What follows belongs to an exercise in optimizing a design on an open flow for small area; a production flow would make more cautious choices. Where RTL was checked, it was by simulation tests only, not by an equivalence proof against the original. The series may have gaps, and a smaller design here may also do less where the tests do not look. Function not checked in runs 15 to 19: the RTL went through the layout flow alone. Power and IR drop assume default switching activity.

<file path="design/flow/run.sh">
#!/bin/bash
# synth_recipe.tcl (not shown) runs the flow's synth.tcl, then flattens the netlist and writes it again
# the make line also repeats each setting of config.mk as NAME=value (left out here)
make -C /OpenROAD-flow-scripts/flow DESIGN_CONFIG=/design/flow/config.mk WORK_HOME=/design/flow/orfs CLKGATE_MAP_FILE= SYNTH_SCRIPT=/design/flow/synth_recipe.tcl finish
</file>
<file path="design/flow/config.mk">
export PLATFORM = sky130hd
export DESIGN_NAME = db_filter
export DESIGN_NICKNAME = db_filter
export VERILOG_FILES = /design/flow/design.v
export SDC_FILE = /design/flow/constraint.sdc
export NUM_CORES = 8
export LEC_CHECK = 0
export CAP_MARGIN = 20
export CORE_MARGIN = 2
export CORE_UTILIZATION = 40
export SLEW_MARGIN = 20
</file>
<file path="design/flow/constraint.sdc">
create_clock -name core_clock -period 9.0 [get_ports {clk}]
set_input_delay 1.8000 -clock core_clock [delete_from_list [all_inputs] [get_ports {clk}]]
set_output_delay 1.8000 -clock core_clock [all_outputs]
set_load 0.01 [all_outputs]
</file>
<file path="design/flow/design.v">
`timescale 1ns/100ps                                  
`timescale 1ns/100ps                                  
module rom_alpha ( address_i, q_o );
input [5:0] address_i;
output [7:0] q_o;
reg [7:0] q_o;
always@(address_i)
begin
	case(address_i)
	6'd16:q_o = 8'd4;
	6'd17:q_o = 8'd4;
	6'd18:q_o = 8'd5;
	6'd19:q_o = 8'd6;
	6'd20:q_o = 8'd7;
	6'd21:q_o = 8'd8;
	6'd22:q_o = 8'd9;
	6'd23:q_o = 8'd10;
	6'd24:q_o = 8'd12;
	6'd25:q_o = 8'd13;
	6'd26:q_o = 8'd15;
	6'd27:q_o = 8'd17;
	6'd28:q_o = 8'd20;
	6'd29:q_o = 8'd22;
	6'd30:q_o = 8'd25;
	6'd31:q_o = 8'd28;
	6'd32:q_o = 8'd32;
	6'd33:q_o = 8'd36;
	6'd34:q_o = 8'd40;
	6'd35:q_o = 8'd45;
	6'd36:q_o = 8'd50;
	6'd37:q_o = 8'd56;
	6'd38:q_o = 8'd63;
	6'd39:q_o = 8'd71;
	6'd40:q_o = 8'd80;
	6'd41:q_o = 8'd90;
	6'd42:q_o = 8'd101;
	6'd43:q_o = 8'd113;
	6'd44:q_o = 8'd127;
	6'd45:q_o = 8'd144;
	6'd46:q_o = 8'd162;
	6'd47:q_o = 8'd182;
	6'd48:q_o = 8'd203;
	6'd49:q_o = 8'd226;
	6'd50:q_o = 8'd255;
	6'd51:q_o = 8'd255;
	default: q_o = 0;
endcase
end
endmodule
`timescale 1ns/100ps                                  
module rom_beta (  address_i, q_o );
input [5:0] address_i;
output [4:0] q_o;
reg [4:0] q_o;
always@(address_i)
begin
	case(address_i)
	6'd16:q_o = 5'd2;
	6'd17:q_o = 5'd2;
	6'd18:q_o = 5'd2;
	6'd19:q_o = 5'd3;
	6'd20:q_o = 5'd3;
	6'd21:q_o = 5'd3;
	6'd22:q_o = 5'd3;
	6'd23:q_o = 5'd4;
	6'd24:q_o = 5'd4;
	6'd25:q_o = 5'd4;
	6'd26:q_o = 5'd6;
	6'd27:q_o = 5'd6;
	6'd28:q_o = 5'd7;
	6'd29:q_o = 5'd7;
	6'd30:q_o = 5'd8;
	6'd31:q_o = 5'd8;
	6'd32:q_o = 5'd9;
	6'd33:q_o = 5'd9;
	6'd34:q_o = 5'd10;
	6'd35:q_o = 5'd10;
	6'd36:q_o = 5'd11;
	6'd37:q_o = 5'd11;
	6'd38:q_o = 5'd12;
	6'd39:q_o = 5'd12;
	6'd40:q_o = 5'd13;
	6'd41:q_o = 5'd13;
	6'd42:q_o = 5'd14;
	6'd43:q_o = 5'd14;
	6'd44:q_o = 5'd15;
	6'd45:q_o = 5'd15;
	6'd46:q_o = 5'd16;
	6'd47:q_o = 5'd16;
	6'd48:q_o = 5'd17;
	6'd49:q_o = 5'd17;
	6'd50:q_o = 5'd18;
	6'd51:q_o = 5'd18;
	default: q_o = 0;
endcase
end
endmodule
`timescale 1ns/100ps                                  
module rom_clip ( address_i, q_o );
input [8:0] address_i;
output [4:0] q_o;
reg [4:0] q_o; 
always@(address_i)
begin
	case(address_i)
	{3'd1,6'd23}:q_o = 5'd1;
	{3'd1,6'd24}:q_o = 5'd1;
	{3'd1,6'd25}:q_o = 5'd1;
	{3'd1,6'd26}:q_o = 5'd1;
	{3'd1,6'd27}:q_o = 5'd1;
	{3'd1,6'd28}:q_o = 5'd1;
	{3'd1,6'd29}:q_o = 5'd1;
	{3'd1,6'd30}:q_o = 5'd1;
	{3'd1,6'd31}:q_o = 5'd1;
	{3'd1,6'd32}:q_o = 5'd1;
	{3'd1,6'd33}:q_o = 5'd2;
	{3'd1,6'd34}:q_o = 5'd2;
	{3'd1,6'd35}:q_o = 5'd2;
	{3'd1,6'd36}:q_o = 5'd2;
	{3'd1,6'd37}:q_o = 5'd3;
	{3'd1,6'd38}:q_o = 5'd3;
	{3'd1,6'd39}:q_o = 5'd3;
	{3'd1,6'd40}:q_o = 5'd4;
	{3'd1,6'd41}:q_o = 5'd4;
	{3'd1,6'd42}:q_o = 5'd4;
	{3'd1,6'd43}:q_o = 5'd5;
	{3'd1,6'd44}:q_o = 5'd6;
	{3'd1,6'd45}:q_o = 5'd6;
	{3'd1,6'd46}:q_o = 5'd7;
	{3'd1,6'd47}:q_o = 5'd8;
	{3'd1,6'd48}:q_o = 5'd9;
	{3'd1,6'd49}:q_o = 5'd10;
	{3'd1,6'd50}:q_o = 5'd11;
	{3'd1,6'd51}:q_o = 5'd13;
	{3'd2,6'd21}:q_o = 5'd1;
	{3'd2,6'd22}:q_o = 5'd1;
	{3'd2,6'd23}:q_o = 5'd1;
	{3'd2,6'd24}:q_o = 5'd1;
	{3'd2,6'd25}:q_o = 5'd1;
	{3'd2,6'd26}:q_o = 5'd1;
	{3'd2,6'd27}:q_o = 5'd1;
	{3'd2,6'd28}:q_o = 5'd1;
	{3'd2,6'd29}:q_o = 5'd1;
	{3'd2,6'd30}:q_o = 5'd1;
	{3'd2,6'd31}:q_o = 5'd2;
	{3'd2,6'd32}:q_o = 5'd2;
	{3'd2,6'd33}:q_o = 5'd2;
	{3'd2,6'd34}:q_o = 5'd2;
	{3'd2,6'd35}:q_o = 5'd3;
	{3'd2,6'd36}:q_o = 5'd3;
	{3'd2,6'd37}:q_o = 5'd3;
	{3'd2,6'd38}:q_o = 5'd4;
	{3'd2,6'd39}:q_o = 5'd4;
	{3'd2,6'd40}:q_o = 5'd5;
	{3'd2,6'd41}:q_o = 5'd5;
	{3'd2,6'd42}:q_o = 5'd6;
	{3'd2,6'd43}:q_o = 5'd7;
	{3'd2,6'd44}:q_o = 5'd8;
	{3'd2,6'd45}:q_o = 5'd8;
	{3'd2,6'd46}:q_o = 5'd10;
	{3'd2,6'd47}:q_o = 5'd11;
	{3'd2,6'd48}:q_o = 5'd12;
	{3'd2,6'd49}:q_o = 5'd13;
	{3'd2,6'd50}:q_o = 5'd15;
	{3'd2,6'd51}:q_o = 5'd17;
	{3'd3,6'd17}:q_o = 5'd1;
	{3'd3,6'd18}:q_o = 5'd1;
	{3'd3,6'd19}:q_o = 5'd1;
	{3'd3,6'd20}:q_o = 5'd1;
	{3'd3,6'd21}:q_o = 5'd1;
	{3'd3,6'd22}:q_o = 5'd1;
	{3'd3,6'd23}:q_o = 5'd1;
	{3'd3,6'd24}:q_o = 5'd1;
	{3'd3,6'd25}:q_o = 5'd1;
	{3'd3,6'd26}:q_o = 5'd1;
	{3'd3,6'd27}:q_o = 5'd2;
	{3'd3,6'd28}:q_o = 5'd2;
	{3'd3,6'd29}:q_o = 5'd2;
	{3'd3,6'd30}:q_o = 5'd2;
	{3'd3,6'd31}:q_o = 5'd3;
	{3'd3,6'd32}:q_o = 5'd3;
	{3'd3,6'd33}:q_o = 5'd3;
	{3'd3,6'd34}:q_o = 5'd4;
	{3'd3,6'd35}:q_o = 5'd4;
	{3'd3,6'd36}:q_o = 5'd4;
	{3'd3,6'd37}:q_o = 5'd5;
	{3'd3,6'd38}:q_o = 5'd6;
	{3'd3,6'd39}:q_o = 5'd6;
	{3'd3,6'd40}:q_o = 5'd7;
	{3'd3,6'd41}:q_o = 5'd8;
	{3'd3,6'd42}:q_o = 5'd9;
	{3'd3,6'd43}:q_o = 5'd10;
	{3'd3,6'd44}:q_o = 5'd11;
	{3'd3,6'd45}:q_o = 5'd13;
	{3'd3,6'd46}:q_o = 5'd14;
	{3'd3,6'd47}:q_o = 5'd16;
	{3'd3,6'd48}:q_o = 5'd18;
	{3'd3,6'd49}:q_o = 5'd20;
	{3'd3,6'd50}:q_o = 5'd23;
	{3'd3,6'd51}:q_o = 5'd25;	
	default: q_o = 0;
endcase
end
endmodule
module luma_pipeline ( clk, rst, bs, 
                           qp1_i, qp2_i,
                           p0_i, p1_i, p2_i, p3_i, q0_i, q1_i, q2_i,q3_i,
                           p0_filtered, p1_filtered, p2_filtered, p3_filtered, q0_filtered, q1_filtered, q2_filtered, q3_filtered
                          );
input clk;
input rst;
input [2:0] bs;
input [7:0] p0_i, p1_i, p2_i, p3_i, q0_i, q1_i, q2_i,q3_i;
input [5:0] qp1_i;
input [5:0] qp2_i;
output [7:0] p0_filtered, p1_filtered, p2_filtered, p3_filtered, q0_filtered, q1_filtered, q2_filtered, q3_filtered;
wire [6:0] qpav1;
assign qpav1=qp1_i+qp2_i+ 7'd1;
wire [5:0] qpav;
assign qpav=qpav1[6:1];
wire [5:0] indexA;
wire [5:0] indexB;
assign indexA=(qpav<=0)?6'd0:((qpav>=6'd51)?6'd51:qpav);
assign indexB=(qpav<=0)?6'd0:((qpav>=6'd51)?6'd51:qpav);
reg [5:0] indexA_reg;
always @(posedge clk or negedge rst) begin
	if(!rst) 
		indexA_reg<=0;
	else
		indexA_reg<=indexA;
end
wire [7:0] alpha;
wire [4:0] beta;
rom_alpha alpha1 ( .address_i(indexA),.q_o(alpha));
rom_beta beta1( .address_i(indexB), .q_o(beta) );
wire [8:0] con_1;
wire [8:0] con_2;
wire [8:0] con_3;
assign con_1=p0_i-q0_i;
assign con_2=p1_i-p0_i;
assign con_3=q1_i-q0_i;
wire [8:0] con_1_1;
wire [8:0] con_2_1;
wire [8:0] con_3_1;
assign con_1_1=(con_1[8]==0)?con_1:(~con_1+8'd1);
assign con_2_1=(con_2[8]==0)?con_2:(~con_2+8'd1);
assign con_3_1=(con_3[8]==0)?con_3:(~con_3+8'd1);
wire con_1_2;
wire con_2_2;
wire con_3_2;
assign con_1_2=(con_1_1<alpha)?1'b1:1'b0;
assign con_2_2=(con_2_1<beta) ?1'b1:1'b0;
assign con_3_2=(con_3_1<beta) ?1'b1:1'b0;
wire con_bs; 
assign con_bs=con_1_2&con_2_2&con_3_2; 
reg con_bs_reg; 
always @(posedge clk or negedge rst) begin
	if(!rst) begin
		con_bs_reg<=0;
	end
	else begin
		con_bs_reg<=con_bs;
	end	
end
reg [2:0] bs_link; 
always @(posedge clk or negedge rst) begin
	if(!rst) begin
		bs_link<=0;
	end
	else begin
		bs_link<=bs;
	end	
end
wire [8:0] con_w_1;
wire [8:0] con_w_2;
assign con_w_1=p2_i-p0_i;
assign con_w_2=q2_i-q0_i;
wire [8:0] con_w_1_1;
wire [8:0] con_w_2_1;
assign con_w_1_1=(con_w_1[8]==0)?con_w_1:(~con_w_1+9'd1);
assign con_w_2_1=(con_w_2[8]==0)?con_w_2:(~con_w_2+9'd1);
wire ap_w;
wire aq_w;
assign ap_w=(con_w_1_1<beta)?1'b1:1'b0;
assign aq_w=(con_w_2_1<beta)?1'b1:1'b0;
reg ap_w_reg;
reg aq_w_reg;
always @( posedge clk or negedge rst) begin
	if(!rst) begin
		ap_w_reg<=0;
		aq_w_reg<=0;
	end
	else begin
		ap_w_reg<=ap_w;
		aq_w_reg<=aq_w;
	end
end
wire [5:0]        alpha_2;
assign            alpha_2=alpha[7:2];
wire [6:0]        alpha_2_1;
assign            alpha_2_1=alpha_2+2'd2;
wire              con_s;
assign            con_s=(con_1_1<alpha_2_1)?1'b1:1'b0;
wire              ap_s;
wire              aq_s;
assign            ap_s=(ap_w&con_s);
assign            aq_s=(aq_w&con_s);
reg ap_s_reg;
reg aq_s_reg;
always @( posedge clk or negedge rst) begin
	if(!rst) begin
		ap_s_reg<=0;
		aq_s_reg<=0;
	end
	else begin
		ap_s_reg<=ap_s;
		aq_s_reg<=aq_s;
	end
end
wire signed [8:0]        p0_i_1;
wire signed [8:0]        p1_i_1;
wire signed [8:0]        q0_i_1;
wire signed [8:0]        q1_i_1;
assign                   p0_i_1={1'b0,p0_i};
assign                   p1_i_1={1'b0,p1_i};
assign                   q0_i_1={1'b0,q0_i};
assign                   q1_i_1={1'b0,q1_i};
wire signed [10:0]       con_s_1;
assign                   con_s_1=(q0_i_1-p0_i_1)<<2;
wire signed [9:0]        con_s_2;
assign                   con_s_2=p1_i_1-q1_i_1+10'sb0000000100;
wire signed [11:0]       con_s_3;
assign                   con_s_3=con_s_1+con_s_2;
wire signed [8:0]        con_s_tc;
assign                   con_s_tc=con_s_3[11:3];
reg signed [8:0] con_s_tc_reg;
always @( posedge clk or negedge rst) begin
	if(!rst) begin
		con_s_tc_reg<=0;
	end
	else begin
		con_s_tc_reg<=con_s_tc;
	end
end
reg [7:0] p0_link, p1_link, p2_link, p3_link, q0_link,q1_link,q2_link,q3_link;
always @(posedge clk or negedge rst) begin
	if(!rst) begin
		p0_link <= 0;
        p1_link <= 0;
        p2_link <= 0;
        p3_link <= 0;
        q0_link <= 0;
        q1_link <= 0;
        q2_link <= 0;
        q3_link <= 0;        
	end
	else begin
		p0_link <= p0_i;
        p1_link <= p1_i;
        p2_link <= p2_i;
        p3_link <= p3_i;
        q0_link <= q0_i;
        q1_link <= q1_i;
        q2_link <= q2_i;
        q3_link <= q3_i; 
	end	
end
wire [4:0]       tc0;
rom_clip clip1(.address_i(({bs_link[2:0],indexA_reg[5:0]})), .q_o(tc0)); 
wire signed [5:0]        tc0_1={1'b0,tc0[4:0]};
wire signed [5:0]        tc;
assign                   tc=tc0_1+ap_w_reg+aq_w_reg;
wire signed [5:0]        dif;
wire signed [8:0]        dif_w; 
assign                   dif_w=(con_s_tc_reg<(-tc))?(-tc):((con_s_tc_reg>tc)?tc:con_s_tc_reg);
assign                   dif = dif_w[5:0] ;
wire signed [8:0]        p0_w;
assign                   p0_w={1'b0,p0_link[7:0]};
wire signed [8:0]        q0_w;
assign                   q0_w={1'b0,q0_link[7:0]};
wire signed [9:0]        p0dif;
assign                   p0dif=p0_w+dif;
wire signed [9:0]        q0dif;
assign                   q0dif=q0_w-dif;
wire signed [8:0]        p01_w;
assign                   p01_w=(p0dif<0)?9'sd0:((p0dif>9'sb011111111)?9'sb011111111:p0dif[8:0]);
wire signed [8:0]        q01_w;
assign                   q01_w=(q0dif<0)?9'sd0:((q0dif>9'sb011111111)?9'sb011111111:q0dif[8:0]);
wire signed [9:0]        p11_w_1;
assign                   p11_w_1=p0_w+q0_w+2'sb01;
wire signed [8:0]        p11_w_2;
assign                   p11_w_2=p11_w_1[9:1];
wire signed [9:0]        p1_w;
assign                   p1_w={1'b0,p1_link[7:0],1'b0};
wire signed [8:0]        p1_w_1;
assign                   p1_w_1={1'b0,p1_link[7:0]};
wire signed [8:0]        p2_w;
assign                   p2_w={1'b0,p2_link[7:0]};
wire signed [9:0]        p11db;
assign                   p11db=p2_w+p11_w_2-p1_w;
wire signed [8:0]        p11db_1;
assign                   p11db_1=p11db[9:1];
wire signed [8:0]        p11db_2;
assign                   p11db_2=(p11db_1<(-tc0_1))?(-tc0_1):((p11db_1>tc0_1)?tc0_1:p11db_1);
wire signed [8:0]        p11db_3;
assign                   p11db_3= p1_w_1+p11db_2;
wire signed [9:0]        q1_w;
assign                   q1_w={1'b0,q1_link[7:0],1'b0};
wire signed [8:0]        q1_w_1;
assign                   q1_w_1={1'b0,q1_link[7:0]};
wire signed [8:0]        q2_w;
assign                   q2_w={1'b0,q2_link[7:0]};
wire signed [9:0]        q11db;
assign                   q11db=q2_w+p11_w_2-q1_w;
wire signed [8:0]        q11db_1;
assign                   q11db_1=q11db[9:1];
wire signed [8:0]        q11db_2;
assign                   q11db_2=(q11db_1<(-tc0_1))?(-tc0_1):((q11db_1>tc0_1)?tc0_1:q11db_1);
wire signed [8:0]        q11db_3;
assign                   q11db_3= q1_w_1+q11db_2;
reg [7:0] p11_w;
always @* begin
	if((bs_link==3'd3||bs_link==3'd2||bs_link==3'd1)&&(ap_w_reg==1)) begin
		p11_w=p11db_3[7:0];
	end
	else begin
		p11_w=p1_link;
	end
end
reg [7:0] q11_w;
always @* begin
	if((bs_link==3'd3||bs_link==3'd2||bs_link==3'd1)&&(aq_w_reg==1)) begin
		q11_w=q11db_3[7:0];
	end
	else begin
		q11_w=q1_link; 
	end
end
reg [10:0] p01_s;
reg [9:0] p11_s;
reg [10:0] p21_s;
always @* begin
	if((bs_link==3'd4)&&(ap_s_reg==1)) begin
		p01_s={3'b000,p2_link[7:0]}+{2'b00,p1_link[7:0],1'b0}+{2'b00,p0_link[7:0],1'b0}+{2'b00,q0_link[7:0],1'b0}+{3'b000,q1_link[7:0]}+11'd4;
		p11_s={2'b00,p2_link[7:0]}+{2'b00,p1_link[7:0]}+{2'b00,p0_link[7:0]}+{2'b00,q0_link[7:0]}+10'd2;
		p21_s={2'b00,p3_link[7:0],1'b0}+{2'b00,p2_link[7:0],1'b0}+{3'b000,p2_link[7:0]}+{3'b000,p1_link[7:0]}+{3'b000,p0_link[7:0]}+{3'b000,q0_link[7:0]}+11'd4;
	end
	else if((bs_link==3'd4)&&(ap_s_reg==0))begin
		p01_s={1'b0,p1_link[7:0],2'b00}+{2'b00,p0_link[7:0],1'b0}+{2'b00,q1_link[7:0],1'b0}+11'd4;
		p11_s={p1_link[7:0],2'b00};
		p21_s={p2_link[7:0],3'b000};
	end
	else begin
		p01_s={p0_link[7:0],3'b000};
		p11_s={p1_link[7:0],2'b00};
		p21_s={p2_link[7:0],3'b000};
	end
end
reg [10:0] q01_s;
reg [9:0] q11_s;
reg [10:0] q21_s;
always @* begin
	if((bs_link==3'd4)&&(aq_s_reg==1)) begin
		q01_s={3'b000,p1_link[7:0]}+{2'b00,p0_link[7:0],1'b0}+{2'b00,q0_link[7:0],1'b0}+{2'b00,q1_link[7:0],1'b0}+{3'b000,q2_link[7:0]}+11'd4;
		q11_s={2'b00,q2_link[7:0]}+{2'b00,q1_link[7:0]}+{2'b00,q0_link[7:0]}+{2'b00,p0_link[7:0]}+10'd2;
		q21_s={2'b00,q3_link[7:0],1'b0}+{2'b00,q2_link[7:0],1'b0}+{3'b000,q2_link[7:0]}+{3'b000,q1_link[7:0]}+{3'b000,q0_link[7:0]}+{3'b000,p0_link[7:0]}+11'd4;
	end
	else if((bs_link==3'd4)&&(aq_s_reg==0))begin
		q01_s={1'b0,q1_link[7:0],2'b00}+{2'b00,q0_link[7:0],1'b0}+{2'b00,p1_link[7:0],1'b0}+11'd4;
		q11_s={q1_link[7:0],2'b00};
		q21_s={q2_link[7:0],3'b000};
	end
	else begin
		q01_s={q0_link[7:0],3'b000};
		q11_s={q1_link[7:0],2'b00};
		q21_s={q2_link[7:0],3'b000};
	end
end
reg [7:0]                    p0_filtered;
reg [7:0]                    p1_filtered;
reg [7:0]                    p2_filtered;
reg [7:0]                    p3_filtered;
reg [7:0]                    q0_filtered;
reg [7:0]                    q1_filtered;
reg [7:0]                    q2_filtered;
reg [7:0]                    q3_filtered;
always @(posedge clk or negedge rst) begin
	if(!rst) begin
		p0_filtered<=0;
		p1_filtered<=0;
		p2_filtered<=0;
		p3_filtered<=0;
		q0_filtered<=0;
		q1_filtered<=0;
		q2_filtered<=0;
		q3_filtered<=0;
	end
	else if((con_bs_reg==1)&&(bs_link==3'd4))begin
		p0_filtered<=p01_s[10:3];
		p1_filtered<=p11_s[9:2];
		p2_filtered<=p21_s[10:3];
		p3_filtered<=p3_link;
		q0_filtered<=q01_s[10:3];
		q1_filtered<=q11_s[9:2];
		q2_filtered<=q21_s[10:3];
		q3_filtered<=q3_link;
	end
	else if ((con_bs_reg==1)&&(bs_link==3'd3||bs_link==3'd2||bs_link==3'd1))begin
		p0_filtered<=p01_w[7:0];
		p1_filtered<=p11_w;
		p2_filtered<=p2_link;
		p3_filtered<=p3_link;
		q0_filtered<=q01_w[7:0];
		q1_filtered<=q11_w;
		q2_filtered<=q2_link;
		q3_filtered<=q3_link;
	end
	else begin
		p0_filtered<=p0_link;
		p1_filtered<=p1_link;
		p2_filtered<=p2_link;
		p3_filtered<=p3_link;
		q0_filtered<=q0_link;
		q1_filtered<=q1_link;
		q2_filtered<=q2_link;
		q3_filtered<=q3_link;
	end
end
endmodule
module chroma_pipeline( clk, rst, 
                         bs, 
                         qp1_i, qp2_i,
                         p0_i, p1_i, p2_i, p3_i, q0_i, q1_i, q2_i, q3_i,
                         p0_filtered, p1_filtered, p2_filtered, p3_filtered,
                         q0_filtered, q1_filtered, q2_filtered, q3_filtered );
input clk;
input rst;
input [2:0] bs;
input [5:0] qp1_i;
input [5:0] qp2_i;
input [7:0] p0_i, p1_i, p2_i, p3_i, q0_i, q1_i, q2_i, q3_i;
output [7:0] p0_filtered, p1_filtered, p2_filtered, p3_filtered;
output [7:0] q0_filtered, q1_filtered, q2_filtered, q3_filtered;
wire [6:0]      qpav1;
assign          qpav1=qp1_i+qp2_i+7'd1;
wire [5:0]      qpav;
assign          qpav=qpav1[6:1];
wire [5:0]      indexA;
wire [5:0]      indexB;
assign          indexA=(qpav<=0)?6'd0:((qpav>=6'd51)?6'd51:qpav);
assign          indexB=(qpav<=0)?6'd0:((qpav>=6'd51)?6'd51:qpav);
reg [5:0] indexA_reg;
always @(posedge clk or negedge rst) begin
	if(!rst) begin
		indexA_reg<=0;
	end
	else begin
		indexA_reg<=indexA; 
	end	
end
wire [7:0]      alpha;
wire [4:0]      beta;
    rom_alpha alpha1 ( .address_i(indexA), .q_o(alpha));
    rom_beta beta1( .address_i(indexB), .q_o(beta) );
wire [8:0]      con_1;
wire [8:0]      con_2;
wire [8:0]      con_3;
assign          con_1=p0_i-q0_i;
assign          con_2=p1_i-p0_i;
assign          con_3=q1_i-q0_i;
wire [8:0]      con_1_1;
wire [8:0]      con_2_1;
wire [8:0]      con_3_1;
assign          con_1_1=(con_1[8]==9'd0)?con_1:(~con_1+9'd1);
assign          con_2_1=(con_2[8]==9'd0)?con_2:(~con_2+9'd1);
assign          con_3_1=(con_3[8]==9'd0)?con_3:(~con_3+9'd1);
wire            con_1_2;
wire            con_2_2;
wire            con_3_2;
assign          con_1_2=(con_1_1<alpha)?1'b1:1'b0; 
assign          con_2_2=(con_2_1<beta )?1'b1:1'b0; 
assign          con_3_2=(con_3_1<beta )?1'b1:1'b0; 
wire con_bs; 
assign con_bs=con_1_2&con_2_2&con_3_2; 
reg [2:0] bs_link; 
always @(posedge clk or negedge rst) begin
	if(!rst) begin
		bs_link<=0;
	end
	else begin
		bs_link<=bs;
	end	
end
reg con_bs_reg; 
always @(posedge clk or negedge rst) begin
	if(!rst) begin
		con_bs_reg<=0;
	end
	else begin
		con_bs_reg<=con_bs;
	end	
end
wire signed [8:0]       p0_i_1;
wire signed [8:0]       p1_i_1;
wire signed [8:0]       q0_i_1;
wire signed [8:0]       q1_i_1;
assign                  p0_i_1={1'b0,p0_i};
assign                  p1_i_1={1'b0,p1_i};
assign                  q0_i_1={1'b0,q0_i};
assign                  q1_i_1={1'b0,q1_i};
wire signed [10:0]      con_s_1;
assign                  con_s_1=(q0_i_1-p0_i_1)<<2;
wire signed [9:0]       con_s_2;
assign                  con_s_2=p1_i_1-q1_i_1+10'sb0000000100;
wire signed [11:0]      con_s_3;
assign                  con_s_3=con_s_1+con_s_2;
wire signed [8:0]       con_s_tc;
assign                  con_s_tc=con_s_3[11:3];
reg signed [8:0] con_s_tc_reg;
always @( posedge clk or negedge rst) begin
	if(!rst) begin
		con_s_tc_reg<=0;
	end
	else begin
		con_s_tc_reg<=con_s_tc;
	end
end
reg [7:0] p0_link, p1_link, p2_link, p3_link, q0_link,q1_link,q2_link,q3_link;
always @(posedge clk or negedge rst) begin
	if(!rst) begin
		p0_link <= 0;
        p1_link <= 0;
        p2_link <= 0;
        p3_link <= 0;
        q0_link <= 0;
        q1_link <= 0;
        q2_link <= 0;
        q3_link <= 0;        
	end
	else begin
		p0_link <= p0_i;
        p1_link <= p1_i;
        p2_link <= p2_i;
        p3_link <= p3_i;
        q0_link <= q0_i;
        q1_link <= q1_i;
        q2_link <= q2_i;
        q3_link <= q3_i; 
	end	
end
wire [4:0]       tc0;
rom_clip clip1(.address_i(({bs_link[2:0],indexA_reg[5:0]})), .q_o(tc0)); 
wire signed [5:0]       tc0_1={1'b0,tc0[4:0]};
wire signed [5:0]       tc;
assign                  tc=tc0_1+2'sb01;
wire signed [5:0]       dif;
wire signed [8:0]       dif_w; 
assign                  dif_w=(con_s_tc_reg<(-tc))?(-tc):((con_s_tc_reg>tc)?tc:con_s_tc_reg);
assign                  dif = dif_w[5:0];
wire signed [8:0]       p0_w;
assign                  p0_w={1'b0,p0_link[7:0]};
wire signed [8:0]       q0_w;
assign                  q0_w={1'b0,q0_link[7:0]};
wire signed [9:0]       p0dif;
assign                  p0dif=p0_w+dif;
wire signed [9:0]       q0dif;
assign                  q0dif=q0_w-dif;
wire signed [8:0]       p01_w;
assign                  p01_w=(p0dif<0)?9'sd0:((p0dif>9'sb011111111)?9'sb011111111:p0dif[8:0]);
wire signed [8:0]       q01_w;
assign                  q01_w=(q0dif<0)?9'sd0:((q0dif>9'sb011111111)?9'sb011111111:q0dif[8:0]);
wire [9:0]              p0_s;
assign                  p0_s={p1_link[7:0],1'b0}+p0_link+q1_link+2'b10;
wire [9:0]              q0_s;
assign                  q0_s={q1_link[7:0],1'b0}+q0_link+p1_link+2'b10;
reg [7:0]               p0_filtered;
reg [7:0]               p1_filtered;
reg [7:0]               p2_filtered;
reg [7:0]               p3_filtered;
reg [7:0]               q0_filtered;
reg [7:0]               q1_filtered;
reg [7:0]               q2_filtered;
reg [7:0]               q3_filtered;
always @(posedge clk or negedge rst) begin
	if (!rst)begin
		p0_filtered<=0;
		p1_filtered<=0;
		p2_filtered<=0;
		p3_filtered<=0;
		q0_filtered<=0;
		q1_filtered<=0;
		q2_filtered<=0;
		q3_filtered<=0;
	end
	else if ((con_bs_reg==1)&&(bs_link==3'd4))begin
		p0_filtered<=p0_s[9:2];
		p1_filtered<=p1_link;
		p2_filtered<=p2_link;
		p3_filtered<=p3_link;
		q0_filtered<=q0_s[9:2];
		q1_filtered<=q1_link;
		q2_filtered<=q2_link;
		q3_filtered<=q3_link;
	end
	else if ((con_bs_reg==1)&&(bs_link==3'd3||bs_link==3'd2||bs_link==3'd1))begin
		p0_filtered<=p01_w[7:0];
		p1_filtered<=p1_link;
		p2_filtered<=p2_link;
		p3_filtered<=p3_link;
		q0_filtered<=q01_w[7:0];
		q1_filtered<=q1_link;
		q2_filtered<=q2_link;
		q3_filtered<=q3_link;
	end
	else begin
		p0_filtered<=p0_link;
		p1_filtered<=p1_link;
		p2_filtered<=p2_link;
		p3_filtered<=p3_link;
		q0_filtered<=q0_link;
		q1_filtered<=q1_link;
		q2_filtered<=q2_link;
		q3_filtered<=q3_link;
	end
end
endmodule
module db_filter ( clk,
					 rst, 
					 bs_luma,
					 bs_chroma_1, 
					 bs_chroma_2, 
                     qp1_i, qp2_i,
					 select,
					 p3_1_i, p2_1_i, p1_1_i, p0_1_i, q0_1_i, q1_1_i, q2_1_i, q3_1_i,
                     p3_2_i, p2_2_i, p1_2_i, p0_2_i, q0_2_i, q1_2_i, q2_2_i, q3_2_i,
                     p3_3_i, p2_3_i, p1_3_i, p0_3_i, q0_3_i, q1_3_i, q2_3_i, q3_3_i,
                     p3_4_i, p2_4_i, p1_4_i, p0_4_i, q0_4_i, q1_4_i, q2_4_i, q3_4_i,
					 p3_1_o, p2_1_o, p1_1_o, p0_1_o, q0_1_o, q1_1_o, q2_1_o, q3_1_o,
                     p3_2_o, p2_2_o, p1_2_o, p0_2_o, q0_2_o, q1_2_o, q2_2_o, q3_2_o,
                     p3_3_o, p2_3_o, p1_3_o, p0_3_o, q0_3_o, q1_3_o, q2_3_o, q3_3_o,
                     p3_4_o, p2_4_o, p1_4_o, p0_4_o, q0_4_o, q1_4_o, q2_4_o, q3_4_o
                    );
input clk;
input rst;
input [2:0] bs_luma;
input [2:0] bs_chroma_1;
input [2:0] bs_chroma_2;
input [5:0] qp1_i, qp2_i;
input select;                  
input [7:0] p3_1_i, p2_1_i, p1_1_i, p0_1_i, q0_1_i, q1_1_i, q2_1_i, q3_1_i;
input [7:0] p3_2_i, p2_2_i, p1_2_i, p0_2_i, q0_2_i, q1_2_i, q2_2_i, q3_2_i;
input [7:0] p3_3_i, p2_3_i, p1_3_i, p0_3_i, q0_3_i, q1_3_i, q2_3_i, q3_3_i;
input [7:0] p3_4_i, p2_4_i, p1_4_i, p0_4_i, q0_4_i, q1_4_i, q2_4_i, q3_4_i;
output [7:0] p3_1_o, p2_1_o, p1_1_o, p0_1_o, q0_1_o, q1_1_o, q2_1_o, q3_1_o;
output [7:0] p3_2_o, p2_2_o, p1_2_o, p0_2_o, q0_2_o, q1_2_o, q2_2_o, q3_2_o;
output [7:0] p3_3_o, p2_3_o, p1_3_o, p0_3_o, q0_3_o, q1_3_o, q2_3_o, q3_3_o;
output [7:0] p3_4_o, p2_4_o, p1_4_o, p0_4_o, q0_4_o, q1_4_o, q2_4_o, q3_4_o;
wire [7:0] p3_filtered_l1, p2_filtered_l1, p1_filtered_l1, p0_filtered_l1, q0_filtered_l1, q1_filtered_l1, q2_filtered_l1, q3_filtered_l1;
wire [7:0] p3_filtered_l2, p2_filtered_l2, p1_filtered_l2, p0_filtered_l2, q0_filtered_l2, q1_filtered_l2, q2_filtered_l2, q3_filtered_l2;
wire [7:0] p3_filtered_l3, p2_filtered_l3, p1_filtered_l3, p0_filtered_l3, q0_filtered_l3, q1_filtered_l3, q2_filtered_l3, q3_filtered_l3;
wire [7:0] p3_filtered_l4, p2_filtered_l4, p1_filtered_l4, p0_filtered_l4, q0_filtered_l4, q1_filtered_l4, q2_filtered_l4, q3_filtered_l4;
luma_pipeline luma1 ( .clk(clk), 
					  .rst(rst), 
					  .bs(bs_luma), 
                      .qp1_i(qp1_i), .qp2_i(qp2_i),
                      .p0_i(p0_1_i), .p1_i(p1_1_i), .p2_i(p2_1_i), .p3_i(p3_1_i), 
					  .q0_i(q0_1_i), .q1_i(q1_1_i), .q2_i(q2_1_i), .q3_i(q3_1_i), 
                      .p0_filtered(p0_filtered_l1), .p1_filtered(p1_filtered_l1), .p2_filtered(p2_filtered_l1), .p3_filtered(p3_filtered_l1), 
					  .q0_filtered(q0_filtered_l1), .q1_filtered(q1_filtered_l1), .q2_filtered(q2_filtered_l1), .q3_filtered(q3_filtered_l1)
                     );
luma_pipeline luma2 ( .clk(clk), 
					  .rst(rst), 
					  .bs(bs_luma), 
                      .qp1_i(qp1_i), .qp2_i(qp2_i),
                      .p0_i(p0_2_i), .p1_i(p1_2_i), .p2_i(p2_2_i), .p3_i(p3_2_i), 
					  .q0_i(q0_2_i), .q1_i(q1_2_i), .q2_i(q2_2_i), .q3_i(q3_2_i), 
                      .p0_filtered(p0_filtered_l2), .p1_filtered(p1_filtered_l2), .p2_filtered(p2_filtered_l2), .p3_filtered(p3_filtered_l2), 
					  .q0_filtered(q0_filtered_l2), .q1_filtered(q1_filtered_l2), .q2_filtered(q2_filtered_l2), .q3_filtered(q3_filtered_l2)
                     );
luma_pipeline luma3 ( .clk(clk), 
					  .rst(rst), 
					  .bs(bs_luma), 
                      .qp1_i(qp1_i), .qp2_i(qp2_i),
                      .p0_i(p0_3_i), .p1_i(p1_3_i), .p2_i(p2_3_i), .p3_i(p3_3_i), 
					  .q0_i(q0_3_i), .q1_i(q1_3_i), .q2_i(q2_3_i), .q3_i(q3_3_i), 
                      .p0_filtered(p0_filtered_l3), .p1_filtered(p1_filtered_l3), .p2_filtered(p2_filtered_l3), .p3_filtered(p3_filtered_l3), 
					  .q0_filtered(q0_filtered_l3), .q1_filtered(q1_filtered_l3), .q2_filtered(q2_filtered_l3), .q3_filtered(q3_filtered_l3)
                     );
luma_pipeline luma4 ( .clk(clk), 
					  .rst(rst), 
					  .bs(bs_luma), 
                      .qp1_i(qp1_i), .qp2_i(qp2_i),
                      .p0_i(p0_4_i), .p1_i(p1_4_i), .p2_i(p2_4_i), .p3_i(p3_4_i), 
					  .q0_i(q0_4_i), .q1_i(q1_4_i), .q2_i(q2_4_i), .q3_i(q3_4_i), 
                      .p0_filtered(p0_filtered_l4), .p1_filtered(p1_filtered_l4), .p2_filtered(p2_filtered_l4), .p3_filtered(p3_filtered_l4), 
					  .q0_filtered(q0_filtered_l4), .q1_filtered(q1_filtered_l4), .q2_filtered(q2_filtered_l4), .q3_filtered(q3_filtered_l4)
                     );
wire [7:0] p3_filtered_c1, p2_filtered_c1, p1_filtered_c1, p0_filtered_c1, q0_filtered_c1, q1_filtered_c1, q2_filtered_c1, q3_filtered_c1;
wire [7:0] p3_filtered_c2, p2_filtered_c2, p1_filtered_c2, p0_filtered_c2, q0_filtered_c2, q1_filtered_c2, q2_filtered_c2, q3_filtered_c2;
wire [7:0] p3_filtered_c3, p2_filtered_c3, p1_filtered_c3, p0_filtered_c3, q0_filtered_c3, q1_filtered_c3, q2_filtered_c3, q3_filtered_c3;
wire [7:0] p3_filtered_c4, p2_filtered_c4, p1_filtered_c4, p0_filtered_c4, q0_filtered_c4, q1_filtered_c4, q2_filtered_c4, q3_filtered_c4;
chroma_pipeline chroma1 ( .clk(clk), 
						  .rst(rst), 
                          .bs(bs_chroma_1), 
                          .qp1_i(qp1_i), .qp2_i(qp2_i),
                          .p0_i(p0_1_i), .p1_i(p1_1_i), .p2_i(p2_1_i), .p3_i(p3_1_i),
						  .q0_i(q0_1_i), .q1_i(q1_1_i), .q2_i(q2_1_i), .q3_i(q3_1_i),
                          .p0_filtered(p0_filtered_c1), .p1_filtered(p1_filtered_c1), .p2_filtered(p2_filtered_c1), .p3_filtered(p3_filtered_c1), 
                          .q0_filtered(q0_filtered_c1), .q1_filtered(q1_filtered_c1), .q2_filtered(q2_filtered_c1), .q3_filtered(q3_filtered_c1)
						 );
chroma_pipeline chroma2 ( .clk(clk), 
						  .rst(rst), 
                          .bs(bs_chroma_1), 
                          .qp1_i(qp1_i), .qp2_i(qp2_i),
                          .p0_i(p0_2_i), .p1_i(p1_2_i), .p2_i(p2_2_i), .p3_i(p3_2_i),
						  .q0_i(q0_2_i), .q1_i(q1_2_i), .q2_i(q2_2_i), .q3_i(q3_2_i),
                          .p0_filtered(p0_filtered_c2), .p1_filtered(p1_filtered_c2), .p2_filtered(p2_filtered_c2), .p3_filtered(p3_filtered_c2), 
                          .q0_filtered(q0_filtered_c2), .q1_filtered(q1_filtered_c2), .q2_filtered(q2_filtered_c2), .q3_filtered(q3_filtered_c2)
						 );
chroma_pipeline chroma3 ( .clk(clk), 
						  .rst(rst), 
                          .bs(bs_chroma_2), 
                          .qp1_i(qp1_i), .qp2_i(qp2_i),
                          .p0_i(p0_3_i), .p1_i(p1_3_i), .p2_i(p2_3_i), .p3_i(p3_3_i),
						  .q0_i(q0_3_i), .q1_i(q1_3_i), .q2_i(q2_3_i), .q3_i(q3_3_i),
                          .p0_filtered(p0_filtered_c3), .p1_filtered(p1_filtered_c3), .p2_filtered(p2_filtered_c3), .p3_filtered(p3_filtered_c3), 
                          .q0_filtered(q0_filtered_c3), .q1_filtered(q1_filtered_c3), .q2_filtered(q2_filtered_c3), .q3_filtered(q3_filtered_c3)
						 );
chroma_pipeline chroma4 ( .clk(clk), 
						  .rst(rst), 
                          .bs(bs_chroma_2), 
                          .qp1_i(qp1_i), .qp2_i(qp2_i),
                          .p0_i(p0_4_i), .p1_i(p1_4_i), .p2_i(p2_4_i), .p3_i(p3_4_i),
						  .q0_i(q0_4_i), .q1_i(q1_4_i), .q2_i(q2_4_i), .q3_i(q3_4_i),
                          .p0_filtered(p0_filtered_c4), .p1_filtered(p1_filtered_c4), .p2_filtered(p2_filtered_c4), .p3_filtered(p3_filtered_c4), 
                          .q0_filtered(q0_filtered_c4), .q1_filtered(q1_filtered_c4), .q2_filtered(q2_filtered_c4), .q3_filtered(q3_filtered_c4)
						 );
reg [7:0] p3_1_o, p2_1_o, p1_1_o, p0_1_o, q0_1_o, q1_1_o, q2_1_o, q3_1_o;
reg [7:0] p3_2_o, p2_2_o, p1_2_o, p0_2_o, q0_2_o, q1_2_o, q2_2_o, q3_2_o;
reg [7:0] p3_3_o, p2_3_o, p1_3_o, p0_3_o, q0_3_o, q1_3_o, q2_3_o, q3_3_o;
reg [7:0] p3_4_o, p2_4_o, p1_4_o, p0_4_o, q0_4_o, q1_4_o, q2_4_o, q3_4_o;						 
always@(*)begin
	case(select)
		1'b0:begin
			p3_1_o <= p3_filtered_l1; p2_1_o <= p2_filtered_l1; p1_1_o <= p1_filtered_l1; p0_1_o <= p0_filtered_l1; 
			p3_2_o <= p3_filtered_l2; p2_2_o <= p2_filtered_l2; p1_2_o <= p1_filtered_l2; p0_2_o <= p0_filtered_l2; 
			p3_3_o <= p3_filtered_l3; p2_3_o <= p2_filtered_l3; p1_3_o <= p1_filtered_l3; p0_3_o <= p0_filtered_l3; 
			p3_4_o <= p3_filtered_l4; p2_4_o <= p2_filtered_l4; p1_4_o <= p1_filtered_l4; p0_4_o <= p0_filtered_l4; 
			q0_1_o <= q0_filtered_l1; q1_1_o <= q1_filtered_l1; q2_1_o <= q2_filtered_l1; q3_1_o <= q3_filtered_l1; 
			q0_2_o <= q0_filtered_l2; q1_2_o <= q1_filtered_l2; q2_2_o <= q2_filtered_l2; q3_2_o <= q3_filtered_l2; 
			q0_3_o <= q0_filtered_l3; q1_3_o <= q1_filtered_l3; q2_3_o <= q2_filtered_l3; q3_3_o <= q3_filtered_l3; 
			q0_4_o <= q0_filtered_l4; q1_4_o <= q1_filtered_l4; q2_4_o <= q2_filtered_l4; q3_4_o <= q3_filtered_l4; 			
		end
		1'b1:begin
			p3_1_o <= p3_filtered_c1; p2_1_o <= p2_filtered_c1; p1_1_o <= p1_filtered_c1; p0_1_o <= p0_filtered_c1; 
			p3_2_o <= p3_filtered_c2; p2_2_o <= p2_filtered_c2; p1_2_o <= p1_filtered_c2; p0_2_o <= p0_filtered_c2; 
			p3_3_o <= p3_filtered_c3; p2_3_o <= p2_filtered_c3; p1_3_o <= p1_filtered_c3; p0_3_o <= p0_filtered_c3; 
			p3_4_o <= p3_filtered_c4; p2_4_o <= p2_filtered_c4; p1_4_o <= p1_filtered_c4; p0_4_o <= p0_filtered_c4;
			q0_1_o <= q0_filtered_c1; q1_1_o <= q1_filtered_c1; q2_1_o <= q2_filtered_c1; q3_1_o <= q3_filtered_c1;
			q0_2_o <= q0_filtered_c2; q1_2_o <= q1_filtered_c2; q2_2_o <= q2_filtered_c2; q3_2_o <= q3_filtered_c2;
			q0_3_o <= q0_filtered_c3; q1_3_o <= q1_filtered_c3; q2_3_o <= q2_filtered_c3; q3_3_o <= q3_filtered_c3;
			q0_4_o <= q0_filtered_c4; q1_4_o <= q1_filtered_c4; q2_4_o <= q2_filtered_c4; q3_4_o <= q3_filtered_c4;
		end 
	endcase
end
endmodule
</file>
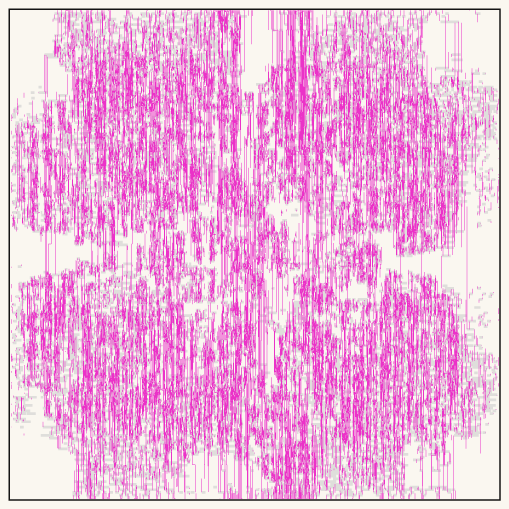
Fig. 1. The metal 2 layer (run 1).
Scale: 1 px per µm. Cells faint in the background.
The wires run mostly vertical. The longest straight run is 130 µm. 11251 nets have wire on it. The layer holds 46% of the routed length.
Total Routed Length: 339000 µm
overall via count from detail_route: 78200
grt met2 use: 0.456

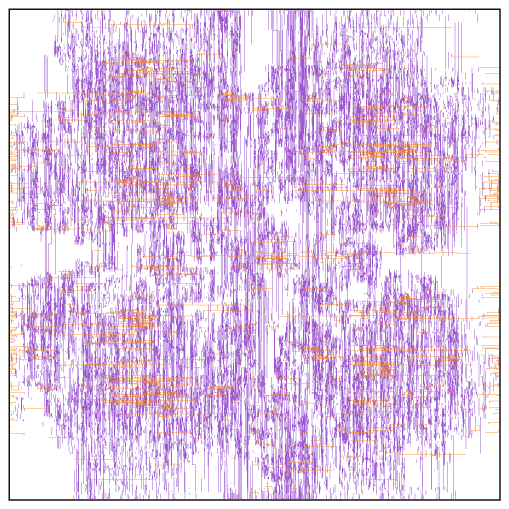
Fig. 2. Metal layers overlaid (run 1).
Scale: 1 px per µm. Only two layers are drawn.
Key: orange = met3 [wire length 20.7 mm]; purple = met2 [wire length 156 mm]
Routed WL per cell: 24.2 µm
Global Route Usage Sum: 0.280

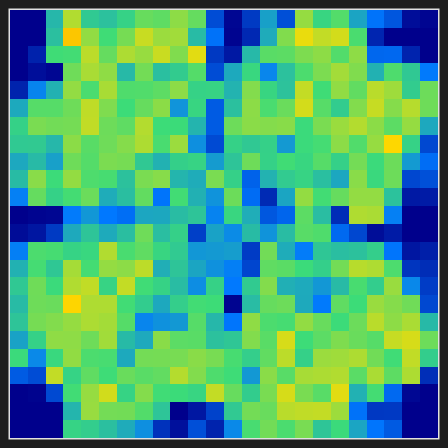
Fig. 3. Local utilization (run 1).
The die is cut into 24 by 24 equal tiles; dark blue is low, red is high, 0 to 100% covered.
The fullest tile reaches 78%. 0.50% of the tiles are over 75% full. 6.4% of the tiles are nearly empty. The mean over all tiles is 44%.
final core occ: 0.461
Starting Density: 0.401
core box area: 235000 µm²

==> results.json, run 1 <==
{
  "buf_share": 0.0661,
  "run_status": "finished clean",
  "synthesized_area_divided_by_synthesized_cell_count_um2": 9.33,
  "async_flop_share": 1.00,
  "finish.net_count": 13300,
  "max-slew-margin-rel": 0.215,
  "min_delay_worst_endpoint": "chroma2.q3_filtered[5]",
  "netlist.area_leader.share": 0.212,
  "power.ir.vdd_worst_v": 0.000172,
  "layout.filler_cells": 22400,
  "grt.met1_usage": 0.369,
  "sequential_group_power_mw": 4.17,
  "num_rows": 178,
  "launch_point_of_the_worst_reg_to_reg_path": "luma4.indexA_reg[1]",
  "clock_skew_ns": 0.0224,
  "cts_max_path_buffers": 3,
  "total_power_mw": 30.2,
  "critical_path.max_stage_delay_ns": 0.51,
  "multi_input_cells": 7919,
  "power_leakage_nw": 52.1,
  "seqCellArea_um2": 19400,
  "regToRegEndpoint": "luma2.p0_filtered[6]",
  "synthesis.area_um2": 94200,
  "synth.largest_area_cell": "sky130_fd_sc_hd__ha_1",
  "synth_sequential_area_ratio": 0.206,
  "cts-buffers-inserted": 96,
  "switchingPower_mw": 14.7
}
run 1: through the flow:
stage                     area, µm²   util  hold slack, ns  setup WS [ns]  cells
after CTS                    108000  0.460           0.386          0.300  14000
after global placement       105000  0.446           0.369          0.568  13800
after global routing         108000  0.461           0.393         0.0121  14000
after detailed placement     105000  0.446           0.371          0.343  13800
final                        108000  0.461           0.383          0.639  14000
after floorplan               94200      -           0.360           1.11  10100
run 1: worst max-delay path: cells and delay by family (launching register included):
kind,cells,cell delay [ns]
mux,1,0.38
buf+inv,4,0.61
compound gates,14,2.71
fa+ha+maj,8,2.31
flops,1,0.49
xor+xnor,2,0.73
simple gates,9,1.00
run 1: cell families (layout without fill, tap and decap cells):
family | count (synthesis) | count (layout) | share of synthesized area
xor gates and xnor gates | 970 | 970 | 0.0902
AOI/OAI and AO/OA | 2551 | 2551 | 0.173
adders and majority gates | 2204 | 2204 | 0.340
DFF | 775 | 775 | 0.206
buffers and inverters | 1399 | 2165 | 0.0564
and+or+nand+nor | 1853 | 1853 | 0.0954
muxes | 341 | 341 | 0.0392
other | 0 | 6 | 0
run 1: what timing repair did:
| item | CTS | global route |
|---|---|---|
| setup endpoints to repair | 0 | 87 |
| setup buffers | 0 | 2 |
| resized for setup | 0 | 20 |
run 1: placed cells by master, fill, tap and decap left out, types with 218 or more instances in the layout:
cell type                         netlist  layout
sky130_fd_sc_hd__ha_1                1599    1599
sky130_fd_sc_hd__inv_1               1223    1223
sky130_fd_sc_hd__a21oi_1              847     845
sky130_fd_sc_hd__dfrtp_1              775     773
sky130_fd_sc_hd__xnor2_1              669     663
sky130_fd_sc_hd__fa_1                 597     597
sky130_fd_sc_hd__nor2_1               569     566
sky130_fd_sc_hd__clkdlybuf4s50_1        0     533
sky130_fd_sc_hd__nand2_1              429     428
sky130_fd_sc_hd__o21ai_0              420     417
sky130_fd_sc_hd__a21o_1               375     375
sky130_fd_sc_hd__xor2_1               301     299
sky130_fd_sc_hd__o21bai_1             275     274
sky130_fd_sc_hd__buf_4                  6     219
sky130_fd_sc_hd__mux2_2               218     218
run 1: layer usage:
| metal | wire length, µm | vias up |
|---|---|---|
| met4 | 17400 | 0 |
| met3 | 20700 | 670 |
| met1 | 146000 | 38500 |
| li1 | - | 36300 |
| met5 | 0 | - |
| met2 | 156000 | 2674 |
Fig. 4: run 1, final layout
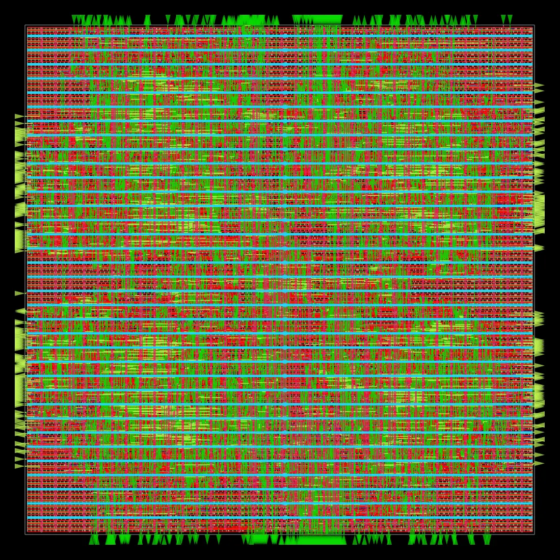

==> run 2: a larger rewrite; changed files in full <==
==> design/flow/design.v <==
`timescale 1ns/100ps                                  
`timescale 1ns/100ps                                  
module rom_alpha ( address_i, q_o );
input [5:0] address_i;
output [7:0] q_o;
reg [7:0] q_o;
always@(address_i)
begin
	case(address_i)
	6'd16:q_o = 8'd4;
	6'd17:q_o = 8'd4;
	6'd18:q_o = 8'd5;
	6'd19:q_o = 8'd6;
	6'd20:q_o = 8'd7;
	6'd21:q_o = 8'd8;
	6'd22:q_o = 8'd9;
	6'd23:q_o = 8'd10;
	6'd24:q_o = 8'd12;
	6'd25:q_o = 8'd13;
	6'd26:q_o = 8'd15;
	6'd27:q_o = 8'd17;
	6'd28:q_o = 8'd20;
	6'd29:q_o = 8'd22;
	6'd30:q_o = 8'd25;
	6'd31:q_o = 8'd28;
	6'd32:q_o = 8'd32;
	6'd33:q_o = 8'd36;
	6'd34:q_o = 8'd40;
	6'd35:q_o = 8'd45;
	6'd36:q_o = 8'd50;
	6'd37:q_o = 8'd56;
	6'd38:q_o = 8'd63;
	6'd39:q_o = 8'd71;
	6'd40:q_o = 8'd80;
	6'd41:q_o = 8'd90;
	6'd42:q_o = 8'd101;
	6'd43:q_o = 8'd113;
	6'd44:q_o = 8'd127;
	6'd45:q_o = 8'd144;
	6'd46:q_o = 8'd162;
	6'd47:q_o = 8'd182;
	6'd48:q_o = 8'd203;
	6'd49:q_o = 8'd226;
	6'd50:q_o = 8'd255;
	6'd51:q_o = 8'd255;
	default: q_o = 0;
endcase
end
endmodule
`timescale 1ns/100ps                                  
module rom_beta (  address_i, q_o );
input [5:0] address_i;
output [4:0] q_o;
reg [4:0] q_o;
always@(address_i)
begin
	case(address_i)
	6'd16:q_o = 5'd2;
	6'd17:q_o = 5'd2;
	6'd18:q_o = 5'd2;
	6'd19:q_o = 5'd3;
	6'd20:q_o = 5'd3;
	6'd21:q_o = 5'd3;
	6'd22:q_o = 5'd3;
	6'd23:q_o = 5'd4;
	6'd24:q_o = 5'd4;
	6'd25:q_o = 5'd4;
	6'd26:q_o = 5'd6;
	6'd27:q_o = 5'd6;
	6'd28:q_o = 5'd7;
	6'd29:q_o = 5'd7;
	6'd30:q_o = 5'd8;
	6'd31:q_o = 5'd8;
	6'd32:q_o = 5'd9;
	6'd33:q_o = 5'd9;
	6'd34:q_o = 5'd10;
	6'd35:q_o = 5'd10;
	6'd36:q_o = 5'd11;
	6'd37:q_o = 5'd11;
	6'd38:q_o = 5'd12;
	6'd39:q_o = 5'd12;
	6'd40:q_o = 5'd13;
	6'd41:q_o = 5'd13;
	6'd42:q_o = 5'd14;
	6'd43:q_o = 5'd14;
	6'd44:q_o = 5'd15;
	6'd45:q_o = 5'd15;
	6'd46:q_o = 5'd16;
	6'd47:q_o = 5'd16;
	6'd48:q_o = 5'd17;
	6'd49:q_o = 5'd17;
	6'd50:q_o = 5'd18;
	6'd51:q_o = 5'd18;
	default: q_o = 0;
endcase
end
endmodule
`timescale 1ns/100ps                                  
module rom_clip ( address_i, q_o );
input [8:0] address_i;
output [4:0] q_o;
reg [4:0] q_o; 
always@(address_i)
begin
	case(address_i)
	{3'd1,6'd23}:q_o = 5'd1;
	{3'd1,6'd24}:q_o = 5'd1;
	{3'd1,6'd25}:q_o = 5'd1;
	{3'd1,6'd26}:q_o = 5'd1;
	{3'd1,6'd27}:q_o = 5'd1;
	{3'd1,6'd28}:q_o = 5'd1;
	{3'd1,6'd29}:q_o = 5'd1;
	{3'd1,6'd30}:q_o = 5'd1;
	{3'd1,6'd31}:q_o = 5'd1;
	{3'd1,6'd32}:q_o = 5'd1;
	{3'd1,6'd33}:q_o = 5'd2;
	{3'd1,6'd34}:q_o = 5'd2;
	{3'd1,6'd35}:q_o = 5'd2;
	{3'd1,6'd36}:q_o = 5'd2;
	{3'd1,6'd37}:q_o = 5'd3;
	{3'd1,6'd38}:q_o = 5'd3;
	{3'd1,6'd39}:q_o = 5'd3;
	{3'd1,6'd40}:q_o = 5'd4;
	{3'd1,6'd41}:q_o = 5'd4;
	{3'd1,6'd42}:q_o = 5'd4;
	{3'd1,6'd43}:q_o = 5'd5;
	{3'd1,6'd44}:q_o = 5'd6;
	{3'd1,6'd45}:q_o = 5'd6;
	{3'd1,6'd46}:q_o = 5'd7;
	{3'd1,6'd47}:q_o = 5'd8;
	{3'd1,6'd48}:q_o = 5'd9;
	{3'd1,6'd49}:q_o = 5'd10;
	{3'd1,6'd50}:q_o = 5'd11;
	{3'd1,6'd51}:q_o = 5'd13;
	{3'd2,6'd21}:q_o = 5'd1;
	{3'd2,6'd22}:q_o = 5'd1;
	{3'd2,6'd23}:q_o = 5'd1;
	{3'd2,6'd24}:q_o = 5'd1;
	{3'd2,6'd25}:q_o = 5'd1;
	{3'd2,6'd26}:q_o = 5'd1;
	{3'd2,6'd27}:q_o = 5'd1;
	{3'd2,6'd28}:q_o = 5'd1;
	{3'd2,6'd29}:q_o = 5'd1;
	{3'd2,6'd30}:q_o = 5'd1;
	{3'd2,6'd31}:q_o = 5'd2;
	{3'd2,6'd32}:q_o = 5'd2;
	{3'd2,6'd33}:q_o = 5'd2;
	{3'd2,6'd34}:q_o = 5'd2;
	{3'd2,6'd35}:q_o = 5'd3;
	{3'd2,6'd36}:q_o = 5'd3;
	{3'd2,6'd37}:q_o = 5'd3;
	{3'd2,6'd38}:q_o = 5'd4;
	{3'd2,6'd39}:q_o = 5'd4;
	{3'd2,6'd40}:q_o = 5'd5;
	{3'd2,6'd41}:q_o = 5'd5;
	{3'd2,6'd42}:q_o = 5'd6;
	{3'd2,6'd43}:q_o = 5'd7;
	{3'd2,6'd44}:q_o = 5'd8;
	{3'd2,6'd45}:q_o = 5'd8;
	{3'd2,6'd46}:q_o = 5'd10;
	{3'd2,6'd47}:q_o = 5'd11;
	{3'd2,6'd48}:q_o = 5'd12;
	{3'd2,6'd49}:q_o = 5'd13;
	{3'd2,6'd50}:q_o = 5'd15;
	{3'd2,6'd51}:q_o = 5'd17;
	{3'd3,6'd17}:q_o = 5'd1;
	{3'd3,6'd18}:q_o = 5'd1;
	{3'd3,6'd19}:q_o = 5'd1;
	{3'd3,6'd20}:q_o = 5'd1;
	{3'd3,6'd21}:q_o = 5'd1;
	{3'd3,6'd22}:q_o = 5'd1;
	{3'd3,6'd23}:q_o = 5'd1;
	{3'd3,6'd24}:q_o = 5'd1;
	{3'd3,6'd25}:q_o = 5'd1;
	{3'd3,6'd26}:q_o = 5'd1;
	{3'd3,6'd27}:q_o = 5'd2;
	{3'd3,6'd28}:q_o = 5'd2;
	{3'd3,6'd29}:q_o = 5'd2;
	{3'd3,6'd30}:q_o = 5'd2;
	{3'd3,6'd31}:q_o = 5'd3;
	{3'd3,6'd32}:q_o = 5'd3;
	{3'd3,6'd33}:q_o = 5'd3;
	{3'd3,6'd34}:q_o = 5'd4;
	{3'd3,6'd35}:q_o = 5'd4;
	{3'd3,6'd36}:q_o = 5'd4;
	{3'd3,6'd37}:q_o = 5'd5;
	{3'd3,6'd38}:q_o = 5'd6;
	{3'd3,6'd39}:q_o = 5'd6;
	{3'd3,6'd40}:q_o = 5'd7;
	{3'd3,6'd41}:q_o = 5'd8;
	{3'd3,6'd42}:q_o = 5'd9;
	{3'd3,6'd43}:q_o = 5'd10;
	{3'd3,6'd44}:q_o = 5'd11;
	{3'd3,6'd45}:q_o = 5'd13;
	{3'd3,6'd46}:q_o = 5'd14;
	{3'd3,6'd47}:q_o = 5'd16;
	{3'd3,6'd48}:q_o = 5'd18;
	{3'd3,6'd49}:q_o = 5'd20;
	{3'd3,6'd50}:q_o = 5'd23;
	{3'd3,6'd51}:q_o = 5'd25;	
	default: q_o = 0;
endcase
end
endmodule
module rca #(parameter W = 8) (a, b, ci, s, co);
input  [W-1:0] a, b;
input          ci;
output [W-1:0] s;
output         co;
wire   [W:0]   c;
assign c[0] = ci;
genvar i;
generate for (i = 0; i < W; i = i + 1) begin : bit_
	assign s[i]   = a[i] ^ b[i] ^ c[i];
	assign c[i+1] = (a[i] & b[i]) | (c[i] & (a[i] ^ b[i]));
end endgenerate
assign co = c[W];
endmodule
module rcc #(parameter W = 8) (a, b, ci, co);
input  [W-1:0] a, b;
input          ci;
output         co;
wire   [W:0]   c;
assign c[0] = ci;
genvar i;
generate for (i = 0; i < W; i = i + 1) begin : bit_
	assign c[i+1] = (a[i] & b[i]) | (c[i] & (a[i] | b[i]));
end endgenerate
assign co = c[W];
endmodule
module beta_test (a, b, nbeta1, ok);
input  [7:0] a, b;
input  [4:0] nbeta1;
output       ok;
wire [7:0] d;
wire       co;
rca #(8) sub (.a(a), .b(~b), .ci(1'b1), .s(d), .co(co));
wire s = ~co;                         
wire [4:0] x = d[4:0] ^ {5{s}};       
wire c5;
rcc #(5) cmp (.a(x), .b(nbeta1), .ci(s), .co(c5));
assign ok = ~c5 & (d[7:5] == {3{s}});
endmodule
module line_pre ( pix, en, nalpha1, nts1, nbeta1, tc0_l, ntc0_l, tc_c,
                  edge_on, ap, aq, con_s, dm, clip_l, clip_c, difp, difq );
input  [63:0] pix;       
input         en;        
input  [7:0]  nalpha1;   
input  [7:0]  nts1;      
input  [4:0]  nbeta1;    
input  [4:0]  tc0_l;     
input  [5:0]  ntc0_l;    
input  [4:0]  tc_c;      
output        edge_on, ap, aq, con_s;
output [5:0]  dm;
output        clip_l, clip_c;
output [5:0]  difp, difq;
wire [7:0] p2 = pix[55:48], p1 = pix[47:40], p0 = pix[39:32];
wire [7:0] q0 = pix[31:24], q1 = pix[23:16], q2 = pix[15:8];
wire [8:0] e   = {1'b0, q0} - {1'b0, p0};        
wire       e_s = e[8];
wire [7:0] e_x = e[7:0] ^ {8{e_s}};
wire ca, cs;
rcc #(8) cmp_a (.a(e_x), .b(nalpha1), .ci(e_s), .co(ca));
rcc #(8) cmp_s (.a(e_x), .b(nts1),    .ci(e_s), .co(cs));
assign con_s = ~cs;
wire b_p1, b_q1;
beta_test bt_p1 (.a(p1), .b(p0), .nbeta1(nbeta1), .ok(b_p1));
beta_test bt_q1 (.a(q1), .b(q0), .nbeta1(nbeta1), .ok(b_q1));
beta_test bt_p2 (.a(p2), .b(p0), .nbeta1(nbeta1), .ok(ap));
beta_test bt_q2 (.a(q2), .b(q0), .nbeta1(nbeta1), .ok(aq));
assign edge_on = en & ~ca & b_p1 & b_q1;
wire [8:0] u = {1'b0, p1} - {1'b0, q1};
wire [9:0] w;
wire       w_co;
rca #(10) add_w (.a({e_s, e}), .b({u[8], u[8], u[8], u[8:2]}), .ci(1'b1), .s(w), .co(w_co));
wire [8:0] delta = w[9:1];
wire       s     = delta[8];
wire [7:0] y     = delta[7:0] ^ {8{s}};    
wire       big   = |y[7:5];                
assign dm = {s, delta[4:0]};
wire [4:0] dd;
wire       dc;
rca #(5) sub_d (.a(y[4:0]), .b(~tc0_l), .ci(s), .s(dd), .co(dc));
assign clip_l = big | (dc & ((~ap & ~aq) | ((ap ^ aq) & (|dd)) | (ap & aq & (|dd[4:1]))));
wire cc5;
rcc #(5) cmp_c (.a(y[4:0]), .b(~tc_c), .ci(s), .co(cc5));
assign clip_c = big | cc5;
wire [8:0] a_c = p0 + q0 + 9'd1;
wire [7:0] avg = a_c[8:1];
p1_pre pp (.x2(p2), .x1(p1), .avg(avg), .tc0(tc0_l), .ntc0(ntc0_l), .dif(difp));
p1_pre pq (.x2(q2), .x1(q1), .avg(avg), .tc0(tc0_l), .ntc0(ntc0_l), .dif(difq));
endmodule
module p1_pre (x2, x1, avg, tc0, ntc0, dif);
input  [7:0] x2, x1, avg;
input  [4:0] tc0;
input  [5:0] ntc0;
output [5:0] dif;
wire [7:0] h_s;
wire       h_co;
rca #(8) add_h (.a(x2), .b(avg), .ci(1'b0), .s(h_s), .co(h_co));
wire [7:0] h = {h_co, h_s[7:1]};
wire [7:0] t;
wire       t_co;
rca #(8) sub_t (.a(h), .b(~x1), .ci(1'b1), .s(t), .co(t_co));
wire       t_s  = ~t_co;
wire [7:0] t_y  = t ^ {8{t_s}};
wire       c5;
rcc #(5) cmp (.a(t_y[4:0]), .b(~tc0), .ci(t_s), .co(c5));
wire       clip = (|t_y[7:5]) | c5;
assign dif = clip ? (t_s ? ntc0 : {1'b0, tc0}) : t[5:0];
endmodule
module add_clip (x, z, ci, y);
input  [7:0] x;
input  [5:0] z;
input        ci;
output [7:0] y;
wire [4:0] lo;
wire       c5;
rca #(5) add_lo (.a(x[4:0]), .b(z[4:0]), .ci(ci), .s(lo), .co(c5));
wire [2:0] xh  = x[7:5];
wire [2:0] inc = {xh[2] ^ (xh[1] & xh[0]), xh[1] ^ xh[0], ~xh[0]};
wire [2:0] dec = {xh[2] ^ (~xh[1] & ~xh[0]), ~(xh[1] ^ xh[0]), ~xh[0]};
wire       sg  = z[5];
wire [2:0] hi  = (sg == c5) ? xh : (c5 ? inc : dec);
wire       ovf = ~sg & c5 & (&xh);
wire       unf = sg & ~c5 & ~(|xh);
assign y = ({hi, lo} | {8{ovf}}) & ~{8{unf}};
endmodule
module add_wrap (x, z, y);
input  [7:0] x;
input  [5:0] z;
output [7:0] y;
wire [4:0] lo;
wire       c5;
rca #(5) add_lo (.a(x[4:0]), .b(z[4:0]), .ci(1'b0), .s(lo), .co(c5));
wire [2:0] xh  = x[7:5];
wire [2:0] inc = {xh[2] ^ (xh[1] & xh[0]), xh[1] ^ xh[0], ~xh[0]};
wire [2:0] dec = {xh[2] ^ (~xh[1] & ~xh[0]), ~(xh[1] ^ xh[0]), ~xh[0]};
wire       sg  = z[5];
wire [2:0] hi  = (sg == c5) ? xh : (c5 ? inc : dec);
assign y = {hi, lo};
endmodule
module line_post ( pix, edge_on, ap, aq, con_s, dm, clip_l, clip_c, difp, difq,
                   t0, t1, t2, tcc, norm, strongf, chroma, pix_o );
input  [63:0] pix;       
input         edge_on;   
input         ap, aq;    
input         con_s;     
input  [5:0]  dm;        
input         clip_l;    
input         clip_c;    
input  [5:0]  difp, difq;  
input  [4:0]  t0, t1, t2;  
input  [4:0]  tcc;       
input         norm;      
input         strongf;   
input         chroma;
output [63:0] pix_o;
wire [7:0] p3 = pix[63:56], p2 = pix[55:48], p1 = pix[47:40], p0 = pix[39:32];
wire [7:0] q0 = pix[31:24], q1 = pix[23:16], q2 = pix[15:8],  q3 = pix[7:0];
wire luma = ~chroma;
wire fn   = edge_on & norm;
wire fs   = edge_on & strongf;
wire sp   = fs & ap & con_s & luma;
wire sq   = fs & aq & con_s & luma;
wire [4:0] tc_l = (ap & aq) ? t2 : ((ap | aq) ? t1 : t0);
wire [4:0] tcs  = chroma ? tcc : tc_l;
wire       clip = chroma ? clip_c : clip_l;
wire       s    = dm[5];
wire [5:0] z    = fn ? {s, (clip ? (tcs ^ {5{s}}) : dm[4:0])} : 6'd0;
wire       zc   = fn & clip & s;
wire [7:0] p0n, q0n;
add_clip ac_p0 (.x(p0), .z(z),  .ci(zc),  .y(p0n));
add_clip ac_q0 (.x(q0), .z(~z), .ci(~zc), .y(q0n));
wire [7:0] p1n, q1n;
add_wrap aw_p1 (.x(p1), .z((fn & ap & luma) ? difp : 6'd0), .y(p1n));
add_wrap aw_q1 (.x(q1), .z((fn & aq & luma) ? difq : 6'd0), .y(q1n));
wire [7:0] a_s;
wire       a_co;
rca #(8) add_a (.a(p0), .b(q0), .ci(1'b1), .s(a_s), .co(a_co));
wire [8:0] a_c = {a_co, a_s};
wire [7:0] pq1_s;
wire       pq1_co;
rca #(8) add_pq1 (.a(p1), .b(q1), .ci(1'b0), .s(pq1_s), .co(pq1_co));
wire [9:0] cc;
rca #(9) add_c (.a(a_c), .b({pq1_co, pq1_s}), .ci(1'b1), .s(cc[8:0]), .co(cc[9]));
wire [7:0] p0s, p1s, p2s, q0s, q1s, q2s;
strong_side ssp (.x3(p3), .x2(p2), .x1(p1), .a_c(a_c), .cc(cc), .y0(p0s), .y1(p1s), .y2(p2s));
strong_side ssq (.x3(q3), .x2(q2), .x1(q1), .a_c(a_c), .cc(cc), .y0(q0s), .y1(q1s), .y2(q2s));
wire [7:0] p0c, q0c;
tap3 t3p (.x1(p1), .x0(p0), .y1(q1), .y(p0c));
tap3 t3q (.x1(q1), .x0(q0), .y1(p1), .y(q0c));
wire [7:0] p0o = fs ? (sp ? p0s : p0c) : p0n;
wire [7:0] q0o = fs ? (sq ? q0s : q0c) : q0n;
wire [7:0] p1o = sp ? p1s : p1n;
wire [7:0] q1o = sq ? q1s : q1n;
wire [7:0] p2o = sp ? p2s : p2;
wire [7:0] q2o = sq ? q2s : q2;
assign pix_o = {p3, p2o, p1o, p0o, q0o, q1o, q2o, q3};
endmodule
module strong_side (x3, x2, x1, a_c, cc, y0, y1, y2);
input  [7:0] x3, x2, x1;
input  [8:0] a_c;
input  [9:0] cc;
output [7:0] y0, y1, y2;
wire [7:0] b_s;
wire       b_co;
rca #(8) add_b (.a(x2), .b(x1), .ci(1'b1), .s(b_s), .co(b_co));
wire [9:0] s;
rca #(9) add_s (.a(a_c), .b({b_co, b_s}), .ci(1'b0), .s(s[8:0]), .co(s[9]));
assign y1 = s[9:2];
wire [10:0] t0;
rca #(10) add_0 (.a(s), .b(cc), .ci(1'b0), .s(t0[9:0]), .co(t0[10]));
assign y0 = t0[10:3];
wire [7:0] m_s;
wire       m_co;
rca #(8) add_m (.a(x3), .b(x2), .ci(1'b1), .s(m_s), .co(m_co));
wire [10:0] t2;
rca #(10) add_2 (.a(s), .b({m_co, m_s, 1'b0}), .ci(1'b0), .s(t2[9:0]), .co(t2[10]));
assign y2 = t2[10:3];
endmodule
module tap3 (x1, x0, y1, y);
input  [7:0] x1, x0, y1;
output [7:0] y;
wire [7:0] h_s;
wire       h_co;
rca #(8) add_h (.a(x0), .b(y1), .ci(1'b0), .s(h_s), .co(h_co));
wire [7:0] r_s;
wire       r_co;
rca #(8) add_r (.a(x1), .b({h_co, h_s[7:1]}), .ci(1'b1), .s(r_s), .co(r_co));
assign y = {r_co, r_s[7:1]};
endmodule
module db_filter ( clk,
					 rst, 
					 bs_luma,
					 bs_chroma_1, 
					 bs_chroma_2, 
                     qp1_i, qp2_i,
					 select,
					 p3_1_i, p2_1_i, p1_1_i, p0_1_i, q0_1_i, q1_1_i, q2_1_i, q3_1_i,
                     p3_2_i, p2_2_i, p1_2_i, p0_2_i, q0_2_i, q1_2_i, q2_2_i, q3_2_i,
                     p3_3_i, p2_3_i, p1_3_i, p0_3_i, q0_3_i, q1_3_i, q2_3_i, q3_3_i,
                     p3_4_i, p2_4_i, p1_4_i, p0_4_i, q0_4_i, q1_4_i, q2_4_i, q3_4_i,
					 p3_1_o, p2_1_o, p1_1_o, p0_1_o, q0_1_o, q1_1_o, q2_1_o, q3_1_o,
                     p3_2_o, p2_2_o, p1_2_o, p0_2_o, q0_2_o, q1_2_o, q2_2_o, q3_2_o,
                     p3_3_o, p2_3_o, p1_3_o, p0_3_o, q0_3_o, q1_3_o, q2_3_o, q3_3_o,
                     p3_4_o, p2_4_o, p1_4_o, p0_4_o, q0_4_o, q1_4_o, q2_4_o, q3_4_o
                    );
input clk;
input rst;
input [2:0] bs_luma;
input [2:0] bs_chroma_1;
input [2:0] bs_chroma_2;
input [5:0] qp1_i, qp2_i;
input select;                  
input [7:0] p3_1_i, p2_1_i, p1_1_i, p0_1_i, q0_1_i, q1_1_i, q2_1_i, q3_1_i;
input [7:0] p3_2_i, p2_2_i, p1_2_i, p0_2_i, q0_2_i, q1_2_i, q2_2_i, q3_2_i;
input [7:0] p3_3_i, p2_3_i, p1_3_i, p0_3_i, q0_3_i, q1_3_i, q2_3_i, q3_3_i;
input [7:0] p3_4_i, p2_4_i, p1_4_i, p0_4_i, q0_4_i, q1_4_i, q2_4_i, q3_4_i;
output [7:0] p3_1_o, p2_1_o, p1_1_o, p0_1_o, q0_1_o, q1_1_o, q2_1_o, q3_1_o;
output [7:0] p3_2_o, p2_2_o, p1_2_o, p0_2_o, q0_2_o, q1_2_o, q2_2_o, q3_2_o;
output [7:0] p3_3_o, p2_3_o, p1_3_o, p0_3_o, q0_3_o, q1_3_o, q2_3_o, q3_3_o;
output [7:0] p3_4_o, p2_4_o, p1_4_o, p0_4_o, q0_4_o, q1_4_o, q2_4_o, q3_4_o;
wire [6:0] qpav1 = qp1_i + qp2_i + 7'd1;
wire [5:0] index = (qpav1[6:1] >= 6'd51) ? 6'd51 : qpav1[6:1];
wire [255:0] pix_i = {p3_1_i, p2_1_i, p1_1_i, p0_1_i, q0_1_i, q1_1_i, q2_1_i, q3_1_i,
                      p3_2_i, p2_2_i, p1_2_i, p0_2_i, q0_2_i, q1_2_i, q2_2_i, q3_2_i,
                      p3_3_i, p2_3_i, p1_3_i, p0_3_i, q0_3_i, q1_3_i, q2_3_i, q3_3_i,
                      p3_4_i, p2_4_i, p1_4_i, p0_4_i, q0_4_i, q1_4_i, q2_4_i, q3_4_i};
reg [255:0] pix_1;
reg [5:0]   index_1;
reg [2:0]   bsl_1, bsc1_1, bsc2_1;
always @(posedge clk or negedge rst) begin
	if(!rst) begin
		pix_1   <= 0;
		index_1 <= 0;
		bsl_1   <= 0;
		bsc1_1  <= 0;
		bsc2_1  <= 0;
	end
	else begin
		pix_1   <= pix_i;
		index_1 <= index;
		bsl_1   <= bs_luma;
		bsc1_1  <= bs_chroma_1;
		bsc2_1  <= bs_chroma_2;
	end
end
wire [7:0] alpha;
wire [4:0] beta;
rom_alpha alpha1 ( .address_i(index_1), .q_o(alpha));
rom_beta  beta1  ( .address_i(index_1), .q_o(beta) );
wire       en      = index_1[5] | index_1[4];      
wire [7:0] nalpha1 = ~(alpha - 8'd1);
wire [7:0] nts1    = ~({2'b00, alpha[7:2]} + 8'd1);
wire [4:0] nbeta1  = ~(beta - 5'd1);
wire [4:0] tc0_l, tc0_c1, tc0_c2;
rom_clip clip_l  (.address_i({bsl_1,  index_1}), .q_o(tc0_l));
rom_clip clip_c1 (.address_i({bsc1_1, index_1}), .q_o(tc0_c1));
rom_clip clip_c2 (.address_i({bsc2_1, index_1}), .q_o(tc0_c2));
wire [5:0] ntc0_l = 6'd0 - {1'b0, tc0_l};
wire [4:0] tc_c1  = tc0_c1 + 5'd1;
wire [4:0] tc_c2  = tc0_c2 + 5'd1;
wire [3:0] edge_on, ap, aq, con_s, clip_lm, clip_cm;
wire [23:0] dm, difp, difq;
line_pre pre1 (.pix(pix_1[255:192]), .en(en), .nalpha1(nalpha1), .nts1(nts1), .nbeta1(nbeta1), .tc0_l(tc0_l), .ntc0_l(ntc0_l), .tc_c(tc_c1),
               .edge_on(edge_on[3]), .ap(ap[3]), .aq(aq[3]), .con_s(con_s[3]), .dm(dm[23:18]), .clip_l(clip_lm[3]), .clip_c(clip_cm[3]), .difp(difp[23:18]), .difq(difq[23:18]));
line_pre pre2 (.pix(pix_1[191:128]), .en(en), .nalpha1(nalpha1), .nts1(nts1), .nbeta1(nbeta1), .tc0_l(tc0_l), .ntc0_l(ntc0_l), .tc_c(tc_c1),
               .edge_on(edge_on[2]), .ap(ap[2]), .aq(aq[2]), .con_s(con_s[2]), .dm(dm[17:12]), .clip_l(clip_lm[2]), .clip_c(clip_cm[2]), .difp(difp[17:12]), .difq(difq[17:12]));
line_pre pre3 (.pix(pix_1[127:64]),  .en(en), .nalpha1(nalpha1), .nts1(nts1), .nbeta1(nbeta1), .tc0_l(tc0_l), .ntc0_l(ntc0_l), .tc_c(tc_c2),
               .edge_on(edge_on[1]), .ap(ap[1]), .aq(aq[1]), .con_s(con_s[1]), .dm(dm[11:6]),  .clip_l(clip_lm[1]), .clip_c(clip_cm[1]), .difp(difp[11:6]),  .difq(difq[11:6]));
line_pre pre4 (.pix(pix_1[63:0]),    .en(en), .nalpha1(nalpha1), .nts1(nts1), .nbeta1(nbeta1), .tc0_l(tc0_l), .ntc0_l(ntc0_l), .tc_c(tc_c2),
               .edge_on(edge_on[0]), .ap(ap[0]), .aq(aq[0]), .con_s(con_s[0]), .dm(dm[5:0]),    .clip_l(clip_lm[0]), .clip_c(clip_cm[0]), .difp(difp[5:0]),    .difq(difq[5:0]));
wire norm_l    = (bsl_1  == 3'd1) | (bsl_1  == 3'd2) | (bsl_1  == 3'd3);
wire norm_c1   = (bsc1_1 == 3'd1) | (bsc1_1 == 3'd2) | (bsc1_1 == 3'd3);
wire norm_c2   = (bsc2_1 == 3'd1) | (bsc2_1 == 3'd2) | (bsc2_1 == 3'd3);
wire strong_l  = (bsl_1  == 3'd4);
wire strong_c1 = (bsc1_1 == 3'd4);
wire strong_c2 = (bsc2_1 == 3'd4);
reg [255:0] pix_2;
reg [3:0]   edge_on_2, ap_2, aq_2, con_s_2, clip_l_2, clip_c_2;
reg [23:0]  dm_2, difp_2, difq_2;
reg [4:0]   tc0_l_2, tc_c1_2, tc_c2_2;
reg         norm_l_2, norm_c1_2, norm_c2_2, strong_l_2, strong_c1_2, strong_c2_2;
always @(posedge clk or negedge rst) begin
	if(!rst) begin
		pix_2      <= 0;
		edge_on_2  <= 0;
		ap_2       <= 0;
		aq_2       <= 0;
		con_s_2    <= 0;
		clip_l_2   <= 0;
		clip_c_2   <= 0;
		dm_2       <= 0;
		difp_2     <= 0;
		difq_2     <= 0;
		tc0_l_2    <= 0;
		tc_c1_2    <= 0;
		tc_c2_2    <= 0;
		norm_l_2   <= 0;
		norm_c1_2  <= 0;
		norm_c2_2  <= 0;
		strong_l_2 <= 0;
		strong_c1_2<= 0;
		strong_c2_2<= 0;
	end
	else begin
		pix_2      <= pix_1;
		edge_on_2  <= edge_on;
		ap_2       <= ap;
		aq_2       <= aq;
		con_s_2    <= con_s;
		clip_l_2   <= clip_lm;
		clip_c_2   <= clip_cm;
		dm_2       <= dm;
		difp_2     <= difp;
		difq_2     <= difq;
		tc0_l_2    <= tc0_l;
		tc_c1_2    <= tc_c1;
		tc_c2_2    <= tc_c2;
		norm_l_2   <= norm_l;
		norm_c1_2  <= norm_c1;
		norm_c2_2  <= norm_c2;
		strong_l_2 <= strong_l;
		strong_c1_2<= strong_c1;
		strong_c2_2<= strong_c2;
	end
end
wire [4:0] t1 = tc0_l_2 + 5'd1;
wire [4:0] t2 = tc0_l_2 + 5'd2;
wire norm_a   = select ? norm_c1_2   : norm_l_2;
wire norm_b   = select ? norm_c2_2   : norm_l_2;
wire strong_a = select ? strong_c1_2 : strong_l_2;
wire strong_b = select ? strong_c2_2 : strong_l_2;
wire [255:0] pix_o;
line_post post1 (.pix(pix_2[255:192]), .edge_on(edge_on_2[3]), .ap(ap_2[3]), .aq(aq_2[3]), .con_s(con_s_2[3]), .dm(dm_2[23:18]), .clip_l(clip_l_2[3]), .clip_c(clip_c_2[3]),
                 .difp(difp_2[23:18]), .difq(difq_2[23:18]), .t0(tc0_l_2), .t1(t1), .t2(t2), .tcc(tc_c1_2), .norm(norm_a), .strongf(strong_a), .chroma(select), .pix_o(pix_o[255:192]));
line_post post2 (.pix(pix_2[191:128]), .edge_on(edge_on_2[2]), .ap(ap_2[2]), .aq(aq_2[2]), .con_s(con_s_2[2]), .dm(dm_2[17:12]), .clip_l(clip_l_2[2]), .clip_c(clip_c_2[2]),
                 .difp(difp_2[17:12]), .difq(difq_2[17:12]), .t0(tc0_l_2), .t1(t1), .t2(t2), .tcc(tc_c1_2), .norm(norm_a), .strongf(strong_a), .chroma(select), .pix_o(pix_o[191:128]));
line_post post3 (.pix(pix_2[127:64]),  .edge_on(edge_on_2[1]), .ap(ap_2[1]), .aq(aq_2[1]), .con_s(con_s_2[1]), .dm(dm_2[11:6]),  .clip_l(clip_l_2[1]), .clip_c(clip_c_2[1]),
                 .difp(difp_2[11:6]),  .difq(difq_2[11:6]),  .t0(tc0_l_2), .t1(t1), .t2(t2), .tcc(tc_c2_2), .norm(norm_b), .strongf(strong_b), .chroma(select), .pix_o(pix_o[127:64]));
line_post post4 (.pix(pix_2[63:0]),    .edge_on(edge_on_2[0]), .ap(ap_2[0]), .aq(aq_2[0]), .con_s(con_s_2[0]), .dm(dm_2[5:0]),    .clip_l(clip_l_2[0]), .clip_c(clip_c_2[0]),
                 .difp(difp_2[5:0]),   .difq(difq_2[5:0]),   .t0(tc0_l_2), .t1(t1), .t2(t2), .tcc(tc_c2_2), .norm(norm_b), .strongf(strong_b), .chroma(select), .pix_o(pix_o[63:0]));
assign {p3_1_o, p2_1_o, p1_1_o, p0_1_o, q0_1_o, q1_1_o, q2_1_o, q3_1_o,
        p3_2_o, p2_2_o, p1_2_o, p0_2_o, q0_2_o, q1_2_o, q2_2_o, q3_2_o,
        p3_3_o, p2_3_o, p1_3_o, p0_3_o, q0_3_o, q1_3_o, q2_3_o, q3_3_o,
        p3_4_o, p2_4_o, p1_4_o, p0_4_o, q0_4_o, q1_4_o, q2_4_o, q3_4_o} = pix_o;
endmodule
==> design/flow/config.mk <==
export PLATFORM = sky130hd
export DESIGN_NAME = db_filter
export DESIGN_NICKNAME = db_filter
export VERILOG_FILES = /design/flow/design.v
export SDC_FILE = /design/flow/constraint.sdc
export NUM_CORES = 8
export LEC_CHECK = 0
export CAP_MARGIN = 20
export CORE_MARGIN = 2
export CORE_UTILIZATION = 40
export CTS_BUF_LIST = sky130_fd_sc_hd__clkbuf_4
export SLEW_MARGIN = 20
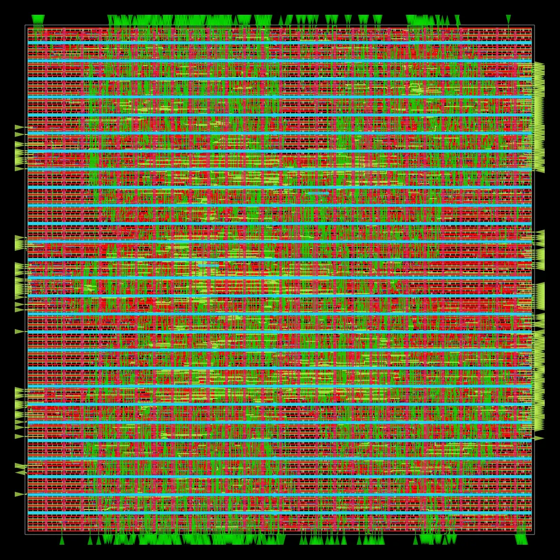
Fig. 5. Final layout (run 2).
Die Wd: 383 µm
Die ar.: 147000 µm²
final core occ: 0.475
final non-filler cell area: 67900 µm²

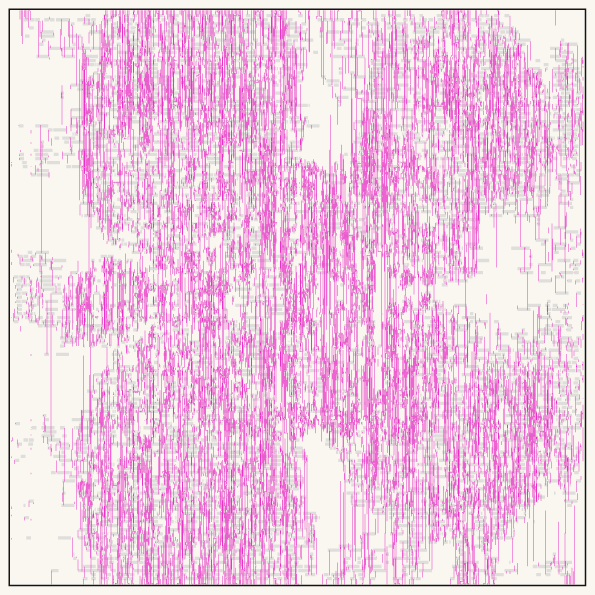
Fig. 6. The metal 2 layer (run 2).
Scale: 1.5 px per µm. Cells faint in the background.
The wires run mostly vertical. The longest straight run is 152 µm.
grt met2 use: 0.420
overall via count from detail_route: 43200
Total Routed Length: 190000 µm

==> results.json, run 2 <==
{
  "synthesis.area_um2": 57500,
  "dpl_worst_slack_ns": 0.298,
  "multi_input_cells": 3792,
  "layout_commonest_cell": "sky130_fd_sc_hd__inv_1",
  "hold_start": "pix_1[248]",
  "buf_share": 0.0915,
  "total_power_mw": 15.1,
  "achievable-frequency_mhz": 112,
  "worst_ep_arrival_time_ns": 7.15,
  "cts_max_path_buffers": 3,
  "layout.filler_cells": 13400,
  "num_rows": 139,
  "cts-buffers-inserted": 189,
  "synth_sequential_area_ratio": 0.280,
  "fp.coreArea_um2": 143000,
  "placement.cell_area_um2": 64700,
  "seqCellArea_um2": 16100,
  "post-route-worst-setup-slack_ns": 0.0465,
  "num_antenna_cells": 12,
  "max-slew-margin-rel": 0.262,
  "post-place-cells": 7936,
  "tns_ns": 0,
  "min_delay_worst_endpoint": "pix_2[248]",
  "drc": 0,
  "regToRegEndpoint": "difp_2[21]",
  "async_flop_share": 1.00,
  "synth.largest_area_cell": "sky130_fd_sc_hd__fa_1",
  "mostFrequentLayoutCells": "sky130_fd_sc_hd__inv_1 (937), sky130_fd_sc_hd__dfrtp_1 (644), sky130_fd_sc_hd__fa_1 (614)",
  "power.ir.vdd_worst_v": 0.000150,
  "finish.net_count": 7669,
  "synth_enable_flop_cells": 0,
  "run_status": "finished clean",
  "clock_skew_ns": 0.0610,
  "drt_first_pass_iters": 6,
  "power_leakage_nw": 30.8,
  "synthTopCellsByArea": "sky130_fd_sc_hd__fa_1 (29%), sky130_fd_sc_hd__dfrtp_1 (28%), sky130_fd_sc_hd__inv_1 (6.4%)",
  "finish.cell_count_without_fillers": 8319,
  "synthesized_area_divided_by_synthesized_cell_count_um2": 10.1,
  "netlist.area_leader.share": 0.294,
  "floorplan.initialDensity": 0.402,
  "holdWs_ns": 0.339,
  "launch_point_of_the_worst_reg_to_reg_path": "pix_1[216]",
  "top_count_cell_post_synth": "sky130_fd_sc_hd__inv_1",
  "finalWorstPathRequiredPeriod_ns": 8.95,
  "drt-initial-drc-count": 3370
}
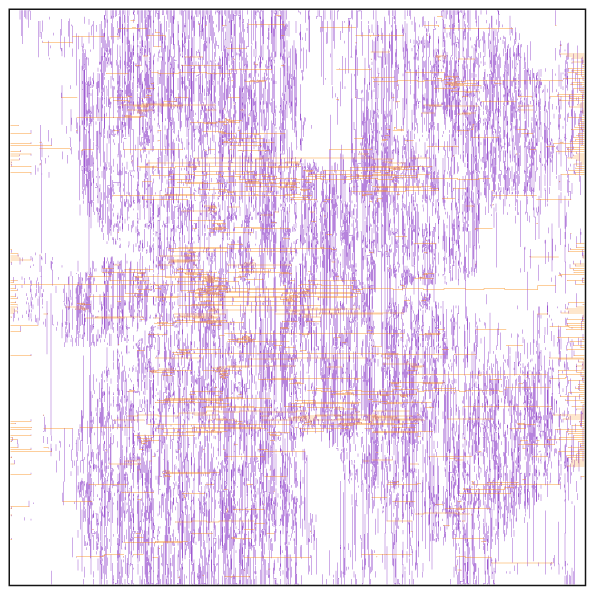
Fig. 7. Metal layers overlaid (run 2).
Scale: 1.5 px per µm. Only two layers are drawn.
Key: purple = met2 [wire length 89.6 mm]; orange = met3 [wire length 12500 µm]
Global Route Usage Sum: 0.262
Routed WL per cell: 22.9 µm

## run 2: changes by cell type after synthesis, moves of 241 or more
cell	previous run	this run
sky130_fd_sc_hd__o21bai_1	275	21
sky130_fd_sc_hd__ha_1	1599	273
sky130_fd_sc_hd__a21oi_1	847	233
sky130_fd_sc_hd__a21o_1	375	18
sky130_fd_sc_hd__inv_1	1223	982
sky130_fd_sc_hd__fa_1	597	845
sky130_fd_sc_hd__nor2_1	569	314
sky130_fd_sc_hd__xnor2_1	669	159
## run 2: critical path, stage by stage, from the launching register on
cell and delay, ns:
sky130_fd_sc_hd__dfrtp_1 0.35, sky130_fd_sc_hd__inv_2 0.07, sky130_fd_sc_hd__ha_4 0.16, sky130_fd_sc_hd__fa_2 0.34
sky130_fd_sc_hd__inv_2 0.06, sky130_fd_sc_hd__fa_2 0.45, sky130_fd_sc_hd__buf_6 0.14, sky130_fd_sc_hd__fa_2 0.37
sky130_fd_sc_hd__fa_2 0.41, sky130_fd_sc_hd__fa_2 0.42, sky130_fd_sc_hd__fa_2 0.41, sky130_fd_sc_hd__fa_2 0.40
sky130_fd_sc_hd__fa_2 0.50, sky130_fd_sc_hd__buf_6 0.13, sky130_fd_sc_hd__fa_2 0.34, sky130_fd_sc_hd__fa_2 0.40
sky130_fd_sc_hd__fa_2 0.53, sky130_fd_sc_hd__mux2i_1 0.08, sky130_fd_sc_hd__o22ai_2 0.17, sky130_fd_sc_hd__buf_2 0.17
## run 2: repair_timing
item | in CTS | in global routing
cloned | 0 | 0
setup buffers | 27 | 20
pin swaps | 114 | 121
resized for setup | 360 | 101
setup endpoints to repair | 67 | 43
## run 2: metal layers
metal	routed length, µm	vias to the layer above	track usage
li1	-	19600	-
met1	81700	21700	0.355
met2	89600	1581	0.420
met3	12500	328	0.0514
met4	6500	4	0.0917
met5	27	-	0
## run 2: kinds of logic after synthesis
logic type	count (synthesis)	synth area share
adder cells (fa/ha/maj)	1150	0.359
AND/OR/NAND/NOR	1260	0.103
XOR/XNOR	254	0.0388
multiplexers	86	0.0155
AO/OA/AOI/OAI	1042	0.117
buffers and inverters	1235	0.0862
flip-flops	644	0.280
## run 2: power by group
group          switching (mW)  leakage [nW]  internal (mW)
Sequential              0.261          7.61           3.16
Clock                    1.34          1.35           1.35
Combinational            5.22          21.8           3.79
Fig. 8: run 2, cells coloured by class
Scale: 1 px per µm.
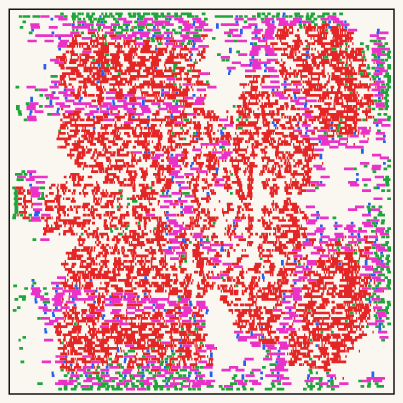

==> run 3: changes to the inputs <==
--- a/design/flow/config.mk
+++ b/design/flow/config.mk
@@ -9,4 +9,3 @@
 export CORE_MARGIN = 2
 export CORE_UTILIZATION = 40
-export CTS_BUF_LIST = sky130_fd_sc_hd__clkbuf_4
 export SLEW_MARGIN = 20
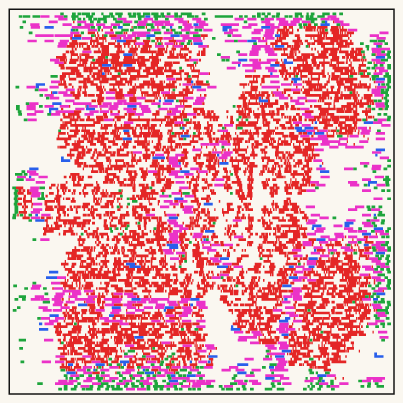
Fig. 9. Cells coloured by class (run 3).
Scale: 1 px per µm.
Key: green = other buffers and delay cells [cells 619, share of their area 9.2%]; blue = clock drivers and dummy loads [cells 152, share of their area 4.3%]; red = all other logic [cells 4781, share of their area 62%]; magenta = flip-flops [cells 644, share of their area 25%]
final core occ: 0.473
num rows: 139
core box area: 143000 µm²
Seq area share: 0.238

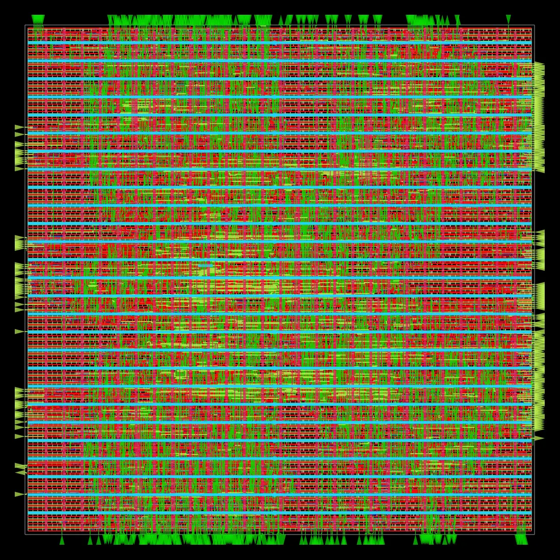
Fig. 10. Final layout (run 3).
die outline height: 383 µm
IO Count: 536

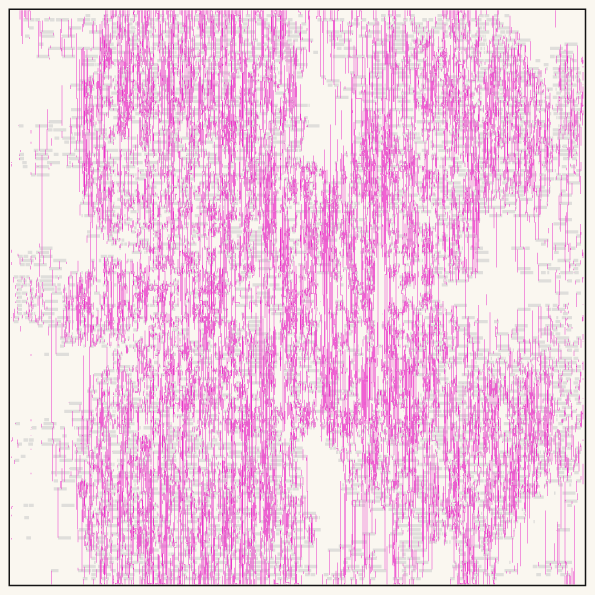
Fig. 11. The metal 2 layer (run 3).
Scale: 1.5 px per µm. Cells faint in the background.
The layer carries 89.0 mm of wire. The wires run mostly vertical. 6230 nets have wire on it. The layer holds 47% of the routed length.
overall via count from detail_route: 42100
Total Routed Length: 189000 µm
grt met2 use: 0.418

==> results.json, run 3 <==
{
  "drv_slew": 0,
  "antenna_left": 0,
  "cts-buffers-inserted": 83,
  "achievable-frequency_mhz": 114,
  "finish.net_count": 7527,
  "worst_ep_arrival_time_ns": 6.96,
  "synth.largest_area_cell": "sky130_fd_sc_hd__fa_1",
  "top_count_cell_post_synth": "sky130_fd_sc_hd__inv_1",
  "run_status": "finished clean",
  "grt.total_usage": 0.259,
  "stdcell_area_um2": 67700,
  "post-route-period-util": 0.974,
  "wl_met2_um": 89000,
  "layout_commonest_cell": "sky130_fd_sc_hd__inv_1",
  "crit_chain": "inv_1, ha_1, fa_2, inv_1, fa_1, fa_1, buf_4, ha_1, a31o_2, fa_2, fa_2, fa_2, fa_2, fa_1, fa_1, inv_1, fa_1, o21ai_1, buf_2",
  "die-width_um": 383,
  "dpl_worst_slack_ns": 0.298,
  "synthesized_area_divided_by_synthesized_cell_count_um2": 10.1,
  "topRoutingLayerUsed": "met5",
  "crit_family": "adder cells",
  "holdWs_ns": 0.332,
  "max_cap_viol_count": 0,
  "synth_enable_flop_cells": 0,
  "wirelength_met1_um": 80800,
  "power.ir.vdd_worst_v": 0.000163,
  "timing.critical_path.buf_inv": 5,
  "power_leakage_nw": 30.8,
  "met3RoutedLength_um": 12900,
  "area.growth.synth_to_final_pct": 17.7,
  "tns_ns": 0,
  "routed_wl_per_cell_um": 23.3,
  "synthTopCellsByArea": "sky130_fd_sc_hd__fa_1 (29%), sky130_fd_sc_hd__dfrtp_1 (28%), sky130_fd_sc_hd__inv_1 (6.4%)",
  "placement.cell_area_um2": 64700,
  "vias_in_the_first_global_route": 44300,
  "async_flop_share": 1.00,
  "max-slew-margin-rel": 0.241,
  "fp.dieArea_um2": 147000,
  "clock_sink_count": 644,
  "synth_sequential_area_ratio": 0.280,
  "drc": 0,
  "cts_max_path_buffers": 3,
  "clock_skew_ns": 0.0370,
  "netlist.area_leader.share": 0.294,
  "drt_first_pass_iters": 7,
  "finalWorstPathRequiredPeriod_ns": 8.76,
  "drt-initial-drc-count": 3147,
  "mostFrequentLayoutCells": "sky130_fd_sc_hd__inv_1 (979), sky130_fd_sc_hd__fa_1 (768), sky130_fd_sc_hd__dfrtp_1 (644)",
  "num_antenna_cells": 0,
  "critical_path.max_stage_delay_ns": 0.59,
  "synthesis.area_um2": 57500,
  "critical-path-slowest-cell": "sky130_fd_sc_hd__fa_2",
  "total_power_mw": 15.5
}
-- run 3: power by group --
part	internal [mW]	switching, mW
clock	1.98	1.43
combinational	3.56	5.11
sequential	3.16	0.260
-- run 3: logic make-up after synthesis --
logic type	count (synthesis)	synth area share
buffers and inverters	1235	0.0862
AOI/OAI and AO/OA	1042	0.117
muxes	86	0.0155
DFF	644	0.280
adders and majority gates	1150	0.359
xor gates and xnor gates	254	0.0388
and+or+nand+nor	1260	0.103
-- run 3: per-layer routing --
metal | global-route usage | vias up
li1 | - | 19100
met1 | 0.352 | 21300
met2 | 0.418 | 1442
met3 | 0.0478 | 278
met4 | 0.0850 | 2
met5 | 0 | -
-- run 3: worst paths after layout --
check | from | endpoint | slack (ns) | cells after the start
max | pix_2[24] | q2_4_o[6] | 0.24 | 19
min | pix_1[0] | pix_2[0] | 0.33 | 0
max reg2reg | pix_1[216] | difp_2[21] | 1.15 | 24
min reg2reg | pix_1[0] | pix_2[0] | 0.33 | 0
max in group asynchronous | rst | pix_2[68] | 6.26 | 3
min in group asynchronous | rst | pix_1[197] | 1.11 | 1
-- run 3: final cells by class --
cell class / instances / area [µm²]
Fill cell: 13400 / 75400
Tap cell: 1903 / 2380
Clock inverter: 40 / 422
Sequential cell: 644 / 16100
Inverter: 989 / 3710
Timing Repair Buffer: 619 / 5990
Clock buffer: 112 / 2370
Multi-Input combinational cell: 3792 / 36700
-- run 3: repair_timing --
| action | 4_1_cts | 5_1_grt |
|---|---|---|
| setup endpoints to repair | 39 | 36 |
| hold buffers | 0 | 0 |
| setup buffers | 6 | 5 |
| endpoints found under the hold margin | 0 | 0 |
| pin swaps | 10 | 11 |
| resized for setup | 76 | 101 |
-- run 3: metrics by stage --
step / util / std cells
finish: 0.473 / 8099
global route: 0.473 / 8099
floorplan: - / 5671
CTS: 0.472 / 8094
detailed placement: 0.452 / 7936
global placement: 0.452 / 7936
Fig. 12: run 3, metal layers overlaid
Scale: 1.5 px per µm. Only two layers are drawn.
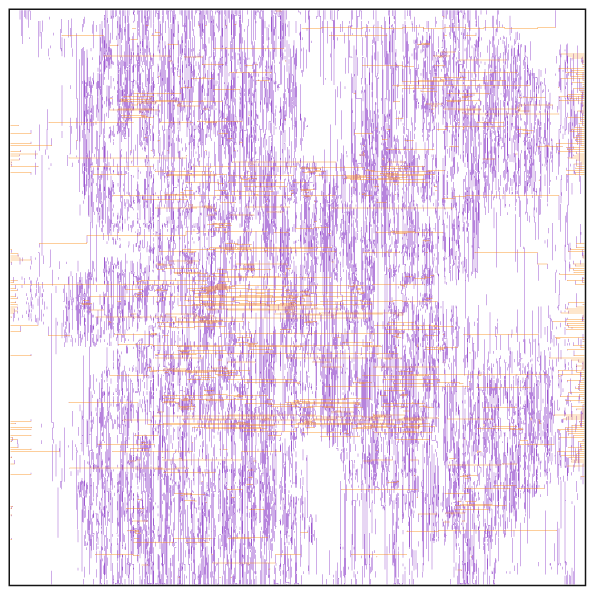

==> run 4: changes to the inputs <==
==> design/flow/flow/run.sh (new file) <==
#!/bin/bash
# Standard layout (standard.sh), with two changes to how it is made:
#  - Yosys's synth runs without its early "abc -fast" pass (SYNTH_ARGS=-noabc),
#    so extract_fa sees the adders before ABC restructures them; ORFS's own
#    ABC mapping runs later as usual.
#  - Port buffers are sky130_fd_sc_hd__buf_1 cells.
set -euo pipefail
export SYNTH_ARGS="-noabc"
export BUFFER_PORTS_ARGS="-buffer_cell sky130_fd_sc_hd__buf_1"
bash standard.sh > standard.log 2>&1
==> design/flow/standard.sh (new file) <==
#!/bin/bash
# synth_recipe.tcl (not shown) runs the flow's synth.tcl, then flattens the netlist and writes it again
# the make line also repeats each setting of config.mk as NAME=value (left out here)
make -C /OpenROAD-flow-scripts/flow DESIGN_CONFIG=/design/flow/config.mk WORK_HOME=/design/flow/orfs CLKGATE_MAP_FILE= SYNTH_SCRIPT=/design/flow/synth_recipe.tcl "${@:-finish}"
removed: design/flow/run.sh
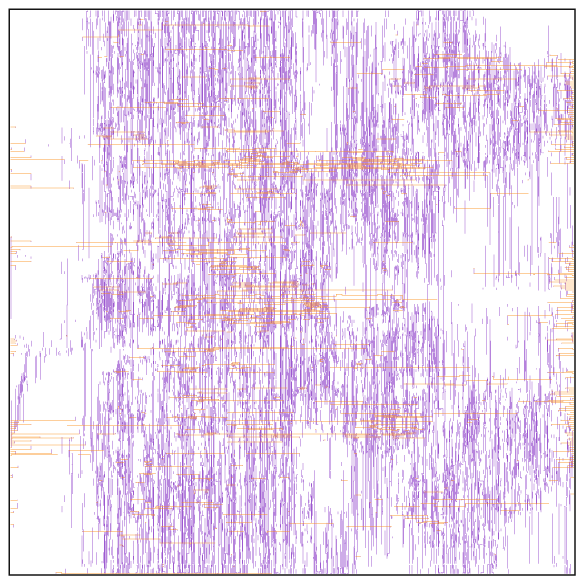
Fig. 13. Metal layers overlaid (run 4).
Scale: 1.5 px per µm. Only two layers are drawn.
Key: purple = met2 [wire length 84.9 mm]; orange = met3 [wire length 11000 µm]
overall via count from detail_route: 39100
Routed WL per cell: 24.2 µm
Global Route Usage Sum: 0.255
Total Routed Length: 178000 µm

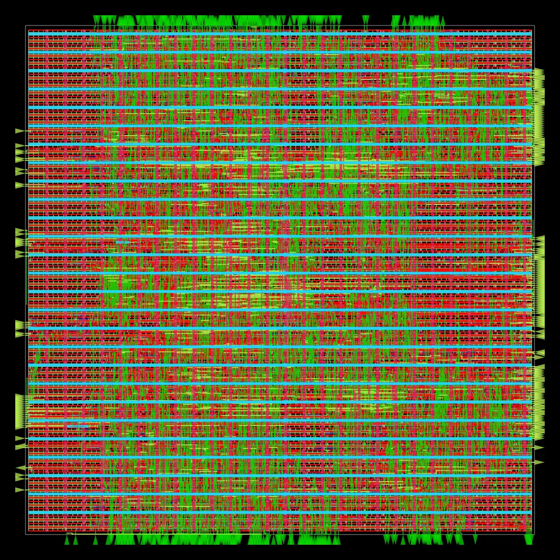
Fig. 14. Final layout (run 4).
final core occ: 0.449
num rows: 136
final non-filler cell area: 61800 µm²

==> results.json, run 4 <==
{
  "io-pin-count": 536,
  "synth.largest_area_cell": "sky130_fd_sc_hd__fa_1",
  "cts-buffers-inserted": 77,
  "finalWorstPathRequiredPeriod_ns": 8.79,
  "critical-path-slowest-cell": "sky130_fd_sc_hd__fa_1",
  "total_power_mw": 14.6,
  "async_flop_share": 1.00,
  "netlist.area_leader.share": 0.305,
  "vias_in_the_first_global_route": 41100,
  "tns_ns": 0,
  "drt-initial-drc-count": 3001,
  "post-route-period-util": 0.976,
  "achievable-frequency_mhz": 114,
  "die_h_um": 376,
  "layout.filler_cells": 13000,
  "synth_enable_flop_cells": 0,
  "cts_max_path_buffers": 3,
  "area.growth.synth_to_final_pct": 11.6,
  "timing.critical_path.buf_inv": 3,
  "top_count_cell_post_synth": "sky130_fd_sc_hd__fa_1",
  "max_cap_viol_count": 0,
  "finish.net_count": 6927,
  "fp.dieArea_um2": 141000,
  "critical_path.max_stage_delay_ns": 0.58,
  "power_leakage_nw": 27.1,
  "drc": 0,
  "power.ir.vdd_worst_v": 0.000178,
  "max-slew-margin-rel": 0.149,
  "grt_util_met2": 0.412,
  "grt.met1_usage": 0.348,
  "holdWs_ns": 0.341,
  "cts_hold_buffers": 0,
  "crit_chain": "inv_1, ha_1, inv_1, fa_1, fa_1, fa_1, fa_1, fa_1, fa_1, fa_2, fa_1, fa_1, fa_1, fa_1, a221o_1, buf_1",
  "run_status": "finished clean",
  "synthesized_area_divided_by_synthesized_cell_count_um2": 10.9,
  "drv_slew": 0,
  "die-width_um": 376,
  "drt_first_pass_iters": 6,
  "layout_commonest_cell": "sky130_fd_sc_hd__fa_1",
  "worst_ep_arrival_time_ns": 6.99,
  "antenna_left": 0,
  "mostFrequentLayoutCells": "sky130_fd_sc_hd__fa_1 (799), sky130_fd_sc_hd__dfrtp_1 (643), sky130_fd_sc_hd__buf_1 (529)",
  "crit_family": "adder cells",
  "synthesis.area_um2": 55400,
  "post-place-cells": 7208,
  "dpl_worst_slack_ns": 0.481
}
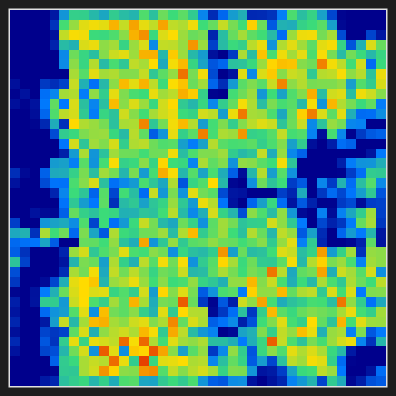
Fig. 15. Local utilization (run 4).
Scale: 1 px per µm. The die is cut into 38 by 38 equal tiles; dark blue is low, red is high, 0 to 100% covered.
The mean over all tiles is 42%. 13% of the tiles are nearly empty. 5.7% of the tiles are over 75% full. The fullest tile reaches 93%.
core box area: 137000 µm²
Starting Density: 0.403

[run 4: cell types whose count changed in the layout (fill, tap and decap cells not counted), moves of 32 or more]
| cell | previous run | this run |
|---|---|---|
| sky130_fd_sc_hd__maj3_1 | 23 | 59 |
| sky130_fd_sc_hd__buf_1 | 0 | 529 |
| sky130_fd_sc_hd__inv_1 | 979 | 475 |
| sky130_fd_sc_hd__ha_1 | 273 | 305 |
| sky130_fd_sc_hd__clkdlybuf4s50_1 | 493 | 0 |
| sky130_fd_sc_hd__o21ai_0 | 304 | 231 |
[run 4: path summary, 6_finish.rpt]
check                                start          end  slack (ns)  cells past startpoint
worst max register to register  pix_1[216]  clip_l_2[3]        1.28                     23
max in group asynchronous              rst     pix_1[1]        6.01                      3
worst min-delay path             pix_1[70]    pix_2[70]        0.34                      0
worst max-delay path              pix_2[8]    q0_4_o[6]        0.21                     16
min in group asynchronous              rst   pix_2[106]        1.24                      1
worst min register to register   pix_1[70]    pix_2[70]        0.34                      0
[run 4: final cells by class]
class	instances	area, µm²	area share
Multi-Input combinational cell	3693	36400	0.589
Sequential cell	644	16100	0.261
Timing Repair Buffer	589	2490	0.0402
Tap cell	1794	2240	0.0363
Clock buffer	104	2200	0.0356
Inverter	492	1850	0.0299
Clock inverter	32	465	0.00753
Antenna cell	8	20.0	0.000324
[run 4: layer usage]
layer / routed length, µm / part of all wire
met1: 76500 / 0.43
met4: 5860 / 0.033
met5: 22 / 0.00012
met3: 11000 / 0.062
met2: 84900 / 0.48
[run 4: kinds of logic after synthesis]
logic type	count (synthesis)	share of synthesized area
buffers and inverters	739	0.0559
muxes	120	0.0226
and+or+nand+nor	1240	0.104
xor gates and xnor gates	239	0.0378
DFF	644	0.291
AOI/OAI and AO/OA	883	0.104
adders and majority gates	1211	0.385
[run 4: what timing repair did]
action                     4_1_cts  5_1_grt
pin swaps                        4        5
buffers inserted                 1        3
gates resized for setup         14       46
setup endpoints to repair        5       24
[run 4: report_power, final]
group	switching, mW	internal (mW)
Clock	1.35	2.01
Combinational	4.50	3.24
Sequential	0.346	3.18
Total	6.19	8.42
Fig. 16: run 4, cells coloured by class
Scale: 1 px per µm.
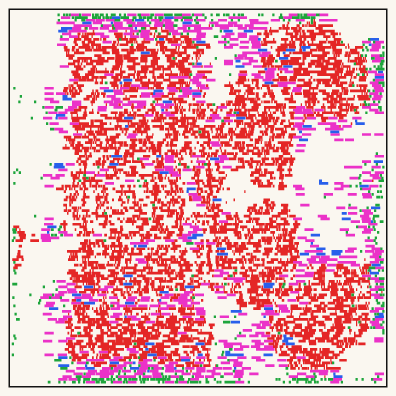

==> run 5: changes to the inputs <==
==> design/flow/flow/run.sh (replaced) <==
#!/bin/bash
set -euo pipefail
HERE=$(pwd)
FLOWDIR=$HERE/flow

# ORFS synth.tcl with the ABC script replaced by ours
sed -e "s#-script \$abc_script#-script $FLOWDIR/abc_area.script#" \
    $FLOW_HOME/scripts/synth_preamble.tcl > $HERE/my_synth_preamble.tcl
sed -e "s#source \$::env(SCRIPTS_DIR)/synth_preamble.tcl#source $HERE/my_synth_preamble.tcl#" \
    $FLOW_HOME/scripts/synth.tcl > $HERE/my_synth.tcl
grep -q "my_synth_preamble.tcl" $HERE/my_synth.tcl
grep -q "$FLOWDIR/abc_area.script" $HERE/my_synth_preamble.tcl
# The standard flow's synthesis script, sourcing the modified synth.tcl
sed -e "s#source \$::env(SCRIPTS_DIR)/synth.tcl#source $HERE/my_synth.tcl#" \
    $HERE/synth_recipe.tcl > $HERE/my_synth_recipe.tcl
grep -q "my_synth.tcl" $HERE/my_synth_recipe.tcl
# standard.sh with our synthesis script
sed -e "s#SYNTH_SCRIPT=[^ ]*#SYNTH_SCRIPT=$HERE/my_synth_recipe.tcl#" $HERE/standard.sh > $HERE/my_standard.sh
grep -q "my_synth_recipe.tcl" $HERE/my_standard.sh

export SYNTH_ARGS="-noabc"
export BUFFER_PORTS_ARGS="-buffer_cell sky130_fd_sc_hd__buf_1"
if [[ -s $FLOWDIR/cts_args.txt ]]; then
  export CTS_ARGS="$(cat $FLOWDIR/cts_args.txt)"
fi
bash $HERE/my_standard.sh > $HERE/standard.log 2>&1
==> design/flow/flow/abc_area.script (new file) <==
&get -n
&st
&dch
&nf -R 1000
&put
==> design/flow/flow/cts_args.txt (new file) <==
-sink_clustering_enable -repair_clock_nets -dont_use_dummy_load
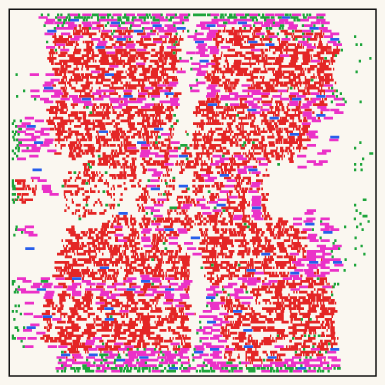
Fig. 17. Cells coloured by class (run 5).
Scale: 1 px per µm.
Key: green = other buffers and delay cells [cells 595, share of their area 4.5%]; red = all other logic [cells 3840, share of their area 63%]; magenta = flip-flops [cells 644, share of their area 29%]; blue = cells driving clock nets [cells 79, share of their area 3.5%]
core box area: 129000 µm²
Seq area share: 0.275
final core occ: 0.452
num rows: 132

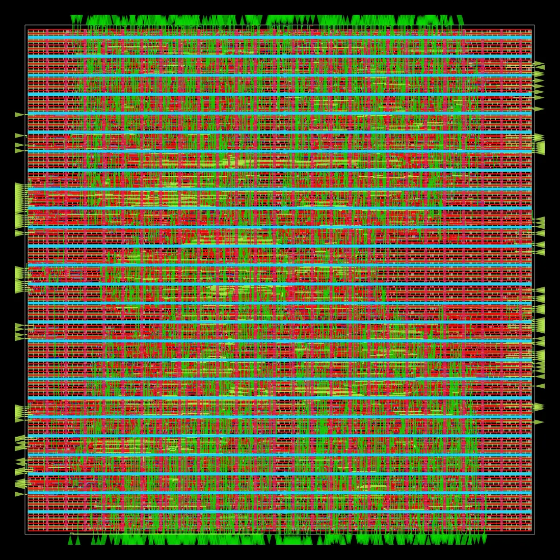
Fig. 18. Final layout (run 5).
Die ar.: 133000 µm²
final non-filler cell area: 58600 µm²
post-route insts no fill: 6904
Total Routed Length: 159000 µm
Die Wd: 365 µm

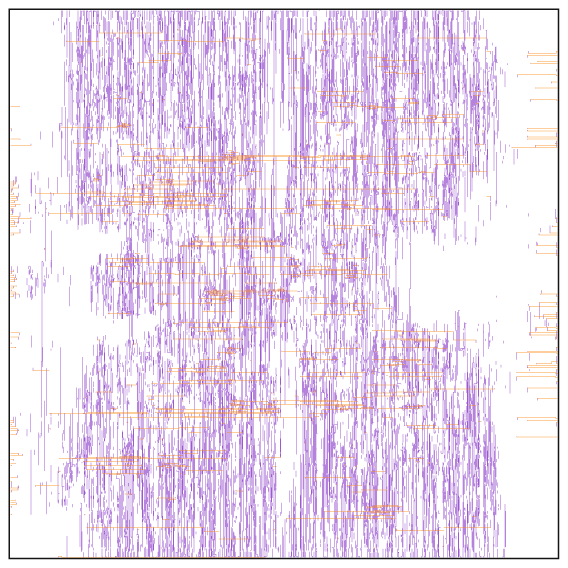
Fig. 19. Metal layers overlaid (run 5).
Scale: 1.5 px per µm. Only two layers are drawn.
Key: orange = met3 [wire length 8810 µm]; purple = met2 [wire length 76.9 mm]
overall via count from detail_route: 35400
Global Route Usage Sum: 0.242

==> results.json, run 5 <==
{
  "top_count_cell_post_synth": "sky130_fd_sc_hd__fa_1",
  "tns_ns": 0,
  "p_comb_mw": 7.27,
  "critical_path.startpoint": "pix_2[88]",
  "worstMarginPinSlew_ns": 1.18,
  "cts-buffers-inserted": 79,
  "synthesized_area_divided_by_synthesized_cell_count_um2": 11.5,
  "hold_path_depth": 0,
  "worst_ep_arrival_time_ns": 6.97,
  "power.largest_group": "combinational logic",
  "max-slew-margin-rel": 0.207,
  "synth_enable_flop_cells": 0,
  "run_status": "finished clean",
  "switching_share": 0.421,
  "layout_commonest_cell": "sky130_fd_sc_hd__fa_1",
  "r2r.worst_path.cells": 23,
  "drv_slew": 0,
  "part_of_the_total_power_dissipated_in_sequential_elements": 0.260,
  "power_leakage_nw": 24.2,
  "layout.filler_cells": 12300,
  "io-pin-count": 536,
  "finish.net_count": 6590,
  "critical_path.max_stage_delay_ns": 0.55,
  "synthesis.area_um2": 52200,
  "syn-num-nets": 5978,
  "area.growth.synth_to_final_pct": 12.3,
  "ff2ff_setup_slack_ns": 0.88,
  "total_power_mw": 13.5,
  "floorplan.initialDensity": 0.403,
  "combinational_power_share": 0.539,
  "synth.largest_area_cell": "sky130_fd_sc_hd__fa_1",
  "worst_path_most_repeated_cell": "sky130_fd_sc_hd__fa_1",
  "cts_max_path_buffers": 3,
  "critical-path-slowest-cell": "sky130_fd_sc_hd__fa_1",
  "pwr-share-clk": 0.201,
  "drc": 0,
  "antenna_left": 0,
  "critical_path.endpoint": "q0_3_o[6]",
  "finalWorstPathRequiredPeriod_ns": 8.77,
  "finalHoldViolCount": 0,
  "launch_point_of_the_worst_reg_to_reg_path": "pix_1[96]",
  "power_clock_mw": 2.71,
  "crit_chain": "clkinv_1, ha_1, clkinv_1, fa_1, fa_1, fa_1, fa_1, fa_1, fa_1, fa_1, fa_1, fa_2, fa_1, fa_1, nor2_1, o22ai_2, buf_2",
  "netlist.area_leader.share": 0.324,
  "seqCellArea_um2": 16100,
  "achievable-frequency_mhz": 114,
  "sequential_group_power_mw": 3.51,
  "drt-initial-drc-count": 2591,
  "switchingPower_mw": 5.68,
  "multi_input_comb_area_um2": 33900,
  "routed_wl_per_cell_um": 23.0,
  "cellInternalPower_mw": 7.82,
  "vias_in_the_first_global_route": 37500,
  "max_cap_viol_count": 0,
  "hold_start": "pix_1[188]"
}
-- run 5: cell types whose count changed in the layout (fill, tap and decap cells not counted), sizes merged, moves of 24 or more --
cell    change
nand2      -28
nand2b     -25
nor3       -40
nor2       -70
o22ai      +27
mux2i      -61
clkinv    +479
inv       -483
o21a       -32
xor2       +25
xnor2      +43
clkbuf     -24
-- run 5: stage by stage --
step / cell area [µm²] / utilization / worst slack, ns / hold slack [ns] / cells
floorplan: 52200 / - / 1.17 / 0.331 / 4548
global placement: 56400 / 0.436 / 0.516 / 0.332 / 6817
detailed placement: 56400 / 0.436 / 0.448 / 0.335 / 6817
CTS: 58400 / 0.451 / 0.000955 / 0.330 / 6896
global route: 58600 / 0.452 / 0.000663 / 0.328 / 6902
finish: 58600 / 0.452 / 0.228 / 0.324 / 6904
-- run 5: cell type report --
cell class                      count  share of cell area
Timing Repair Buffer              595              0.0430
Sequential cell                   644               0.275
Antenna cell                        4            0.000171
Multi-Input combinational cell   3340               0.579
Clock buffer                       79              0.0337
Tap cell                         1742              0.0372
Inverter                          500              0.0321
-- run 5: layer usage --
layer  track usage  part of all wire  vias to the layer above
li1              -                 -                    16000
met1         0.334              0.43                    18100
met5             0                 0                        -
met4        0.0779             0.029                        0
met2         0.394              0.48                     1028
met3        0.0350             0.056                      222
-- run 5: worst min path at each step --
stage | to | slack [ns]
floorplan | pix_2[0] | 0.33
global placement | pix_2[59] | 0.33
detailed placement | pix_2[120] | 0.33
CTS | pix_2[189] | 0.33
global route | pix_2[189] | 0.33
finish | pix_2[188] | 0.32
-- run 5: cell families after synthesis --
family,share of synthesized area
flops,0.309
fa+ha+maj,0.409
buf+inv,0.0452
compound gates,0.0889
mux,0.0116
simple gates,0.0852
xor+xnor,0.0515
-- run 5: what timing repair did --
| item | CTS | global route |
|---|---|---|
| buffers inserted | 0 | 4 |
| resized for setup | 12 | 47 |
| pin swaps | 0 | 7 |
| endpoints found under the hold margin | 0 | 0 |
| setup endpoints to repair | 4 | 24 |
-- run 5: worst max-delay path, delay by kind of cell, from the launching register on --
family / cells / cell delay (ns)
AO/OA/AOI/OAI: 1 / 0.20
adder cells (fa/ha/maj): 12 / 5.37
buffers and inverters: 3 / 0.37
flip-flops: 1 / 0.32
AND/OR/NAND/NOR: 1 / 0.06
Fig. 20: run 5, local utilization
Scale: 1 px per µm. The die is cut into 37 by 37 equal tiles; dark blue is low, red is high, 0 to 100% covered.
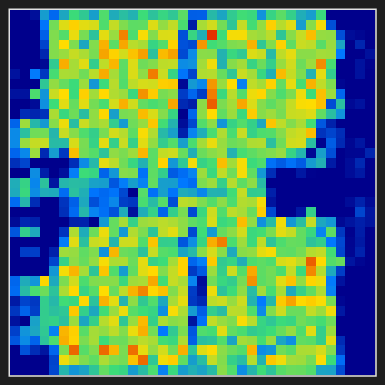

==> run 6: changes to the inputs <==
==> design/flow/flow/cts_args.txt (replaced) <==
-sink_clustering_enable -repair_clock_nets -dont_use_dummy_load -buf_list sky130_fd_sc_hd__clkbuf_8 -sink_clustering_size 16 -sink_clustering_max_diameter 60
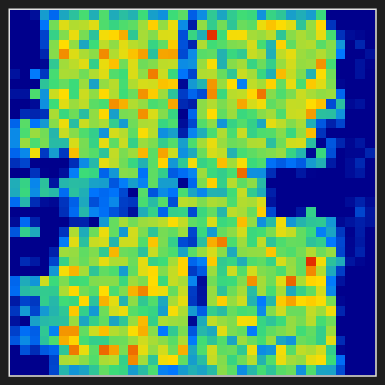
Fig. 21. Local utilization (run 6).
Scale: 1 px per µm. The die is cut into 37 by 37 equal tiles; dark blue is low, red is high, 0 to 100% covered.
The fullest tile reaches 95%. The mean over all tiles is 42%. 16% of the tiles are nearly empty.
Starting Density: 0.403
final core occ: 0.447

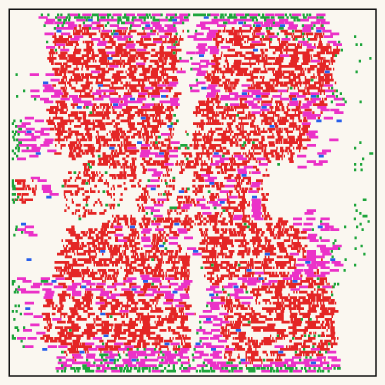
Fig. 22. Cells coloured by class (run 6).
Scale: 1 px per µm.
Key: green = other buffers and delay cells [cells 598, share of their area 4.6%]; blue = cells driving clock nets [cells 81, share of their area 2.0%]; magenta = flip-flops [cells 644, share of their area 29%]; red = all other logic [cells 3840, share of their area 64%]
Seq area share: 0.278
final non-filler cell area: 57900 µm²

==> results.json, run 6 <==
{
  "cellInternalPower_mw": 7.14,
  "layout_commonest_cell": "sky130_fd_sc_hd__fa_1",
  "power_leakage_nw": 23.7,
  "synth_top_family_by_area": "adder cells",
  "run_status": "finished clean",
  "max-slew-margin-rel": 0.236,
  "synthesis.area_um2": 52200,
  "top_count_cell_post_synth": "sky130_fd_sc_hd__fa_1",
  "power.largest_group": "combinational logic",
  "drv_slew": 0,
  "r2r.worst_path.cells": 23,
  "syn-num-nets": 5978,
  "post-route-worst-setup-slack_ns": 0.233,
  "switching_share": 0.439,
  "drt-initial-drc-count": 2690,
  "launch_point_of_the_worst_reg_to_reg_path": "pix_1[96]",
  "combinational_power_share": 0.579,
  "fp.dieArea_um2": 133000,
  "wl_met2_um": 76600,
  "synth.largest_area_cell": "sky130_fd_sc_hd__fa_1",
  "max_cap_viol_count": 0,
  "p_comb_mw": 7.37,
  "finish.net_count": 6595,
  "post_synth_and_or_nand_nor_area_fraction": 0.0852,
  "part_of_the_total_power_dissipated_in_sequential_elements": 0.275,
  "finalHoldViolCount": 0,
  "die-width_um": 365,
  "synth.area.mux_share": 0.0116,
  "pwr-share-clk": 0.146,
  "fp.coreArea_um2": 129000,
  "area.growth.synth_to_final_pct": 10.9,
  "synth_enable_flop_cells": 0,
  "switchingPower_mw": 5.59,
  "routed_wl_per_cell_um": 22.9,
  "antenna_left": 0,
  "sequential_group_power_mw": 3.50
}
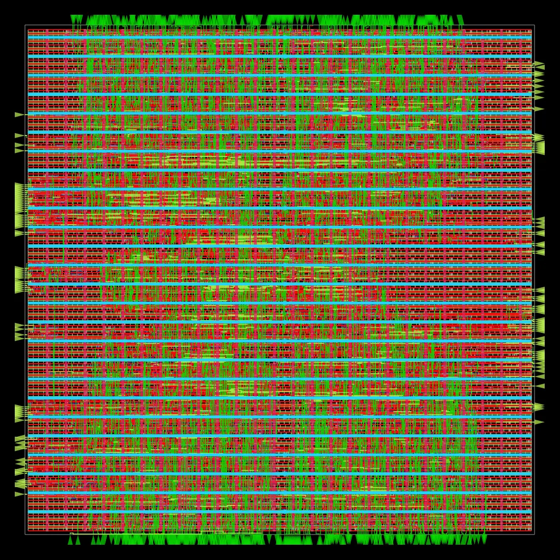
Fig. 23. Final layout (run 6).
Total Routed Length: 158000 µm
post-route insts no fill: 6909

==> run 6: cell counts after synthesis <==
No cell type changed its count.
==> run 6: cell families after synthesis <==
| logic type | after synthesis |
|---|---|
| buf+inv | 564 |
| compound gates | 769 |
| flops | 644 |
| simple gates | 997 |
| mux | 57 |
| xor+xnor | 307 |
| fa+ha+maj | 1210 |
==> run 6: cell type report <==
| type | count | area, µm² |
|---|---|---|
| multi-input combinational | 3340 | 34000 |
| inverter | 500 | 1890 |
| sequential | 644 | 16100 |
| fill | 12400 | 71600 |
| antenna | 4 | 10.0 |
| tap | 1742 | 2180 |
| timing repair buffer | 598 | 2550 |
| clock buffer | 81 | 1110 |
==> run 6: routing by layer <==
metal  up-vias  global-route usage
met5         -                   0
met4         0              0.0739
met3       190              0.0321
met2       996               0.392
met1     18100               0.335
li1      16000                   -
==> run 6: metrics by stage <==
step | power (mW) | cells | cell area (µm²)
global placement | 10.5 | 6817 | 56400
finish | 12.7 | 6909 | 57900
floorplan | 8.55 | 4548 | 52200
detailed placement | 10.7 | 6817 | 56400
global route | 13.9 | 6908 | 57900
CTS | 12.7 | 6899 | 57600
==> run 6: worst max-delay path, cell delays in order (launching register included) <==
cell	delay, ns
sky130_fd_sc_hd__dfrtp_1	0.41
sky130_fd_sc_hd__clkinv_1	0.07
sky130_fd_sc_hd__ha_1	0.14
sky130_fd_sc_hd__clkinv_1	0.07
sky130_fd_sc_hd__fa_2	0.36
sky130_fd_sc_hd__fa_2	0.65
sky130_fd_sc_hd__fa_1	0.48
sky130_fd_sc_hd__ha_1	0.29
sky130_fd_sc_hd__a31o_1	0.23
sky130_fd_sc_hd__fa_1	0.46
sky130_fd_sc_hd__fa_2	0.44
sky130_fd_sc_hd__fa_1	0.47
sky130_fd_sc_hd__fa_2	0.41
sky130_fd_sc_hd__fa_1	0.46
sky130_fd_sc_hd__fa_1	0.45
sky130_fd_sc_hd__fa_1	0.49
sky130_fd_sc_hd__nand2_1	0.05
sky130_fd_sc_hd__nand2_1	0.07
sky130_fd_sc_hd__buf_1	0.16
==> run 6: what timing repair did <==
action | CTS | global route
setup buffers | 1 | 6
setup endpoints to repair | 20 | 30
pin swaps | 6 | 16
gates resized for setup | 36 | 76
hold endpoints to repair | 0 | 0
Fig. 24: run 6, the metal 2 layer
Scale: 1.5 px per µm. Cells faint in the background.
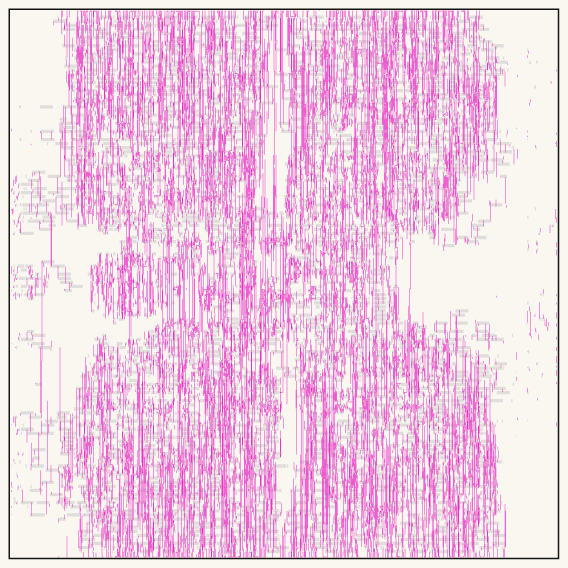

==> run 7: changes to the inputs <==
--- a/design/flow/design.v
+++ b/design/flow/design.v
@@ -287,5 +287,6 @@
 rcc #(5) cmp_c (.a(y[4:0]), .b(~tc_c), .ci(s), .co(cc5));
 assign clip_c = big | cc5;
-wire [8:0] a_c = p0 + q0 + 9'd1;
+wire [8:0] a_c;
+rca #(8) add_a (.a(p0), .b(q0), .ci(1'b1), .s(a_c[7:0]), .co(a_c[8]));
 wire [7:0] avg = a_c[8:1];
 p1_pre pp (.x2(p2), .x1(p1), .avg(avg), .tc0(tc0_l), .ntc0(ntc0_l), .dif(difp));
@@ -377,19 +378,13 @@
 add_wrap aw_p1 (.x(p1), .z((fn & ap & luma) ? difp : 6'd0), .y(p1n));
 add_wrap aw_q1 (.x(q1), .z((fn & aq & luma) ? difq : 6'd0), .y(q1n));
-wire [7:0] a_s;
-wire       a_co;
-rca #(8) add_a (.a(p0), .b(q0), .ci(1'b1), .s(a_s), .co(a_co));
-wire [8:0] a_c = {a_co, a_s};
-wire [7:0] pq1_s;
-wire       pq1_co;
-rca #(8) add_pq1 (.a(p1), .b(q1), .ci(1'b0), .s(pq1_s), .co(pq1_co));
+wire [8:0] pq1, ep, eq;
+rca #(8) add_pq1 (.a(p1), .b(q1), .ci(1'b0), .s(pq1[7:0]), .co(pq1[8]));
+rca #(8) add_ep  (.a(p1), .b(p0), .ci(1'b1), .s(ep[7:0]),  .co(ep[8]));
+rca #(8) add_eq  (.a(q1), .b(q0), .ci(1'b1), .s(eq[7:0]),  .co(eq[8]));
 wire [9:0] cc;
-rca #(9) add_c (.a(a_c), .b({pq1_co, pq1_s}), .ci(1'b1), .s(cc[8:0]), .co(cc[9]));
-wire [7:0] p0s, p1s, p2s, q0s, q1s, q2s;
-strong_side ssp (.x3(p3), .x2(p2), .x1(p1), .a_c(a_c), .cc(cc), .y0(p0s), .y1(p1s), .y2(p2s));
-strong_side ssq (.x3(q3), .x2(q2), .x1(q1), .a_c(a_c), .cc(cc), .y0(q0s), .y1(q1s), .y2(q2s));
-wire [7:0] p0c, q0c;
-tap3 t3p (.x1(p1), .x0(p0), .y1(q1), .y(p0c));
-tap3 t3q (.x1(q1), .x0(q0), .y1(p1), .y(q0c));
+rca #(9) add_c (.a(ep), .b(eq), .ci(1'b0), .s(cc[8:0]), .co(cc[9]));
+wire [7:0] p0s, p1s, p2s, q0s, q1s, q2s, p0c, q0c;
+strong_side ssp (.x3(p3), .x2(p2), .y0(q0), .e(ep), .pq1(pq1), .cc(cc), .y0s(p0s), .y1s(p1s), .y2s(p2s), .y0c(p0c));
+strong_side ssq (.x3(q3), .x2(q2), .y0(p0), .e(eq), .pq1(pq1), .cc(cc), .y0s(q0s), .y1s(q1s), .y2s(q2s), .y0c(q0c));
 wire [7:0] p0o = fs ? (sp ? p0s : p0c) : p0n;
 wire [7:0] q0o = fs ? (sq ? q0s : q0c) : q0n;
@@ -400,35 +395,25 @@
 assign pix_o = {p3, p2o, p1o, p0o, q0o, q1o, q2o, q3};
 endmodule
-module strong_side (x3, x2, x1, a_c, cc, y0, y1, y2);
-input  [7:0] x3, x2, x1;
-input  [8:0] a_c;
+module strong_side (x3, x2, y0, e, pq1, cc, y0s, y1s, y2s, y0c);
+input  [7:0] x3, x2, y0;
+input  [8:0] e, pq1;
 input  [9:0] cc;
-output [7:0] y0, y1, y2;
-wire [7:0] b_s;
-wire       b_co;
-rca #(8) add_b (.a(x2), .b(x1), .ci(1'b1), .s(b_s), .co(b_co));
+output [7:0] y0s, y1s, y2s, y0c;
+wire [8:0] f;
+rca #(8) add_f (.a(x2), .b(y0), .ci(1'b0), .s(f[7:0]), .co(f[8]));
 wire [9:0] s;
-rca #(9) add_s (.a(a_c), .b({b_co, b_s}), .ci(1'b0), .s(s[8:0]), .co(s[9]));
-assign y1 = s[9:2];
+rca #(9) add_s (.a(e), .b(f), .ci(1'b1), .s(s[8:0]), .co(s[9]));
+assign y1s = s[9:2];
 wire [10:0] t0;
 rca #(10) add_0 (.a(s), .b(cc), .ci(1'b0), .s(t0[9:0]), .co(t0[10]));
-assign y0 = t0[10:3];
-wire [7:0] m_s;
-wire       m_co;
-rca #(8) add_m (.a(x3), .b(x2), .ci(1'b1), .s(m_s), .co(m_co));
+assign y0s = t0[10:3];
+wire [8:0] m;
+rca #(8) add_m (.a(x3), .b(x2), .ci(1'b1), .s(m[7:0]), .co(m[8]));
 wire [10:0] t2;
-rca #(10) add_2 (.a(s), .b({m_co, m_s, 1'b0}), .ci(1'b0), .s(t2[9:0]), .co(t2[10]));
-assign y2 = t2[10:3];
-endmodule
-module tap3 (x1, x0, y1, y);
-input  [7:0] x1, x0, y1;
-output [7:0] y;
-wire [7:0] h_s;
-wire       h_co;
-rca #(8) add_h (.a(x0), .b(y1), .ci(1'b0), .s(h_s), .co(h_co));
-wire [7:0] r_s;
-wire       r_co;
-rca #(8) add_r (.a(x1), .b({h_co, h_s[7:1]}), .ci(1'b1), .s(r_s), .co(r_co));
-assign y = {r_co, r_s[7:1]};
+rca #(10) add_2 (.a(s), .b({m, 1'b0}), .ci(1'b0), .s(t2[9:0]), .co(t2[10]));
+assign y2s = t2[10:3];
+wire [9:0] x;
+rca #(9) add_x (.a(e), .b(pq1), .ci(1'b1), .s(x[8:0]), .co(x[9]));
+assign y0c = x[9:2];
 endmodule
 module db_filter ( clk,
--- a/design/flow/flow/run.sh
+++ b/design/flow/flow/run.sh
@@ -8,6 +8,8 @@
     $FLOW_HOME/scripts/synth_preamble.tcl > $HERE/my_synth_preamble.tcl
 sed -e "s#source \$::env(SCRIPTS_DIR)/synth_preamble.tcl#source $HERE/my_synth_preamble.tcl#" \
+    -e "s#extract_fa {\*}\[dont_use_extract_fa_args\]#extract_fa -fa#" \
     $FLOW_HOME/scripts/synth.tcl > $HERE/my_synth.tcl
 grep -q "my_synth_preamble.tcl" $HERE/my_synth.tcl
+grep -q "extract_fa -fa" $HERE/my_synth.tcl
 grep -q "$FLOWDIR/abc_area.script" $HERE/my_synth_preamble.tcl
 # The standard flow's synthesis script, sourcing the modified synth.tcl
==> design/flow/flow/cts_args.txt (replaced) <==
-sink_clustering_enable -repair_clock_nets -dont_use_dummy_load -buf_list sky130_fd_sc_hd__clkbuf_16 -sink_clustering_size 24 -sink_clustering_max_diameter 70
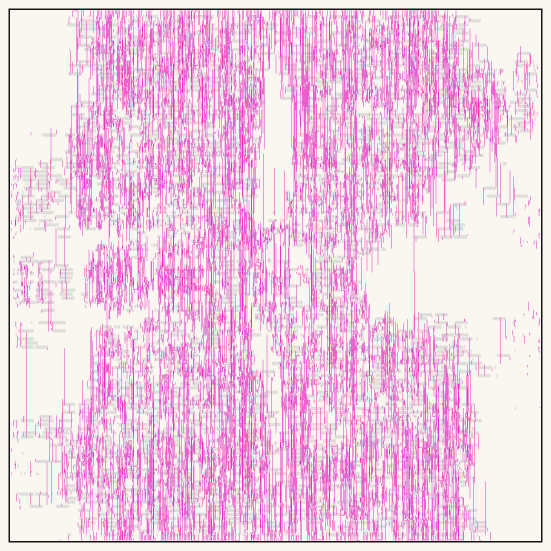
Fig. 25. The metal 2 layer (run 7).
Scale: 1.5 px per µm. Cells faint in the background.
The layer holds 48% of the routed length. The wires run mostly vertical. The longest straight run is 112 µm.
overall via count from detail_route: 33700
Total Routed Length: 153000 µm
grt met2 use: 0.399

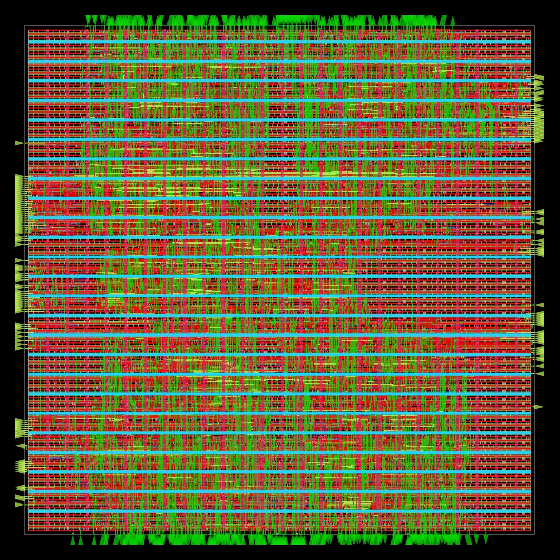
Fig. 26. Final layout (run 7).
die outline height: 354 µm
final non-filler cell area: 54800 µm²
final core occ: 0.450
post-route insts no fill: 6455
Die Wd: 354 µm

==> results.json, run 7 <==
{
  "post-place-cells": 6382,
  "timing.critical_path.buf_inv": 2,
  "seqCellArea_um2": 16100,
  "port_buffers": 535,
  "crit_chain": "or2_0, fa_1, fa_2, fa_1, fa_2, buf_4, fa_1, fa_1, fa_1, fa_1, fa_1, fa_1, fa_1, nand2_1, nand2_1, buf_1",
  "vias_in_the_first_global_route": 35700,
  "clk_pin_slew_ns": 0.10,
  "drt-initial-drc-count": 2774,
  "critical-path-slowest-cell": "sky130_fd_sc_hd__fa_1",
  "top_count_cell_post_synth": "sky130_fd_sc_hd__fa_1",
  "layout_commonest_cell": "sky130_fd_sc_hd__fa_1",
  "synthesis.area_um2": 49000,
  "layout.filler_cells": 11600,
  "critical_path.max_stage_delay_ns": 0.53,
  "finalHoldViolCount": 0,
  "placement.cell_area_um2": 53100,
  "drt_first_pass_iters": 5,
  "power.ir.vdd_worst_v": 0.000149,
  "post-route-worst-setup-slack_ns": 0.186,
  "postSynthCellCount": 4229,
  "finish.net_count": 5944,
  "hold_start": "pix_1[197]",
  "hold_path_depth": 0,
  "worst_path_most_repeated_cell": "sky130_fd_sc_hd__fa_1",
  "syn-num-nets": 5350,
  "synth.largest_area_cell": "sky130_fd_sc_hd__fa_1",
  "setup.worst_path.end_class": "output port",
  "finalWorstPathRequiredPeriod_ns": 8.81,
  "drv_slew": 0,
  "run_status": "finished clean",
  "floorplan.initialDensity": 0.403,
  "async_flop_share": 1.00,
  "max-slew-margin-rel": 0.216,
  "crit_family": "adder cells",
  "cts_tree": "done",
  "power_density_nw_per_um2": 225,
  "antenna_left": 0,
  "r2r.worst_path.cells": 22,
  "launch_point_of_the_worst_reg_to_reg_path": "pix_1[88]",
  "power_leakage_nw": 21.5,
  "drc": 0,
  "synth_enable_flop_cells": 0,
  "yosysUniqueCellTypes": 52,
  "cts_max_path_buffers": 3,
  "area.growth.synth_to_final_pct": 11.8,
  "worst-path-stages": 16,
  "layout-drive-gt1-share": 0.0396,
  "fp.dieArea_um2": 125000,
  "first_pass_grt_wire_length_um": 230000,
  "max_cap_viol_count": 0,
  "overflow": 0,
  "total_power_mw": 12.3,
  "multi_input_comb_area_um2": 31700,
  "routed_wl_per_cell_um": 23.7,
  "worstPathMaxFanout": 6
}
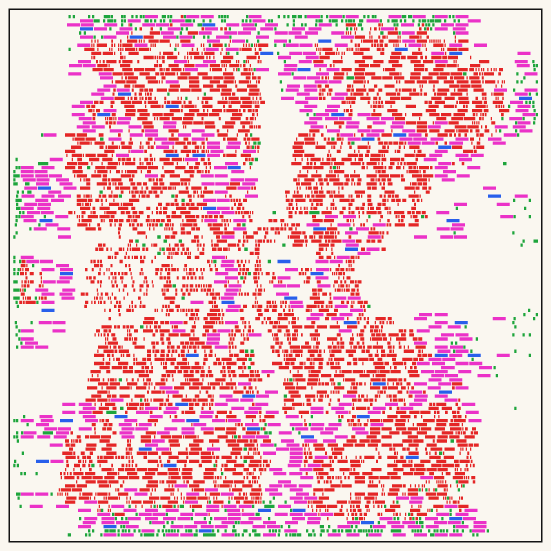
Fig. 27. Cells coloured by class (run 7).
Scale: 1.5 px per µm.
Key: magenta = flip-flops [cells 644, share of their area 31%]; red = all other logic [cells 3521, share of their area 62%]; blue = cells driving clock nets [cells 57, share of their area 2.7%]; green = other buffers and delay cells [cells 599, share of their area 4.9%]
num rows: 128
Seq area share: 0.294
core box area: 122000 µm²

run 7: cell count changes in the layout (fill, tap and decap cells not counted), moves of 44 or more:
cell | previous run | this run
sky130_fd_sc_hd__ha_1 | 305 | 0
sky130_fd_sc_hd__clkinv_1 | 488 | 250
sky130_fd_sc_hd__xor2_1 | 129 | 235
sky130_fd_sc_hd__clkbuf_8 | 81 | 0
sky130_fd_sc_hd__maj3_1 | 60 | 124
sky130_fd_sc_hd__clkbuf_16 | 0 | 57
sky130_fd_sc_hd__fa_2 | 87 | 32
sky130_fd_sc_hd__fa_1 | 758 | 809
sky130_fd_sc_hd__nor2b_1 | 23 | 67
run 7: report_power, final:
| group | switching [mW] | internal [mW] | total, mW |
|---|---|---|---|
| sequential | 0.355 | 3.17 | 3.53 |
| clock | 1.07 | 1.10 | 2.17 |
| combinational | 3.77 | 2.87 | 6.64 |
| total | 5.19 | 7.14 | 12.3 |
run 7: cell type report:
type,count,share of cell area
multi-input combinational,3271,0.578
antenna,9,0.000411
sequential,644,0.294
clock buffer,57,0.0260
tap,1625,0.0371
timing repair buffer,599,0.0468
inverter,250,0.0171
run 7: metal layers:
metal / part of all wire / global-route usage / routed length (µm) / up-vias
met5: 0 / 0 / 0 / -
met4: 0.036 / 0.0847 / 5440 / 0
met3: 0.047 / 0.0267 / 7240 / 250
met2: 0.48 / 0.399 / 73500 / 1007
met1: 0.44 / 0.349 / 66700 / 17300
li1: - / - / - / 15100
run 7: cells by family (layout without fill, tap and decap cells):
logic type | after synthesis | count (layout) | share of synthesized area
AOI/OAI and AO/OA | 718 | 718 | 0.0857
xor gates and xnor gates | 402 | 402 | 0.0719
adders and majority gates | 966 | 966 | 0.369
buffers and inverters | 314 | 906 | 0.0290
DFF | 644 | 644 | 0.329
muxes | 42 | 42 | 0.00868
other | 0 | 9 | 0
and+or+nand+nor | 1143 | 1143 | 0.107
run 7: worst max-delay path by stage:
stage,from,end,slack (ns)
6_report,pix_2[144],q2_2_o[6],0.19
2_1_floorplan,pix_2[104],p0_3_o[6],1.18
4_1_cts,pix_2[144],p0_2_o[6],0.004
3_3_place_gp,select,p0_1_o[2],0.52
5_1_grt,pix_2[144],q2_2_o[6],-0.008
3_5_place_dp,select,p0_1_o[6],0.47
run 7: timing repair:
action | CTS | global route
buffers inserted | 0 | 5
hold buffers | 0 | 0
gates resized for setup | 4 | 51
pin swaps | 0 | 6
setup endpoints to repair | 2 | 15
Fig. 28: run 7, metal layers overlaid
Scale: 1.5 px per µm. Only two layers are drawn.
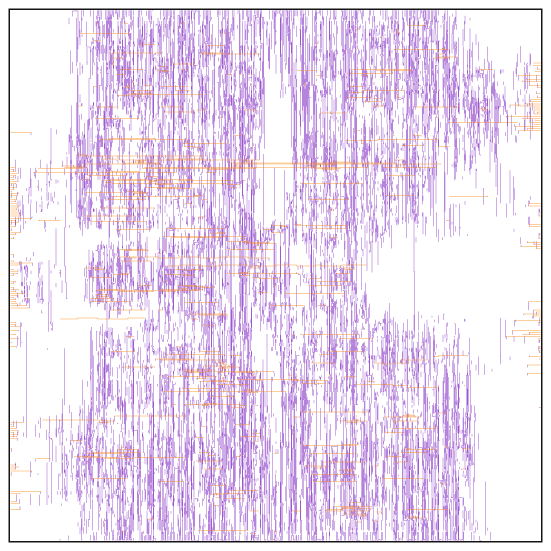

==> run 8: changes to the inputs <==
==> design/flow/flow/cts_args.txt (replaced) <==
-sink_clustering_enable -repair_clock_nets -dont_use_dummy_load -buf_list sky130_fd_sc_hd__clkbuf_8 -sink_clustering_size 16 -sink_clustering_max_diameter 60
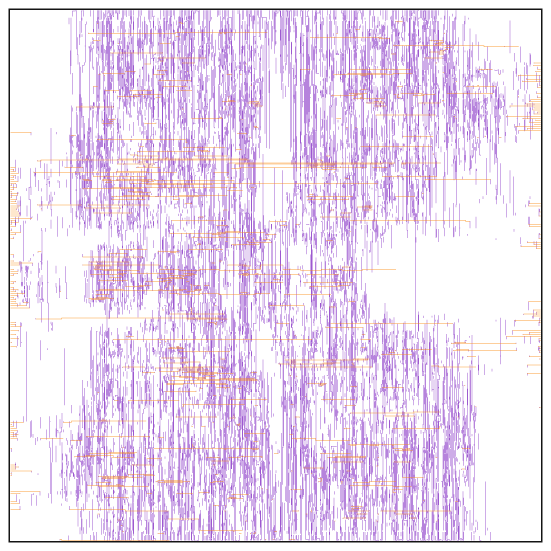
Fig. 29. Metal layers overlaid (run 8).
Scale: 1.5 px per µm. Only two layers are drawn.
Key: purple = met2 [wire length 73.6 mm]; orange = met3 [wire length 8340 µm]
Routed WL per cell: 23.6 µm
Total Routed Length: 153000 µm
overall via count from detail_route: 33900

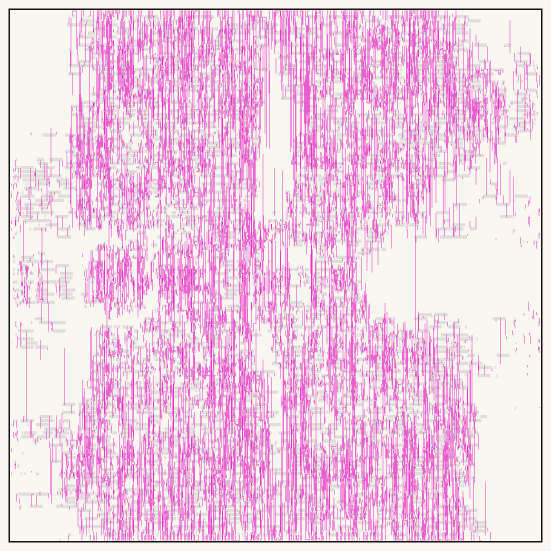
Fig. 30. The metal 2 layer (run 8).
Scale: 1.5 px per µm. Cells faint in the background.
The wires run mostly vertical. The layer carries 73.6 mm of wire.
grt met2 use: 0.397

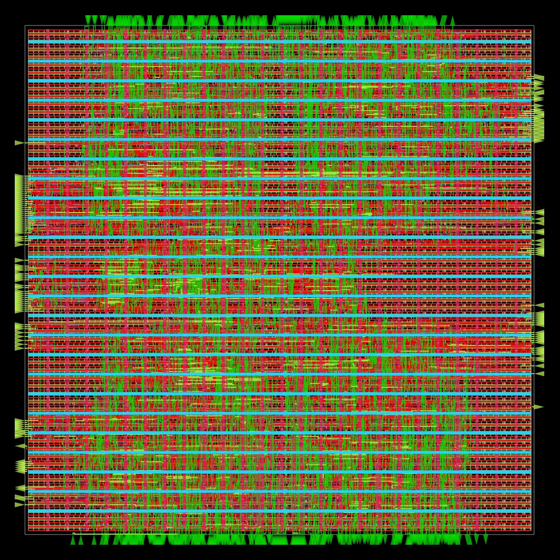
Fig. 31. Final layout (run 8).
final non-filler cell area: 54600 µm²
post-route insts no fill: 6485
final core occ: 0.448
Die ar.: 125000 µm²

==> results.json, run 8 <==
{
  "yosysUniqueCellTypes": 52,
  "setup_viol": 0,
  "finish.net_count": 5973,
  "synthesis.area_um2": 49000,
  "power_leakage_nw": 21.4,
  "grt.total_usage": 0.248,
  "biggestRegsByFlops": "pix_1: 256 flops, pix_2: 256 flops",
  "antenna_left": 0,
  "power_density_nw_per_um2": 220,
  "worst_path_most_repeated_cell": "sky130_fd_sc_hd__fa_1",
  "layout_commonest_cell": "sky130_fd_sc_hd__fa_1",
  "worst_ep_required_time_ns": 7.20,
  "die_h_um": 354,
  "fp.coreArea_um2": 122000,
  "die-width_um": 354,
  "area.growth.synth_to_final_pct": 11.4,
  "critical-path-slowest-cell": "sky130_fd_sc_hd__fa_2",
  "synth.largest_area_cell": "sky130_fd_sc_hd__fa_1",
  "ff2ff_setup_slack_ns": 0.55,
  "worstSkewPairLatency_ns": 0.80,
  "critical_path.startpoint": "pix_2[16]",
  "power.ir.vdd_worst_v": 0.000123,
  "setup.worst_path.end_class": "output port",
  "top_count_cell_post_synth": "sky130_fd_sc_hd__fa_1",
  "overflow": 0,
  "layout-drive-gt1-share": 0.0551,
  "r2r.worst_path.cells": 21,
  "drc": 0,
  "drt_first_pass_iters": 8,
  "cts_hold_buffers": 0,
  "critical_path.max_stage_delay_ns": 0.61,
  "cts_root_buffer": "sky130_fd_sc_hd__clkbuf_8",
  "max-slew-margin-rel": 0.220,
  "drt-initial-drc-count": 2717,
  "async_flop_share": 1.00,
  "postSynthRegisterBits": 644,
  "floorplan.initialDensity": 0.403,
  "finalWorstPathRequiredPeriod_ns": 8.79,
  "run_status": "finished clean",
  "worstPathMaxFanout": 6,
  "vias_in_the_first_global_route": 35900,
  "synth_top_cells_by_count": "sky130_fd_sc_hd__fa_1 (841), sky130_fd_sc_hd__dfrtp_1 (644), sky130_fd_sc_hd__nand2_1 (507), sky130_fd_sc_hd__nor2_1 (277), sky130_fd_sc_hd__o21ai_0 (269)",
  "crit_chain": "or2_0, fa_2, fa_2, fa_2, fa_2, fa_1, fa_1, fa_1, fa_1, fa_2, fa_1, fa_1, nor2_1, o22ai_2, buf_2",
  "critical_path.endpoint": "q0_4_o[6]",
  "cts_max_path_buffers": 3,
  "finalHoldViolCount": 0,
  "clk_pin_slew_ns": 0.10,
  "clock_sink_count": 644,
  "max_cap_viol_count": 0,
  "syn-num-nets": 5350,
  "postSynthCellCount": 4229,
  "cts_tree": "done",
  "total_power_mw": 12.0,
  "synth_enable_flop_cells": 0,
  "drv_slew": 0,
  "port_buffers": 535,
  "first_pass_grt_wire_length_um": 230000,
  "num_rows": 128,
  "post-place-cells": 6382,
  "launch_point_of_the_worst_reg_to_reg_path": "pix_1[152]"
}
-- run 8: cell counts after synthesis --
Identical to the previous run, type by type.
-- run 8: cells by family after synthesis --
family          Yosys count  synth area share
compound gates          718            0.0857
xor+xnor                402            0.0719
fa+ha+maj               966             0.369
buf+inv                 314            0.0290
flops                   644             0.329
mux                      42           0.00868
simple gates           1143             0.107
-- run 8: layer usage --
metal,vias up,part of all wire,GRT usage
met5,-,0,0
met1,17400,0.43,0.347
met2,1136,0.48,0.397
met4,0,0.034,0.0896
met3,240,0.054,0.0336
li1,15100,-,-
-- run 8: critical path, delay by kind of cell (launching register included) --
family / cells / cell delay (ns)
fa+ha+maj: 11 / 5.12
compound gates: 1 / 0.16
flops: 1 / 0.46
simple gates: 2 / 0.29
buf+inv: 1 / 0.17
-- run 8: area by class of cell --
cell class | count | area [µm²]
fill | 11600 | 67100
timing repair buffer | 612 | 2670
multi-input combinational | 3271 | 31800
inverter | 250 | 938
sequential | 644 | 16100
antenna | 10 | 25.0
tap | 1625 | 2030
clock buffer | 73 | 1000
-- run 8: worst min-delay path by stage --
stage | startpoint | to | slack, ns | cells after the start
floorplan | pix_1[0] | pix_2[0] | 0.33 | 0
global placement | pix_1[251] | pix_2[251] | 0.33 | 0
detailed placement | pix_1[123] | pix_2[123] | 0.33 | 0
CTS | pix_1[197] | pix_2[197] | 0.29 | 0
global route | pix_1[197] | pix_2[197] | 0.30 | 0
finish | pix_1[197] | pix_2[197] | 0.29 | 0
-- run 8: timing repair --
item / 4_1_cts / 5_1_grt
pin swaps: 4 / 11
buffers inserted: 5 / 13
endpoints found under the setup margin: 12 / 21
gates resized for setup: 46 / 57
-- run 8: through the flow --
step	utilization	worst slack, ns	instance area (µm²)
global placement	0.437	0.520	53100
global route	0.448	-0.0245	54600
floorplan	-	1.18	49000
detailed placement	0.437	0.466	53100
CTS	0.446	0.00160	54300
finish	0.448	0.213	54600
-- run 8: power breakdown --
group	switching, mW	total (mW)	internal, mW	leakage, nW
sequential	0.354	3.52	3.17	7.60
clock	1.02	1.74	0.717	0.525
combinational	3.79	6.73	2.94	13.3
Fig. 32: run 8, local utilization
Scale: 1 px per µm. The die is cut into 35 by 35 equal tiles; dark blue is low, red is high, 0 to 100% covered.
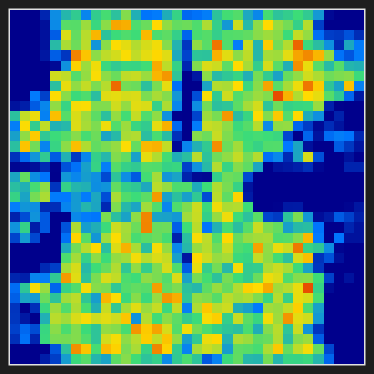

==> run 9: changes to the inputs <==
--- a/design/flow/design.v
+++ b/design/flow/design.v
@@ -212,6 +212,5 @@
 genvar i;
 generate for (i = 0; i < W; i = i + 1) begin : bit_
-	assign s[i]   = a[i] ^ b[i] ^ c[i];
-	assign c[i+1] = (a[i] & b[i]) | (c[i] & (a[i] ^ b[i]));
+	assign {c[i+1], s[i]} = a[i] + b[i] + c[i];
 end endgenerate
 assign co = c[W];
@@ -258,5 +257,8 @@
 wire [7:0] p2 = pix[55:48], p1 = pix[47:40], p0 = pix[39:32];
 wire [7:0] q0 = pix[31:24], q1 = pix[23:16], q2 = pix[15:8];
-wire [8:0] e   = {1'b0, q0} - {1'b0, p0};        
+wire [8:0] e;                                    
+wire       e_co;
+rca #(8) sub_e (.a(q0), .b(~p0), .ci(1'b1), .s(e[7:0]), .co(e_co));
+assign e[8] = ~e_co;
 wire       e_s = e[8];
 wire [7:0] e_x = e[7:0] ^ {8{e_s}};
@@ -271,5 +273,8 @@
 beta_test bt_q2 (.a(q2), .b(q0), .nbeta1(nbeta1), .ok(aq));
 assign edge_on = en & ~ca & b_p1 & b_q1;
-wire [8:0] u = {1'b0, p1} - {1'b0, q1};
+wire [8:0] u;                                    
+wire       u_co;
+rca #(8) sub_u (.a(p1), .b(~q1), .ci(1'b1), .s(u[7:0]), .co(u_co));
+assign u[8] = ~u_co;
 wire [9:0] w;
 wire       w_co;
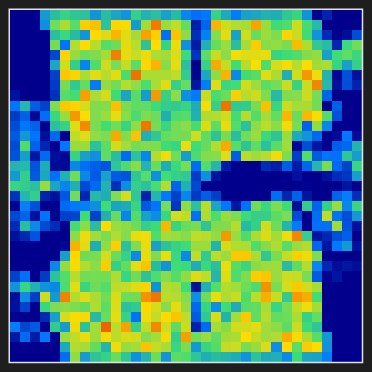
Fig. 33. Local utilization (run 9).
Scale: 1 px per µm. The die is cut into 35 by 35 equal tiles; dark blue is low, red is high, 0 to 100% covered.
The fullest tile reaches 89%. 6.2% of the tiles are over 75% full. 14% of the tiles are nearly empty. The mean over all tiles is 42%. The emptiest ninth of the die: east.
core box area: 120000 µm²
final core occ: 0.450

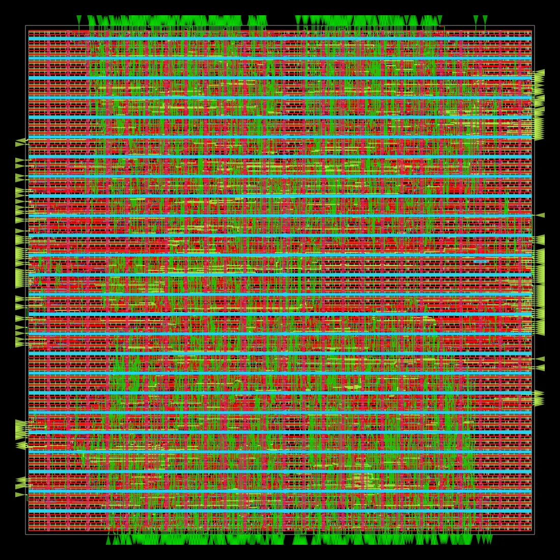
Fig. 34. Final layout (run 9).
post-route insts no fill: 6320
num rows: 127
Total Routed Length: 152000 µm

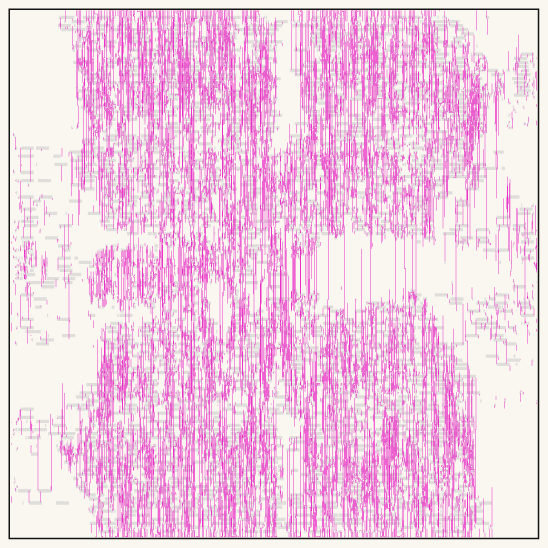
Fig. 35. The metal 2 layer (run 9).
Scale: 1.5 px per µm. Cells faint in the background.
The longest straight run is 155 µm. 4889 nets have wire on it. The layer holds 48% of the routed length. The wires run mostly vertical. The layer carries 73.4 mm of wire.
grt met2 use: 0.406
overall via count from detail_route: 33000

==> results.json, run 9 <==
{
  "post-route-period-util": 0.974,
  "power.ir.vdd_worst_v": 0.000126,
  "drv_slew": 0,
  "worst_ep_required_time_ns": 7.20,
  "synthesis.area_um2": 48400,
  "total_power_mw": 12.1,
  "finalHoldViolCount": 0,
  "power_density_nw_per_um2": 224,
  "timing.critical_path.buf_inv": 1,
  "stdcell_area_um2": 54000,
  "area.growth.synth_to_final_pct": 11.6,
  "worstSkewPairLatency_ns": 0.84,
  "hold_start": "pix_1[67]",
  "drc": 0,
  "postSynthRegisterBits": 644,
  "power_leakage_nw": 20.8,
  "syn-num-nets": 5241,
  "max_cap_viol_count": 0,
  "critical_path.max_stage_delay_ns": 0.58,
  "setup.worst_path.end_class": "output port",
  "max-slew-margin-rel": 0.230,
  "launch_point_of_the_worst_reg_to_reg_path": "pix_1[232]",
  "worstPathMaxFanout": 6,
  "synth_enable_flop_cells": 0,
  "async_flop_share": 1.00,
  "setup_viol": 0,
  "finish.net_count": 5873,
  "die_h_um": 352,
  "finalWorstPathRequiredPeriod_ns": 8.76,
  "critical_path.startpoint": "pix_2[208]",
  "cts_hold_buffers": 0,
  "placement.cell_area_um2": 52500,
  "antenna_left": 0,
  "crit_chain": "or2_0, fa_2, fa_1, fa_2, fa_1, fa_1, fa_1, fa_1, fa_1, fa_1, fa_1, fa_1, nand2_1, nand2_1, buf_1",
  "vias_in_the_first_global_route": 35300,
  "cts_root_buffer": "sky130_fd_sc_hd__clkbuf_8",
  "cts_max_path_buffers": 3,
  "fp.dieArea_um2": 124000,
  "first_pass_grt_wire_length_um": 228000,
  "worst_path_most_repeated_cell": "sky130_fd_sc_hd__fa_1",
  "overflow": 0,
  "clock_sink_count": 644,
  "postSynthCellCount": 4072,
  "drt-initial-drc-count": 2358,
  "synth_top_cells_by_count": "sky130_fd_sc_hd__fa_1 (889), sky130_fd_sc_hd__dfrtp_1 (644), sky130_fd_sc_hd__nand2_1 (476), sky130_fd_sc_hd__nor2_1 (354), sky130_fd_sc_hd__o21ai_0 (223)",
  "clk_pin_slew_ns": 0.08,
  "drt_first_pass_iters": 6,
  "crit_family": "adder cells",
  "run_status": "finished clean",
  "layout-drive-gt1-share": 0.0593,
  "layout_commonest_cell": "sky130_fd_sc_hd__fa_1",
  "yosysUniqueCellTypes": 55,
  "routed_wl_per_cell_um": 24.0
}
## run 9: final cells by class
class,count,area [µm²]
Multi-Input combinational cell,3167,31300
Inverter,197,739
Antenna cell,6,15.0
Sequential cell,644,16100
Timing Repair Buffer,619,2700
Clock buffer,75,1030
Fill cell,11200,66000
Tap cell,1612,2020
## run 9: what timing repair did
| action | 4_1_cts | 5_1_grt |
|---|---|---|
| setup buffers | 8 | 11 |
| hold endpoints to repair | 0 | 0 |
| resized for setup | 51 | 57 |
| setup endpoints to repair | 18 | 21 |
| pin swaps | 9 | 11 |
## run 9: logic make-up after synthesis
logic type	count (synthesis)	share of synthesized area
compound gates	685	0.0836
xor+xnor	316	0.0572
fa+ha+maj	943	0.379
buf+inv	261	0.0252
flops	644	0.333
mux	66	0.0142
simple gates	1157	0.108
## run 9: layer usage
metal  vias up  GRT usage  part of all wire
met4         2      0.105             0.042
met1     17000      0.343              0.42
met5         -          0          0.000046
met2      1087      0.406              0.48
li1      14700          -                 -
met3       269     0.0383             0.052
## run 9: worst paths after layout
check | endpoint | slack [ns] | cells after the start
min in group asynchronous | pix_2[187] | 1.21 | 1
max in group asynchronous | pix_2[119] | 5.87 | 3
worst min register to register | pix_2[67] | 0.30 | 0
worst max register to register | clip_l_2[3] | 0.48 | 23
worst max-delay path | q2_1_o[6] | 0.24 | 15
worst min-delay path | pix_2[67] | 0.30 | 0
## run 9: per-stage QoR
| step | hold WS [ns] | setup WS (ns) | instances |
|---|---|---|---|
| 2_1_floorplan | 0.331 | 0.997 | 4072 |
| 3_3_place_gp | 0.332 | 0.557 | 6218 |
| 3_5_place_dp | 0.335 | 0.483 | 6218 |
| 4_1_cts | 0.297 | -0.00149 | 6301 |
| 5_1_grt | 0.301 | -0.0113 | 6320 |
| 6_report | 0.297 | 0.237 | 6320 |
## run 9: power by group
part | total (mW) | internal [mW] | switching [mW]
sequential | 3.49 | 3.16 | 0.332
clock | 1.76 | 0.736 | 1.03
combinational | 6.82 | 2.96 | 3.86
Fig. 36: run 9, metal layers overlaid
Scale: 1.5 px per µm. Only two layers are drawn.
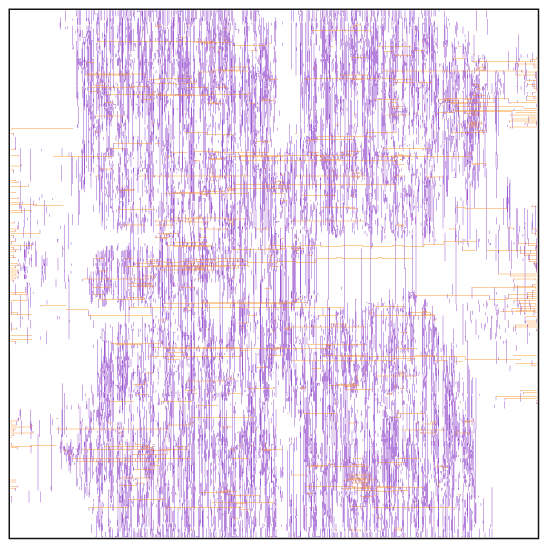

==> run 10: changes to the inputs <==
==> design/flow/flow/abc_area.script (replaced) <==
strash
dch -f
amap
strash
dch -f
amap
--- a/design/flow/config.mk
+++ b/design/flow/config.mk
@@ -8,4 +8,4 @@
 export CAP_MARGIN = 20
 export CORE_MARGIN = 2
-export CORE_UTILIZATION = 40
+export CORE_UTILIZATION = 60
 export SLEW_MARGIN = 20
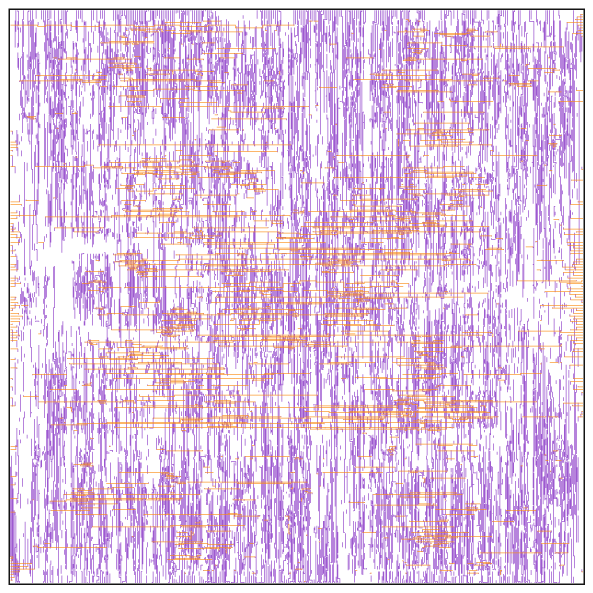
Fig. 37. Metal layers overlaid (run 10).
Scale: 2 px per µm. Only two layers are drawn.
Key: orange = met3 [wire length 13300 µm]; purple = met2 [wire length 69.2 mm]
overall via count from detail_route: 36100
Total Routed Length: 151000 µm
Global Route Usage Sum: 0.378
Routed WL per cell: 25.5 µm

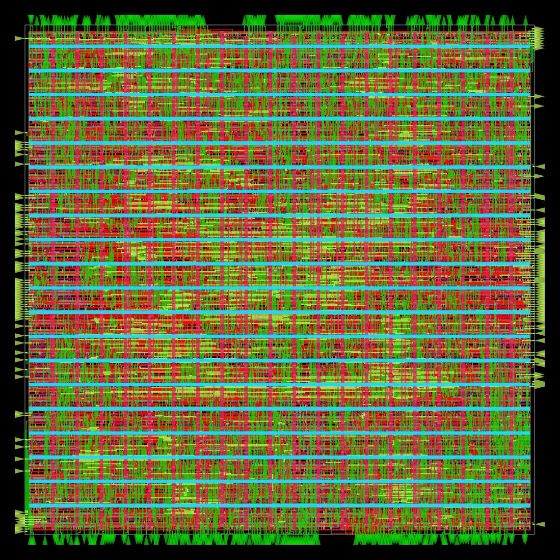
Fig. 38. Final layout (run 10).
Die ar.: 82200 µm²
num rows: 103
Die Wd: 287 µm
final non-filler cell area: 52500 µm²
die outline height: 287 µm

==> results.json, run 10 <==
{
  "setup_viol": 0,
  "combinational_power_share": 0.571,
  "grt_busiest_layer": "met2",
  "area.growth.synth_to_final_pct": 9.47,
  "worst_path_most_repeated_cell": "sky130_fd_sc_hd__fa_1",
  "synthesis.area_um2": 48000,
  "placement.cell_area_um2": 51300,
  "layout-drive-gt1-share": 0.0461,
  "power.ir.vdd_worst_v": 0.000197,
  "finish.net_count": 6029,
  "finalWorstPathRequiredPeriod_ns": 8.80,
  "worstPathMaxFanout": 15,
  "total_power_mw": 11.9,
  "run_status": "finished clean",
  "cts.repair_timing.setup_buffer_count": 0,
  "postSynthRegisterBits": 644,
  "power_leakage_nw": 20.3,
  "layout_commonest_cell": "sky130_fd_sc_hd__fa_1",
  "synth_enable_flop_cells": 0,
  "yosysUniqueCellTypes": 48,
  "cts_max_path_buffers": 3,
  "grt.met1_usage": 0.541,
  "setup.worst_path.end_class": "output port",
  "clock_sink_count": 644,
  "drt_first_pass_iters": 8,
  "cts_hold_buffers": 0,
  "r2r.worst_path.cells": 23,
  "cts_root_buffer": "sky130_fd_sc_hd__clkbuf_8",
  "seqCellArea_um2": 16100,
  "max-slew-margin-rel": 0.270,
  "syn-num-nets": 5429,
  "worst_ep_required_time_ns": 7.20,
  "antenna_left": 0,
  "vias_in_the_first_global_route": 36900
}
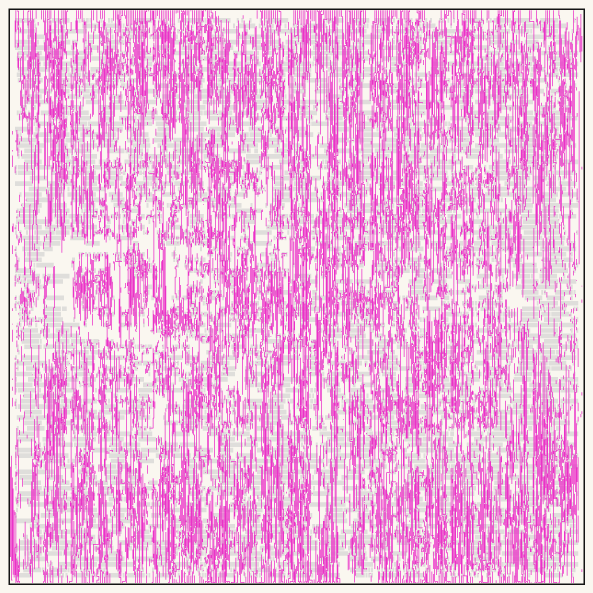
Fig. 39. The metal 2 layer (run 10).
Scale: 2 px per µm. Cells faint in the background.
The layer carries 69.2 mm of wire. The longest straight run is 122 µm. 5150 nets have wire on it.
grt met2 use: 0.569

[run 10: changes by cell type after synthesis, sizes merged, moves of 54 or more]
cell	previous run	this run
o21ai	223	312
maj3	54	0
nand2	476	291
and2	80	5
xnor2	198	3
clkinv	197	511
xor2	118	0
nor2	354	497
o22ai	113	203
a22o	1	88
[run 10: logic make-up after synthesis]
logic type      count (synthesis)  share of synthesized area
xor+xnor                        3                   0.000548
compound gates               1156                      0.155
simple gates                  993                     0.0876
flops                         644                      0.336
fa+ha+maj                     889                      0.371
buf+inv                       575                     0.0500
[run 10: power by group through the flow]
stage	clock network [mW]	registers, mW	logic [mW]
floorplan	0	3.38	4.75
global placement	0	3.48	6.35
detailed placement	0	3.49	6.53
CTS	1.70	3.43	6.57
global route	1.80	3.46	7.60
finish	1.65	3.43	6.77
[run 10: worst max-delay path: cells and delay by family]
| kind | cells | cell delay, ns |
|---|---|---|
| AND/OR/NAND/NOR | 5 | 0.77 |
| AO/OA/AOI/OAI | 4 | 0.89 |
| adder cells (fa/ha/maj) | 5 | 2.26 |
| buffers and inverters | 6 | 1.28 |
[run 10: stage by stage]
stage / hold WS [ns] / util / std cells / worst slack, ns
floorplan: 0.331 / - / 4260 / 0.641
global placement: 0.331 / 0.649 / 5832 / 0.306
detailed placement: 0.335 / 0.649 / 5832 / 0.137
CTS: 0.313 / 0.661 / 5900 / 0.00236
global route: 0.301 / 0.665 / 5912 / -0.00931
finish: 0.324 / 0.665 / 5913 / 0.199
[run 10: worst paths after layout]
| check | endpoint | from | slack, ns |
|---|---|---|---|
| setup / recovery | p0_2_o[6] | select | 0.20 |
| hold reg to reg | pix_2[69] | pix_1[69] | 0.32 |
| min in group asynchronous | pix_1[193] | rst | 1.09 |
| max in group asynchronous | pix_1[185] | rst | 6.11 |
| hold / removal | pix_2[69] | pix_1[69] | 0.32 |
| setup reg to reg | clip_l_2[2] | pix_1[145] | 0.39 |
[run 10: final cells by class]
cell class              instances  area share
diodes                          5    0.000238
clock buffers                  68      0.0178
well taps                    1050      0.0250
repair buffers                594      0.0476
inverters                     511      0.0367
multi-input cells            3041       0.566
flip-flops and latches        644       0.307
[run 10: metal layers]
layer,part of all wire,vias to the layer above
met5,0,-
met4,0.048,0
met3,0.088,342
met2,0.46,1802
met1,0.40,18300
li1,-,15700
Fig. 40: run 10, local utilization
Scale: 1 px per µm. The die is cut into 29 by 29 equal tiles; dark blue is low, red is high, 0 to 100% covered.
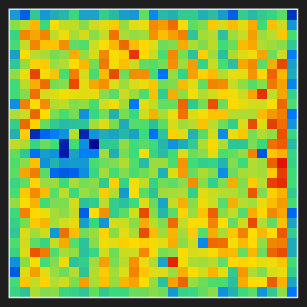

==> run 11: changes to the inputs <==
--- a/design/flow/config.mk
+++ b/design/flow/config.mk
@@ -8,4 +8,5 @@
 export CAP_MARGIN = 20
 export CORE_MARGIN = 2
-export CORE_UTILIZATION = 60
+export CORE_UTILIZATION = 70
+export PLACE_DENSITY = 0.8
 export SLEW_MARGIN = 20
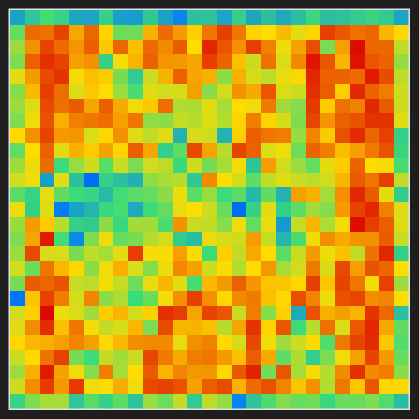
Fig. 41. Local utilization (run 11).
Scale: 1.5 px per µm. The die is cut into 27 by 27 equal tiles; dark blue is low, red is high, 0 to 100% covered.
The fullest tile reaches 99%. 50% of the tiles are over 75% full. The mean over all tiles is 72%.
final core occ: 0.774
Starting Density: 0.710
core box area: 67500 µm²

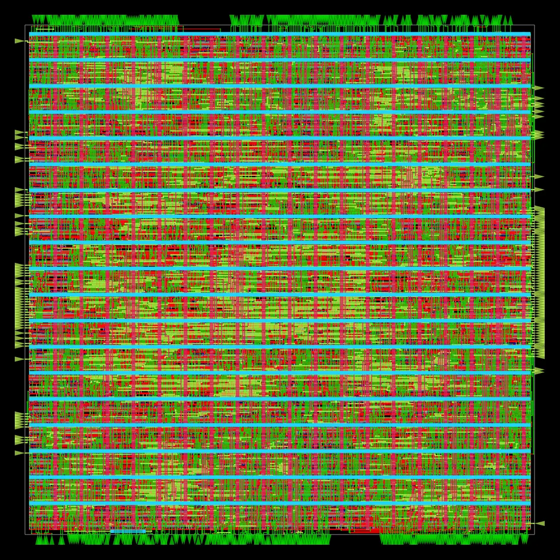
Fig. 42. Final layout (run 11).
Die Wd: 266 µm
post-route insts no fill: 5736

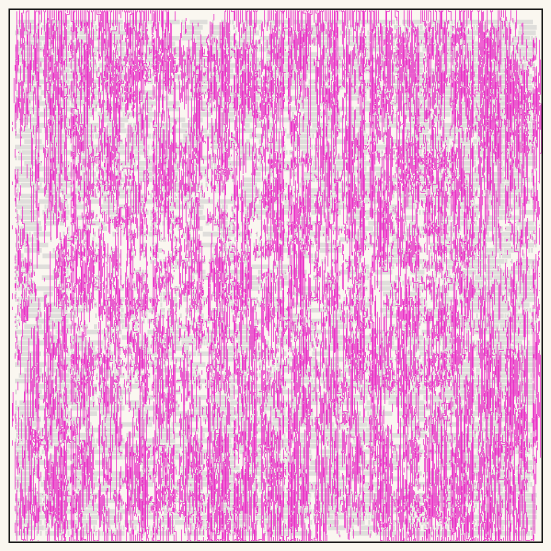
Fig. 43. The metal 2 layer (run 11).
Scale: 2 px per µm. Cells faint in the background.
The layer holds 46% of the routed length. The longest straight run is 101 µm. The wires run mostly vertical. The layer carries 70.0 mm of wire.
grt met2 use: 0.666
overall via count from detail_route: 37700
Total Routed Length: 152000 µm

==> results.json, run 11 <==
{
  "met3RoutedLength_um": 18000,
  "setup.worst_path.end_class": "output port",
  "finish.net_count": 6021,
  "total_power_mw": 12.0,
  "area.growth.synth_to_final_pct": 8.95,
  "antenna_left": 0,
  "synth.area.mux_share": 0,
  "cts_hold_buffers": 0,
  "run_status": "finished clean",
  "max-slew-margin-rel": 0.227,
  "synth-xor-area-share": 0.000548,
  "synth_enable_flop_cells": 0,
  "fp.dieArea_um2": 70600,
  "post_synth_and_or_nand_nor_area_fraction": 0.0876,
  "grt.total_usage": 0.443,
  "cts_root_buffer": "sky130_fd_sc_hd__clkbuf_8",
  "syn-num-nets": 5429,
  "worst_ep_required_time_ns": 7.20,
  "r2r.worst_path.cells": 21,
  "postSynthRegisterBits": 644,
  "finalWorstPathRequiredPeriod_ns": 8.86,
  "drt_first_pass_iters": 9,
  "post_synthesis_compound_gate_area_fraction": 0.155,
  "worstPathMaxFanout": 5,
  "num_rows": 95,
  "synth_top_family_by_area": "adder cells",
  "wirelength_met1_um": 54800,
  "synth_fa_ha_area_frac": 0.371
}
run 11: cell families after synthesis:
kind of cell / count (synthesis)
AO/OA/AOI/OAI: 1156
AND/OR/NAND/NOR: 993
adder cells (fa/ha/maj): 889
flip-flops: 644
buffers and inverters: 575
XOR/XNOR: 3
run 11: critical path, stage by stage, from the launching register on:
cell and delay, ns:
sky130_fd_sc_hd__dfrtp_1 0.35, sky130_fd_sc_hd__clkinv_1 0.16, sky130_fd_sc_hd__nor2_2 0.19, sky130_fd_sc_hd__fa_1 0.45
sky130_fd_sc_hd__fa_1 0.47, sky130_fd_sc_hd__fa_1 0.44, sky130_fd_sc_hd__fa_2 0.52, sky130_fd_sc_hd__fa_1 0.43
sky130_fd_sc_hd__fa_1 0.49, sky130_fd_sc_hd__fa_2 0.44, sky130_fd_sc_hd__fa_1 0.46, sky130_fd_sc_hd__fa_1 0.48
sky130_fd_sc_hd__fa_1 0.46, sky130_fd_sc_hd__fa_1 0.55, sky130_fd_sc_hd__a22oi_2 0.10, sky130_fd_sc_hd__o21ai_1 0.17
sky130_fd_sc_hd__buf_1 0.17
run 11: power by group:
group	internal (mW)	total, mW	switching [mW]	leakage [nW]
clock	0.578	1.54	0.966	0.424
combinational	2.90	7.00	4.09	12.2
sequential	3.15	3.44	0.283	7.62
total	6.64	12.0	5.34	20.2
run 11: what timing repair did:
item                                    4_1_cts  5_1_grt
endpoints found under the setup margin       19       51
pin swaps                                     4       11
setup buffers                                 4        2
endpoints found under the hold margin         0        0
gates resized for setup                      32       90
run 11: final timing paths:
| path | startpoint | to | slack, ns |
|---|---|---|---|
| hold reg to reg | pix_1[129] | pix_2[129] | 0.29 |
| hold / removal | pix_1[129] | pix_2[129] | 0.29 |
| max in group asynchronous | rst | pix_2[179] | 6.13 |
| setup reg to reg | pix_1[32] | difq_2[4] | 0.33 |
| setup / recovery | pix_2[136] | q0_2_o[6] | 0.14 |
| min in group asynchronous | rst | pix_1[194] | 0.95 |
run 11: final cells by class:
class / instances / area (µm²)
Antenna cell: 13 / 32.5
Clock buffer: 59 / 812
Fill cell: 4389 / 15300
Inverter: 511 / 1930
Multi-Input combinational cell: 3041 / 29800
Sequential cell: 644 / 16100
Tap cell: 873 / 1090
Timing Repair Buffer: 595 / 2510
Fig. 44: run 11, metal layers overlaid
Scale: 2 px per µm. Only two layers are drawn.
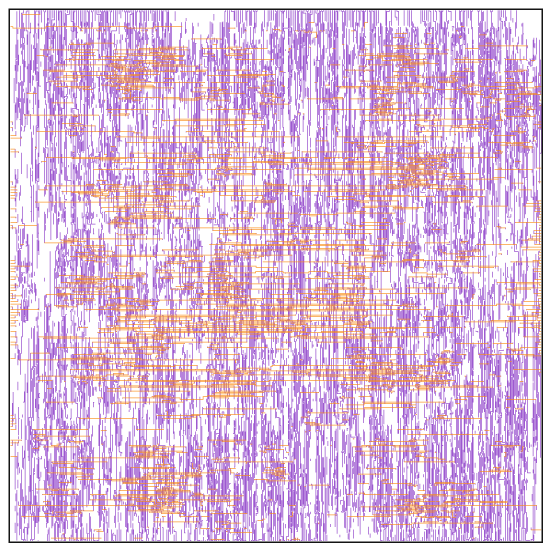

==> run 12: changes to the inputs <==
--- a/design/flow/config.mk
+++ b/design/flow/config.mk
@@ -8,5 +8,4 @@
 export CAP_MARGIN = 20
 export CORE_MARGIN = 2
-export CORE_UTILIZATION = 70
-export PLACE_DENSITY = 0.8
+export CORE_UTILIZATION = 40
 export SLEW_MARGIN = 20
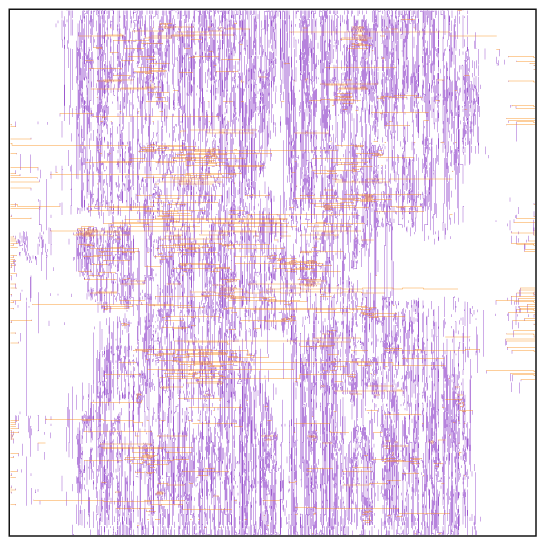
Fig. 45. Metal layers overlaid (run 12).
Scale: 1.5 px per µm. Only two layers are drawn.
Key: purple = met2 [wire length 75.8 mm]; orange = met3 [wire length 10800 µm]
Global Route Usage Sum: 0.265
Routed WL per cell: 24.5 µm
overall via count from detail_route: 35300

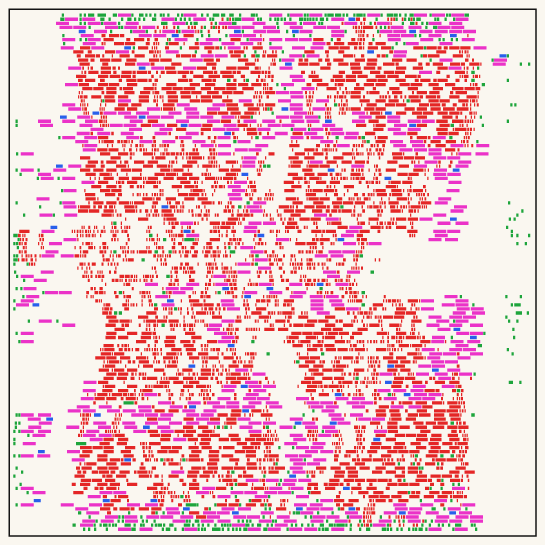
Fig. 46. Cells coloured by class (run 12).
Scale: 1.5 px per µm.
Key: magenta = flip-flops [cells 644, share of their area 31%]; green = other buffers and delay cells [cells 602, share of their area 5.0%]; blue = cells driving clock nets [cells 69, share of their area 1.9%]; red = all other logic [cells 3552, share of their area 62%]
core box area: 119000 µm²
Seq area share: 0.302
final non-filler cell area: 53300 µm²
final core occ: 0.446
num rows: 127

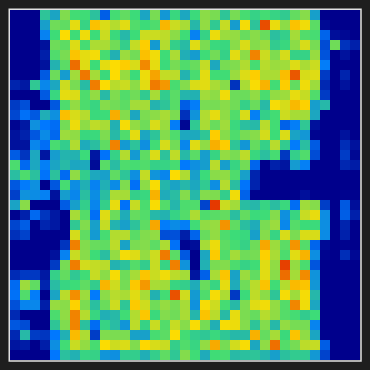
Fig. 47. Local utilization (run 12).
Scale: 1 px per µm. The die is cut into 35 by 35 equal tiles; dark blue is low, red is high, 0 to 100% covered.
5.6% of the tiles are over 75% full. 16% of the tiles are nearly empty. The mean over all tiles is 42%.
Starting Density: 0.401

==> results.json, run 12 <==
{
  "run_status": "finished clean",
  "crit_chain": "clkinv_2, nor2_2, fa_1, fa_1, fa_1, fa_2, buf_4, fa_1, fa_1, fa_1, fa_2, fa_1, fa_1, fa_1, a22o_1, buf_1",
  "critical_path.max_stage_delay_ns": 0.52,
  "io-pin-count": 536,
  "finalWorstPathRequiredPeriod_ns": 8.77,
  "max-slew-margin-rel": 0.215,
  "postSynthRegisterBits": 644,
  "critical_path.endpoint": "q2_1_o[6]",
  "die-width_um": 350,
  "launch_point_of_the_worst_reg_to_reg_path": "pix_1[145]",
  "worst_path_most_repeated_cell": "sky130_fd_sc_hd__fa_1",
  "worst_ep_required_time_ns": 7.20,
  "finish.net_count": 6038,
  "vias_in_the_first_global_route": 36800,
  "cts_hold_buffers": 0,
  "worstPathMaxFanout": 5,
  "critical-path-slowest-cell": "sky130_fd_sc_hd__fa_2",
  "regToRegEndpoint": "clip_l_2[2]",
  "syn-num-nets": 5429,
  "critical_path.startpoint": "pix_2[200]",
  "layout.filler_cells": 11400,
  "fp.dieArea_um2": 123000,
  "setup.worst_path.end_class": "output port",
  "drt_first_pass_iters": 8,
  "synth_enable_flop_cells": 0,
  "area.growth.synth_to_final_pct": 11.2,
  "antenna_left": 0,
  "ff2ff_setup_slack_ns": 0.34
}
run 12: cell counts after synthesis:
No cell type changed its count.
run 12: area by class of cell:
cell class                 count  area (µm²)  area share
multi-input combinational   3041       29700       0.558
sequential                   644       16100       0.302
timing repair buffer         602        2580      0.0483
tap                         1612        2020      0.0378
inverter                     511        1930      0.0362
clock buffer                  69         950      0.0178
antenna                        4        10.0    0.000188
run 12: worst min path at each step:
stage	to	start	cells past startpoint	slack, ns
floorplan	pix_2[0]	pix_1[0]	0	0.33
global placement	pix_2[67]	pix_1[67]	0	0.33
detailed placement	pix_2[129]	pix_1[129]	0	0.33
CTS	pix_2[251]	pix_1[251]	0	0.29
global route	pix_2[251]	pix_1[251]	0	0.30
finish	pix_2[251]	pix_1[251]	0	0.30
run 12: cells by family after synthesis:
logic type | after synthesis | synth area share
AOI/OAI and AO/OA | 1156 | 0.155
xor gates and xnor gates | 3 | 0.000548
adders and majority gates | 889 | 0.371
buffers and inverters | 575 | 0.0500
DFF | 644 | 0.336
and+or+nand+nor | 993 | 0.0876
run 12: routing by layer:
| metal | GRT usage | wire [µm] | up-vias |
|---|---|---|---|
| met3 | 0.0447 | 10800 | 300 |
| met5 | 0 | 13 | - |
| met2 | 0.420 | 75800 | 1441 |
| met1 | 0.359 | 64800 | 17800 |
| li1 | - | - | 15700 |
| met4 | 0.117 | 7260 | 2 |
run 12: timing repair:
item / CTS / global route
setup buffers: 4 / 9
gates resized for setup: 46 / 73
pin swaps: 4 / 9
endpoints found under the setup margin: 17 / 35
run 12: where the power goes:
part           internal (mW)  switching, mW
Sequential              3.15          0.280
Combinational           2.84           3.91
Clock                  0.680           1.01
Total                   6.67           5.20
run 12: stage by stage:
step | cells | setup WS (ns) | util | total power, mW | cell area, µm²
CTS | 6470 | -0.0214 | 0.445 | 11.8 | 53100
detailed placement | 6397 | 0.171 | 0.435 | 10.0 | 52000
finish | 6483 | 0.233 | 0.446 | 11.9 | 53300
global placement | 6397 | 0.279 | 0.435 | 9.88 | 52000
global route | 6483 | -0.00665 | 0.446 | 13.0 | 53300
floorplan | 4260 | 0.641 | - | 8.13 | 48000
run 12: worst max-delay path: cells and delay by family, from the launching register on:
kind / cells / cell delay [ns]
AOI/OAI and AO/OA: 1 / 0.13
DFF: 1 / 0.35
and+or+nand+nor: 1 / 0.16
buffers and inverters: 3 / 0.44
adders and majority gates: 11 / 5.07
Fig. 48: run 12, final layout
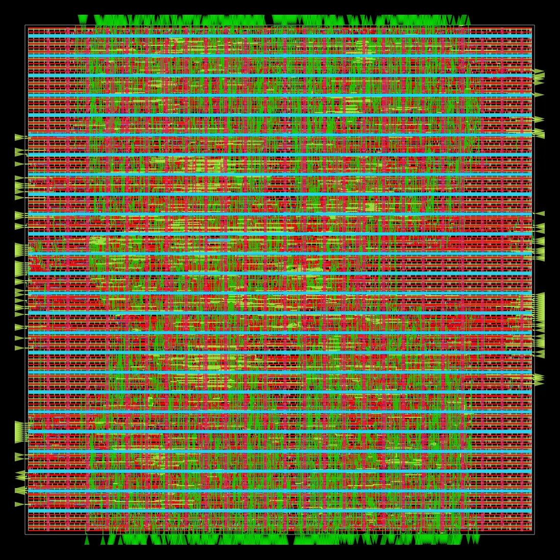

==> run 13: changes to the inputs <==
==> design/flow/flow/cts_args.txt (replaced) <==
-sink_clustering_enable -repair_clock_nets -dont_use_dummy_load -buf_list sky130_fd_sc_hd__clkbuf_16 -sink_clustering_size 30 -sink_clustering_max_diameter 60
--- a/design/flow/config.mk
+++ b/design/flow/config.mk
@@ -8,4 +8,4 @@
 export CAP_MARGIN = 20
 export CORE_MARGIN = 2
-export CORE_UTILIZATION = 40
+export CORE_UTILIZATION = 60
 export SLEW_MARGIN = 20
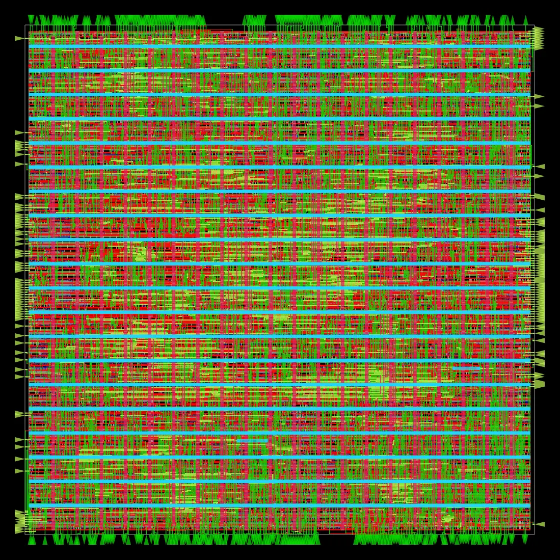
Fig. 49. Final layout (run 13).
num rows: 103
final core occ: 0.670

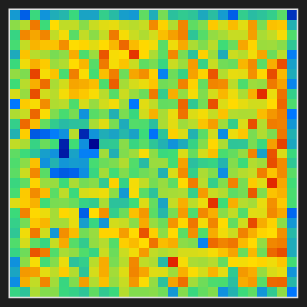
Fig. 50. Local utilization (run 13).
Scale: 1 px per µm. The die is cut into 29 by 29 equal tiles; dark blue is low, red is high, 0 to 100% covered.
The fullest tile reaches 96%. 28% of the tiles are over 75% full. 0.10% of the tiles are nearly empty. The mean over all tiles is 63%.
core box area: 79000 µm²
Starting Density: 0.607

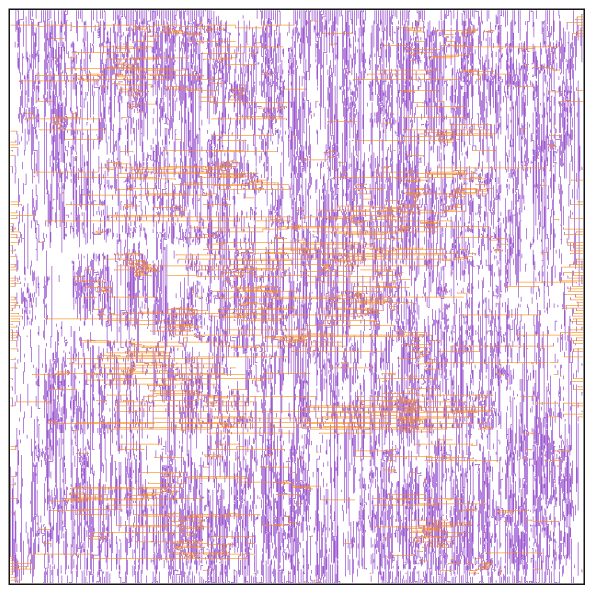
Fig. 51. Metal layers overlaid (run 13).
Scale: 2 px per µm. Only two layers are drawn.
Key: purple = met2 [wire length 69.4 mm]; orange = met3 [wire length 13600 µm]
Total Routed Length: 151000 µm
Global Route Usage Sum: 0.379

==> results.json, run 13 <==
{
  "vias_in_the_first_global_route": 37000,
  "postSynthRegisterBits": 644,
  "total_power_mw": 12.3,
  "layout.filler_cells": 6313,
  "part_of_the_total_power_dissipated_in_sequential_elements": 0.278,
  "worst_ep_required_time_ns": 7.20,
  "run_status": "finished clean",
  "switchingPower_mw": 5.26,
  "worst_path_most_repeated_cell": "sky130_fd_sc_hd__fa_1",
  "fp.dieArea_um2": 82200,
  "worstPathMaxFanout": 5,
  "die-width_um": 287,
  "hold_start": "pix_1[69]",
  "pwr-share-clk": 0.175,
  "crit_chain": "clkinvlp_4, nor2_2, fa_1, fa_1, fa_1, fa_2, fa_1, fa_1, fa_1, fa_1, fa_1, fa_1, fa_1, a22oi_1, o21ai_0, clkbuf_2",
  "post-route-worst-setup-slack_ns": 0.190,
  "via_count": 36200,
  "launch_point_of_the_worst_reg_to_reg_path": "pix_1[145]",
  "syn-num-nets": 5429,
  "combinational_power_share": 0.547,
  "post-place-cells": 5832,
  "synth_enable_flop_cells": 0,
  "io-pin-count": 536,
  "antenna_left": 0,
  "critical-path-slowest-cell": "sky130_fd_sc_hd__fa_1",
  "finalWorstPathRequiredPeriod_ns": 8.81,
  "dpl_worst_slack_ns": 0.137,
  "area.growth.synth_to_final_pct": 10.4,
  "switching_share": 0.426,
  "drt_first_pass_iters": 10,
  "crit_family": "adder cells",
  "cts_hold_buffers": 0,
  "cellInternalPower_mw": 7.08
}
-- run 13: layer usage --
metal | vias to the layer above | routed length [µm] | GRT usage
met5 | - | 29 | 0
met4 | 4 | 7480 | 0.162
met3 | 368 | 13600 | 0.0831
met2 | 1849 | 69400 | 0.572
met1 | 18400 | 60900 | 0.540
li1 | 15600 | - | -
-- run 13: area by class of cell --
cell class	count	area, µm²	area share
diodes	5	12.5	0.000236
multi-input cells	3041	29700	0.560
clock buffers	58	1450	0.0274
inverters	511	1920	0.0363
flip-flops and latches	644	16100	0.304
well taps	1050	1310	0.0248
repair buffers	590	2470	0.0466
-- run 13: worst paths after layout --
| path | to | slack, ns | cells past startpoint |
|---|---|---|---|
| min | pix_2[69] | 0.31 | 0 |
| max in group asynchronous | pix_1[136] | 6.07 | 3 |
| min in group asynchronous | pix_1[193] | 1.12 | 1 |
| max reg2reg | clip_l_2[2] | 0.41 | 23 |
| max | p0_1_o[6] | 0.19 | 16 |
| min reg2reg | pix_2[69] | 0.31 | 0 |
-- run 13: power groups by stage --
stage / Combinational [mW] / Sequential (mW) / Clock (mW)
2_1_floorplan: 4.75 / 3.38 / 0
3_3_place_gp: 6.35 / 3.48 / 0
3_5_place_dp: 6.53 / 3.49 / 0
4_1_cts: 6.56 / 3.43 / 2.19
5_1_grt: 7.58 / 3.47 / 2.30
6_report: 6.74 / 3.43 / 2.16
-- run 13: cell families after synthesis --
family                   synth area share
adder cells (fa/ha/maj)             0.371
flip-flops                          0.336
AO/OA/AOI/OAI                       0.155
AND/OR/NAND/NOR                    0.0876
buffers and inverters              0.0500
XOR/XNOR                         0.000548
-- run 13: what timing repair did --
item | in CTS | in global routing
resized for setup | 9 | 74
pin swaps | 0 | 3
endpoints found under the hold margin | 0 | 0
setup buffers | 0 | 4
setup endpoints to repair | 8 | 46
-- run 13: through the flow --
step | hold slack (ns) | utilization
finish | 0.306 | 0.670
global route | 0.304 | 0.670
detailed placement | 0.335 | 0.649
floorplan | 0.331 | -
CTS | 0.305 | 0.668
global placement | 0.331 | 0.649
Fig. 52: run 13, the metal 2 layer
Scale: 2 px per µm. Cells faint in the background.
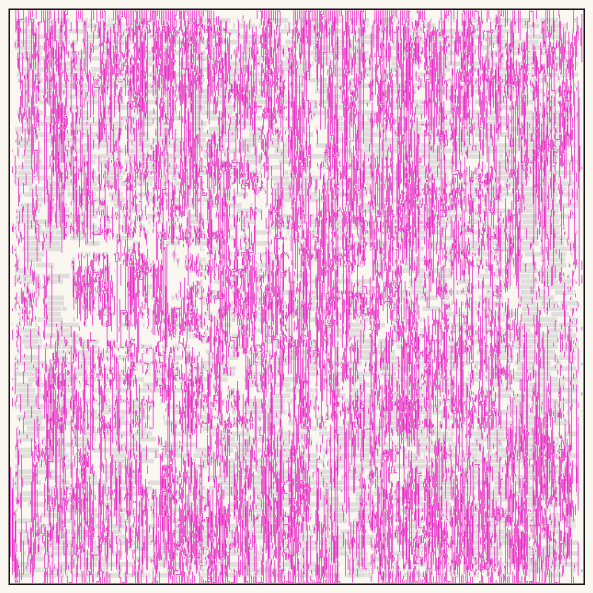

==> run 14: changes to the inputs <==
==> design/flow/flow/cts_args.txt (replaced) <==
-sink_clustering_enable -repair_clock_nets -dont_use_dummy_load -buf_list sky130_fd_sc_hd__clkbuf_8 -sink_clustering_size 20 -sink_clustering_max_diameter 50
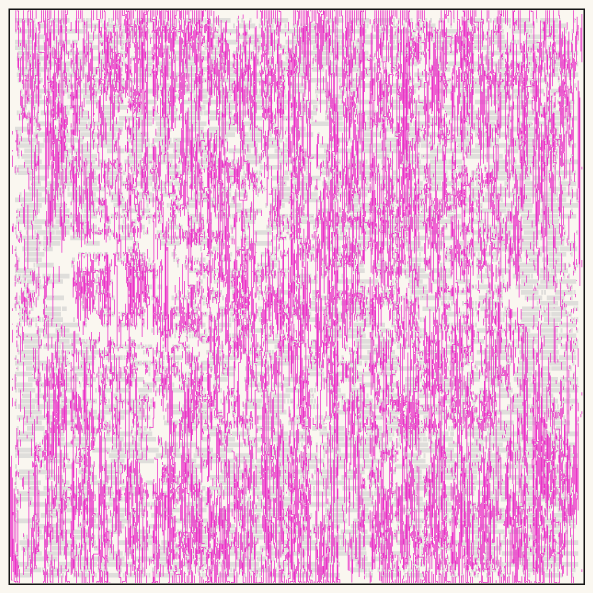
Fig. 53. The metal 2 layer (run 14).
Scale: 2 px per µm. Cells faint in the background.
The layer holds 46% of the routed length. The longest straight run is 94.2 µm. 5166 nets have wire on it.
Total Routed Length: 151000 µm
overall via count from detail_route: 36200
grt met2 use: 0.569

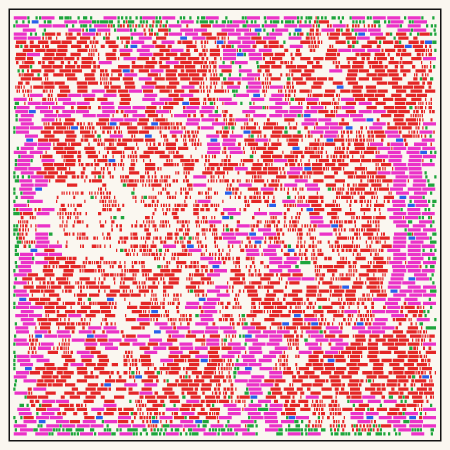
Fig. 54. Cells coloured by class (run 14).
Scale: 1.5 px per µm.
Key: magenta = flip-flops [cells 644, share of their area 31%]; red = all other logic [cells 3552, share of their area 62%]; blue = cells driving clock nets [cells 77, share of their area 2.1%]; green = other buffers and delay cells [cells 593, share of their area 4.9%]
final non-filler cell area: 52700 µm²
Seq area share: 0.306

==> results.json, run 14 <==
{
  "finalWorstPathRequiredPeriod_ns": 8.79,
  "dpl_worst_slack_ns": 0.137,
  "crit_chain": "clkinv_2, nor2_4, fa_1, fa_1, fa_1, fa_2, buf_4, fa_1, fa_1, fa_1, fa_2, fa_1, fa_1, fa_1, a22o_1, buf_1",
  "finish.net_count": 6037,
  "antenna_left": 0,
  "worstPathMaxFanout": 5,
  "synth_enable_flop_cells": 0,
  "fp.coreArea_um2": 79000,
  "post-route-worst-setup-slack_ns": 0.210,
  "drt_first_pass_iters": 8,
  "postSynthRegisterBits": 644,
  "total_power_mw": 12.0,
  "area.growth.synth_to_final_pct": 9.81,
  "gr-usage-met3": 0.0835,
  "biggestRegsByFlops": "pix_1: 256 flops, pix_2: 256 flops",
  "grt.met1_usage": 0.543,
  "crit_family": "adder cells",
  "layout_commonest_cell": "sky130_fd_sc_hd__fa_1",
  "pin_count_of_the_biggest_net_entering_global_routing": 165,
  "die-width_um": 287,
  "fp.dieArea_um2": 82200,
  "post-place-cells": 5832,
  "num_rows": 103,
  "layout.filler_cells": 6380,
  "worst_ep_required_time_ns": 7.20,
  "worst_path_most_repeated_cell": "sky130_fd_sc_hd__fa_1",
  "syn-num-nets": 5429,
  "run_status": "finished clean",
  "cts_hold_buffers": 0,
  "critical-path-slowest-cell": "sky130_fd_sc_hd__fa_2",
  "drc": 0,
  "worstMarginPinSlew_ns": 1.05,
  "vias_in_the_first_global_route": 36900,
  "floorplan.initialDensity": 0.607,
  "grt_busiest_layer": "met2"
}
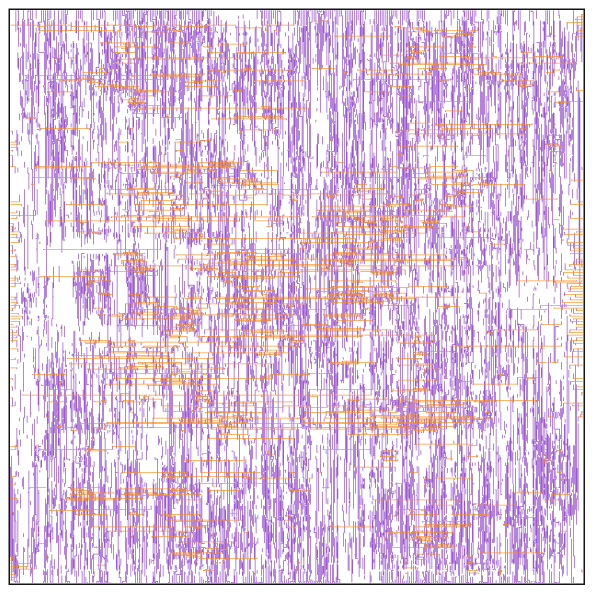
Fig. 55. Metal layers overlaid (run 14).
Scale: 2 px per µm. Only two layers are drawn.
Key: orange = met3 [wire length 13600 µm]; purple = met2 [wire length 69.2 mm]
Global Route Usage Sum: 0.379
Routed WL per cell: 25.5 µm

==> run 14: cell counts after synthesis <==
No cell type changed its count.
==> run 14: routing by layer <==
metal | wire (µm) | vias up
li1 | - | 15700
met1 | 60800 | 18200
met2 | 69200 | 1880
met3 | 13600 | 361
met4 | 7290 | 0
met5 | 0 | -
==> run 14: area by class of cell <==
cell class / instances / area (µm²) / area share
diodes: 8 / 20.0 / 0.000380
clock buffers: 77 / 1060 / 0.0201
inverters: 511 / 1930 / 0.0366
multi-input cells: 3041 / 29700 / 0.564
flip-flops and latches: 644 / 16100 / 0.306
well taps: 1050 / 1310 / 0.0249
repair buffers: 593 / 2490 / 0.0474
==> run 14: logic make-up (layout without fill, tap and decap cells) <==
kind of cell | count (synthesis) | after routing | synth area share
compound gates | 1156 | 1156 | 0.155
xor+xnor | 3 | 3 | 0.000548
fa+ha+maj | 889 | 889 | 0.371
buf+inv | 575 | 1181 | 0.0500
flops | 644 | 644 | 0.336
other cells | 0 | 8 | 0
simple gates | 993 | 993 | 0.0876
==> run 14: final timing paths <==
check                                 from          end  slack [ns]  depth (start not counted)
worst max-delay path            pix_2[200]    q2_1_o[6]        0.21                         16
worst min-delay path            pix_1[254]   pix_2[254]        0.31                          0
worst max register to register  pix_1[145]  clip_l_2[2]        0.46                         23
worst min register to register  pix_1[254]   pix_2[254]        0.31                          0
max in group asynchronous              rst   pix_1[185]        6.12                          3
min in group asynchronous              rst   pix_1[193]        1.07                          1
==> run 14: metrics by stage <==
stage / hold slack, ns / setup TNS [ns] / utilization
after floorplan: 0.331 / 0 / -
after global placement: 0.331 / 0 / 0.649
after detailed placement: 0.335 / 0 / 0.649
after CTS: 0.311 / 0 / 0.663
after global routing: 0.306 / -0.0457 / 0.666
final: 0.313 / 0 / 0.667
==> run 14: power by group <==
part	switching, mW	leakage, nW	total [mW]	internal [mW]
sequential	0.277	7.62	3.43	3.16
clock	0.990	0.554	1.74	0.754
combinational	3.95	12.2	6.78	2.83
==> run 14: timing repair <==
action / CTS / global route
pin swaps: 1 / 9
buffers inserted: 0 / 7
resized for setup: 22 / 83
setup endpoints to repair: 15 / 51
Fig. 56: run 14, final layout
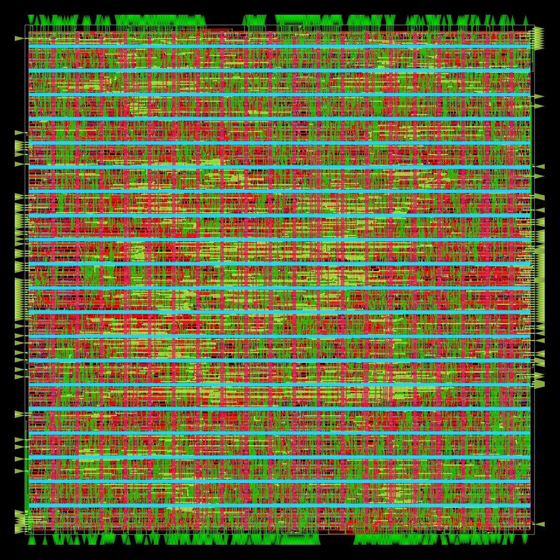

==> run 15: changes to the inputs <==
--- a/design/flow/design.v
+++ b/design/flow/design.v
@@ -1,204 +1,76 @@
 `timescale 1ns/100ps                                  
-`timescale 1ns/100ps                                  
-module rom_alpha ( address_i, q_o );
-input [5:0] address_i;
-output [7:0] q_o;
-reg [7:0] q_o;
-always@(address_i)
-begin
-	case(address_i)
-	6'd16:q_o = 8'd4;
-	6'd17:q_o = 8'd4;
-	6'd18:q_o = 8'd5;
-	6'd19:q_o = 8'd6;
-	6'd20:q_o = 8'd7;
-	6'd21:q_o = 8'd8;
-	6'd22:q_o = 8'd9;
-	6'd23:q_o = 8'd10;
-	6'd24:q_o = 8'd12;
-	6'd25:q_o = 8'd13;
-	6'd26:q_o = 8'd15;
-	6'd27:q_o = 8'd17;
-	6'd28:q_o = 8'd20;
-	6'd29:q_o = 8'd22;
-	6'd30:q_o = 8'd25;
-	6'd31:q_o = 8'd28;
-	6'd32:q_o = 8'd32;
-	6'd33:q_o = 8'd36;
-	6'd34:q_o = 8'd40;
-	6'd35:q_o = 8'd45;
-	6'd36:q_o = 8'd50;
-	6'd37:q_o = 8'd56;
-	6'd38:q_o = 8'd63;
-	6'd39:q_o = 8'd71;
-	6'd40:q_o = 8'd80;
-	6'd41:q_o = 8'd90;
-	6'd42:q_o = 8'd101;
-	6'd43:q_o = 8'd113;
-	6'd44:q_o = 8'd127;
-	6'd45:q_o = 8'd144;
-	6'd46:q_o = 8'd162;
-	6'd47:q_o = 8'd182;
-	6'd48:q_o = 8'd203;
-	6'd49:q_o = 8'd226;
-	6'd50:q_o = 8'd255;
-	6'd51:q_o = 8'd255;
-	default: q_o = 0;
-endcase
-end
-endmodule
-`timescale 1ns/100ps                                  
-module rom_beta (  address_i, q_o );
-input [5:0] address_i;
-output [4:0] q_o;
-reg [4:0] q_o;
-always@(address_i)
-begin
-	case(address_i)
-	6'd16:q_o = 5'd2;
-	6'd17:q_o = 5'd2;
-	6'd18:q_o = 5'd2;
-	6'd19:q_o = 5'd3;
-	6'd20:q_o = 5'd3;
-	6'd21:q_o = 5'd3;
-	6'd22:q_o = 5'd3;
-	6'd23:q_o = 5'd4;
-	6'd24:q_o = 5'd4;
-	6'd25:q_o = 5'd4;
-	6'd26:q_o = 5'd6;
-	6'd27:q_o = 5'd6;
-	6'd28:q_o = 5'd7;
-	6'd29:q_o = 5'd7;
-	6'd30:q_o = 5'd8;
-	6'd31:q_o = 5'd8;
-	6'd32:q_o = 5'd9;
-	6'd33:q_o = 5'd9;
-	6'd34:q_o = 5'd10;
-	6'd35:q_o = 5'd10;
-	6'd36:q_o = 5'd11;
-	6'd37:q_o = 5'd11;
-	6'd38:q_o = 5'd12;
-	6'd39:q_o = 5'd12;
-	6'd40:q_o = 5'd13;
-	6'd41:q_o = 5'd13;
-	6'd42:q_o = 5'd14;
-	6'd43:q_o = 5'd14;
-	6'd44:q_o = 5'd15;
-	6'd45:q_o = 5'd15;
-	6'd46:q_o = 5'd16;
-	6'd47:q_o = 5'd16;
-	6'd48:q_o = 5'd17;
-	6'd49:q_o = 5'd17;
-	6'd50:q_o = 5'd18;
-	6'd51:q_o = 5'd18;
-	default: q_o = 0;
-endcase
-end
-endmodule
-`timescale 1ns/100ps                                  
-module rom_clip ( address_i, q_o );
-input [8:0] address_i;
-output [4:0] q_o;
-reg [4:0] q_o; 
-always@(address_i)
-begin
-	case(address_i)
-	{3'd1,6'd23}:q_o = 5'd1;
-	{3'd1,6'd24}:q_o = 5'd1;
-	{3'd1,6'd25}:q_o = 5'd1;
-	{3'd1,6'd26}:q_o = 5'd1;
-	{3'd1,6'd27}:q_o = 5'd1;
-	{3'd1,6'd28}:q_o = 5'd1;
-	{3'd1,6'd29}:q_o = 5'd1;
-	{3'd1,6'd30}:q_o = 5'd1;
-	{3'd1,6'd31}:q_o = 5'd1;
-	{3'd1,6'd32}:q_o = 5'd1;
-	{3'd1,6'd33}:q_o = 5'd2;
-	{3'd1,6'd34}:q_o = 5'd2;
-	{3'd1,6'd35}:q_o = 5'd2;
-	{3'd1,6'd36}:q_o = 5'd2;
-	{3'd1,6'd37}:q_o = 5'd3;
-	{3'd1,6'd38}:q_o = 5'd3;
-	{3'd1,6'd39}:q_o = 5'd3;
-	{3'd1,6'd40}:q_o = 5'd4;
-	{3'd1,6'd41}:q_o = 5'd4;
-	{3'd1,6'd42}:q_o = 5'd4;
-	{3'd1,6'd43}:q_o = 5'd5;
-	{3'd1,6'd44}:q_o = 5'd6;
-	{3'd1,6'd45}:q_o = 5'd6;
-	{3'd1,6'd46}:q_o = 5'd7;
-	{3'd1,6'd47}:q_o = 5'd8;
-	{3'd1,6'd48}:q_o = 5'd9;
-	{3'd1,6'd49}:q_o = 5'd10;
-	{3'd1,6'd50}:q_o = 5'd11;
-	{3'd1,6'd51}:q_o = 5'd13;
-	{3'd2,6'd21}:q_o = 5'd1;
-	{3'd2,6'd22}:q_o = 5'd1;
-	{3'd2,6'd23}:q_o = 5'd1;
-	{3'd2,6'd24}:q_o = 5'd1;
-	{3'd2,6'd25}:q_o = 5'd1;
-	{3'd2,6'd26}:q_o = 5'd1;
-	{3'd2,6'd27}:q_o = 5'd1;
-	{3'd2,6'd28}:q_o = 5'd1;
-	{3'd2,6'd29}:q_o = 5'd1;
-	{3'd2,6'd30}:q_o = 5'd1;
-	{3'd2,6'd31}:q_o = 5'd2;
-	{3'd2,6'd32}:q_o = 5'd2;
-	{3'd2,6'd33}:q_o = 5'd2;
-	{3'd2,6'd34}:q_o = 5'd2;
-	{3'd2,6'd35}:q_o = 5'd3;
-	{3'd2,6'd36}:q_o = 5'd3;
-	{3'd2,6'd37}:q_o = 5'd3;
-	{3'd2,6'd38}:q_o = 5'd4;
-	{3'd2,6'd39}:q_o = 5'd4;
-	{3'd2,6'd40}:q_o = 5'd5;
-	{3'd2,6'd41}:q_o = 5'd5;
-	{3'd2,6'd42}:q_o = 5'd6;
-	{3'd2,6'd43}:q_o = 5'd7;
-	{3'd2,6'd44}:q_o = 5'd8;
-	{3'd2,6'd45}:q_o = 5'd8;
-	{3'd2,6'd46}:q_o = 5'd10;
-	{3'd2,6'd47}:q_o = 5'd11;
-	{3'd2,6'd48}:q_o = 5'd12;
-	{3'd2,6'd49}:q_o = 5'd13;
-	{3'd2,6'd50}:q_o = 5'd15;
-	{3'd2,6'd51}:q_o = 5'd17;
-	{3'd3,6'd17}:q_o = 5'd1;
-	{3'd3,6'd18}:q_o = 5'd1;
-	{3'd3,6'd19}:q_o = 5'd1;
-	{3'd3,6'd20}:q_o = 5'd1;
-	{3'd3,6'd21}:q_o = 5'd1;
-	{3'd3,6'd22}:q_o = 5'd1;
-	{3'd3,6'd23}:q_o = 5'd1;
-	{3'd3,6'd24}:q_o = 5'd1;
-	{3'd3,6'd25}:q_o = 5'd1;
-	{3'd3,6'd26}:q_o = 5'd1;
-	{3'd3,6'd27}:q_o = 5'd2;
-	{3'd3,6'd28}:q_o = 5'd2;
-	{3'd3,6'd29}:q_o = 5'd2;
-	{3'd3,6'd30}:q_o = 5'd2;
-	{3'd3,6'd31}:q_o = 5'd3;
-	{3'd3,6'd32}:q_o = 5'd3;
-	{3'd3,6'd33}:q_o = 5'd3;
-	{3'd3,6'd34}:q_o = 5'd4;
-	{3'd3,6'd35}:q_o = 5'd4;
-	{3'd3,6'd36}:q_o = 5'd4;
-	{3'd3,6'd37}:q_o = 5'd5;
-	{3'd3,6'd38}:q_o = 5'd6;
-	{3'd3,6'd39}:q_o = 5'd6;
-	{3'd3,6'd40}:q_o = 5'd7;
-	{3'd3,6'd41}:q_o = 5'd8;
-	{3'd3,6'd42}:q_o = 5'd9;
-	{3'd3,6'd43}:q_o = 5'd10;
-	{3'd3,6'd44}:q_o = 5'd11;
-	{3'd3,6'd45}:q_o = 5'd13;
-	{3'd3,6'd46}:q_o = 5'd14;
-	{3'd3,6'd47}:q_o = 5'd16;
-	{3'd3,6'd48}:q_o = 5'd18;
-	{3'd3,6'd49}:q_o = 5'd20;
-	{3'd3,6'd50}:q_o = 5'd23;
-	{3'd3,6'd51}:q_o = 5'd25;	
-	default: q_o = 0;
-endcase
+module db_tables ( idx, nalpha1, nts1, nbeta1, tc1, tc2, tc3 );
+input  [5:0] idx;
+output [7:0] nalpha1, nts1;
+output [4:0] nbeta1, tc1, tc2, tc3;
+reg    [7:0] nalpha1, nts1;
+reg    [4:0] nbeta1, tc1, tc2, tc3;
+always @(idx) begin
+	case (idx)
+	6'd0: begin nalpha1 = 8'd252; nts1 = 8'd253; nbeta1 = 5'd30; tc1 = 5'd0; tc2 = 5'd0; tc3 = 5'd0; end
+	6'd1: begin nalpha1 = 8'd252; nts1 = 8'd253; nbeta1 = 5'd30; tc1 = 5'd0; tc2 = 5'd0; tc3 = 5'd0; end
+	6'd2: begin nalpha1 = 8'd252; nts1 = 8'd253; nbeta1 = 5'd30; tc1 = 5'd0; tc2 = 5'd0; tc3 = 5'd0; end
+	6'd3: begin nalpha1 = 8'd252; nts1 = 8'd253; nbeta1 = 5'd30; tc1 = 5'd0; tc2 = 5'd0; tc3 = 5'd0; end
+	6'd4: begin nalpha1 = 8'd252; nts1 = 8'd253; nbeta1 = 5'd30; tc1 = 5'd0; tc2 = 5'd0; tc3 = 5'd0; end
+	6'd5: begin nalpha1 = 8'd252; nts1 = 8'd253; nbeta1 = 5'd30; tc1 = 5'd0; tc2 = 5'd0; tc3 = 5'd0; end
+	6'd6: begin nalpha1 = 8'd252; nts1 = 8'd253; nbeta1 = 5'd30; tc1 = 5'd0; tc2 = 5'd0; tc3 = 5'd0; end
+	6'd7: begin nalpha1 = 8'd252; nts1 = 8'd253; nbeta1 = 5'd30; tc1 = 5'd0; tc2 = 5'd0; tc3 = 5'd0; end
+	6'd8: begin nalpha1 = 8'd252; nts1 = 8'd253; nbeta1 = 5'd30; tc1 = 5'd0; tc2 = 5'd0; tc3 = 5'd0; end
+	6'd9: begin nalpha1 = 8'd252; nts1 = 8'd253; nbeta1 = 5'd30; tc1 = 5'd0; tc2 = 5'd0; tc3 = 5'd0; end
+	6'd10: begin nalpha1 = 8'd252; nts1 = 8'd253; nbeta1 = 5'd30; tc1 = 5'd0; tc2 = 5'd0; tc3 = 5'd0; end
+	6'd11: begin nalpha1 = 8'd252; nts1 = 8'd253; nbeta1 = 5'd30; tc1 = 5'd0; tc2 = 5'd0; tc3 = 5'd0; end
+	6'd12: begin nalpha1 = 8'd252; nts1 = 8'd253; nbeta1 = 5'd30; tc1 = 5'd0; tc2 = 5'd0; tc3 = 5'd0; end
+	6'd13: begin nalpha1 = 8'd252; nts1 = 8'd253; nbeta1 = 5'd30; tc1 = 5'd0; tc2 = 5'd0; tc3 = 5'd0; end
+	6'd14: begin nalpha1 = 8'd252; nts1 = 8'd253; nbeta1 = 5'd30; tc1 = 5'd0; tc2 = 5'd0; tc3 = 5'd0; end
+	6'd15: begin nalpha1 = 8'd252; nts1 = 8'd253; nbeta1 = 5'd30; tc1 = 5'd0; tc2 = 5'd0; tc3 = 5'd0; end
+	6'd16: begin nalpha1 = 8'd252; nts1 = 8'd253; nbeta1 = 5'd30; tc1 = 5'd0; tc2 = 5'd0; tc3 = 5'd0; end
+	6'd17: begin nalpha1 = 8'd252; nts1 = 8'd253; nbeta1 = 5'd30; tc1 = 5'd0; tc2 = 5'd0; tc3 = 5'd1; end
+	6'd18: begin nalpha1 = 8'd251; nts1 = 8'd253; nbeta1 = 5'd30; tc1 = 5'd0; tc2 = 5'd0; tc3 = 5'd1; end
+	6'd19: begin nalpha1 = 8'd250; nts1 = 8'd253; nbeta1 = 5'd29; tc1 = 5'd0; tc2 = 5'd0; tc3 = 5'd1; end
+	6'd20: begin nalpha1 = 8'd249; nts1 = 8'd253; nbeta1 = 5'd29; tc1 = 5'd0; tc2 = 5'd0; tc3 = 5'd1; end
+	6'd21: begin nalpha1 = 8'd248; nts1 = 8'd252; nbeta1 = 5'd29; tc1 = 5'd0; tc2 = 5'd1; tc3 = 5'd1; end
+	6'd22: begin nalpha1 = 8'd247; nts1 = 8'd252; nbeta1 = 5'd29; tc1 = 5'd0; tc2 = 5'd1; tc3 = 5'd1; end
+	6'd23: begin nalpha1 = 8'd246; nts1 = 8'd252; nbeta1 = 5'd28; tc1 = 5'd1; tc2 = 5'd1; tc3 = 5'd1; end
+	6'd24: begin nalpha1 = 8'd244; nts1 = 8'd251; nbeta1 = 5'd28; tc1 = 5'd1; tc2 = 5'd1; tc3 = 5'd1; end
+	6'd25: begin nalpha1 = 8'd243; nts1 = 8'd251; nbeta1 = 5'd28; tc1 = 5'd1; tc2 = 5'd1; tc3 = 5'd1; end
+	6'd26: begin nalpha1 = 8'd241; nts1 = 8'd251; nbeta1 = 5'd26; tc1 = 5'd1; tc2 = 5'd1; tc3 = 5'd1; end
+	6'd27: begin nalpha1 = 8'd239; nts1 = 8'd250; nbeta1 = 5'd26; tc1 = 5'd1; tc2 = 5'd1; tc3 = 5'd2; end
+	6'd28: begin nalpha1 = 8'd236; nts1 = 8'd249; nbeta1 = 5'd25; tc1 = 5'd1; tc2 = 5'd1; tc3 = 5'd2; end
+	6'd29: begin nalpha1 = 8'd234; nts1 = 8'd249; nbeta1 = 5'd25; tc1 = 5'd1; tc2 = 5'd1; tc3 = 5'd2; end
+	6'd30: begin nalpha1 = 8'd231; nts1 = 8'd248; nbeta1 = 5'd24; tc1 = 5'd1; tc2 = 5'd1; tc3 = 5'd2; end
+	6'd31: begin nalpha1 = 8'd228; nts1 = 8'd247; nbeta1 = 5'd24; tc1 = 5'd1; tc2 = 5'd2; tc3 = 5'd3; end
+	6'd32: begin nalpha1 = 8'd224; nts1 = 8'd246; nbeta1 = 5'd23; tc1 = 5'd1; tc2 = 5'd2; tc3 = 5'd3; end
+	6'd33: begin nalpha1 = 8'd220; nts1 = 8'd245; nbeta1 = 5'd23; tc1 = 5'd2; tc2 = 5'd2; tc3 = 5'd3; end
+	6'd34: begin nalpha1 = 8'd216; nts1 = 8'd244; nbeta1 = 5'd22; tc1 = 5'd2; tc2 = 5'd2; tc3 = 5'd4; end
+	6'd35: begin nalpha1 = 8'd211; nts1 = 8'd243; nbeta1 = 5'd22; tc1 = 5'd2; tc2 = 5'd3; tc3 = 5'd4; end
+	6'd36: begin nalpha1 = 8'd206; nts1 = 8'd242; nbeta1 = 5'd21; tc1 = 5'd2; tc2 = 5'd3; tc3 = 5'd4; end
+	6'd37: begin nalpha1 = 8'd200; nts1 = 8'd240; nbeta1 = 5'd21; tc1 = 5'd3; tc2 = 5'd3; tc3 = 5'd5; end
+	6'd38: begin nalpha1 = 8'd193; nts1 = 8'd239; nbeta1 = 5'd20; tc1 = 5'd3; tc2 = 5'd4; tc3 = 5'd6; end
+	6'd39: begin nalpha1 = 8'd185; nts1 = 8'd237; nbeta1 = 5'd20; tc1 = 5'd3; tc2 = 5'd4; tc3 = 5'd6; end
+	6'd40: begin nalpha1 = 8'd176; nts1 = 8'd234; nbeta1 = 5'd19; tc1 = 5'd4; tc2 = 5'd5; tc3 = 5'd7; end
+	6'd41: begin nalpha1 = 8'd166; nts1 = 8'd232; nbeta1 = 5'd19; tc1 = 5'd4; tc2 = 5'd5; tc3 = 5'd8; end
+	6'd42: begin nalpha1 = 8'd155; nts1 = 8'd229; nbeta1 = 5'd18; tc1 = 5'd4; tc2 = 5'd6; tc3 = 5'd9; end
+	6'd43: begin nalpha1 = 8'd143; nts1 = 8'd226; nbeta1 = 5'd18; tc1 = 5'd5; tc2 = 5'd7; tc3 = 5'd10; end
+	6'd44: begin nalpha1 = 8'd129; nts1 = 8'd223; nbeta1 = 5'd17; tc1 = 5'd6; tc2 = 5'd8; tc3 = 5'd11; end
+	6'd45: begin nalpha1 = 8'd112; nts1 = 8'd218; nbeta1 = 5'd17; tc1 = 5'd6; tc2 = 5'd8; tc3 = 5'd13; end
+	6'd46: begin nalpha1 = 8'd94; nts1 = 8'd214; nbeta1 = 5'd16; tc1 = 5'd7; tc2 = 5'd10; tc3 = 5'd14; end
+	6'd47: begin nalpha1 = 8'd74; nts1 = 8'd209; nbeta1 = 5'd16; tc1 = 5'd8; tc2 = 5'd11; tc3 = 5'd16; end
+	6'd48: begin nalpha1 = 8'd53; nts1 = 8'd204; nbeta1 = 5'd15; tc1 = 5'd9; tc2 = 5'd12; tc3 = 5'd18; end
+	6'd49: begin nalpha1 = 8'd30; nts1 = 8'd198; nbeta1 = 5'd15; tc1 = 5'd10; tc2 = 5'd13; tc3 = 5'd20; end
+	6'd50: begin nalpha1 = 8'd1; nts1 = 8'd191; nbeta1 = 5'd14; tc1 = 5'd11; tc2 = 5'd15; tc3 = 5'd23; end
+	6'd51: begin nalpha1 = 8'd1; nts1 = 8'd191; nbeta1 = 5'd14; tc1 = 5'd13; tc2 = 5'd17; tc3 = 5'd25; end
+	6'd52: begin nalpha1 = 8'd1; nts1 = 8'd191; nbeta1 = 5'd14; tc1 = 5'd13; tc2 = 5'd17; tc3 = 5'd25; end
+	6'd53: begin nalpha1 = 8'd1; nts1 = 8'd191; nbeta1 = 5'd14; tc1 = 5'd13; tc2 = 5'd17; tc3 = 5'd25; end
+	6'd54: begin nalpha1 = 8'd1; nts1 = 8'd191; nbeta1 = 5'd14; tc1 = 5'd13; tc2 = 5'd17; tc3 = 5'd25; end
+	6'd55: begin nalpha1 = 8'd1; nts1 = 8'd191; nbeta1 = 5'd14; tc1 = 5'd13; tc2 = 5'd17; tc3 = 5'd25; end
+	6'd56: begin nalpha1 = 8'd1; nts1 = 8'd191; nbeta1 = 5'd14; tc1 = 5'd13; tc2 = 5'd17; tc3 = 5'd25; end
+	6'd57: begin nalpha1 = 8'd1; nts1 = 8'd191; nbeta1 = 5'd14; tc1 = 5'd13; tc2 = 5'd17; tc3 = 5'd25; end
+	6'd58: begin nalpha1 = 8'd1; nts1 = 8'd191; nbeta1 = 5'd14; tc1 = 5'd13; tc2 = 5'd17; tc3 = 5'd25; end
+	6'd59: begin nalpha1 = 8'd1; nts1 = 8'd191; nbeta1 = 5'd14; tc1 = 5'd13; tc2 = 5'd17; tc3 = 5'd25; end
+	6'd60: begin nalpha1 = 8'd1; nts1 = 8'd191; nbeta1 = 5'd14; tc1 = 5'd13; tc2 = 5'd17; tc3 = 5'd25; end
+	6'd61: begin nalpha1 = 8'd1; nts1 = 8'd191; nbeta1 = 5'd14; tc1 = 5'd13; tc2 = 5'd17; tc3 = 5'd25; end
+	6'd62: begin nalpha1 = 8'd1; nts1 = 8'd191; nbeta1 = 5'd14; tc1 = 5'd13; tc2 = 5'd17; tc3 = 5'd25; end
+	6'd63: begin nalpha1 = 8'd1; nts1 = 8'd191; nbeta1 = 5'd14; tc1 = 5'd13; tc2 = 5'd17; tc3 = 5'd25; end
+	endcase
 end
 endmodule
@@ -478,16 +350,11 @@
 	end
 end
-wire [7:0] alpha;
-wire [4:0] beta;
-rom_alpha alpha1 ( .address_i(index_1), .q_o(alpha));
-rom_beta  beta1  ( .address_i(index_1), .q_o(beta) );
-wire       en      = index_1[5] | index_1[4];      
-wire [7:0] nalpha1 = ~(alpha - 8'd1);
-wire [7:0] nts1    = ~({2'b00, alpha[7:2]} + 8'd1);
-wire [4:0] nbeta1  = ~(beta - 5'd1);
-wire [4:0] tc0_l, tc0_c1, tc0_c2;
-rom_clip clip_l  (.address_i({bsl_1,  index_1}), .q_o(tc0_l));
-rom_clip clip_c1 (.address_i({bsc1_1, index_1}), .q_o(tc0_c1));
-rom_clip clip_c2 (.address_i({bsc2_1, index_1}), .q_o(tc0_c2));
+wire       en = index_1[5] | index_1[4];      
+wire [7:0] nalpha1, nts1;
+wire [4:0] nbeta1, tc1, tc2, tc3;
+db_tables tab (.idx(index_1), .nalpha1(nalpha1), .nts1(nts1), .nbeta1(nbeta1), .tc1(tc1), .tc2(tc2), .tc3(tc3));
+wire [4:0] tc0_l  = bsl_1[1]  ? (bsl_1[0]  ? tc3 : tc2) : tc1;
+wire [4:0] tc0_c1 = bsc1_1[1] ? (bsc1_1[0] ? tc3 : tc2) : tc1;
+wire [4:0] tc0_c2 = bsc2_1[1] ? (bsc2_1[0] ? tc3 : tc2) : tc1;
 wire [5:0] ntc0_l = 6'd0 - {1'b0, tc0_l};
 wire [4:0] tc_c1  = tc0_c1 + 5'd1;
==> design/flow/flow/cts_args.txt (replaced) <==
-sink_clustering_enable -repair_clock_nets -dont_use_dummy_load -buf_list sky130_fd_sc_hd__clkbuf_8 -sink_clustering_size 16 -sink_clustering_max_diameter 60
--- a/design/flow/config.mk
+++ b/design/flow/config.mk
@@ -8,4 +8,4 @@
 export CAP_MARGIN = 20
 export CORE_MARGIN = 2
-export CORE_UTILIZATION = 60
+export CORE_UTILIZATION = 40
 export SLEW_MARGIN = 20
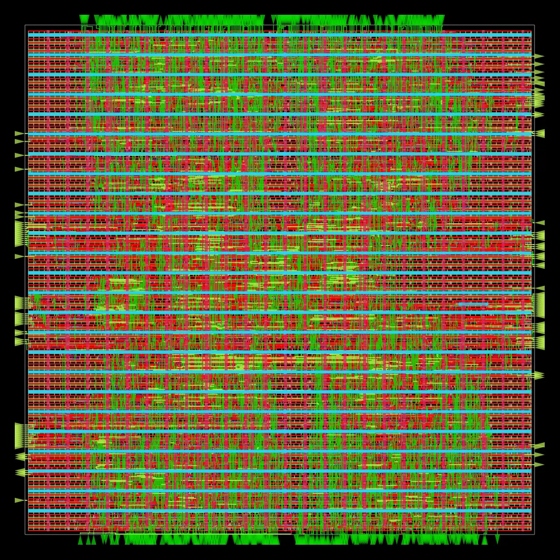
Fig. 57. Final layout (run 15).
die outline height: 350 µm
Die Wd: 350 µm
final core occ: 0.451
Die ar.: 122000 µm²
post-route insts no fill: 6356

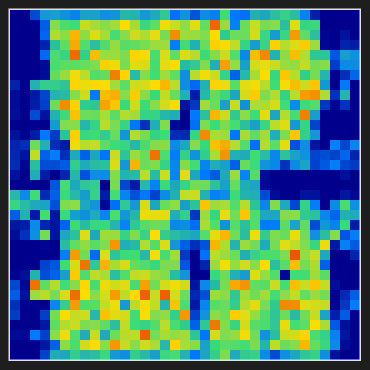
Fig. 58. Local utilization (run 15).
Scale: 1 px per µm. The die is cut into 35 by 35 equal tiles; dark blue is low, red is high, 0 to 100% covered.
The mean over all tiles is 42%. 12% of the tiles are nearly empty. The fullest tile reaches 90%. 6.9% of the tiles are over 75% full.
Starting Density: 0.404
core box area: 118000 µm²

==> results.json, run 15 <==
{
  "run_status": "finished clean",
  "cts_hold_buffers": 0,
  "critical_path.max_stage_delay_ns": 0.47,
  "postSynthRegisterBits": 644,
  "layout.filler_cells": 11200,
  "multi_input_comb_area_um2": 29700,
  "vias_in_the_first_global_route": 36300,
  "via_count": 34900,
  "cts-htree-levels": 3,
  "area.growth.synth_to_final_pct": 11.6,
  "drv_slew": 0,
  "synthesis.area_um2": 47800,
  "layout_commonest_cell": "sky130_fd_sc_hd__fa_1",
  "synth_enable_flop_cells": 0,
  "worstHoldPathType": "reg2reg",
  "finalWorstPathRequiredPeriod_ns": 8.84,
  "synthTopCellsByArea": "sky130_fd_sc_hd__fa_1 (37%), sky130_fd_sc_hd__dfrtp_1 (34%), sky130_fd_sc_hd__nor2_1 (4.0%)",
  "critical-path-slowest-cell": "sky130_fd_sc_hd__a22oi_1",
  "worstPathMaxFanout": 9,
  "drt_first_pass_iters": 7,
  "worstMarginPinSlew_ns": 1.21,
  "async_flop_share": 1.00,
  "syn-num-nets": 5348,
  "biggestRegsByFlops": "pix_1: 256 flops, pix_2: 256 flops",
  "antenna_left": 0,
  "worst_path_most_repeated_cell": "sky130_fd_sc_hd__fa_1",
  "routed_wl_per_cell_um": 24.9,
  "synth_sequential_area_ratio": 0.337,
  "main_flop_type_after_synthesis": "sky130_fd_sc_hd__dfrtp_1",
  "power_density_nw_per_um2": 230,
  "holdWs_ns": 0.310,
  "power_leakage_nw": 20.4,
  "setup_viol": 0,
  "grt.total_usage": 0.264,
  "route.final.wire_length_um": 158000,
  "crit_chain": "clkbuf_2, clkinv_1, buf_4, a22oi_1, or2_0, buf_4, nor2_2, clkinv_1, nor2_1, fa_1, fa_1, fa_1, fa_1, fa_1, nor4_1, a21oi_1, o21ai_0, o21ai_0, buf_1",
  "finish.net_count": 5986,
  "port_buffers": 535,
  "pin_count_of_the_biggest_net_entering_global_routing": 155,
  "drc": 0,
  "worst_ep_required_time_ns": 7.20,
  "seqCellArea_um2": 16100,
  "first_pass_grt_wire_length_um": 236000
}
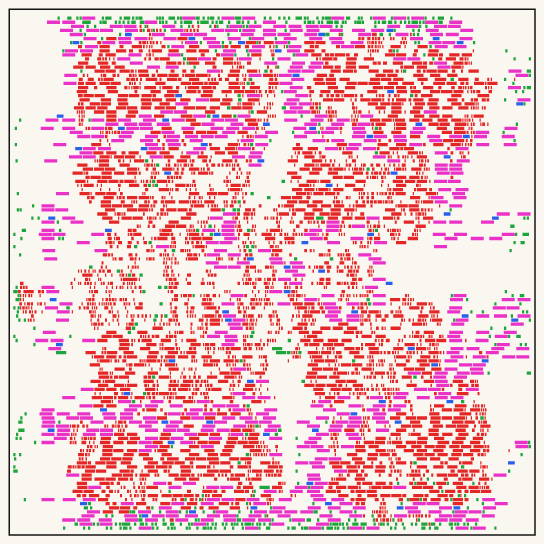
Fig. 59. Cells coloured by class (run 15).
Scale: 1.5 px per µm.
Key: green = other buffers and delay cells [cells 625, share of their area 5.4%]; red = all other logic [cells 3471, share of their area 61%]; blue = cells driving clock nets [cells 75, share of their area 2.0%]; magenta = flip-flops [cells 644, share of their area 31%]
num rows: 126
final non-filler cell area: 53300 µm²
Seq area share: 0.302

[run 15: cells by family after synthesis]
| group | after synthesis | synth area share |
|---|---|---|
| compound gates | 1131 | 0.154 |
| fa+ha+maj | 889 | 0.373 |
| buf+inv | 539 | 0.0474 |
| flops | 644 | 0.337 |
| simple gates | 976 | 0.0885 |
[run 15: critical path: cells and delay by family]
family                     cells  cell delay [ns]
adders and majority gates      5             2.22
buffers and inverters          6             1.13
and+or+nand+nor                4             0.80
AOI/OAI and AO/OA              4             1.09
[run 15: power breakdown]
part / total [mW] / leakage [nW] / internal [mW] / switching [mW]
combinational: 7.02 / 12.3 / 2.93 / 4.09
sequential: 3.50 / 7.56 / 3.21 / 0.294
clock: 1.77 / 0.539 / 0.736 / 1.03
[run 15: cell type report]
type                    instances  area share
diodes                          5    0.000235
multi-input cells            2996       0.557
flip-flops and latches        644       0.302
well taps                    1536      0.0361
repair buffers                625      0.0516
clock buffers                  75      0.0194
inverters                     475      0.0337
[run 15: final timing paths]
check | start | end | slack, ns | cells past startpoint
max | select | p0_4_o[4] | 0.16 | 19
min | pix_1[252] | pix_2[252] | 0.31 | 0
max reg2reg | pix_1[145] | clip_l_2[2] | 0.38 | 23
min reg2reg | pix_1[252] | pix_2[252] | 0.31 | 0
max in group asynchronous | rst | pix_2[96] | 6.10 | 3
min in group asynchronous | rst | pix_1[191] | 1.03 | 1
[run 15: through the flow]
step | total power [mW] | TNS (ns) | std cells | setup WS, ns | cell area (µm²)
2_1_floorplan | 8.33 | 0 | 4179 | 0.785 | 47800
3_3_place_gp | 10.2 | -0.150 | 6268 | -0.127 | 52000
3_5_place_dp | 10.4 | -0.749 | 6269 | -0.192 | 52000
4_1_cts | 12.2 | 0 | 6345 | 0.0000644 | 53100
5_1_grt | 13.4 | -0.369 | 6355 | -0.0588 | 53300
6_report | 12.3 | 0 | 6356 | 0.157 | 53300
[run 15: timing repair]
action,4_1_cts,5_1_grt
setup endpoints to repair,17,61
pin swaps,0,8
gates resized for setup,31,70
setup buffers,1,6
[run 15: metal layers]
layer	share of wire	global-route usage
met5	0.00011	0
met3	0.062	0.0352
met4	0.043	0.105
met1	0.42	0.369
met2	0.47	0.418
Fig. 60: run 15, the metal 2 layer
Scale: 1.5 px per µm. Cells faint in the background.
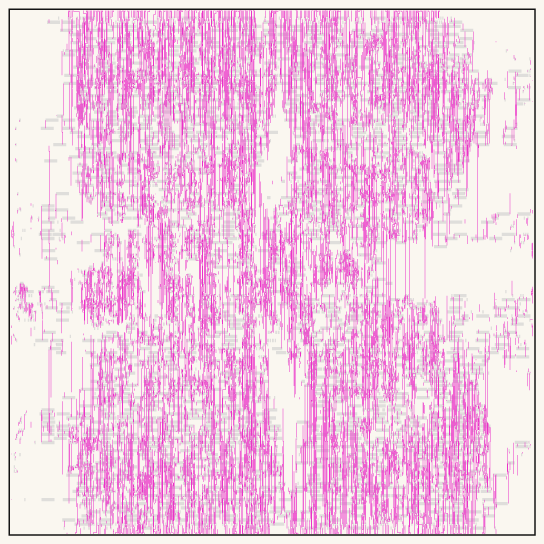

==> run 16: changes to the inputs <==
==> design/flow/flow/cts_args.txt (replaced) <==
-sink_clustering_enable -repair_clock_nets -dont_use_dummy_load -buf_list sky130_fd_sc_hd__clkbuf_16 -sink_clustering_size 20 -sink_clustering_max_diameter 50
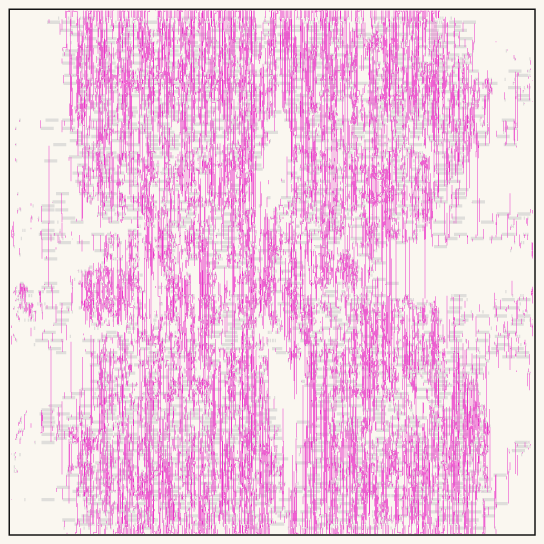
Fig. 61. The metal 2 layer (run 16).
Scale: 1.5 px per µm. Cells faint in the background.
The layer carries 75.7 mm of wire. The layer holds 48% of the routed length. 5065 nets have wire on it.
overall via count from detail_route: 35100
Total Routed Length: 159000 µm
grt met2 use: 0.419

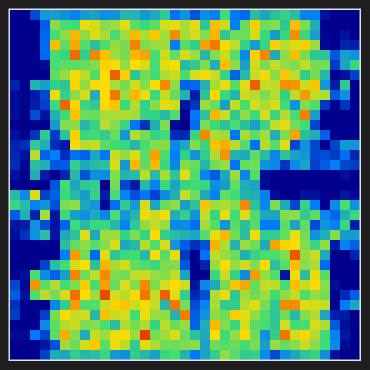
Fig. 62. Local utilization (run 16).
Scale: 1 px per µm. The die is cut into 35 by 35 equal tiles; dark blue is low, red is high, 0 to 100% covered.
The fullest tile reaches 93%. 12% of the tiles are nearly empty. The mean over all tiles is 43%.
final core occ: 0.460

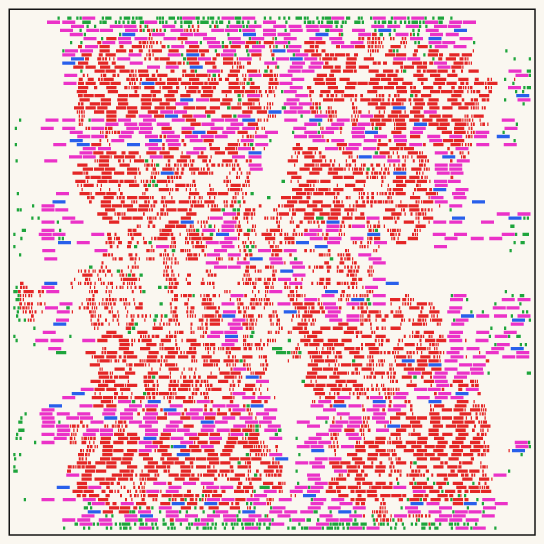
Fig. 63. Cells coloured by class (run 16).
Scale: 1.5 px per µm.
Key: magenta = flip-flops [cells 644, share of their area 31%]; green = other buffers and delay cells [cells 623, share of their area 5.2%]; blue = cells driving clock nets [cells 89, share of their area 4.2%]; red = all other logic [cells 3471, share of their area 60%]
final non-filler cell area: 54400 µm²
Seq area share: 0.296

==> results.json, run 16 <==
{
  "main_flop_type_after_synthesis": "sky130_fd_sc_hd__dfrtp_1",
  "area.growth.synth_to_final_pct": 14.0,
  "crit_family": "adder cells",
  "worstHoldPathType": "reg2reg",
  "die-width_um": 350,
  "power.ir.vdd_worst_v": 0.000135,
  "cts-htree-levels": 3,
  "die_h_um": 350,
  "power_leakage_nw": 20.9,
  "postSynthRegisterBits": 644,
  "synthTopCellsByArea": "sky130_fd_sc_hd__fa_1 (37%), sky130_fd_sc_hd__dfrtp_1 (34%), sky130_fd_sc_hd__nor2_1 (4.0%)",
  "grt.total_usage": 0.264,
  "antenna_left": 0,
  "layout_commonest_cell": "sky130_fd_sc_hd__fa_1",
  "port_buffers": 535,
  "setup_viol": 0,
  "clk_pin_slew_ns": 0.06,
  "drc": 0,
  "achievable-frequency_mhz": 113,
  "fp.coreArea_um2": 118000,
  "tns_ns": 0,
  "floorplan.initialDensity": 0.404,
  "synth_sequential_area_ratio": 0.337,
  "syn-num-nets": 5348,
  "power_density_nw_per_um2": 246,
  "timing.critical_path.buf_inv": 6,
  "worstPathMaxFanout": 9,
  "run_status": "finished clean",
  "finalWorstPathRequiredPeriod_ns": 8.83,
  "crit_chain": "clkbuf_2, clkinv_1, buf_4, a22oi_1, or2_0, buf_4, nor2_2, clkinv_1, nor2_1, fa_1, fa_1, fa_1, fa_1, fa_1, nor4_1, a21oi_1, o21ai_0, o21ai_0, buf_1",
  "netlist.area_leader.share": 0.373,
  "async_flop_share": 1.00,
  "biggestRegsByFlops": "pix_1: 256 flops, pix_2: 256 flops",
  "fp.dieArea_um2": 122000,
  "setup_repair_after_global_routing_missed_its_margin": "true",
  "synthesis.area_um2": 47800,
  "max_cap_viol_count": 0,
  "worstMarginPinSlew_ns": 1.20,
  "cts_max_path_buffers": 3,
  "finish.net_count": 5998,
  "drt_first_pass_iters": 9,
  "routed_wl_per_cell_um": 24.9,
  "layout-drive-gt1-share": 0.0534,
  "critical_path.max_stage_delay_ns": 0.47,
  "vias_in_the_first_global_route": 36400,
  "first_pass_grt_wire_length_um": 237000,
  "worst_path_most_repeated_cell": "sky130_fd_sc_hd__fa_1",
  "critical-path-slowest-cell": "sky130_fd_sc_hd__fa_1",
  "pin_count_of_the_biggest_net_entering_global_routing": 155,
  "drv_slew": 0,
  "worst_ep_required_time_ns": 7.20,
  "total_power_mw": 13.4,
  "synth_enable_flop_cells": 0,
  "num_rows": 126
}
==> run 16: cell counts after synthesis <==
Identical to the previous run, type by type.
==> run 16: power by group <==
group          switching (mW)  internal [mW]
logic                    4.08           2.90
registers               0.295           3.21
clock network            1.17           1.71
total                    5.55           7.82
==> run 16: what timing repair did <==
item / in CTS / in global routing
hold buffers: 0 / 0
endpoints found under the setup margin: 15 / 61
resized for setup: 10 / 67
pin swaps: 0 / 3
setup buffers: 0 / 5
==> run 16: layout make-up <==
type                       count  area [µm²]
fill                       11000       63800
timing repair buffer         623        2730
inverter                     475        1800
clock buffer                  89        2230
antenna                        5        12.5
sequential                   644       16100
multi-input combinational   2996       29600
tap                         1536        1920
==> run 16: cells by family (layout without fill, tap and decap cells) <==
kind of cell,count (synthesis),count (layout),synth area share
AO/OA/AOI/OAI,1131,1131,0.154
AND/OR/NAND/NOR,976,976,0.0885
adder cells (fa/ha/maj),889,889,0.373
flip-flops,644,644,0.337
buffers and inverters,539,1187,0.0474
other,0,5,0
==> run 16: final timing paths <==
check | startpoint | endpoint | slack (ns) | cells after the start
setup / recovery | select | p0_4_o[3] | 0.17 | 19
hold / removal | pix_1[67] | pix_2[67] | 0.33 | 0
setup reg to reg | pix_1[81] | clip_l_2[1] | 0.42 | 23
hold reg to reg | pix_1[67] | pix_2[67] | 0.33 | 0
max in group asynchronous | rst | pix_2[96] | 6.03 | 3
min in group asynchronous | rst | pix_2[165] | 1.14 | 1
==> run 16: through the flow <==
stage	cells	instance area (µm²)	util	setup slack (ns)	hold WS [ns]
6_report	6368	54400	0.460	0.171	0.328
5_1_grt	6368	54400	0.460	-0.0612	0.334
4_1_cts	6358	54200	0.459	0.00797	0.330
3_5_place_dp	6269	52000	0.440	-0.192	0.335
3_3_place_gp	6268	52000	0.440	-0.127	0.332
2_1_floorplan	4179	47800	-	0.785	0.331
==> run 16: per-layer routing <==
metal  part of all wire  vias to the layer above  GRT usage
met5            0.00026                        -          0
met4              0.042                        6      0.106
met3              0.062                      308     0.0367
met2               0.48                     1439      0.419
met1               0.42                    17700      0.368
li1                   -                    15600          -
Fig. 64: run 16, final layout
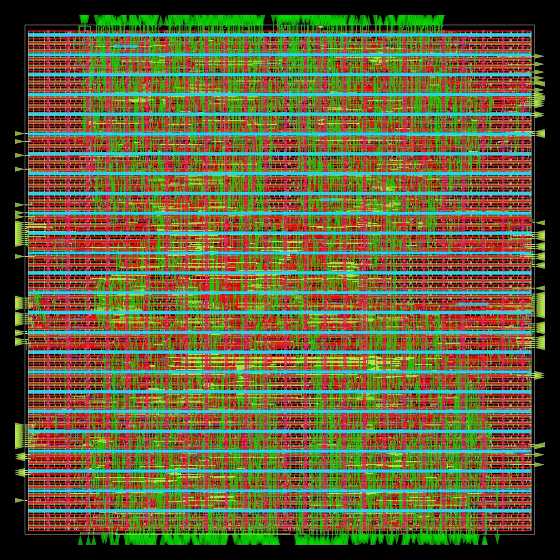

==> run 17: changes to the inputs <==
==> design/flow/flow/cts_args.txt (replaced) <==
-sink_clustering_enable -repair_clock_nets -dont_use_dummy_load -buf_list {sky130_fd_sc_hd__clkbuf_4 sky130_fd_sc_hd__clkbuf_8} -sink_clustering_size 12 -sink_clustering_max_diameter 40
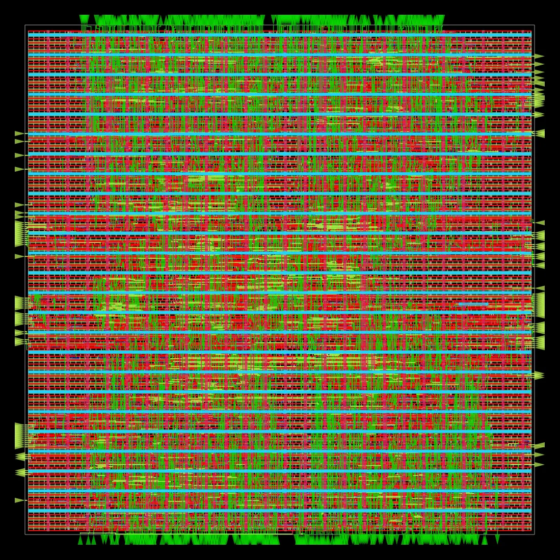
Fig. 65. Final layout (run 17).
post-route insts no fill: 6392
final core occ: 0.455

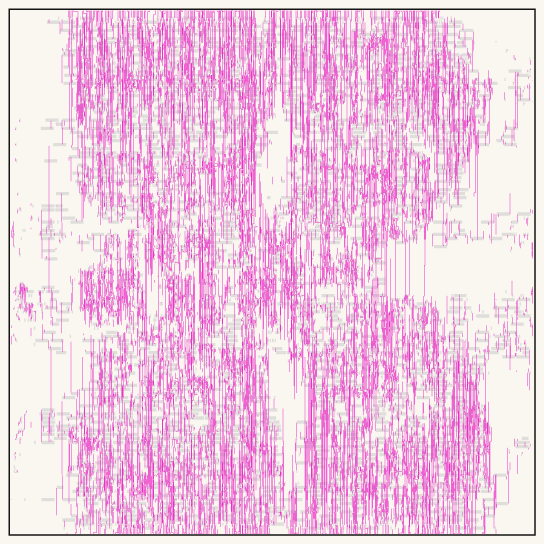
Fig. 66. The metal 2 layer (run 17).
Scale: 1.5 px per µm. Cells faint in the background.
5098 nets have wire on it. The layer carries 75.5 mm of wire.
grt met2 use: 0.417
overall via count from detail_route: 35200
Total Routed Length: 159000 µm

==> results.json, run 17 <==
{
  "hold_start": "pix_1[67]",
  "regToRegEndpoint": "clip_l_2[2]",
  "max_cap_viol_count": 0,
  "hold_path_depth": 0,
  "vias_in_the_first_global_route": 36600,
  "switching_share": 0.432,
  "synthesis.area_um2": 47800,
  "setup_viol": 0,
  "synth_top_family_by_area": "adder cells",
  "combinational_power_share": 0.553,
  "critical_path.endpoint": "p0_4_o[3]",
  "post_synthesis_compound_gate_area_fraction": 0.154,
  "die_h_um": 350,
  "biggestRegsByFlops": "pix_1: 256 flops, pix_2: 256 flops",
  "postSynthRegisterBits": 644,
  "drc": 0,
  "power_density_nw_per_um2": 236,
  "netlist.area_leader.share": 0.373,
  "main_flop_type_after_synthesis": "sky130_fd_sc_hd__dfrtp_1",
  "critical_path.startpoint": "select",
  "fp.dieArea_um2": 122000,
  "fp.coreArea_um2": 118000,
  "setup_repair_after_global_routing_missed_its_margin": "true",
  "async_flop_share": 1.00,
  "critical_path.max_stage_delay_ns": 0.47,
  "post_synth_and_or_nand_nor_area_fraction": 0.0885,
  "worstHoldPathType": "reg2reg",
  "run_status": "finished clean",
  "layout_commonest_cell": "sky130_fd_sc_hd__fa_1",
  "holdWs_ns": 0.320,
  "drv_slew": 0,
  "critical-path-slowest-cell": "sky130_fd_sc_hd__fa_1",
  "floorplan.initialDensity": 0.404,
  "power_leakage_nw": 20.6,
  "worstPathMaxFanout": 9
}
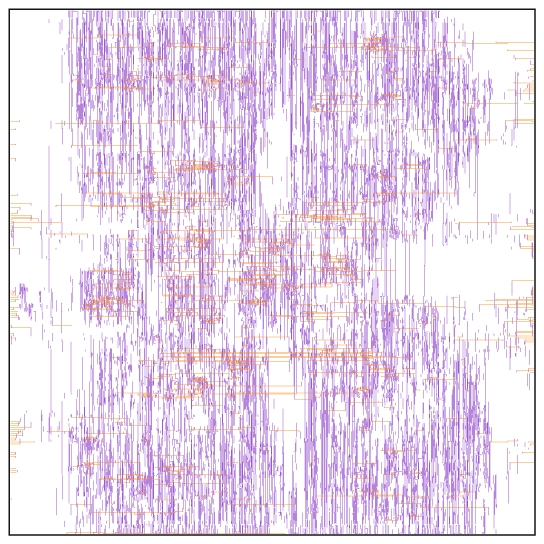
Fig. 67. Metal layers overlaid (run 17).
Scale: 1.5 px per µm. Only two layers are drawn.
Key: orange = met3 [wire length 9910 µm]; purple = met2 [wire length 75.5 mm]
Routed WL per cell: 24.9 µm
Global Route Usage Sum: 0.265

==> run 17: how the worst min path moves through the flow <==
| stage | endpoint |
|---|---|
| after floorplan | pix_2[0] |
| after global placement | pix_2[58] |
| after detailed placement | pix_2[0] |
| after CTS | pix_2[67] |
| after global routing | pix_2[68] |
| final | pix_2[67] |
==> run 17: routing by layer <==
metal / track usage / wire length [µm] / vias up
met2: 0.417 / 75500 / 1495
met4: 0.114 / 7090 / 2
li1: - / - / 15600
met1: 0.368 / 66500 / 17700
met3: 0.0373 / 9910 / 322
met5: 0 / 18 / -
==> run 17: per-stage QoR <==
stage                     instances  setup TNS (ns)  utilization  instance area [µm²]
after floorplan                4179               0            -                47800
after global placement         6268          -0.150        0.440                52000
after detailed placement       6269          -0.749        0.440                52000
after CTS                      6383         -0.0273        0.454                53700
after global routing           6391          -0.243        0.455                53800
final                          6392               0        0.455                53800
==> run 17: logic make-up (layout without fill, tap and decap cells) <==
kind of cell,after synthesis,in the layout
simple gates,976,976
compound gates,1131,1131
flops,644,644
fa+ha+maj,889,889
other cells,0,5
buf+inv,539,1211
==> run 17: repair_timing <==
item / CTS / global route
buffers inserted: 2 / 4
gates resized for setup: 55 / 61
pin swaps: 3 / 5
endpoints found under the setup margin: 25 / 65
==> run 17: cell type report <==
cell class | count | area (µm²)
Inverter | 475 | 1790
Clock buffer | 112 | 1540
Tap cell | 1536 | 1920
Antenna cell | 5 | 12.5
Multi-Input combinational cell | 2996 | 29700
Fill cell | 11100 | 64400
Sequential cell | 644 | 16100
Timing Repair Buffer | 624 | 2740
==> run 17: power groups by stage <==
stage | Combinational (mW) | Sequential (mW) | Clock, mW
6_report | 7.04 | 3.51 | 2.18
5_1_grt | 7.91 | 3.55 | 2.38
4_1_cts | 6.90 | 3.51 | 2.27
3_5_place_dp | 6.83 | 3.56 | 0
3_3_place_gp | 6.68 | 3.56 | 0
2_1_floorplan | 4.88 | 3.44 | 0
Fig. 68: run 17, local utilization
Scale: 1 px per µm. The die is cut into 35 by 35 equal tiles; dark blue is low, red is high, 0 to 100% covered.
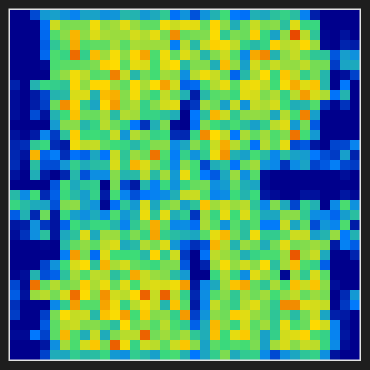

==> run 18: changes to the inputs <==
==> design/flow/flow/cts_args.txt (replaced) <==
-sink_clustering_enable -repair_clock_nets -dont_use_dummy_load -buf_list sky130_fd_sc_hd__clkbuf_8 -sink_clustering_buffer sky130_fd_sc_hd__clkbuf_16 -sink_clustering_size 24 -sink_clustering_max_diameter 90
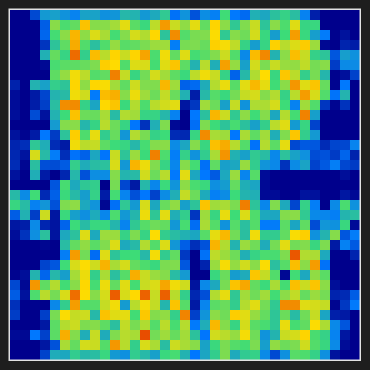
Fig. 69. Local utilization (run 18).
Scale: 1 px per µm. The die is cut into 35 by 35 equal tiles; dark blue is low, red is high, 0 to 100% covered.
The emptiest ninth of the die: east. The mean over all tiles is 42%. 12% of the tiles are nearly empty.
final core occ: 0.451

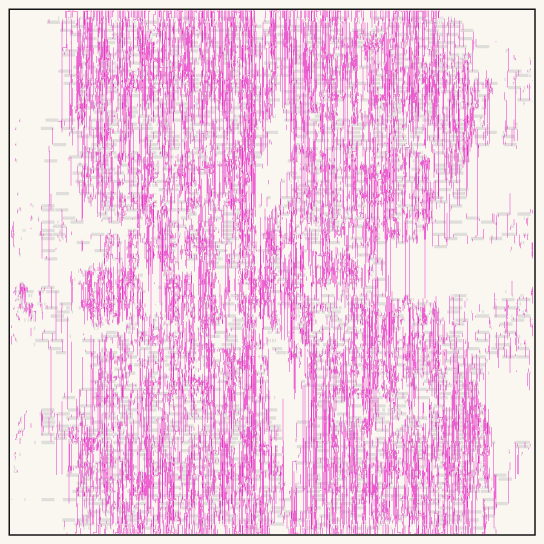
Fig. 70. The metal 2 layer (run 18).
Scale: 1.5 px per µm. Cells faint in the background.
5033 nets have wire on it. The longest straight run is 112 µm. The layer carries 74.9 mm of wire. The layer holds 48% of the routed length. The wires run mostly vertical.
grt met2 use: 0.416
overall via count from detail_route: 35000
Total Routed Length: 158000 µm

==> results.json, run 18 <==
{
  "switching_share": 0.436,
  "hold_path_depth": 0,
  "multi_input_comb_area_um2": 29700,
  "power_density_nw_per_um2": 231,
  "routed_wl_per_cell_um": 24.9,
  "wirelength_met1_um": 65900,
  "worstHoldPathType": "reg2reg",
  "setup_repair_after_global_routing_missed_its_margin": "true",
  "holdWs_ns": 0.327,
  "layout_commonest_cell": "sky130_fd_sc_hd__fa_1",
  "regToRegEndpoint": "clip_l_2[1]",
  "layout.filler_cells": 11100,
  "min_delay_worst_endpoint": "pix_2[63]",
  "netlist.area_leader.share": 0.373,
  "worstPathMaxFanout": 9,
  "critical-path-slowest-cell": "sky130_fd_sc_hd__fa_1",
  "fp.dieArea_um2": 122000,
  "drv_slew": 0,
  "seqCellArea_um2": 16100,
  "main_flop_type_after_synthesis": "sky130_fd_sc_hd__dfrtp_1",
  "critical_path.max_stage_delay_ns": 0.51,
  "run_status": "finished clean",
  "combinational_power_share": 0.570,
  "hold_start": "pix_1[63]",
  "power_leakage_nw": 20.3,
  "met3RoutedLength_um": 9540,
  "async_flop_share": 1.00,
  "wl_met2_um": 74900,
  "max_cap_viol_count": 0,
  "synthesis.area_um2": 47800,
  "fp.coreArea_um2": 118000,
  "drc": 0,
  "postSynthRegisterBits": 644,
  "placement.cell_area_um2": 52000,
  "topRoutingLayerUsed": "met5",
  "setup_viol": 0,
  "tns_ns": 0,
  "die_h_um": 350,
  "synth_top_family_by_area": "adder cells"
}
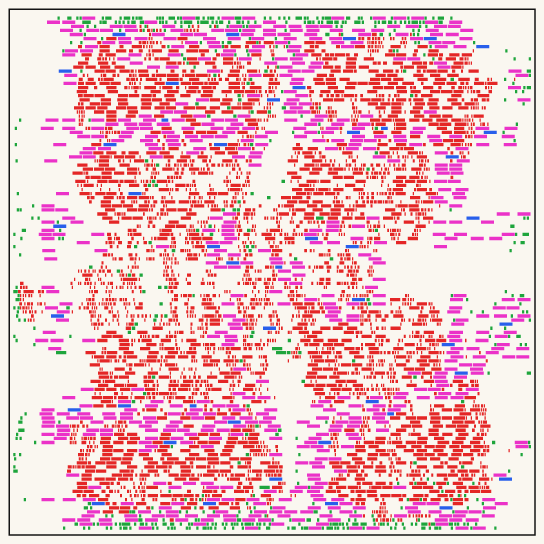
Fig. 71. Cells coloured by class (run 18).
Scale: 1.5 px per µm.
Key: blue = cells driving clock nets [cells 44, share of their area 2.0%]; magenta = flip-flops [cells 644, share of their area 31%]; green = other buffers and delay cells [cells 628, share of their area 5.4%]; red = all other logic [cells 3471, share of their area 61%]
Seq area share: 0.302
final non-filler cell area: 53400 µm²

## run 18: kinds of logic after synthesis
| logic type | Yosys count |
|---|---|
| fa+ha+maj | 889 |
| flops | 644 |
| buf+inv | 539 |
| simple gates | 976 |
| compound gates | 1131 |
## run 18: how the worst max path moves through the flow
| stage | from | endpoint | cells past startpoint |
|---|---|---|---|
| finish | select | p0_2_o[3] | 20 |
| CTS | pix_2[96] | q0_3_o[6] | 16 |
| detailed placement | select | q0_3_o[6] | 17 |
| global placement | select | q0_3_o[6] | 17 |
| floorplan | select | p0_4_o[0] | 8 |
| global route | pix_2[24] | q0_4_o[7] | 19 |
## run 18: layer usage
metal | up-vias | track usage
met1 | 17800 | 0.369
met2 | 1420 | 0.416
li1 | 15500 | -
met4 | 4 | 0.104
met3 | 284 | 0.0335
met5 | - | 0
## run 18: repair_timing
item,in CTS,in global routing
setup buffers,5,5
setup endpoints to repair,24,64
pin swaps,5,8
gates resized for setup,45,71
## run 18: layout make-up
type / count / share of cell area
clock buffer: 44 / 0.0196
multi-input combinational: 2996 / 0.557
timing repair buffer: 628 / 0.0519
antenna: 5 / 0.000234
inverter: 475 / 0.0336
sequential: 644 / 0.302
tap: 1536 / 0.0360
## run 18: power by group through the flow
stage	Combinational (mW)	Sequential [mW]	Clock, mW
final	7.04	3.50	1.81
after global routing	7.91	3.54	1.98
after CTS	6.89	3.50	1.88
after detailed placement	6.83	3.56	0
after global placement	6.68	3.56	0
after floorplan	4.88	3.44	0
## run 18: worst max-delay path, delay by kind of cell
| kind | cells | cell delay [ns] |
|---|---|---|
| adder cells (fa/ha/maj) | 5 | 2.26 |
| AO/OA/AOI/OAI | 4 | 1.04 |
| buffers and inverters | 6 | 1.14 |
| AND/OR/NAND/NOR | 5 | 0.79 |
## run 18: metrics by stage
| step | cells | utilization | setup WS (ns) |
|---|---|---|---|
| global placement | 6268 | 0.440 | -0.127 |
| detailed placement | 6269 | 0.440 | -0.192 |
| global route | 6327 | 0.451 | -0.0598 |
| floorplan | 4179 | - | 0.785 |
| CTS | 6318 | 0.450 | 0.000516 |
| finish | 6328 | 0.451 | 0.167 |
Fig. 72: run 18, metal layers overlaid
Scale: 1.5 px per µm. Only two layers are drawn.
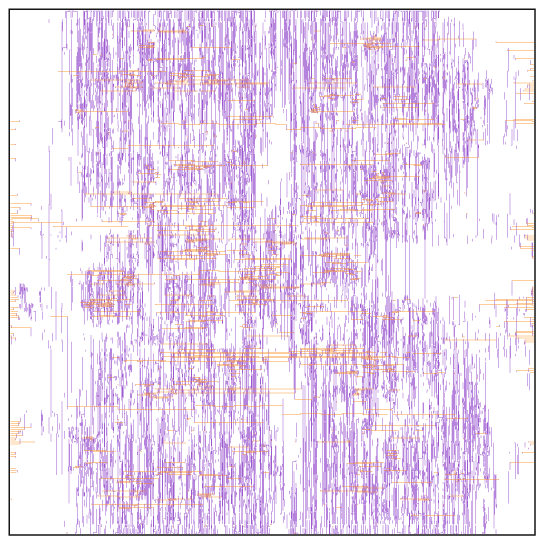

==> run 19: changes to the inputs <==
==> design/flow/flow/cts_args.txt (replaced) <==
-sink_clustering_enable -repair_clock_nets -dont_use_dummy_load -buf_list sky130_fd_sc_hd__clkbuf_8 -sink_clustering_size 20 -sink_clustering_max_diameter 75
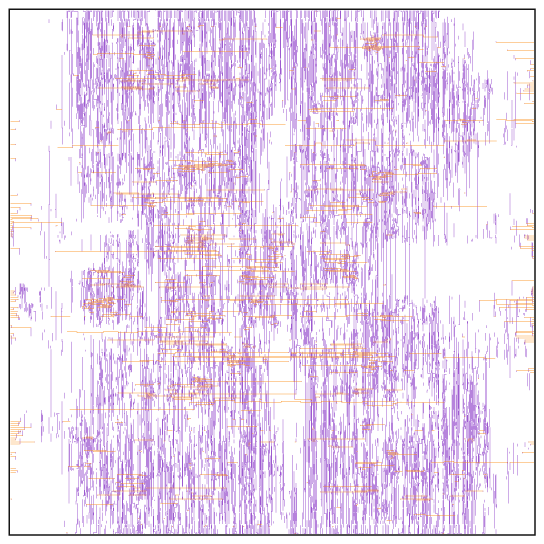
Fig. 73. Metal layers overlaid (run 19).
Scale: 1.5 px per µm. Only two layers are drawn.
Key: orange = met3 [wire length 8980 µm]; purple = met2 [wire length 75.0 mm]
Global Route Usage Sum: 0.263
Routed WL per cell: 24.9 µm
Total Routed Length: 158000 µm
overall via count from detail_route: 34800

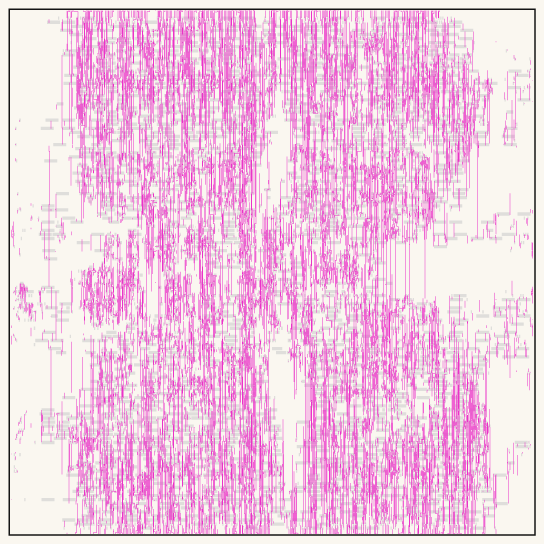
Fig. 74. The metal 2 layer (run 19).
Scale: 1.5 px per µm. Cells faint in the background.
5021 nets have wire on it. The longest straight run is 111 µm.
grt met2 use: 0.416

==> results.json, run 19 <==
{
  "run_status": "finished clean",
  "path_class": "in2out",
  "multi_input_comb_area_um2": 29700,
  "fp.dieArea_um2": 122000,
  "layout.filler_cells": 11200,
  "switching_share": 0.445,
  "worstPathMaxFanout": 9,
  "die_h_um": 350,
  "setup_viol": 0,
  "seqCellArea_um2": 16100,
  "max_cap_viol_count": 0,
  "regToRegEndpoint": "clip_l_2[2]",
  "netlist.area_leader.share": 0.373,
  "fp.coreArea_um2": 118000,
  "critical_path.startpoint": "select",
  "postSynthRegisterBits": 644,
  "async_flop_share": 1.00,
  "power_leakage_nw": 20.2,
  "hold_path_depth": 0,
  "sequential_group_power_mw": 3.50,
  "power_clock_mw": 1.53,
  "post-route-period-util": 0.981,
  "critical_path.endpoint": "p0_4_o[3]",
  "finalHoldViolCount": 0,
  "setup_repair_after_global_routing_missed_its_margin": "true",
  "placement.cell_area_um2": 52000,
  "layout-drive-gt1-share": 0.0542,
  "finish.cell_count_without_fillers": 6338,
  "power.largest_group": "combinational logic",
  "p_comb_mw": 7.02,
  "drc": 0,
  "area.growth.synth_to_final_pct": 11.1,
  "main_flop_type_after_synthesis": "sky130_fd_sc_hd__dfrtp_1",
  "synthesis.area_um2": 47800,
  "layout_commonest_cell": "sky130_fd_sc_hd__fa_1",
  "combinational_power_share": 0.583,
  "power_density_nw_per_um2": 227,
  "tns_ns": 0,
  "drv_slew": 0,
  "mostFrequentLayoutCells": "sky130_fd_sc_hd__fa_1 (840), sky130_fd_sc_hd__dfrtp_1 (641), sky130_fd_sc_hd__buf_1 (530)"
}
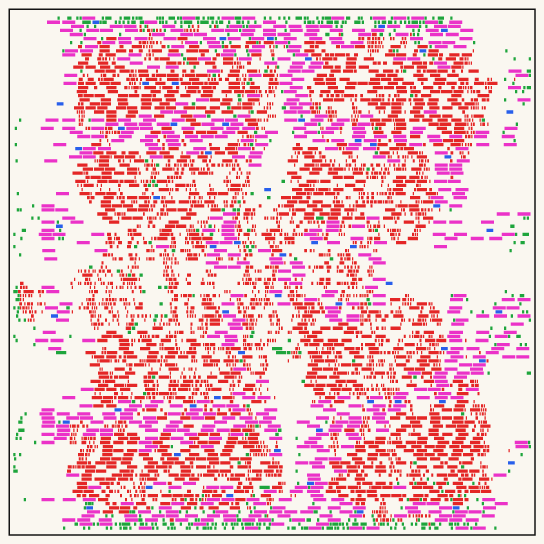
Fig. 75. Cells coloured by class (run 19).
Scale: 1.5 px per µm.
Key: red = all other logic [cells 3471, share of their area 62%]; magenta = flip-flops [cells 644, share of their area 32%]; green = other buffers and delay cells [cells 627, share of their area 5.4%]; blue = cells driving clock nets [cells 56, share of their area 1.5%]
final non-filler cell area: 53100 µm²
Seq area share: 0.304
final core occ: 0.449

-- run 19: cell counts after synthesis --
Identical to the previous run, type by type.
-- run 19: stage by stage --
step	setup WS, ns	hold WS [ns]
6_report	0.167	0.347
4_1_cts	-0.00761	0.349
5_1_grt	-0.0622	0.360
3_3_place_gp	-0.127	0.332
2_1_floorplan	0.785	0.331
3_5_place_dp	-0.192	0.335
-- run 19: metal layers --
metal,track usage,share of wire
met5,0,0.000063
met4,0.106,0.045
met3,0.0348,0.057
met2,0.416,0.48
met1,0.368,0.42
-- run 19: what timing repair did --
action                     CTS  global route
buffers inserted             2             7
cloned                       0             0
pin swaps                    2             6
setup endpoints to repair   21            64
gates resized for setup     44            67
-- run 19: cell type report --
type,instances,share of cell area
antenna,4,0.000189
clock buffer,56,0.0145
inverter,475,0.0338
multi-input combinational,2996,0.559
sequential,644,0.304
tap,1536,0.0362
timing repair buffer,627,0.0521
-- run 19: worst min-delay path by stage --
stage	from	end	slack, ns
after floorplan	pix_1[0]	pix_2[0]	0.33
after global placement	pix_1[58]	pix_2[58]	0.33
after detailed placement	pix_1[0]	pix_2[0]	0.33
after CTS	pix_1[252]	pix_2[252]	0.35
after global routing	pix_1[120]	pix_2[120]	0.36
final	pix_1[252]	pix_2[252]	0.35
-- run 19: cells by family after synthesis --
family | count (synthesis) | share of synthesized area
AOI/OAI and AO/OA | 1131 | 0.154
and+or+nand+nor | 976 | 0.0885
adders and majority gates | 889 | 0.373
DFF | 644 | 0.337
buffers and inverters | 539 | 0.0474
-- run 19: critical path: stages --
cell                       delay [ns]
sky130_fd_sc_hd__clkbuf_2        0.17
sky130_fd_sc_hd__clkinv_1        0.29
sky130_fd_sc_hd__buf_4           0.28
sky130_fd_sc_hd__a22oi_1         0.44
sky130_fd_sc_hd__or2_0           0.26
sky130_fd_sc_hd__buf_4           0.18
sky130_fd_sc_hd__nor2_2          0.07
sky130_fd_sc_hd__clkinv_1        0.07
sky130_fd_sc_hd__nor2_1          0.07
sky130_fd_sc_hd__fa_1            0.42
sky130_fd_sc_hd__fa_1            0.43
sky130_fd_sc_hd__fa_1            0.46
sky130_fd_sc_hd__fa_1            0.45
sky130_fd_sc_hd__fa_1            0.47
sky130_fd_sc_hd__nor4_1          0.40
sky130_fd_sc_hd__a21oi_1         0.28
sky130_fd_sc_hd__o21ai_0         0.15
sky130_fd_sc_hd__o21ai_0         0.16
sky130_fd_sc_hd__buf_1           0.16
Fig. 76: run 19, local utilization
Scale: 1 px per µm. The die is cut into 35 by 35 equal tiles; dark blue is low, red is high, 0 to 100% covered.
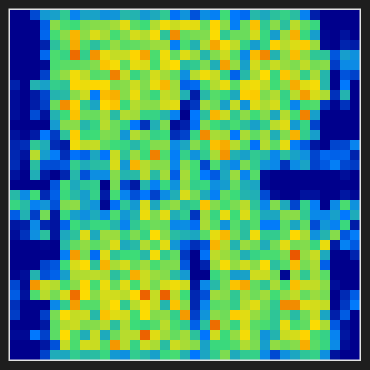

==> run 20: changes to the inputs <==
--- a/design/flow/design.v
+++ b/design/flow/design.v
@@ -326,5 +326,5 @@
 output [7:0] p3_4_o, p2_4_o, p1_4_o, p0_4_o, q0_4_o, q1_4_o, q2_4_o, q3_4_o;
 wire [6:0] qpav1 = qp1_i + qp2_i + 7'd1;
-wire [5:0] index = (qpav1[6:1] >= 6'd51) ? 6'd51 : qpav1[6:1];
+wire [5:0] index = qpav1[6:1];
 wire [255:0] pix_i = {p3_1_i, p2_1_i, p1_1_i, p0_1_i, q0_1_i, q1_1_i, q2_1_i, q3_1_i,
                       p3_2_i, p2_2_i, p1_2_i, p0_2_i, q0_2_i, q1_2_i, q2_2_i, q3_2_i,
--- a/design/flow/config.mk
+++ b/design/flow/config.mk
@@ -8,4 +8,5 @@
 export CAP_MARGIN = 20
 export CORE_MARGIN = 2
-export CORE_UTILIZATION = 40
+export CORE_UTILIZATION = 65
+export SETUP_SLACK_MARGIN = 0.1
 export SLEW_MARGIN = 20
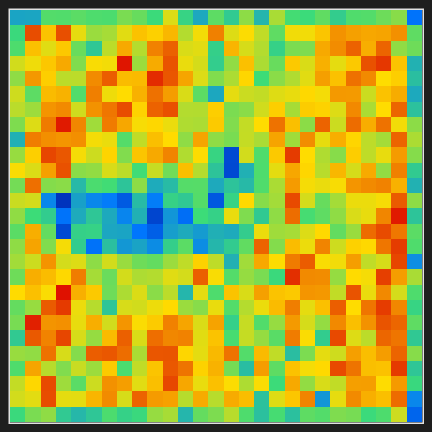
Fig. 77. Local utilization (run 20).
Scale: 1.5 px per µm. The die is cut into 27 by 27 equal tiles; dark blue is low, red is high, 0 to 100% covered.
The mean over all tiles is 67%. The fullest tile reaches 98%. 37% of the tiles are over 75% full.
core box area: 72800 µm²
final core occ: 0.715
Starting Density: 0.655

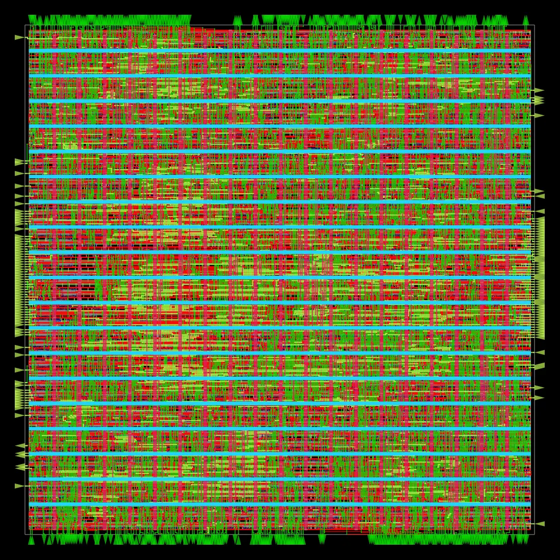
Fig. 78. Final layout (run 20).
num rows: 99
post-route insts no fill: 5739

==> results.json, run 20 <==
{
  "main_flop_type_after_synthesis": "sky130_fd_sc_hd__dfrtp_1",
  "num_antenna_cells": 4,
  "async_flop_share": 1.00,
  "setup_viol": 0,
  "synth_top_family_by_area": "adder cells",
  "grt_busiest_layer": "met2",
  "post-route-worst-setup-slack_ns": 0.270,
  "post_synth_and_or_nand_nor_area_fraction": 0.0892,
  "gr-usage-met3": 0.0782,
  "mostFrequentLayoutCells": "sky130_fd_sc_hd__fa_1 (823), sky130_fd_sc_hd__dfrtp_1 (644), sky130_fd_sc_hd__buf_1 (526)",
  "sequential_group_power_mw": 3.50,
  "power_clock_mw": 1.36,
  "power_leakage_nw": 20.0,
  "worstPathMaxFanout": 4,
  "layout-drive-gt1-share": 0.0528,
  "buf_share": 0.0496,
  "multi_input_comb_area_um2": 29700,
  "tns_ns": 0,
  "regToRegEndpoint": "clip_l_2[0]",
  "power.largest_group": "combinational logic",
  "layout.filler_cells": 5295,
  "switching_share": 0.441,
  "run_status": "finished clean",
  "grt_util_met2": 0.608,
  "dpl_worst_slack_ns": 0.349,
  "buffers_excl_clock": 601,
  "min_delay_worst_endpoint": "pix_2[1]",
  "grt.met1_usage": 0.565,
  "seq-cell-share": 0.309,
  "multi_input_logic_portion_of_the_cell_area": 0.571,
  "routed_wl_per_cell_um": 25.3,
  "synthesis.area_um2": 47700,
  "hold_path_depth": 0,
  "path_class": "reg2out",
  "max_cap_viol_count": 0,
  "power_density_nw_per_um2": 227,
  "area.growth.synth_to_final_pct": 9.15,
  "fp.dieArea_um2": 75600,
  "hold_start": "pix_1[1]",
  "synth.area.mux_share": 0,
  "critical_path.startpoint": "pix_2[208]",
  "combinational_power_share": 0.589,
  "finalHoldViolCount": 0,
  "drc": 0,
  "nClkBuffers": 45,
  "netlist.area_leader.share": 0.373,
  "taps": 959,
  "p_comb_mw": 6.95,
  "post_synthesis_compound_gate_area_fraction": 0.152
}
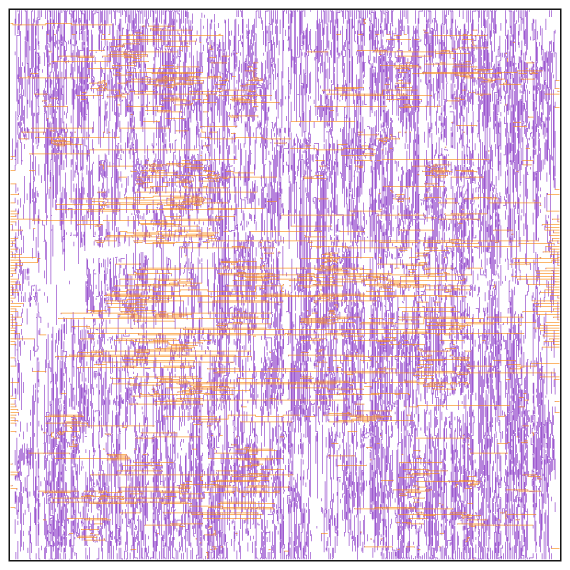
Fig. 79. Metal layers overlaid (run 20).
Scale: 2 px per µm. Only two layers are drawn.
Key: orange = met3 [wire length 13500 µm]; purple = met2 [wire length 68.1 mm]
Total Routed Length: 145000 µm
overall via count from detail_route: 36300
Global Route Usage Sum: 0.396

-- run 20: changes by cell type after synthesis, moves of 7 or more --
| cell | before | now |
|---|---|---|
| sky130_fd_sc_hd__a221oi_1 | 57 | 38 |
| sky130_fd_sc_hd__a32oi_1 | 10 | 1 |
| sky130_fd_sc_hd__o21ai_0 | 264 | 288 |
| sky130_fd_sc_hd__nand2_1 | 214 | 225 |
| sky130_fd_sc_hd__nor2_1 | 512 | 530 |
| sky130_fd_sc_hd__or2_0 | 43 | 30 |
| sky130_fd_sc_hd__nor4_1 | 23 | 32 |
| sky130_fd_sc_hd__a21oi_1 | 238 | 225 |
| sky130_fd_sc_hd__o22ai_1 | 198 | 186 |
| sky130_fd_sc_hd__a22oi_1 | 70 | 82 |
| sky130_fd_sc_hd__o21a_1 | 15 | 8 |
| sky130_fd_sc_hd__a222oi_1 | 22 | 31 |
-- run 20: repair_timing --
item	4_1_cts	5_1_grt
gates resized for setup	39	92
setup buffers	5	10
pin swaps	4	20
setup endpoints to repair	17	42
cloned	0	0
hold buffers	0	0
-- run 20: critical path: stages (launching register included) --
cell and delay [ns]:
sky130_fd_sc_hd__dfrtp_1 0.40, sky130_fd_sc_hd__clkinv_1 0.13, sky130_fd_sc_hd__nand2_1 0.13, sky130_fd_sc_hd__fa_2 0.49, sky130_fd_sc_hd__fa_1 0.46, sky130_fd_sc_hd__fa_1 0.42, sky130_fd_sc_hd__fa_2 0.47, sky130_fd_sc_hd__fa_1 0.45
sky130_fd_sc_hd__fa_1 0.48, sky130_fd_sc_hd__fa_2 0.42, sky130_fd_sc_hd__fa_2 0.43, sky130_fd_sc_hd__fa_1 0.48, sky130_fd_sc_hd__fa_1 0.45, sky130_fd_sc_hd__fa_1 0.55, sky130_fd_sc_hd__a22oi_2 0.10, sky130_fd_sc_hd__o21ai_2 0.19
sky130_fd_sc_hd__buf_2 0.17
-- run 20: through the flow --
step           instances  cell area (µm²)  power (mW)   util  hold WS [ns]
3_3_place_gp        5675            51000        9.92  0.701         0.331
5_1_grt             5738            52100        12.8  0.715         0.296
3_5_place_dp        5675            51000        10.2  0.701         0.335
2_1_floorplan       4194            47700        8.25      -         0.331
4_1_cts             5725            51800        11.6  0.711         0.299
6_report            5739            52100        11.8  0.715         0.298
-- run 20: layer usage --
layer	wire [µm]	share of wire
met4	7030	0.048
met2	68100	0.47
met1	56700	0.39
met5	0	0
met3	13500	0.093

-- static timing again, ports no longer ideal --
Ports are ideal in the flow. The routed layouts listed here were re-timed in OpenROAD.
Step 1: set_driving_cell puts a clkbuf_16 on clk and a buf_2 on each other input, an assumption about the parent block.
Step 2 also shifts input and output timing later by t, the mid clock arrival at the registers, as if the neighbouring blocks saw the same clock.
Slacks: ideal ports / drivers / drivers and shift; pairs: ideal ports / drivers.
run | t (ns) | slack for setup (ns) | worst setup path at the end | latest minus earliest clock arrival (ns) | worst slew at a driven data input, ns
run 1 | 0.847 | 0.639 / 0.639 / 0.527 | input to register | 0.027 / 0.027 | 0.12
run 2 | 1.293 | 0.046 / -0.025 / 0.305 | input to output | 0.075 / 0.074 | 0.14
run 3 | 0.788 | 0.236 / 0.153 / 0.297 | input to output | 0.046 / 0.046 | 0.14
run 4 | 0.762 | 0.213 / 0.135 / 0.410 | input to output | 0.031 / 0.031 | 0.10
run 5 | 0.738 | 0.228 / 0.156 / 0.418 | input to output | 0.051 / 0.051 | 0.15
run 6 | 0.840 | 0.233 / 0.160 / 0.380 | input to output | 0.105 / 0.104 | 0.15
run 7 | 0.734 | 0.186 / 0.111 / 0.375 | input to output | 0.091 / 0.091 | 0.13
run 8 | 0.830 | 0.213 / 0.142 / 0.315 | input to output | 0.150 / 0.150 | 0.13
run 9 | 0.849 | 0.237 / 0.164 / 0.415 | input to output | 0.125 / 0.126 | 0.09
run 10 | 0.740 | 0.199 / 0.118 / 0.118 | input to output | 0.096 / 0.096 | 0.08
run 11 | 0.777 | 0.141 / 0.071 / 0.246 | input to output | 0.075 / 0.075 | 0.08
run 12 | 0.832 | 0.233 / 0.129 / 0.129 | input to output | 0.099 / 0.099 | 0.17
run 13 | 0.708 | 0.190 / 0.115 / 0.163 | input to output | 0.081 / 0.082 | 0.09
run 14 | 0.754 | 0.210 / 0.136 / 0.155 | input to output | 0.107 / 0.107 | 0.09
run 15 | 0.778 | 0.157 / 0.081 / 0.081 | input to output | 0.096 / 0.096 | 0.09
run 16 | 0.716 | 0.171 / 0.070 / 0.070 | input to output | 0.061 / 0.060 | 0.10
run 17 | 0.862 | 0.174 / 0.097 / 0.097 | input to output | 0.100 / 0.100 | 0.09
run 18 | 0.842 | 0.167 / 0.085 / 0.085 | input to output | 0.087 / 0.087 | 0.09
run 19 | 0.822 | 0.167 / 0.083 / 0.083 | input to output | 0.109 / 0.109 | 0.09
run 20 | 0.738 | 0.270 / 0.199 / 0.293 | input to output | 0.103 / 0.103 | 0.07
After both steps every run listed still meets setup and hold. For run 1, which loses most, drivers alone change the setup slack by 0.000 ns; drivers and shift together by -0.112 ns.
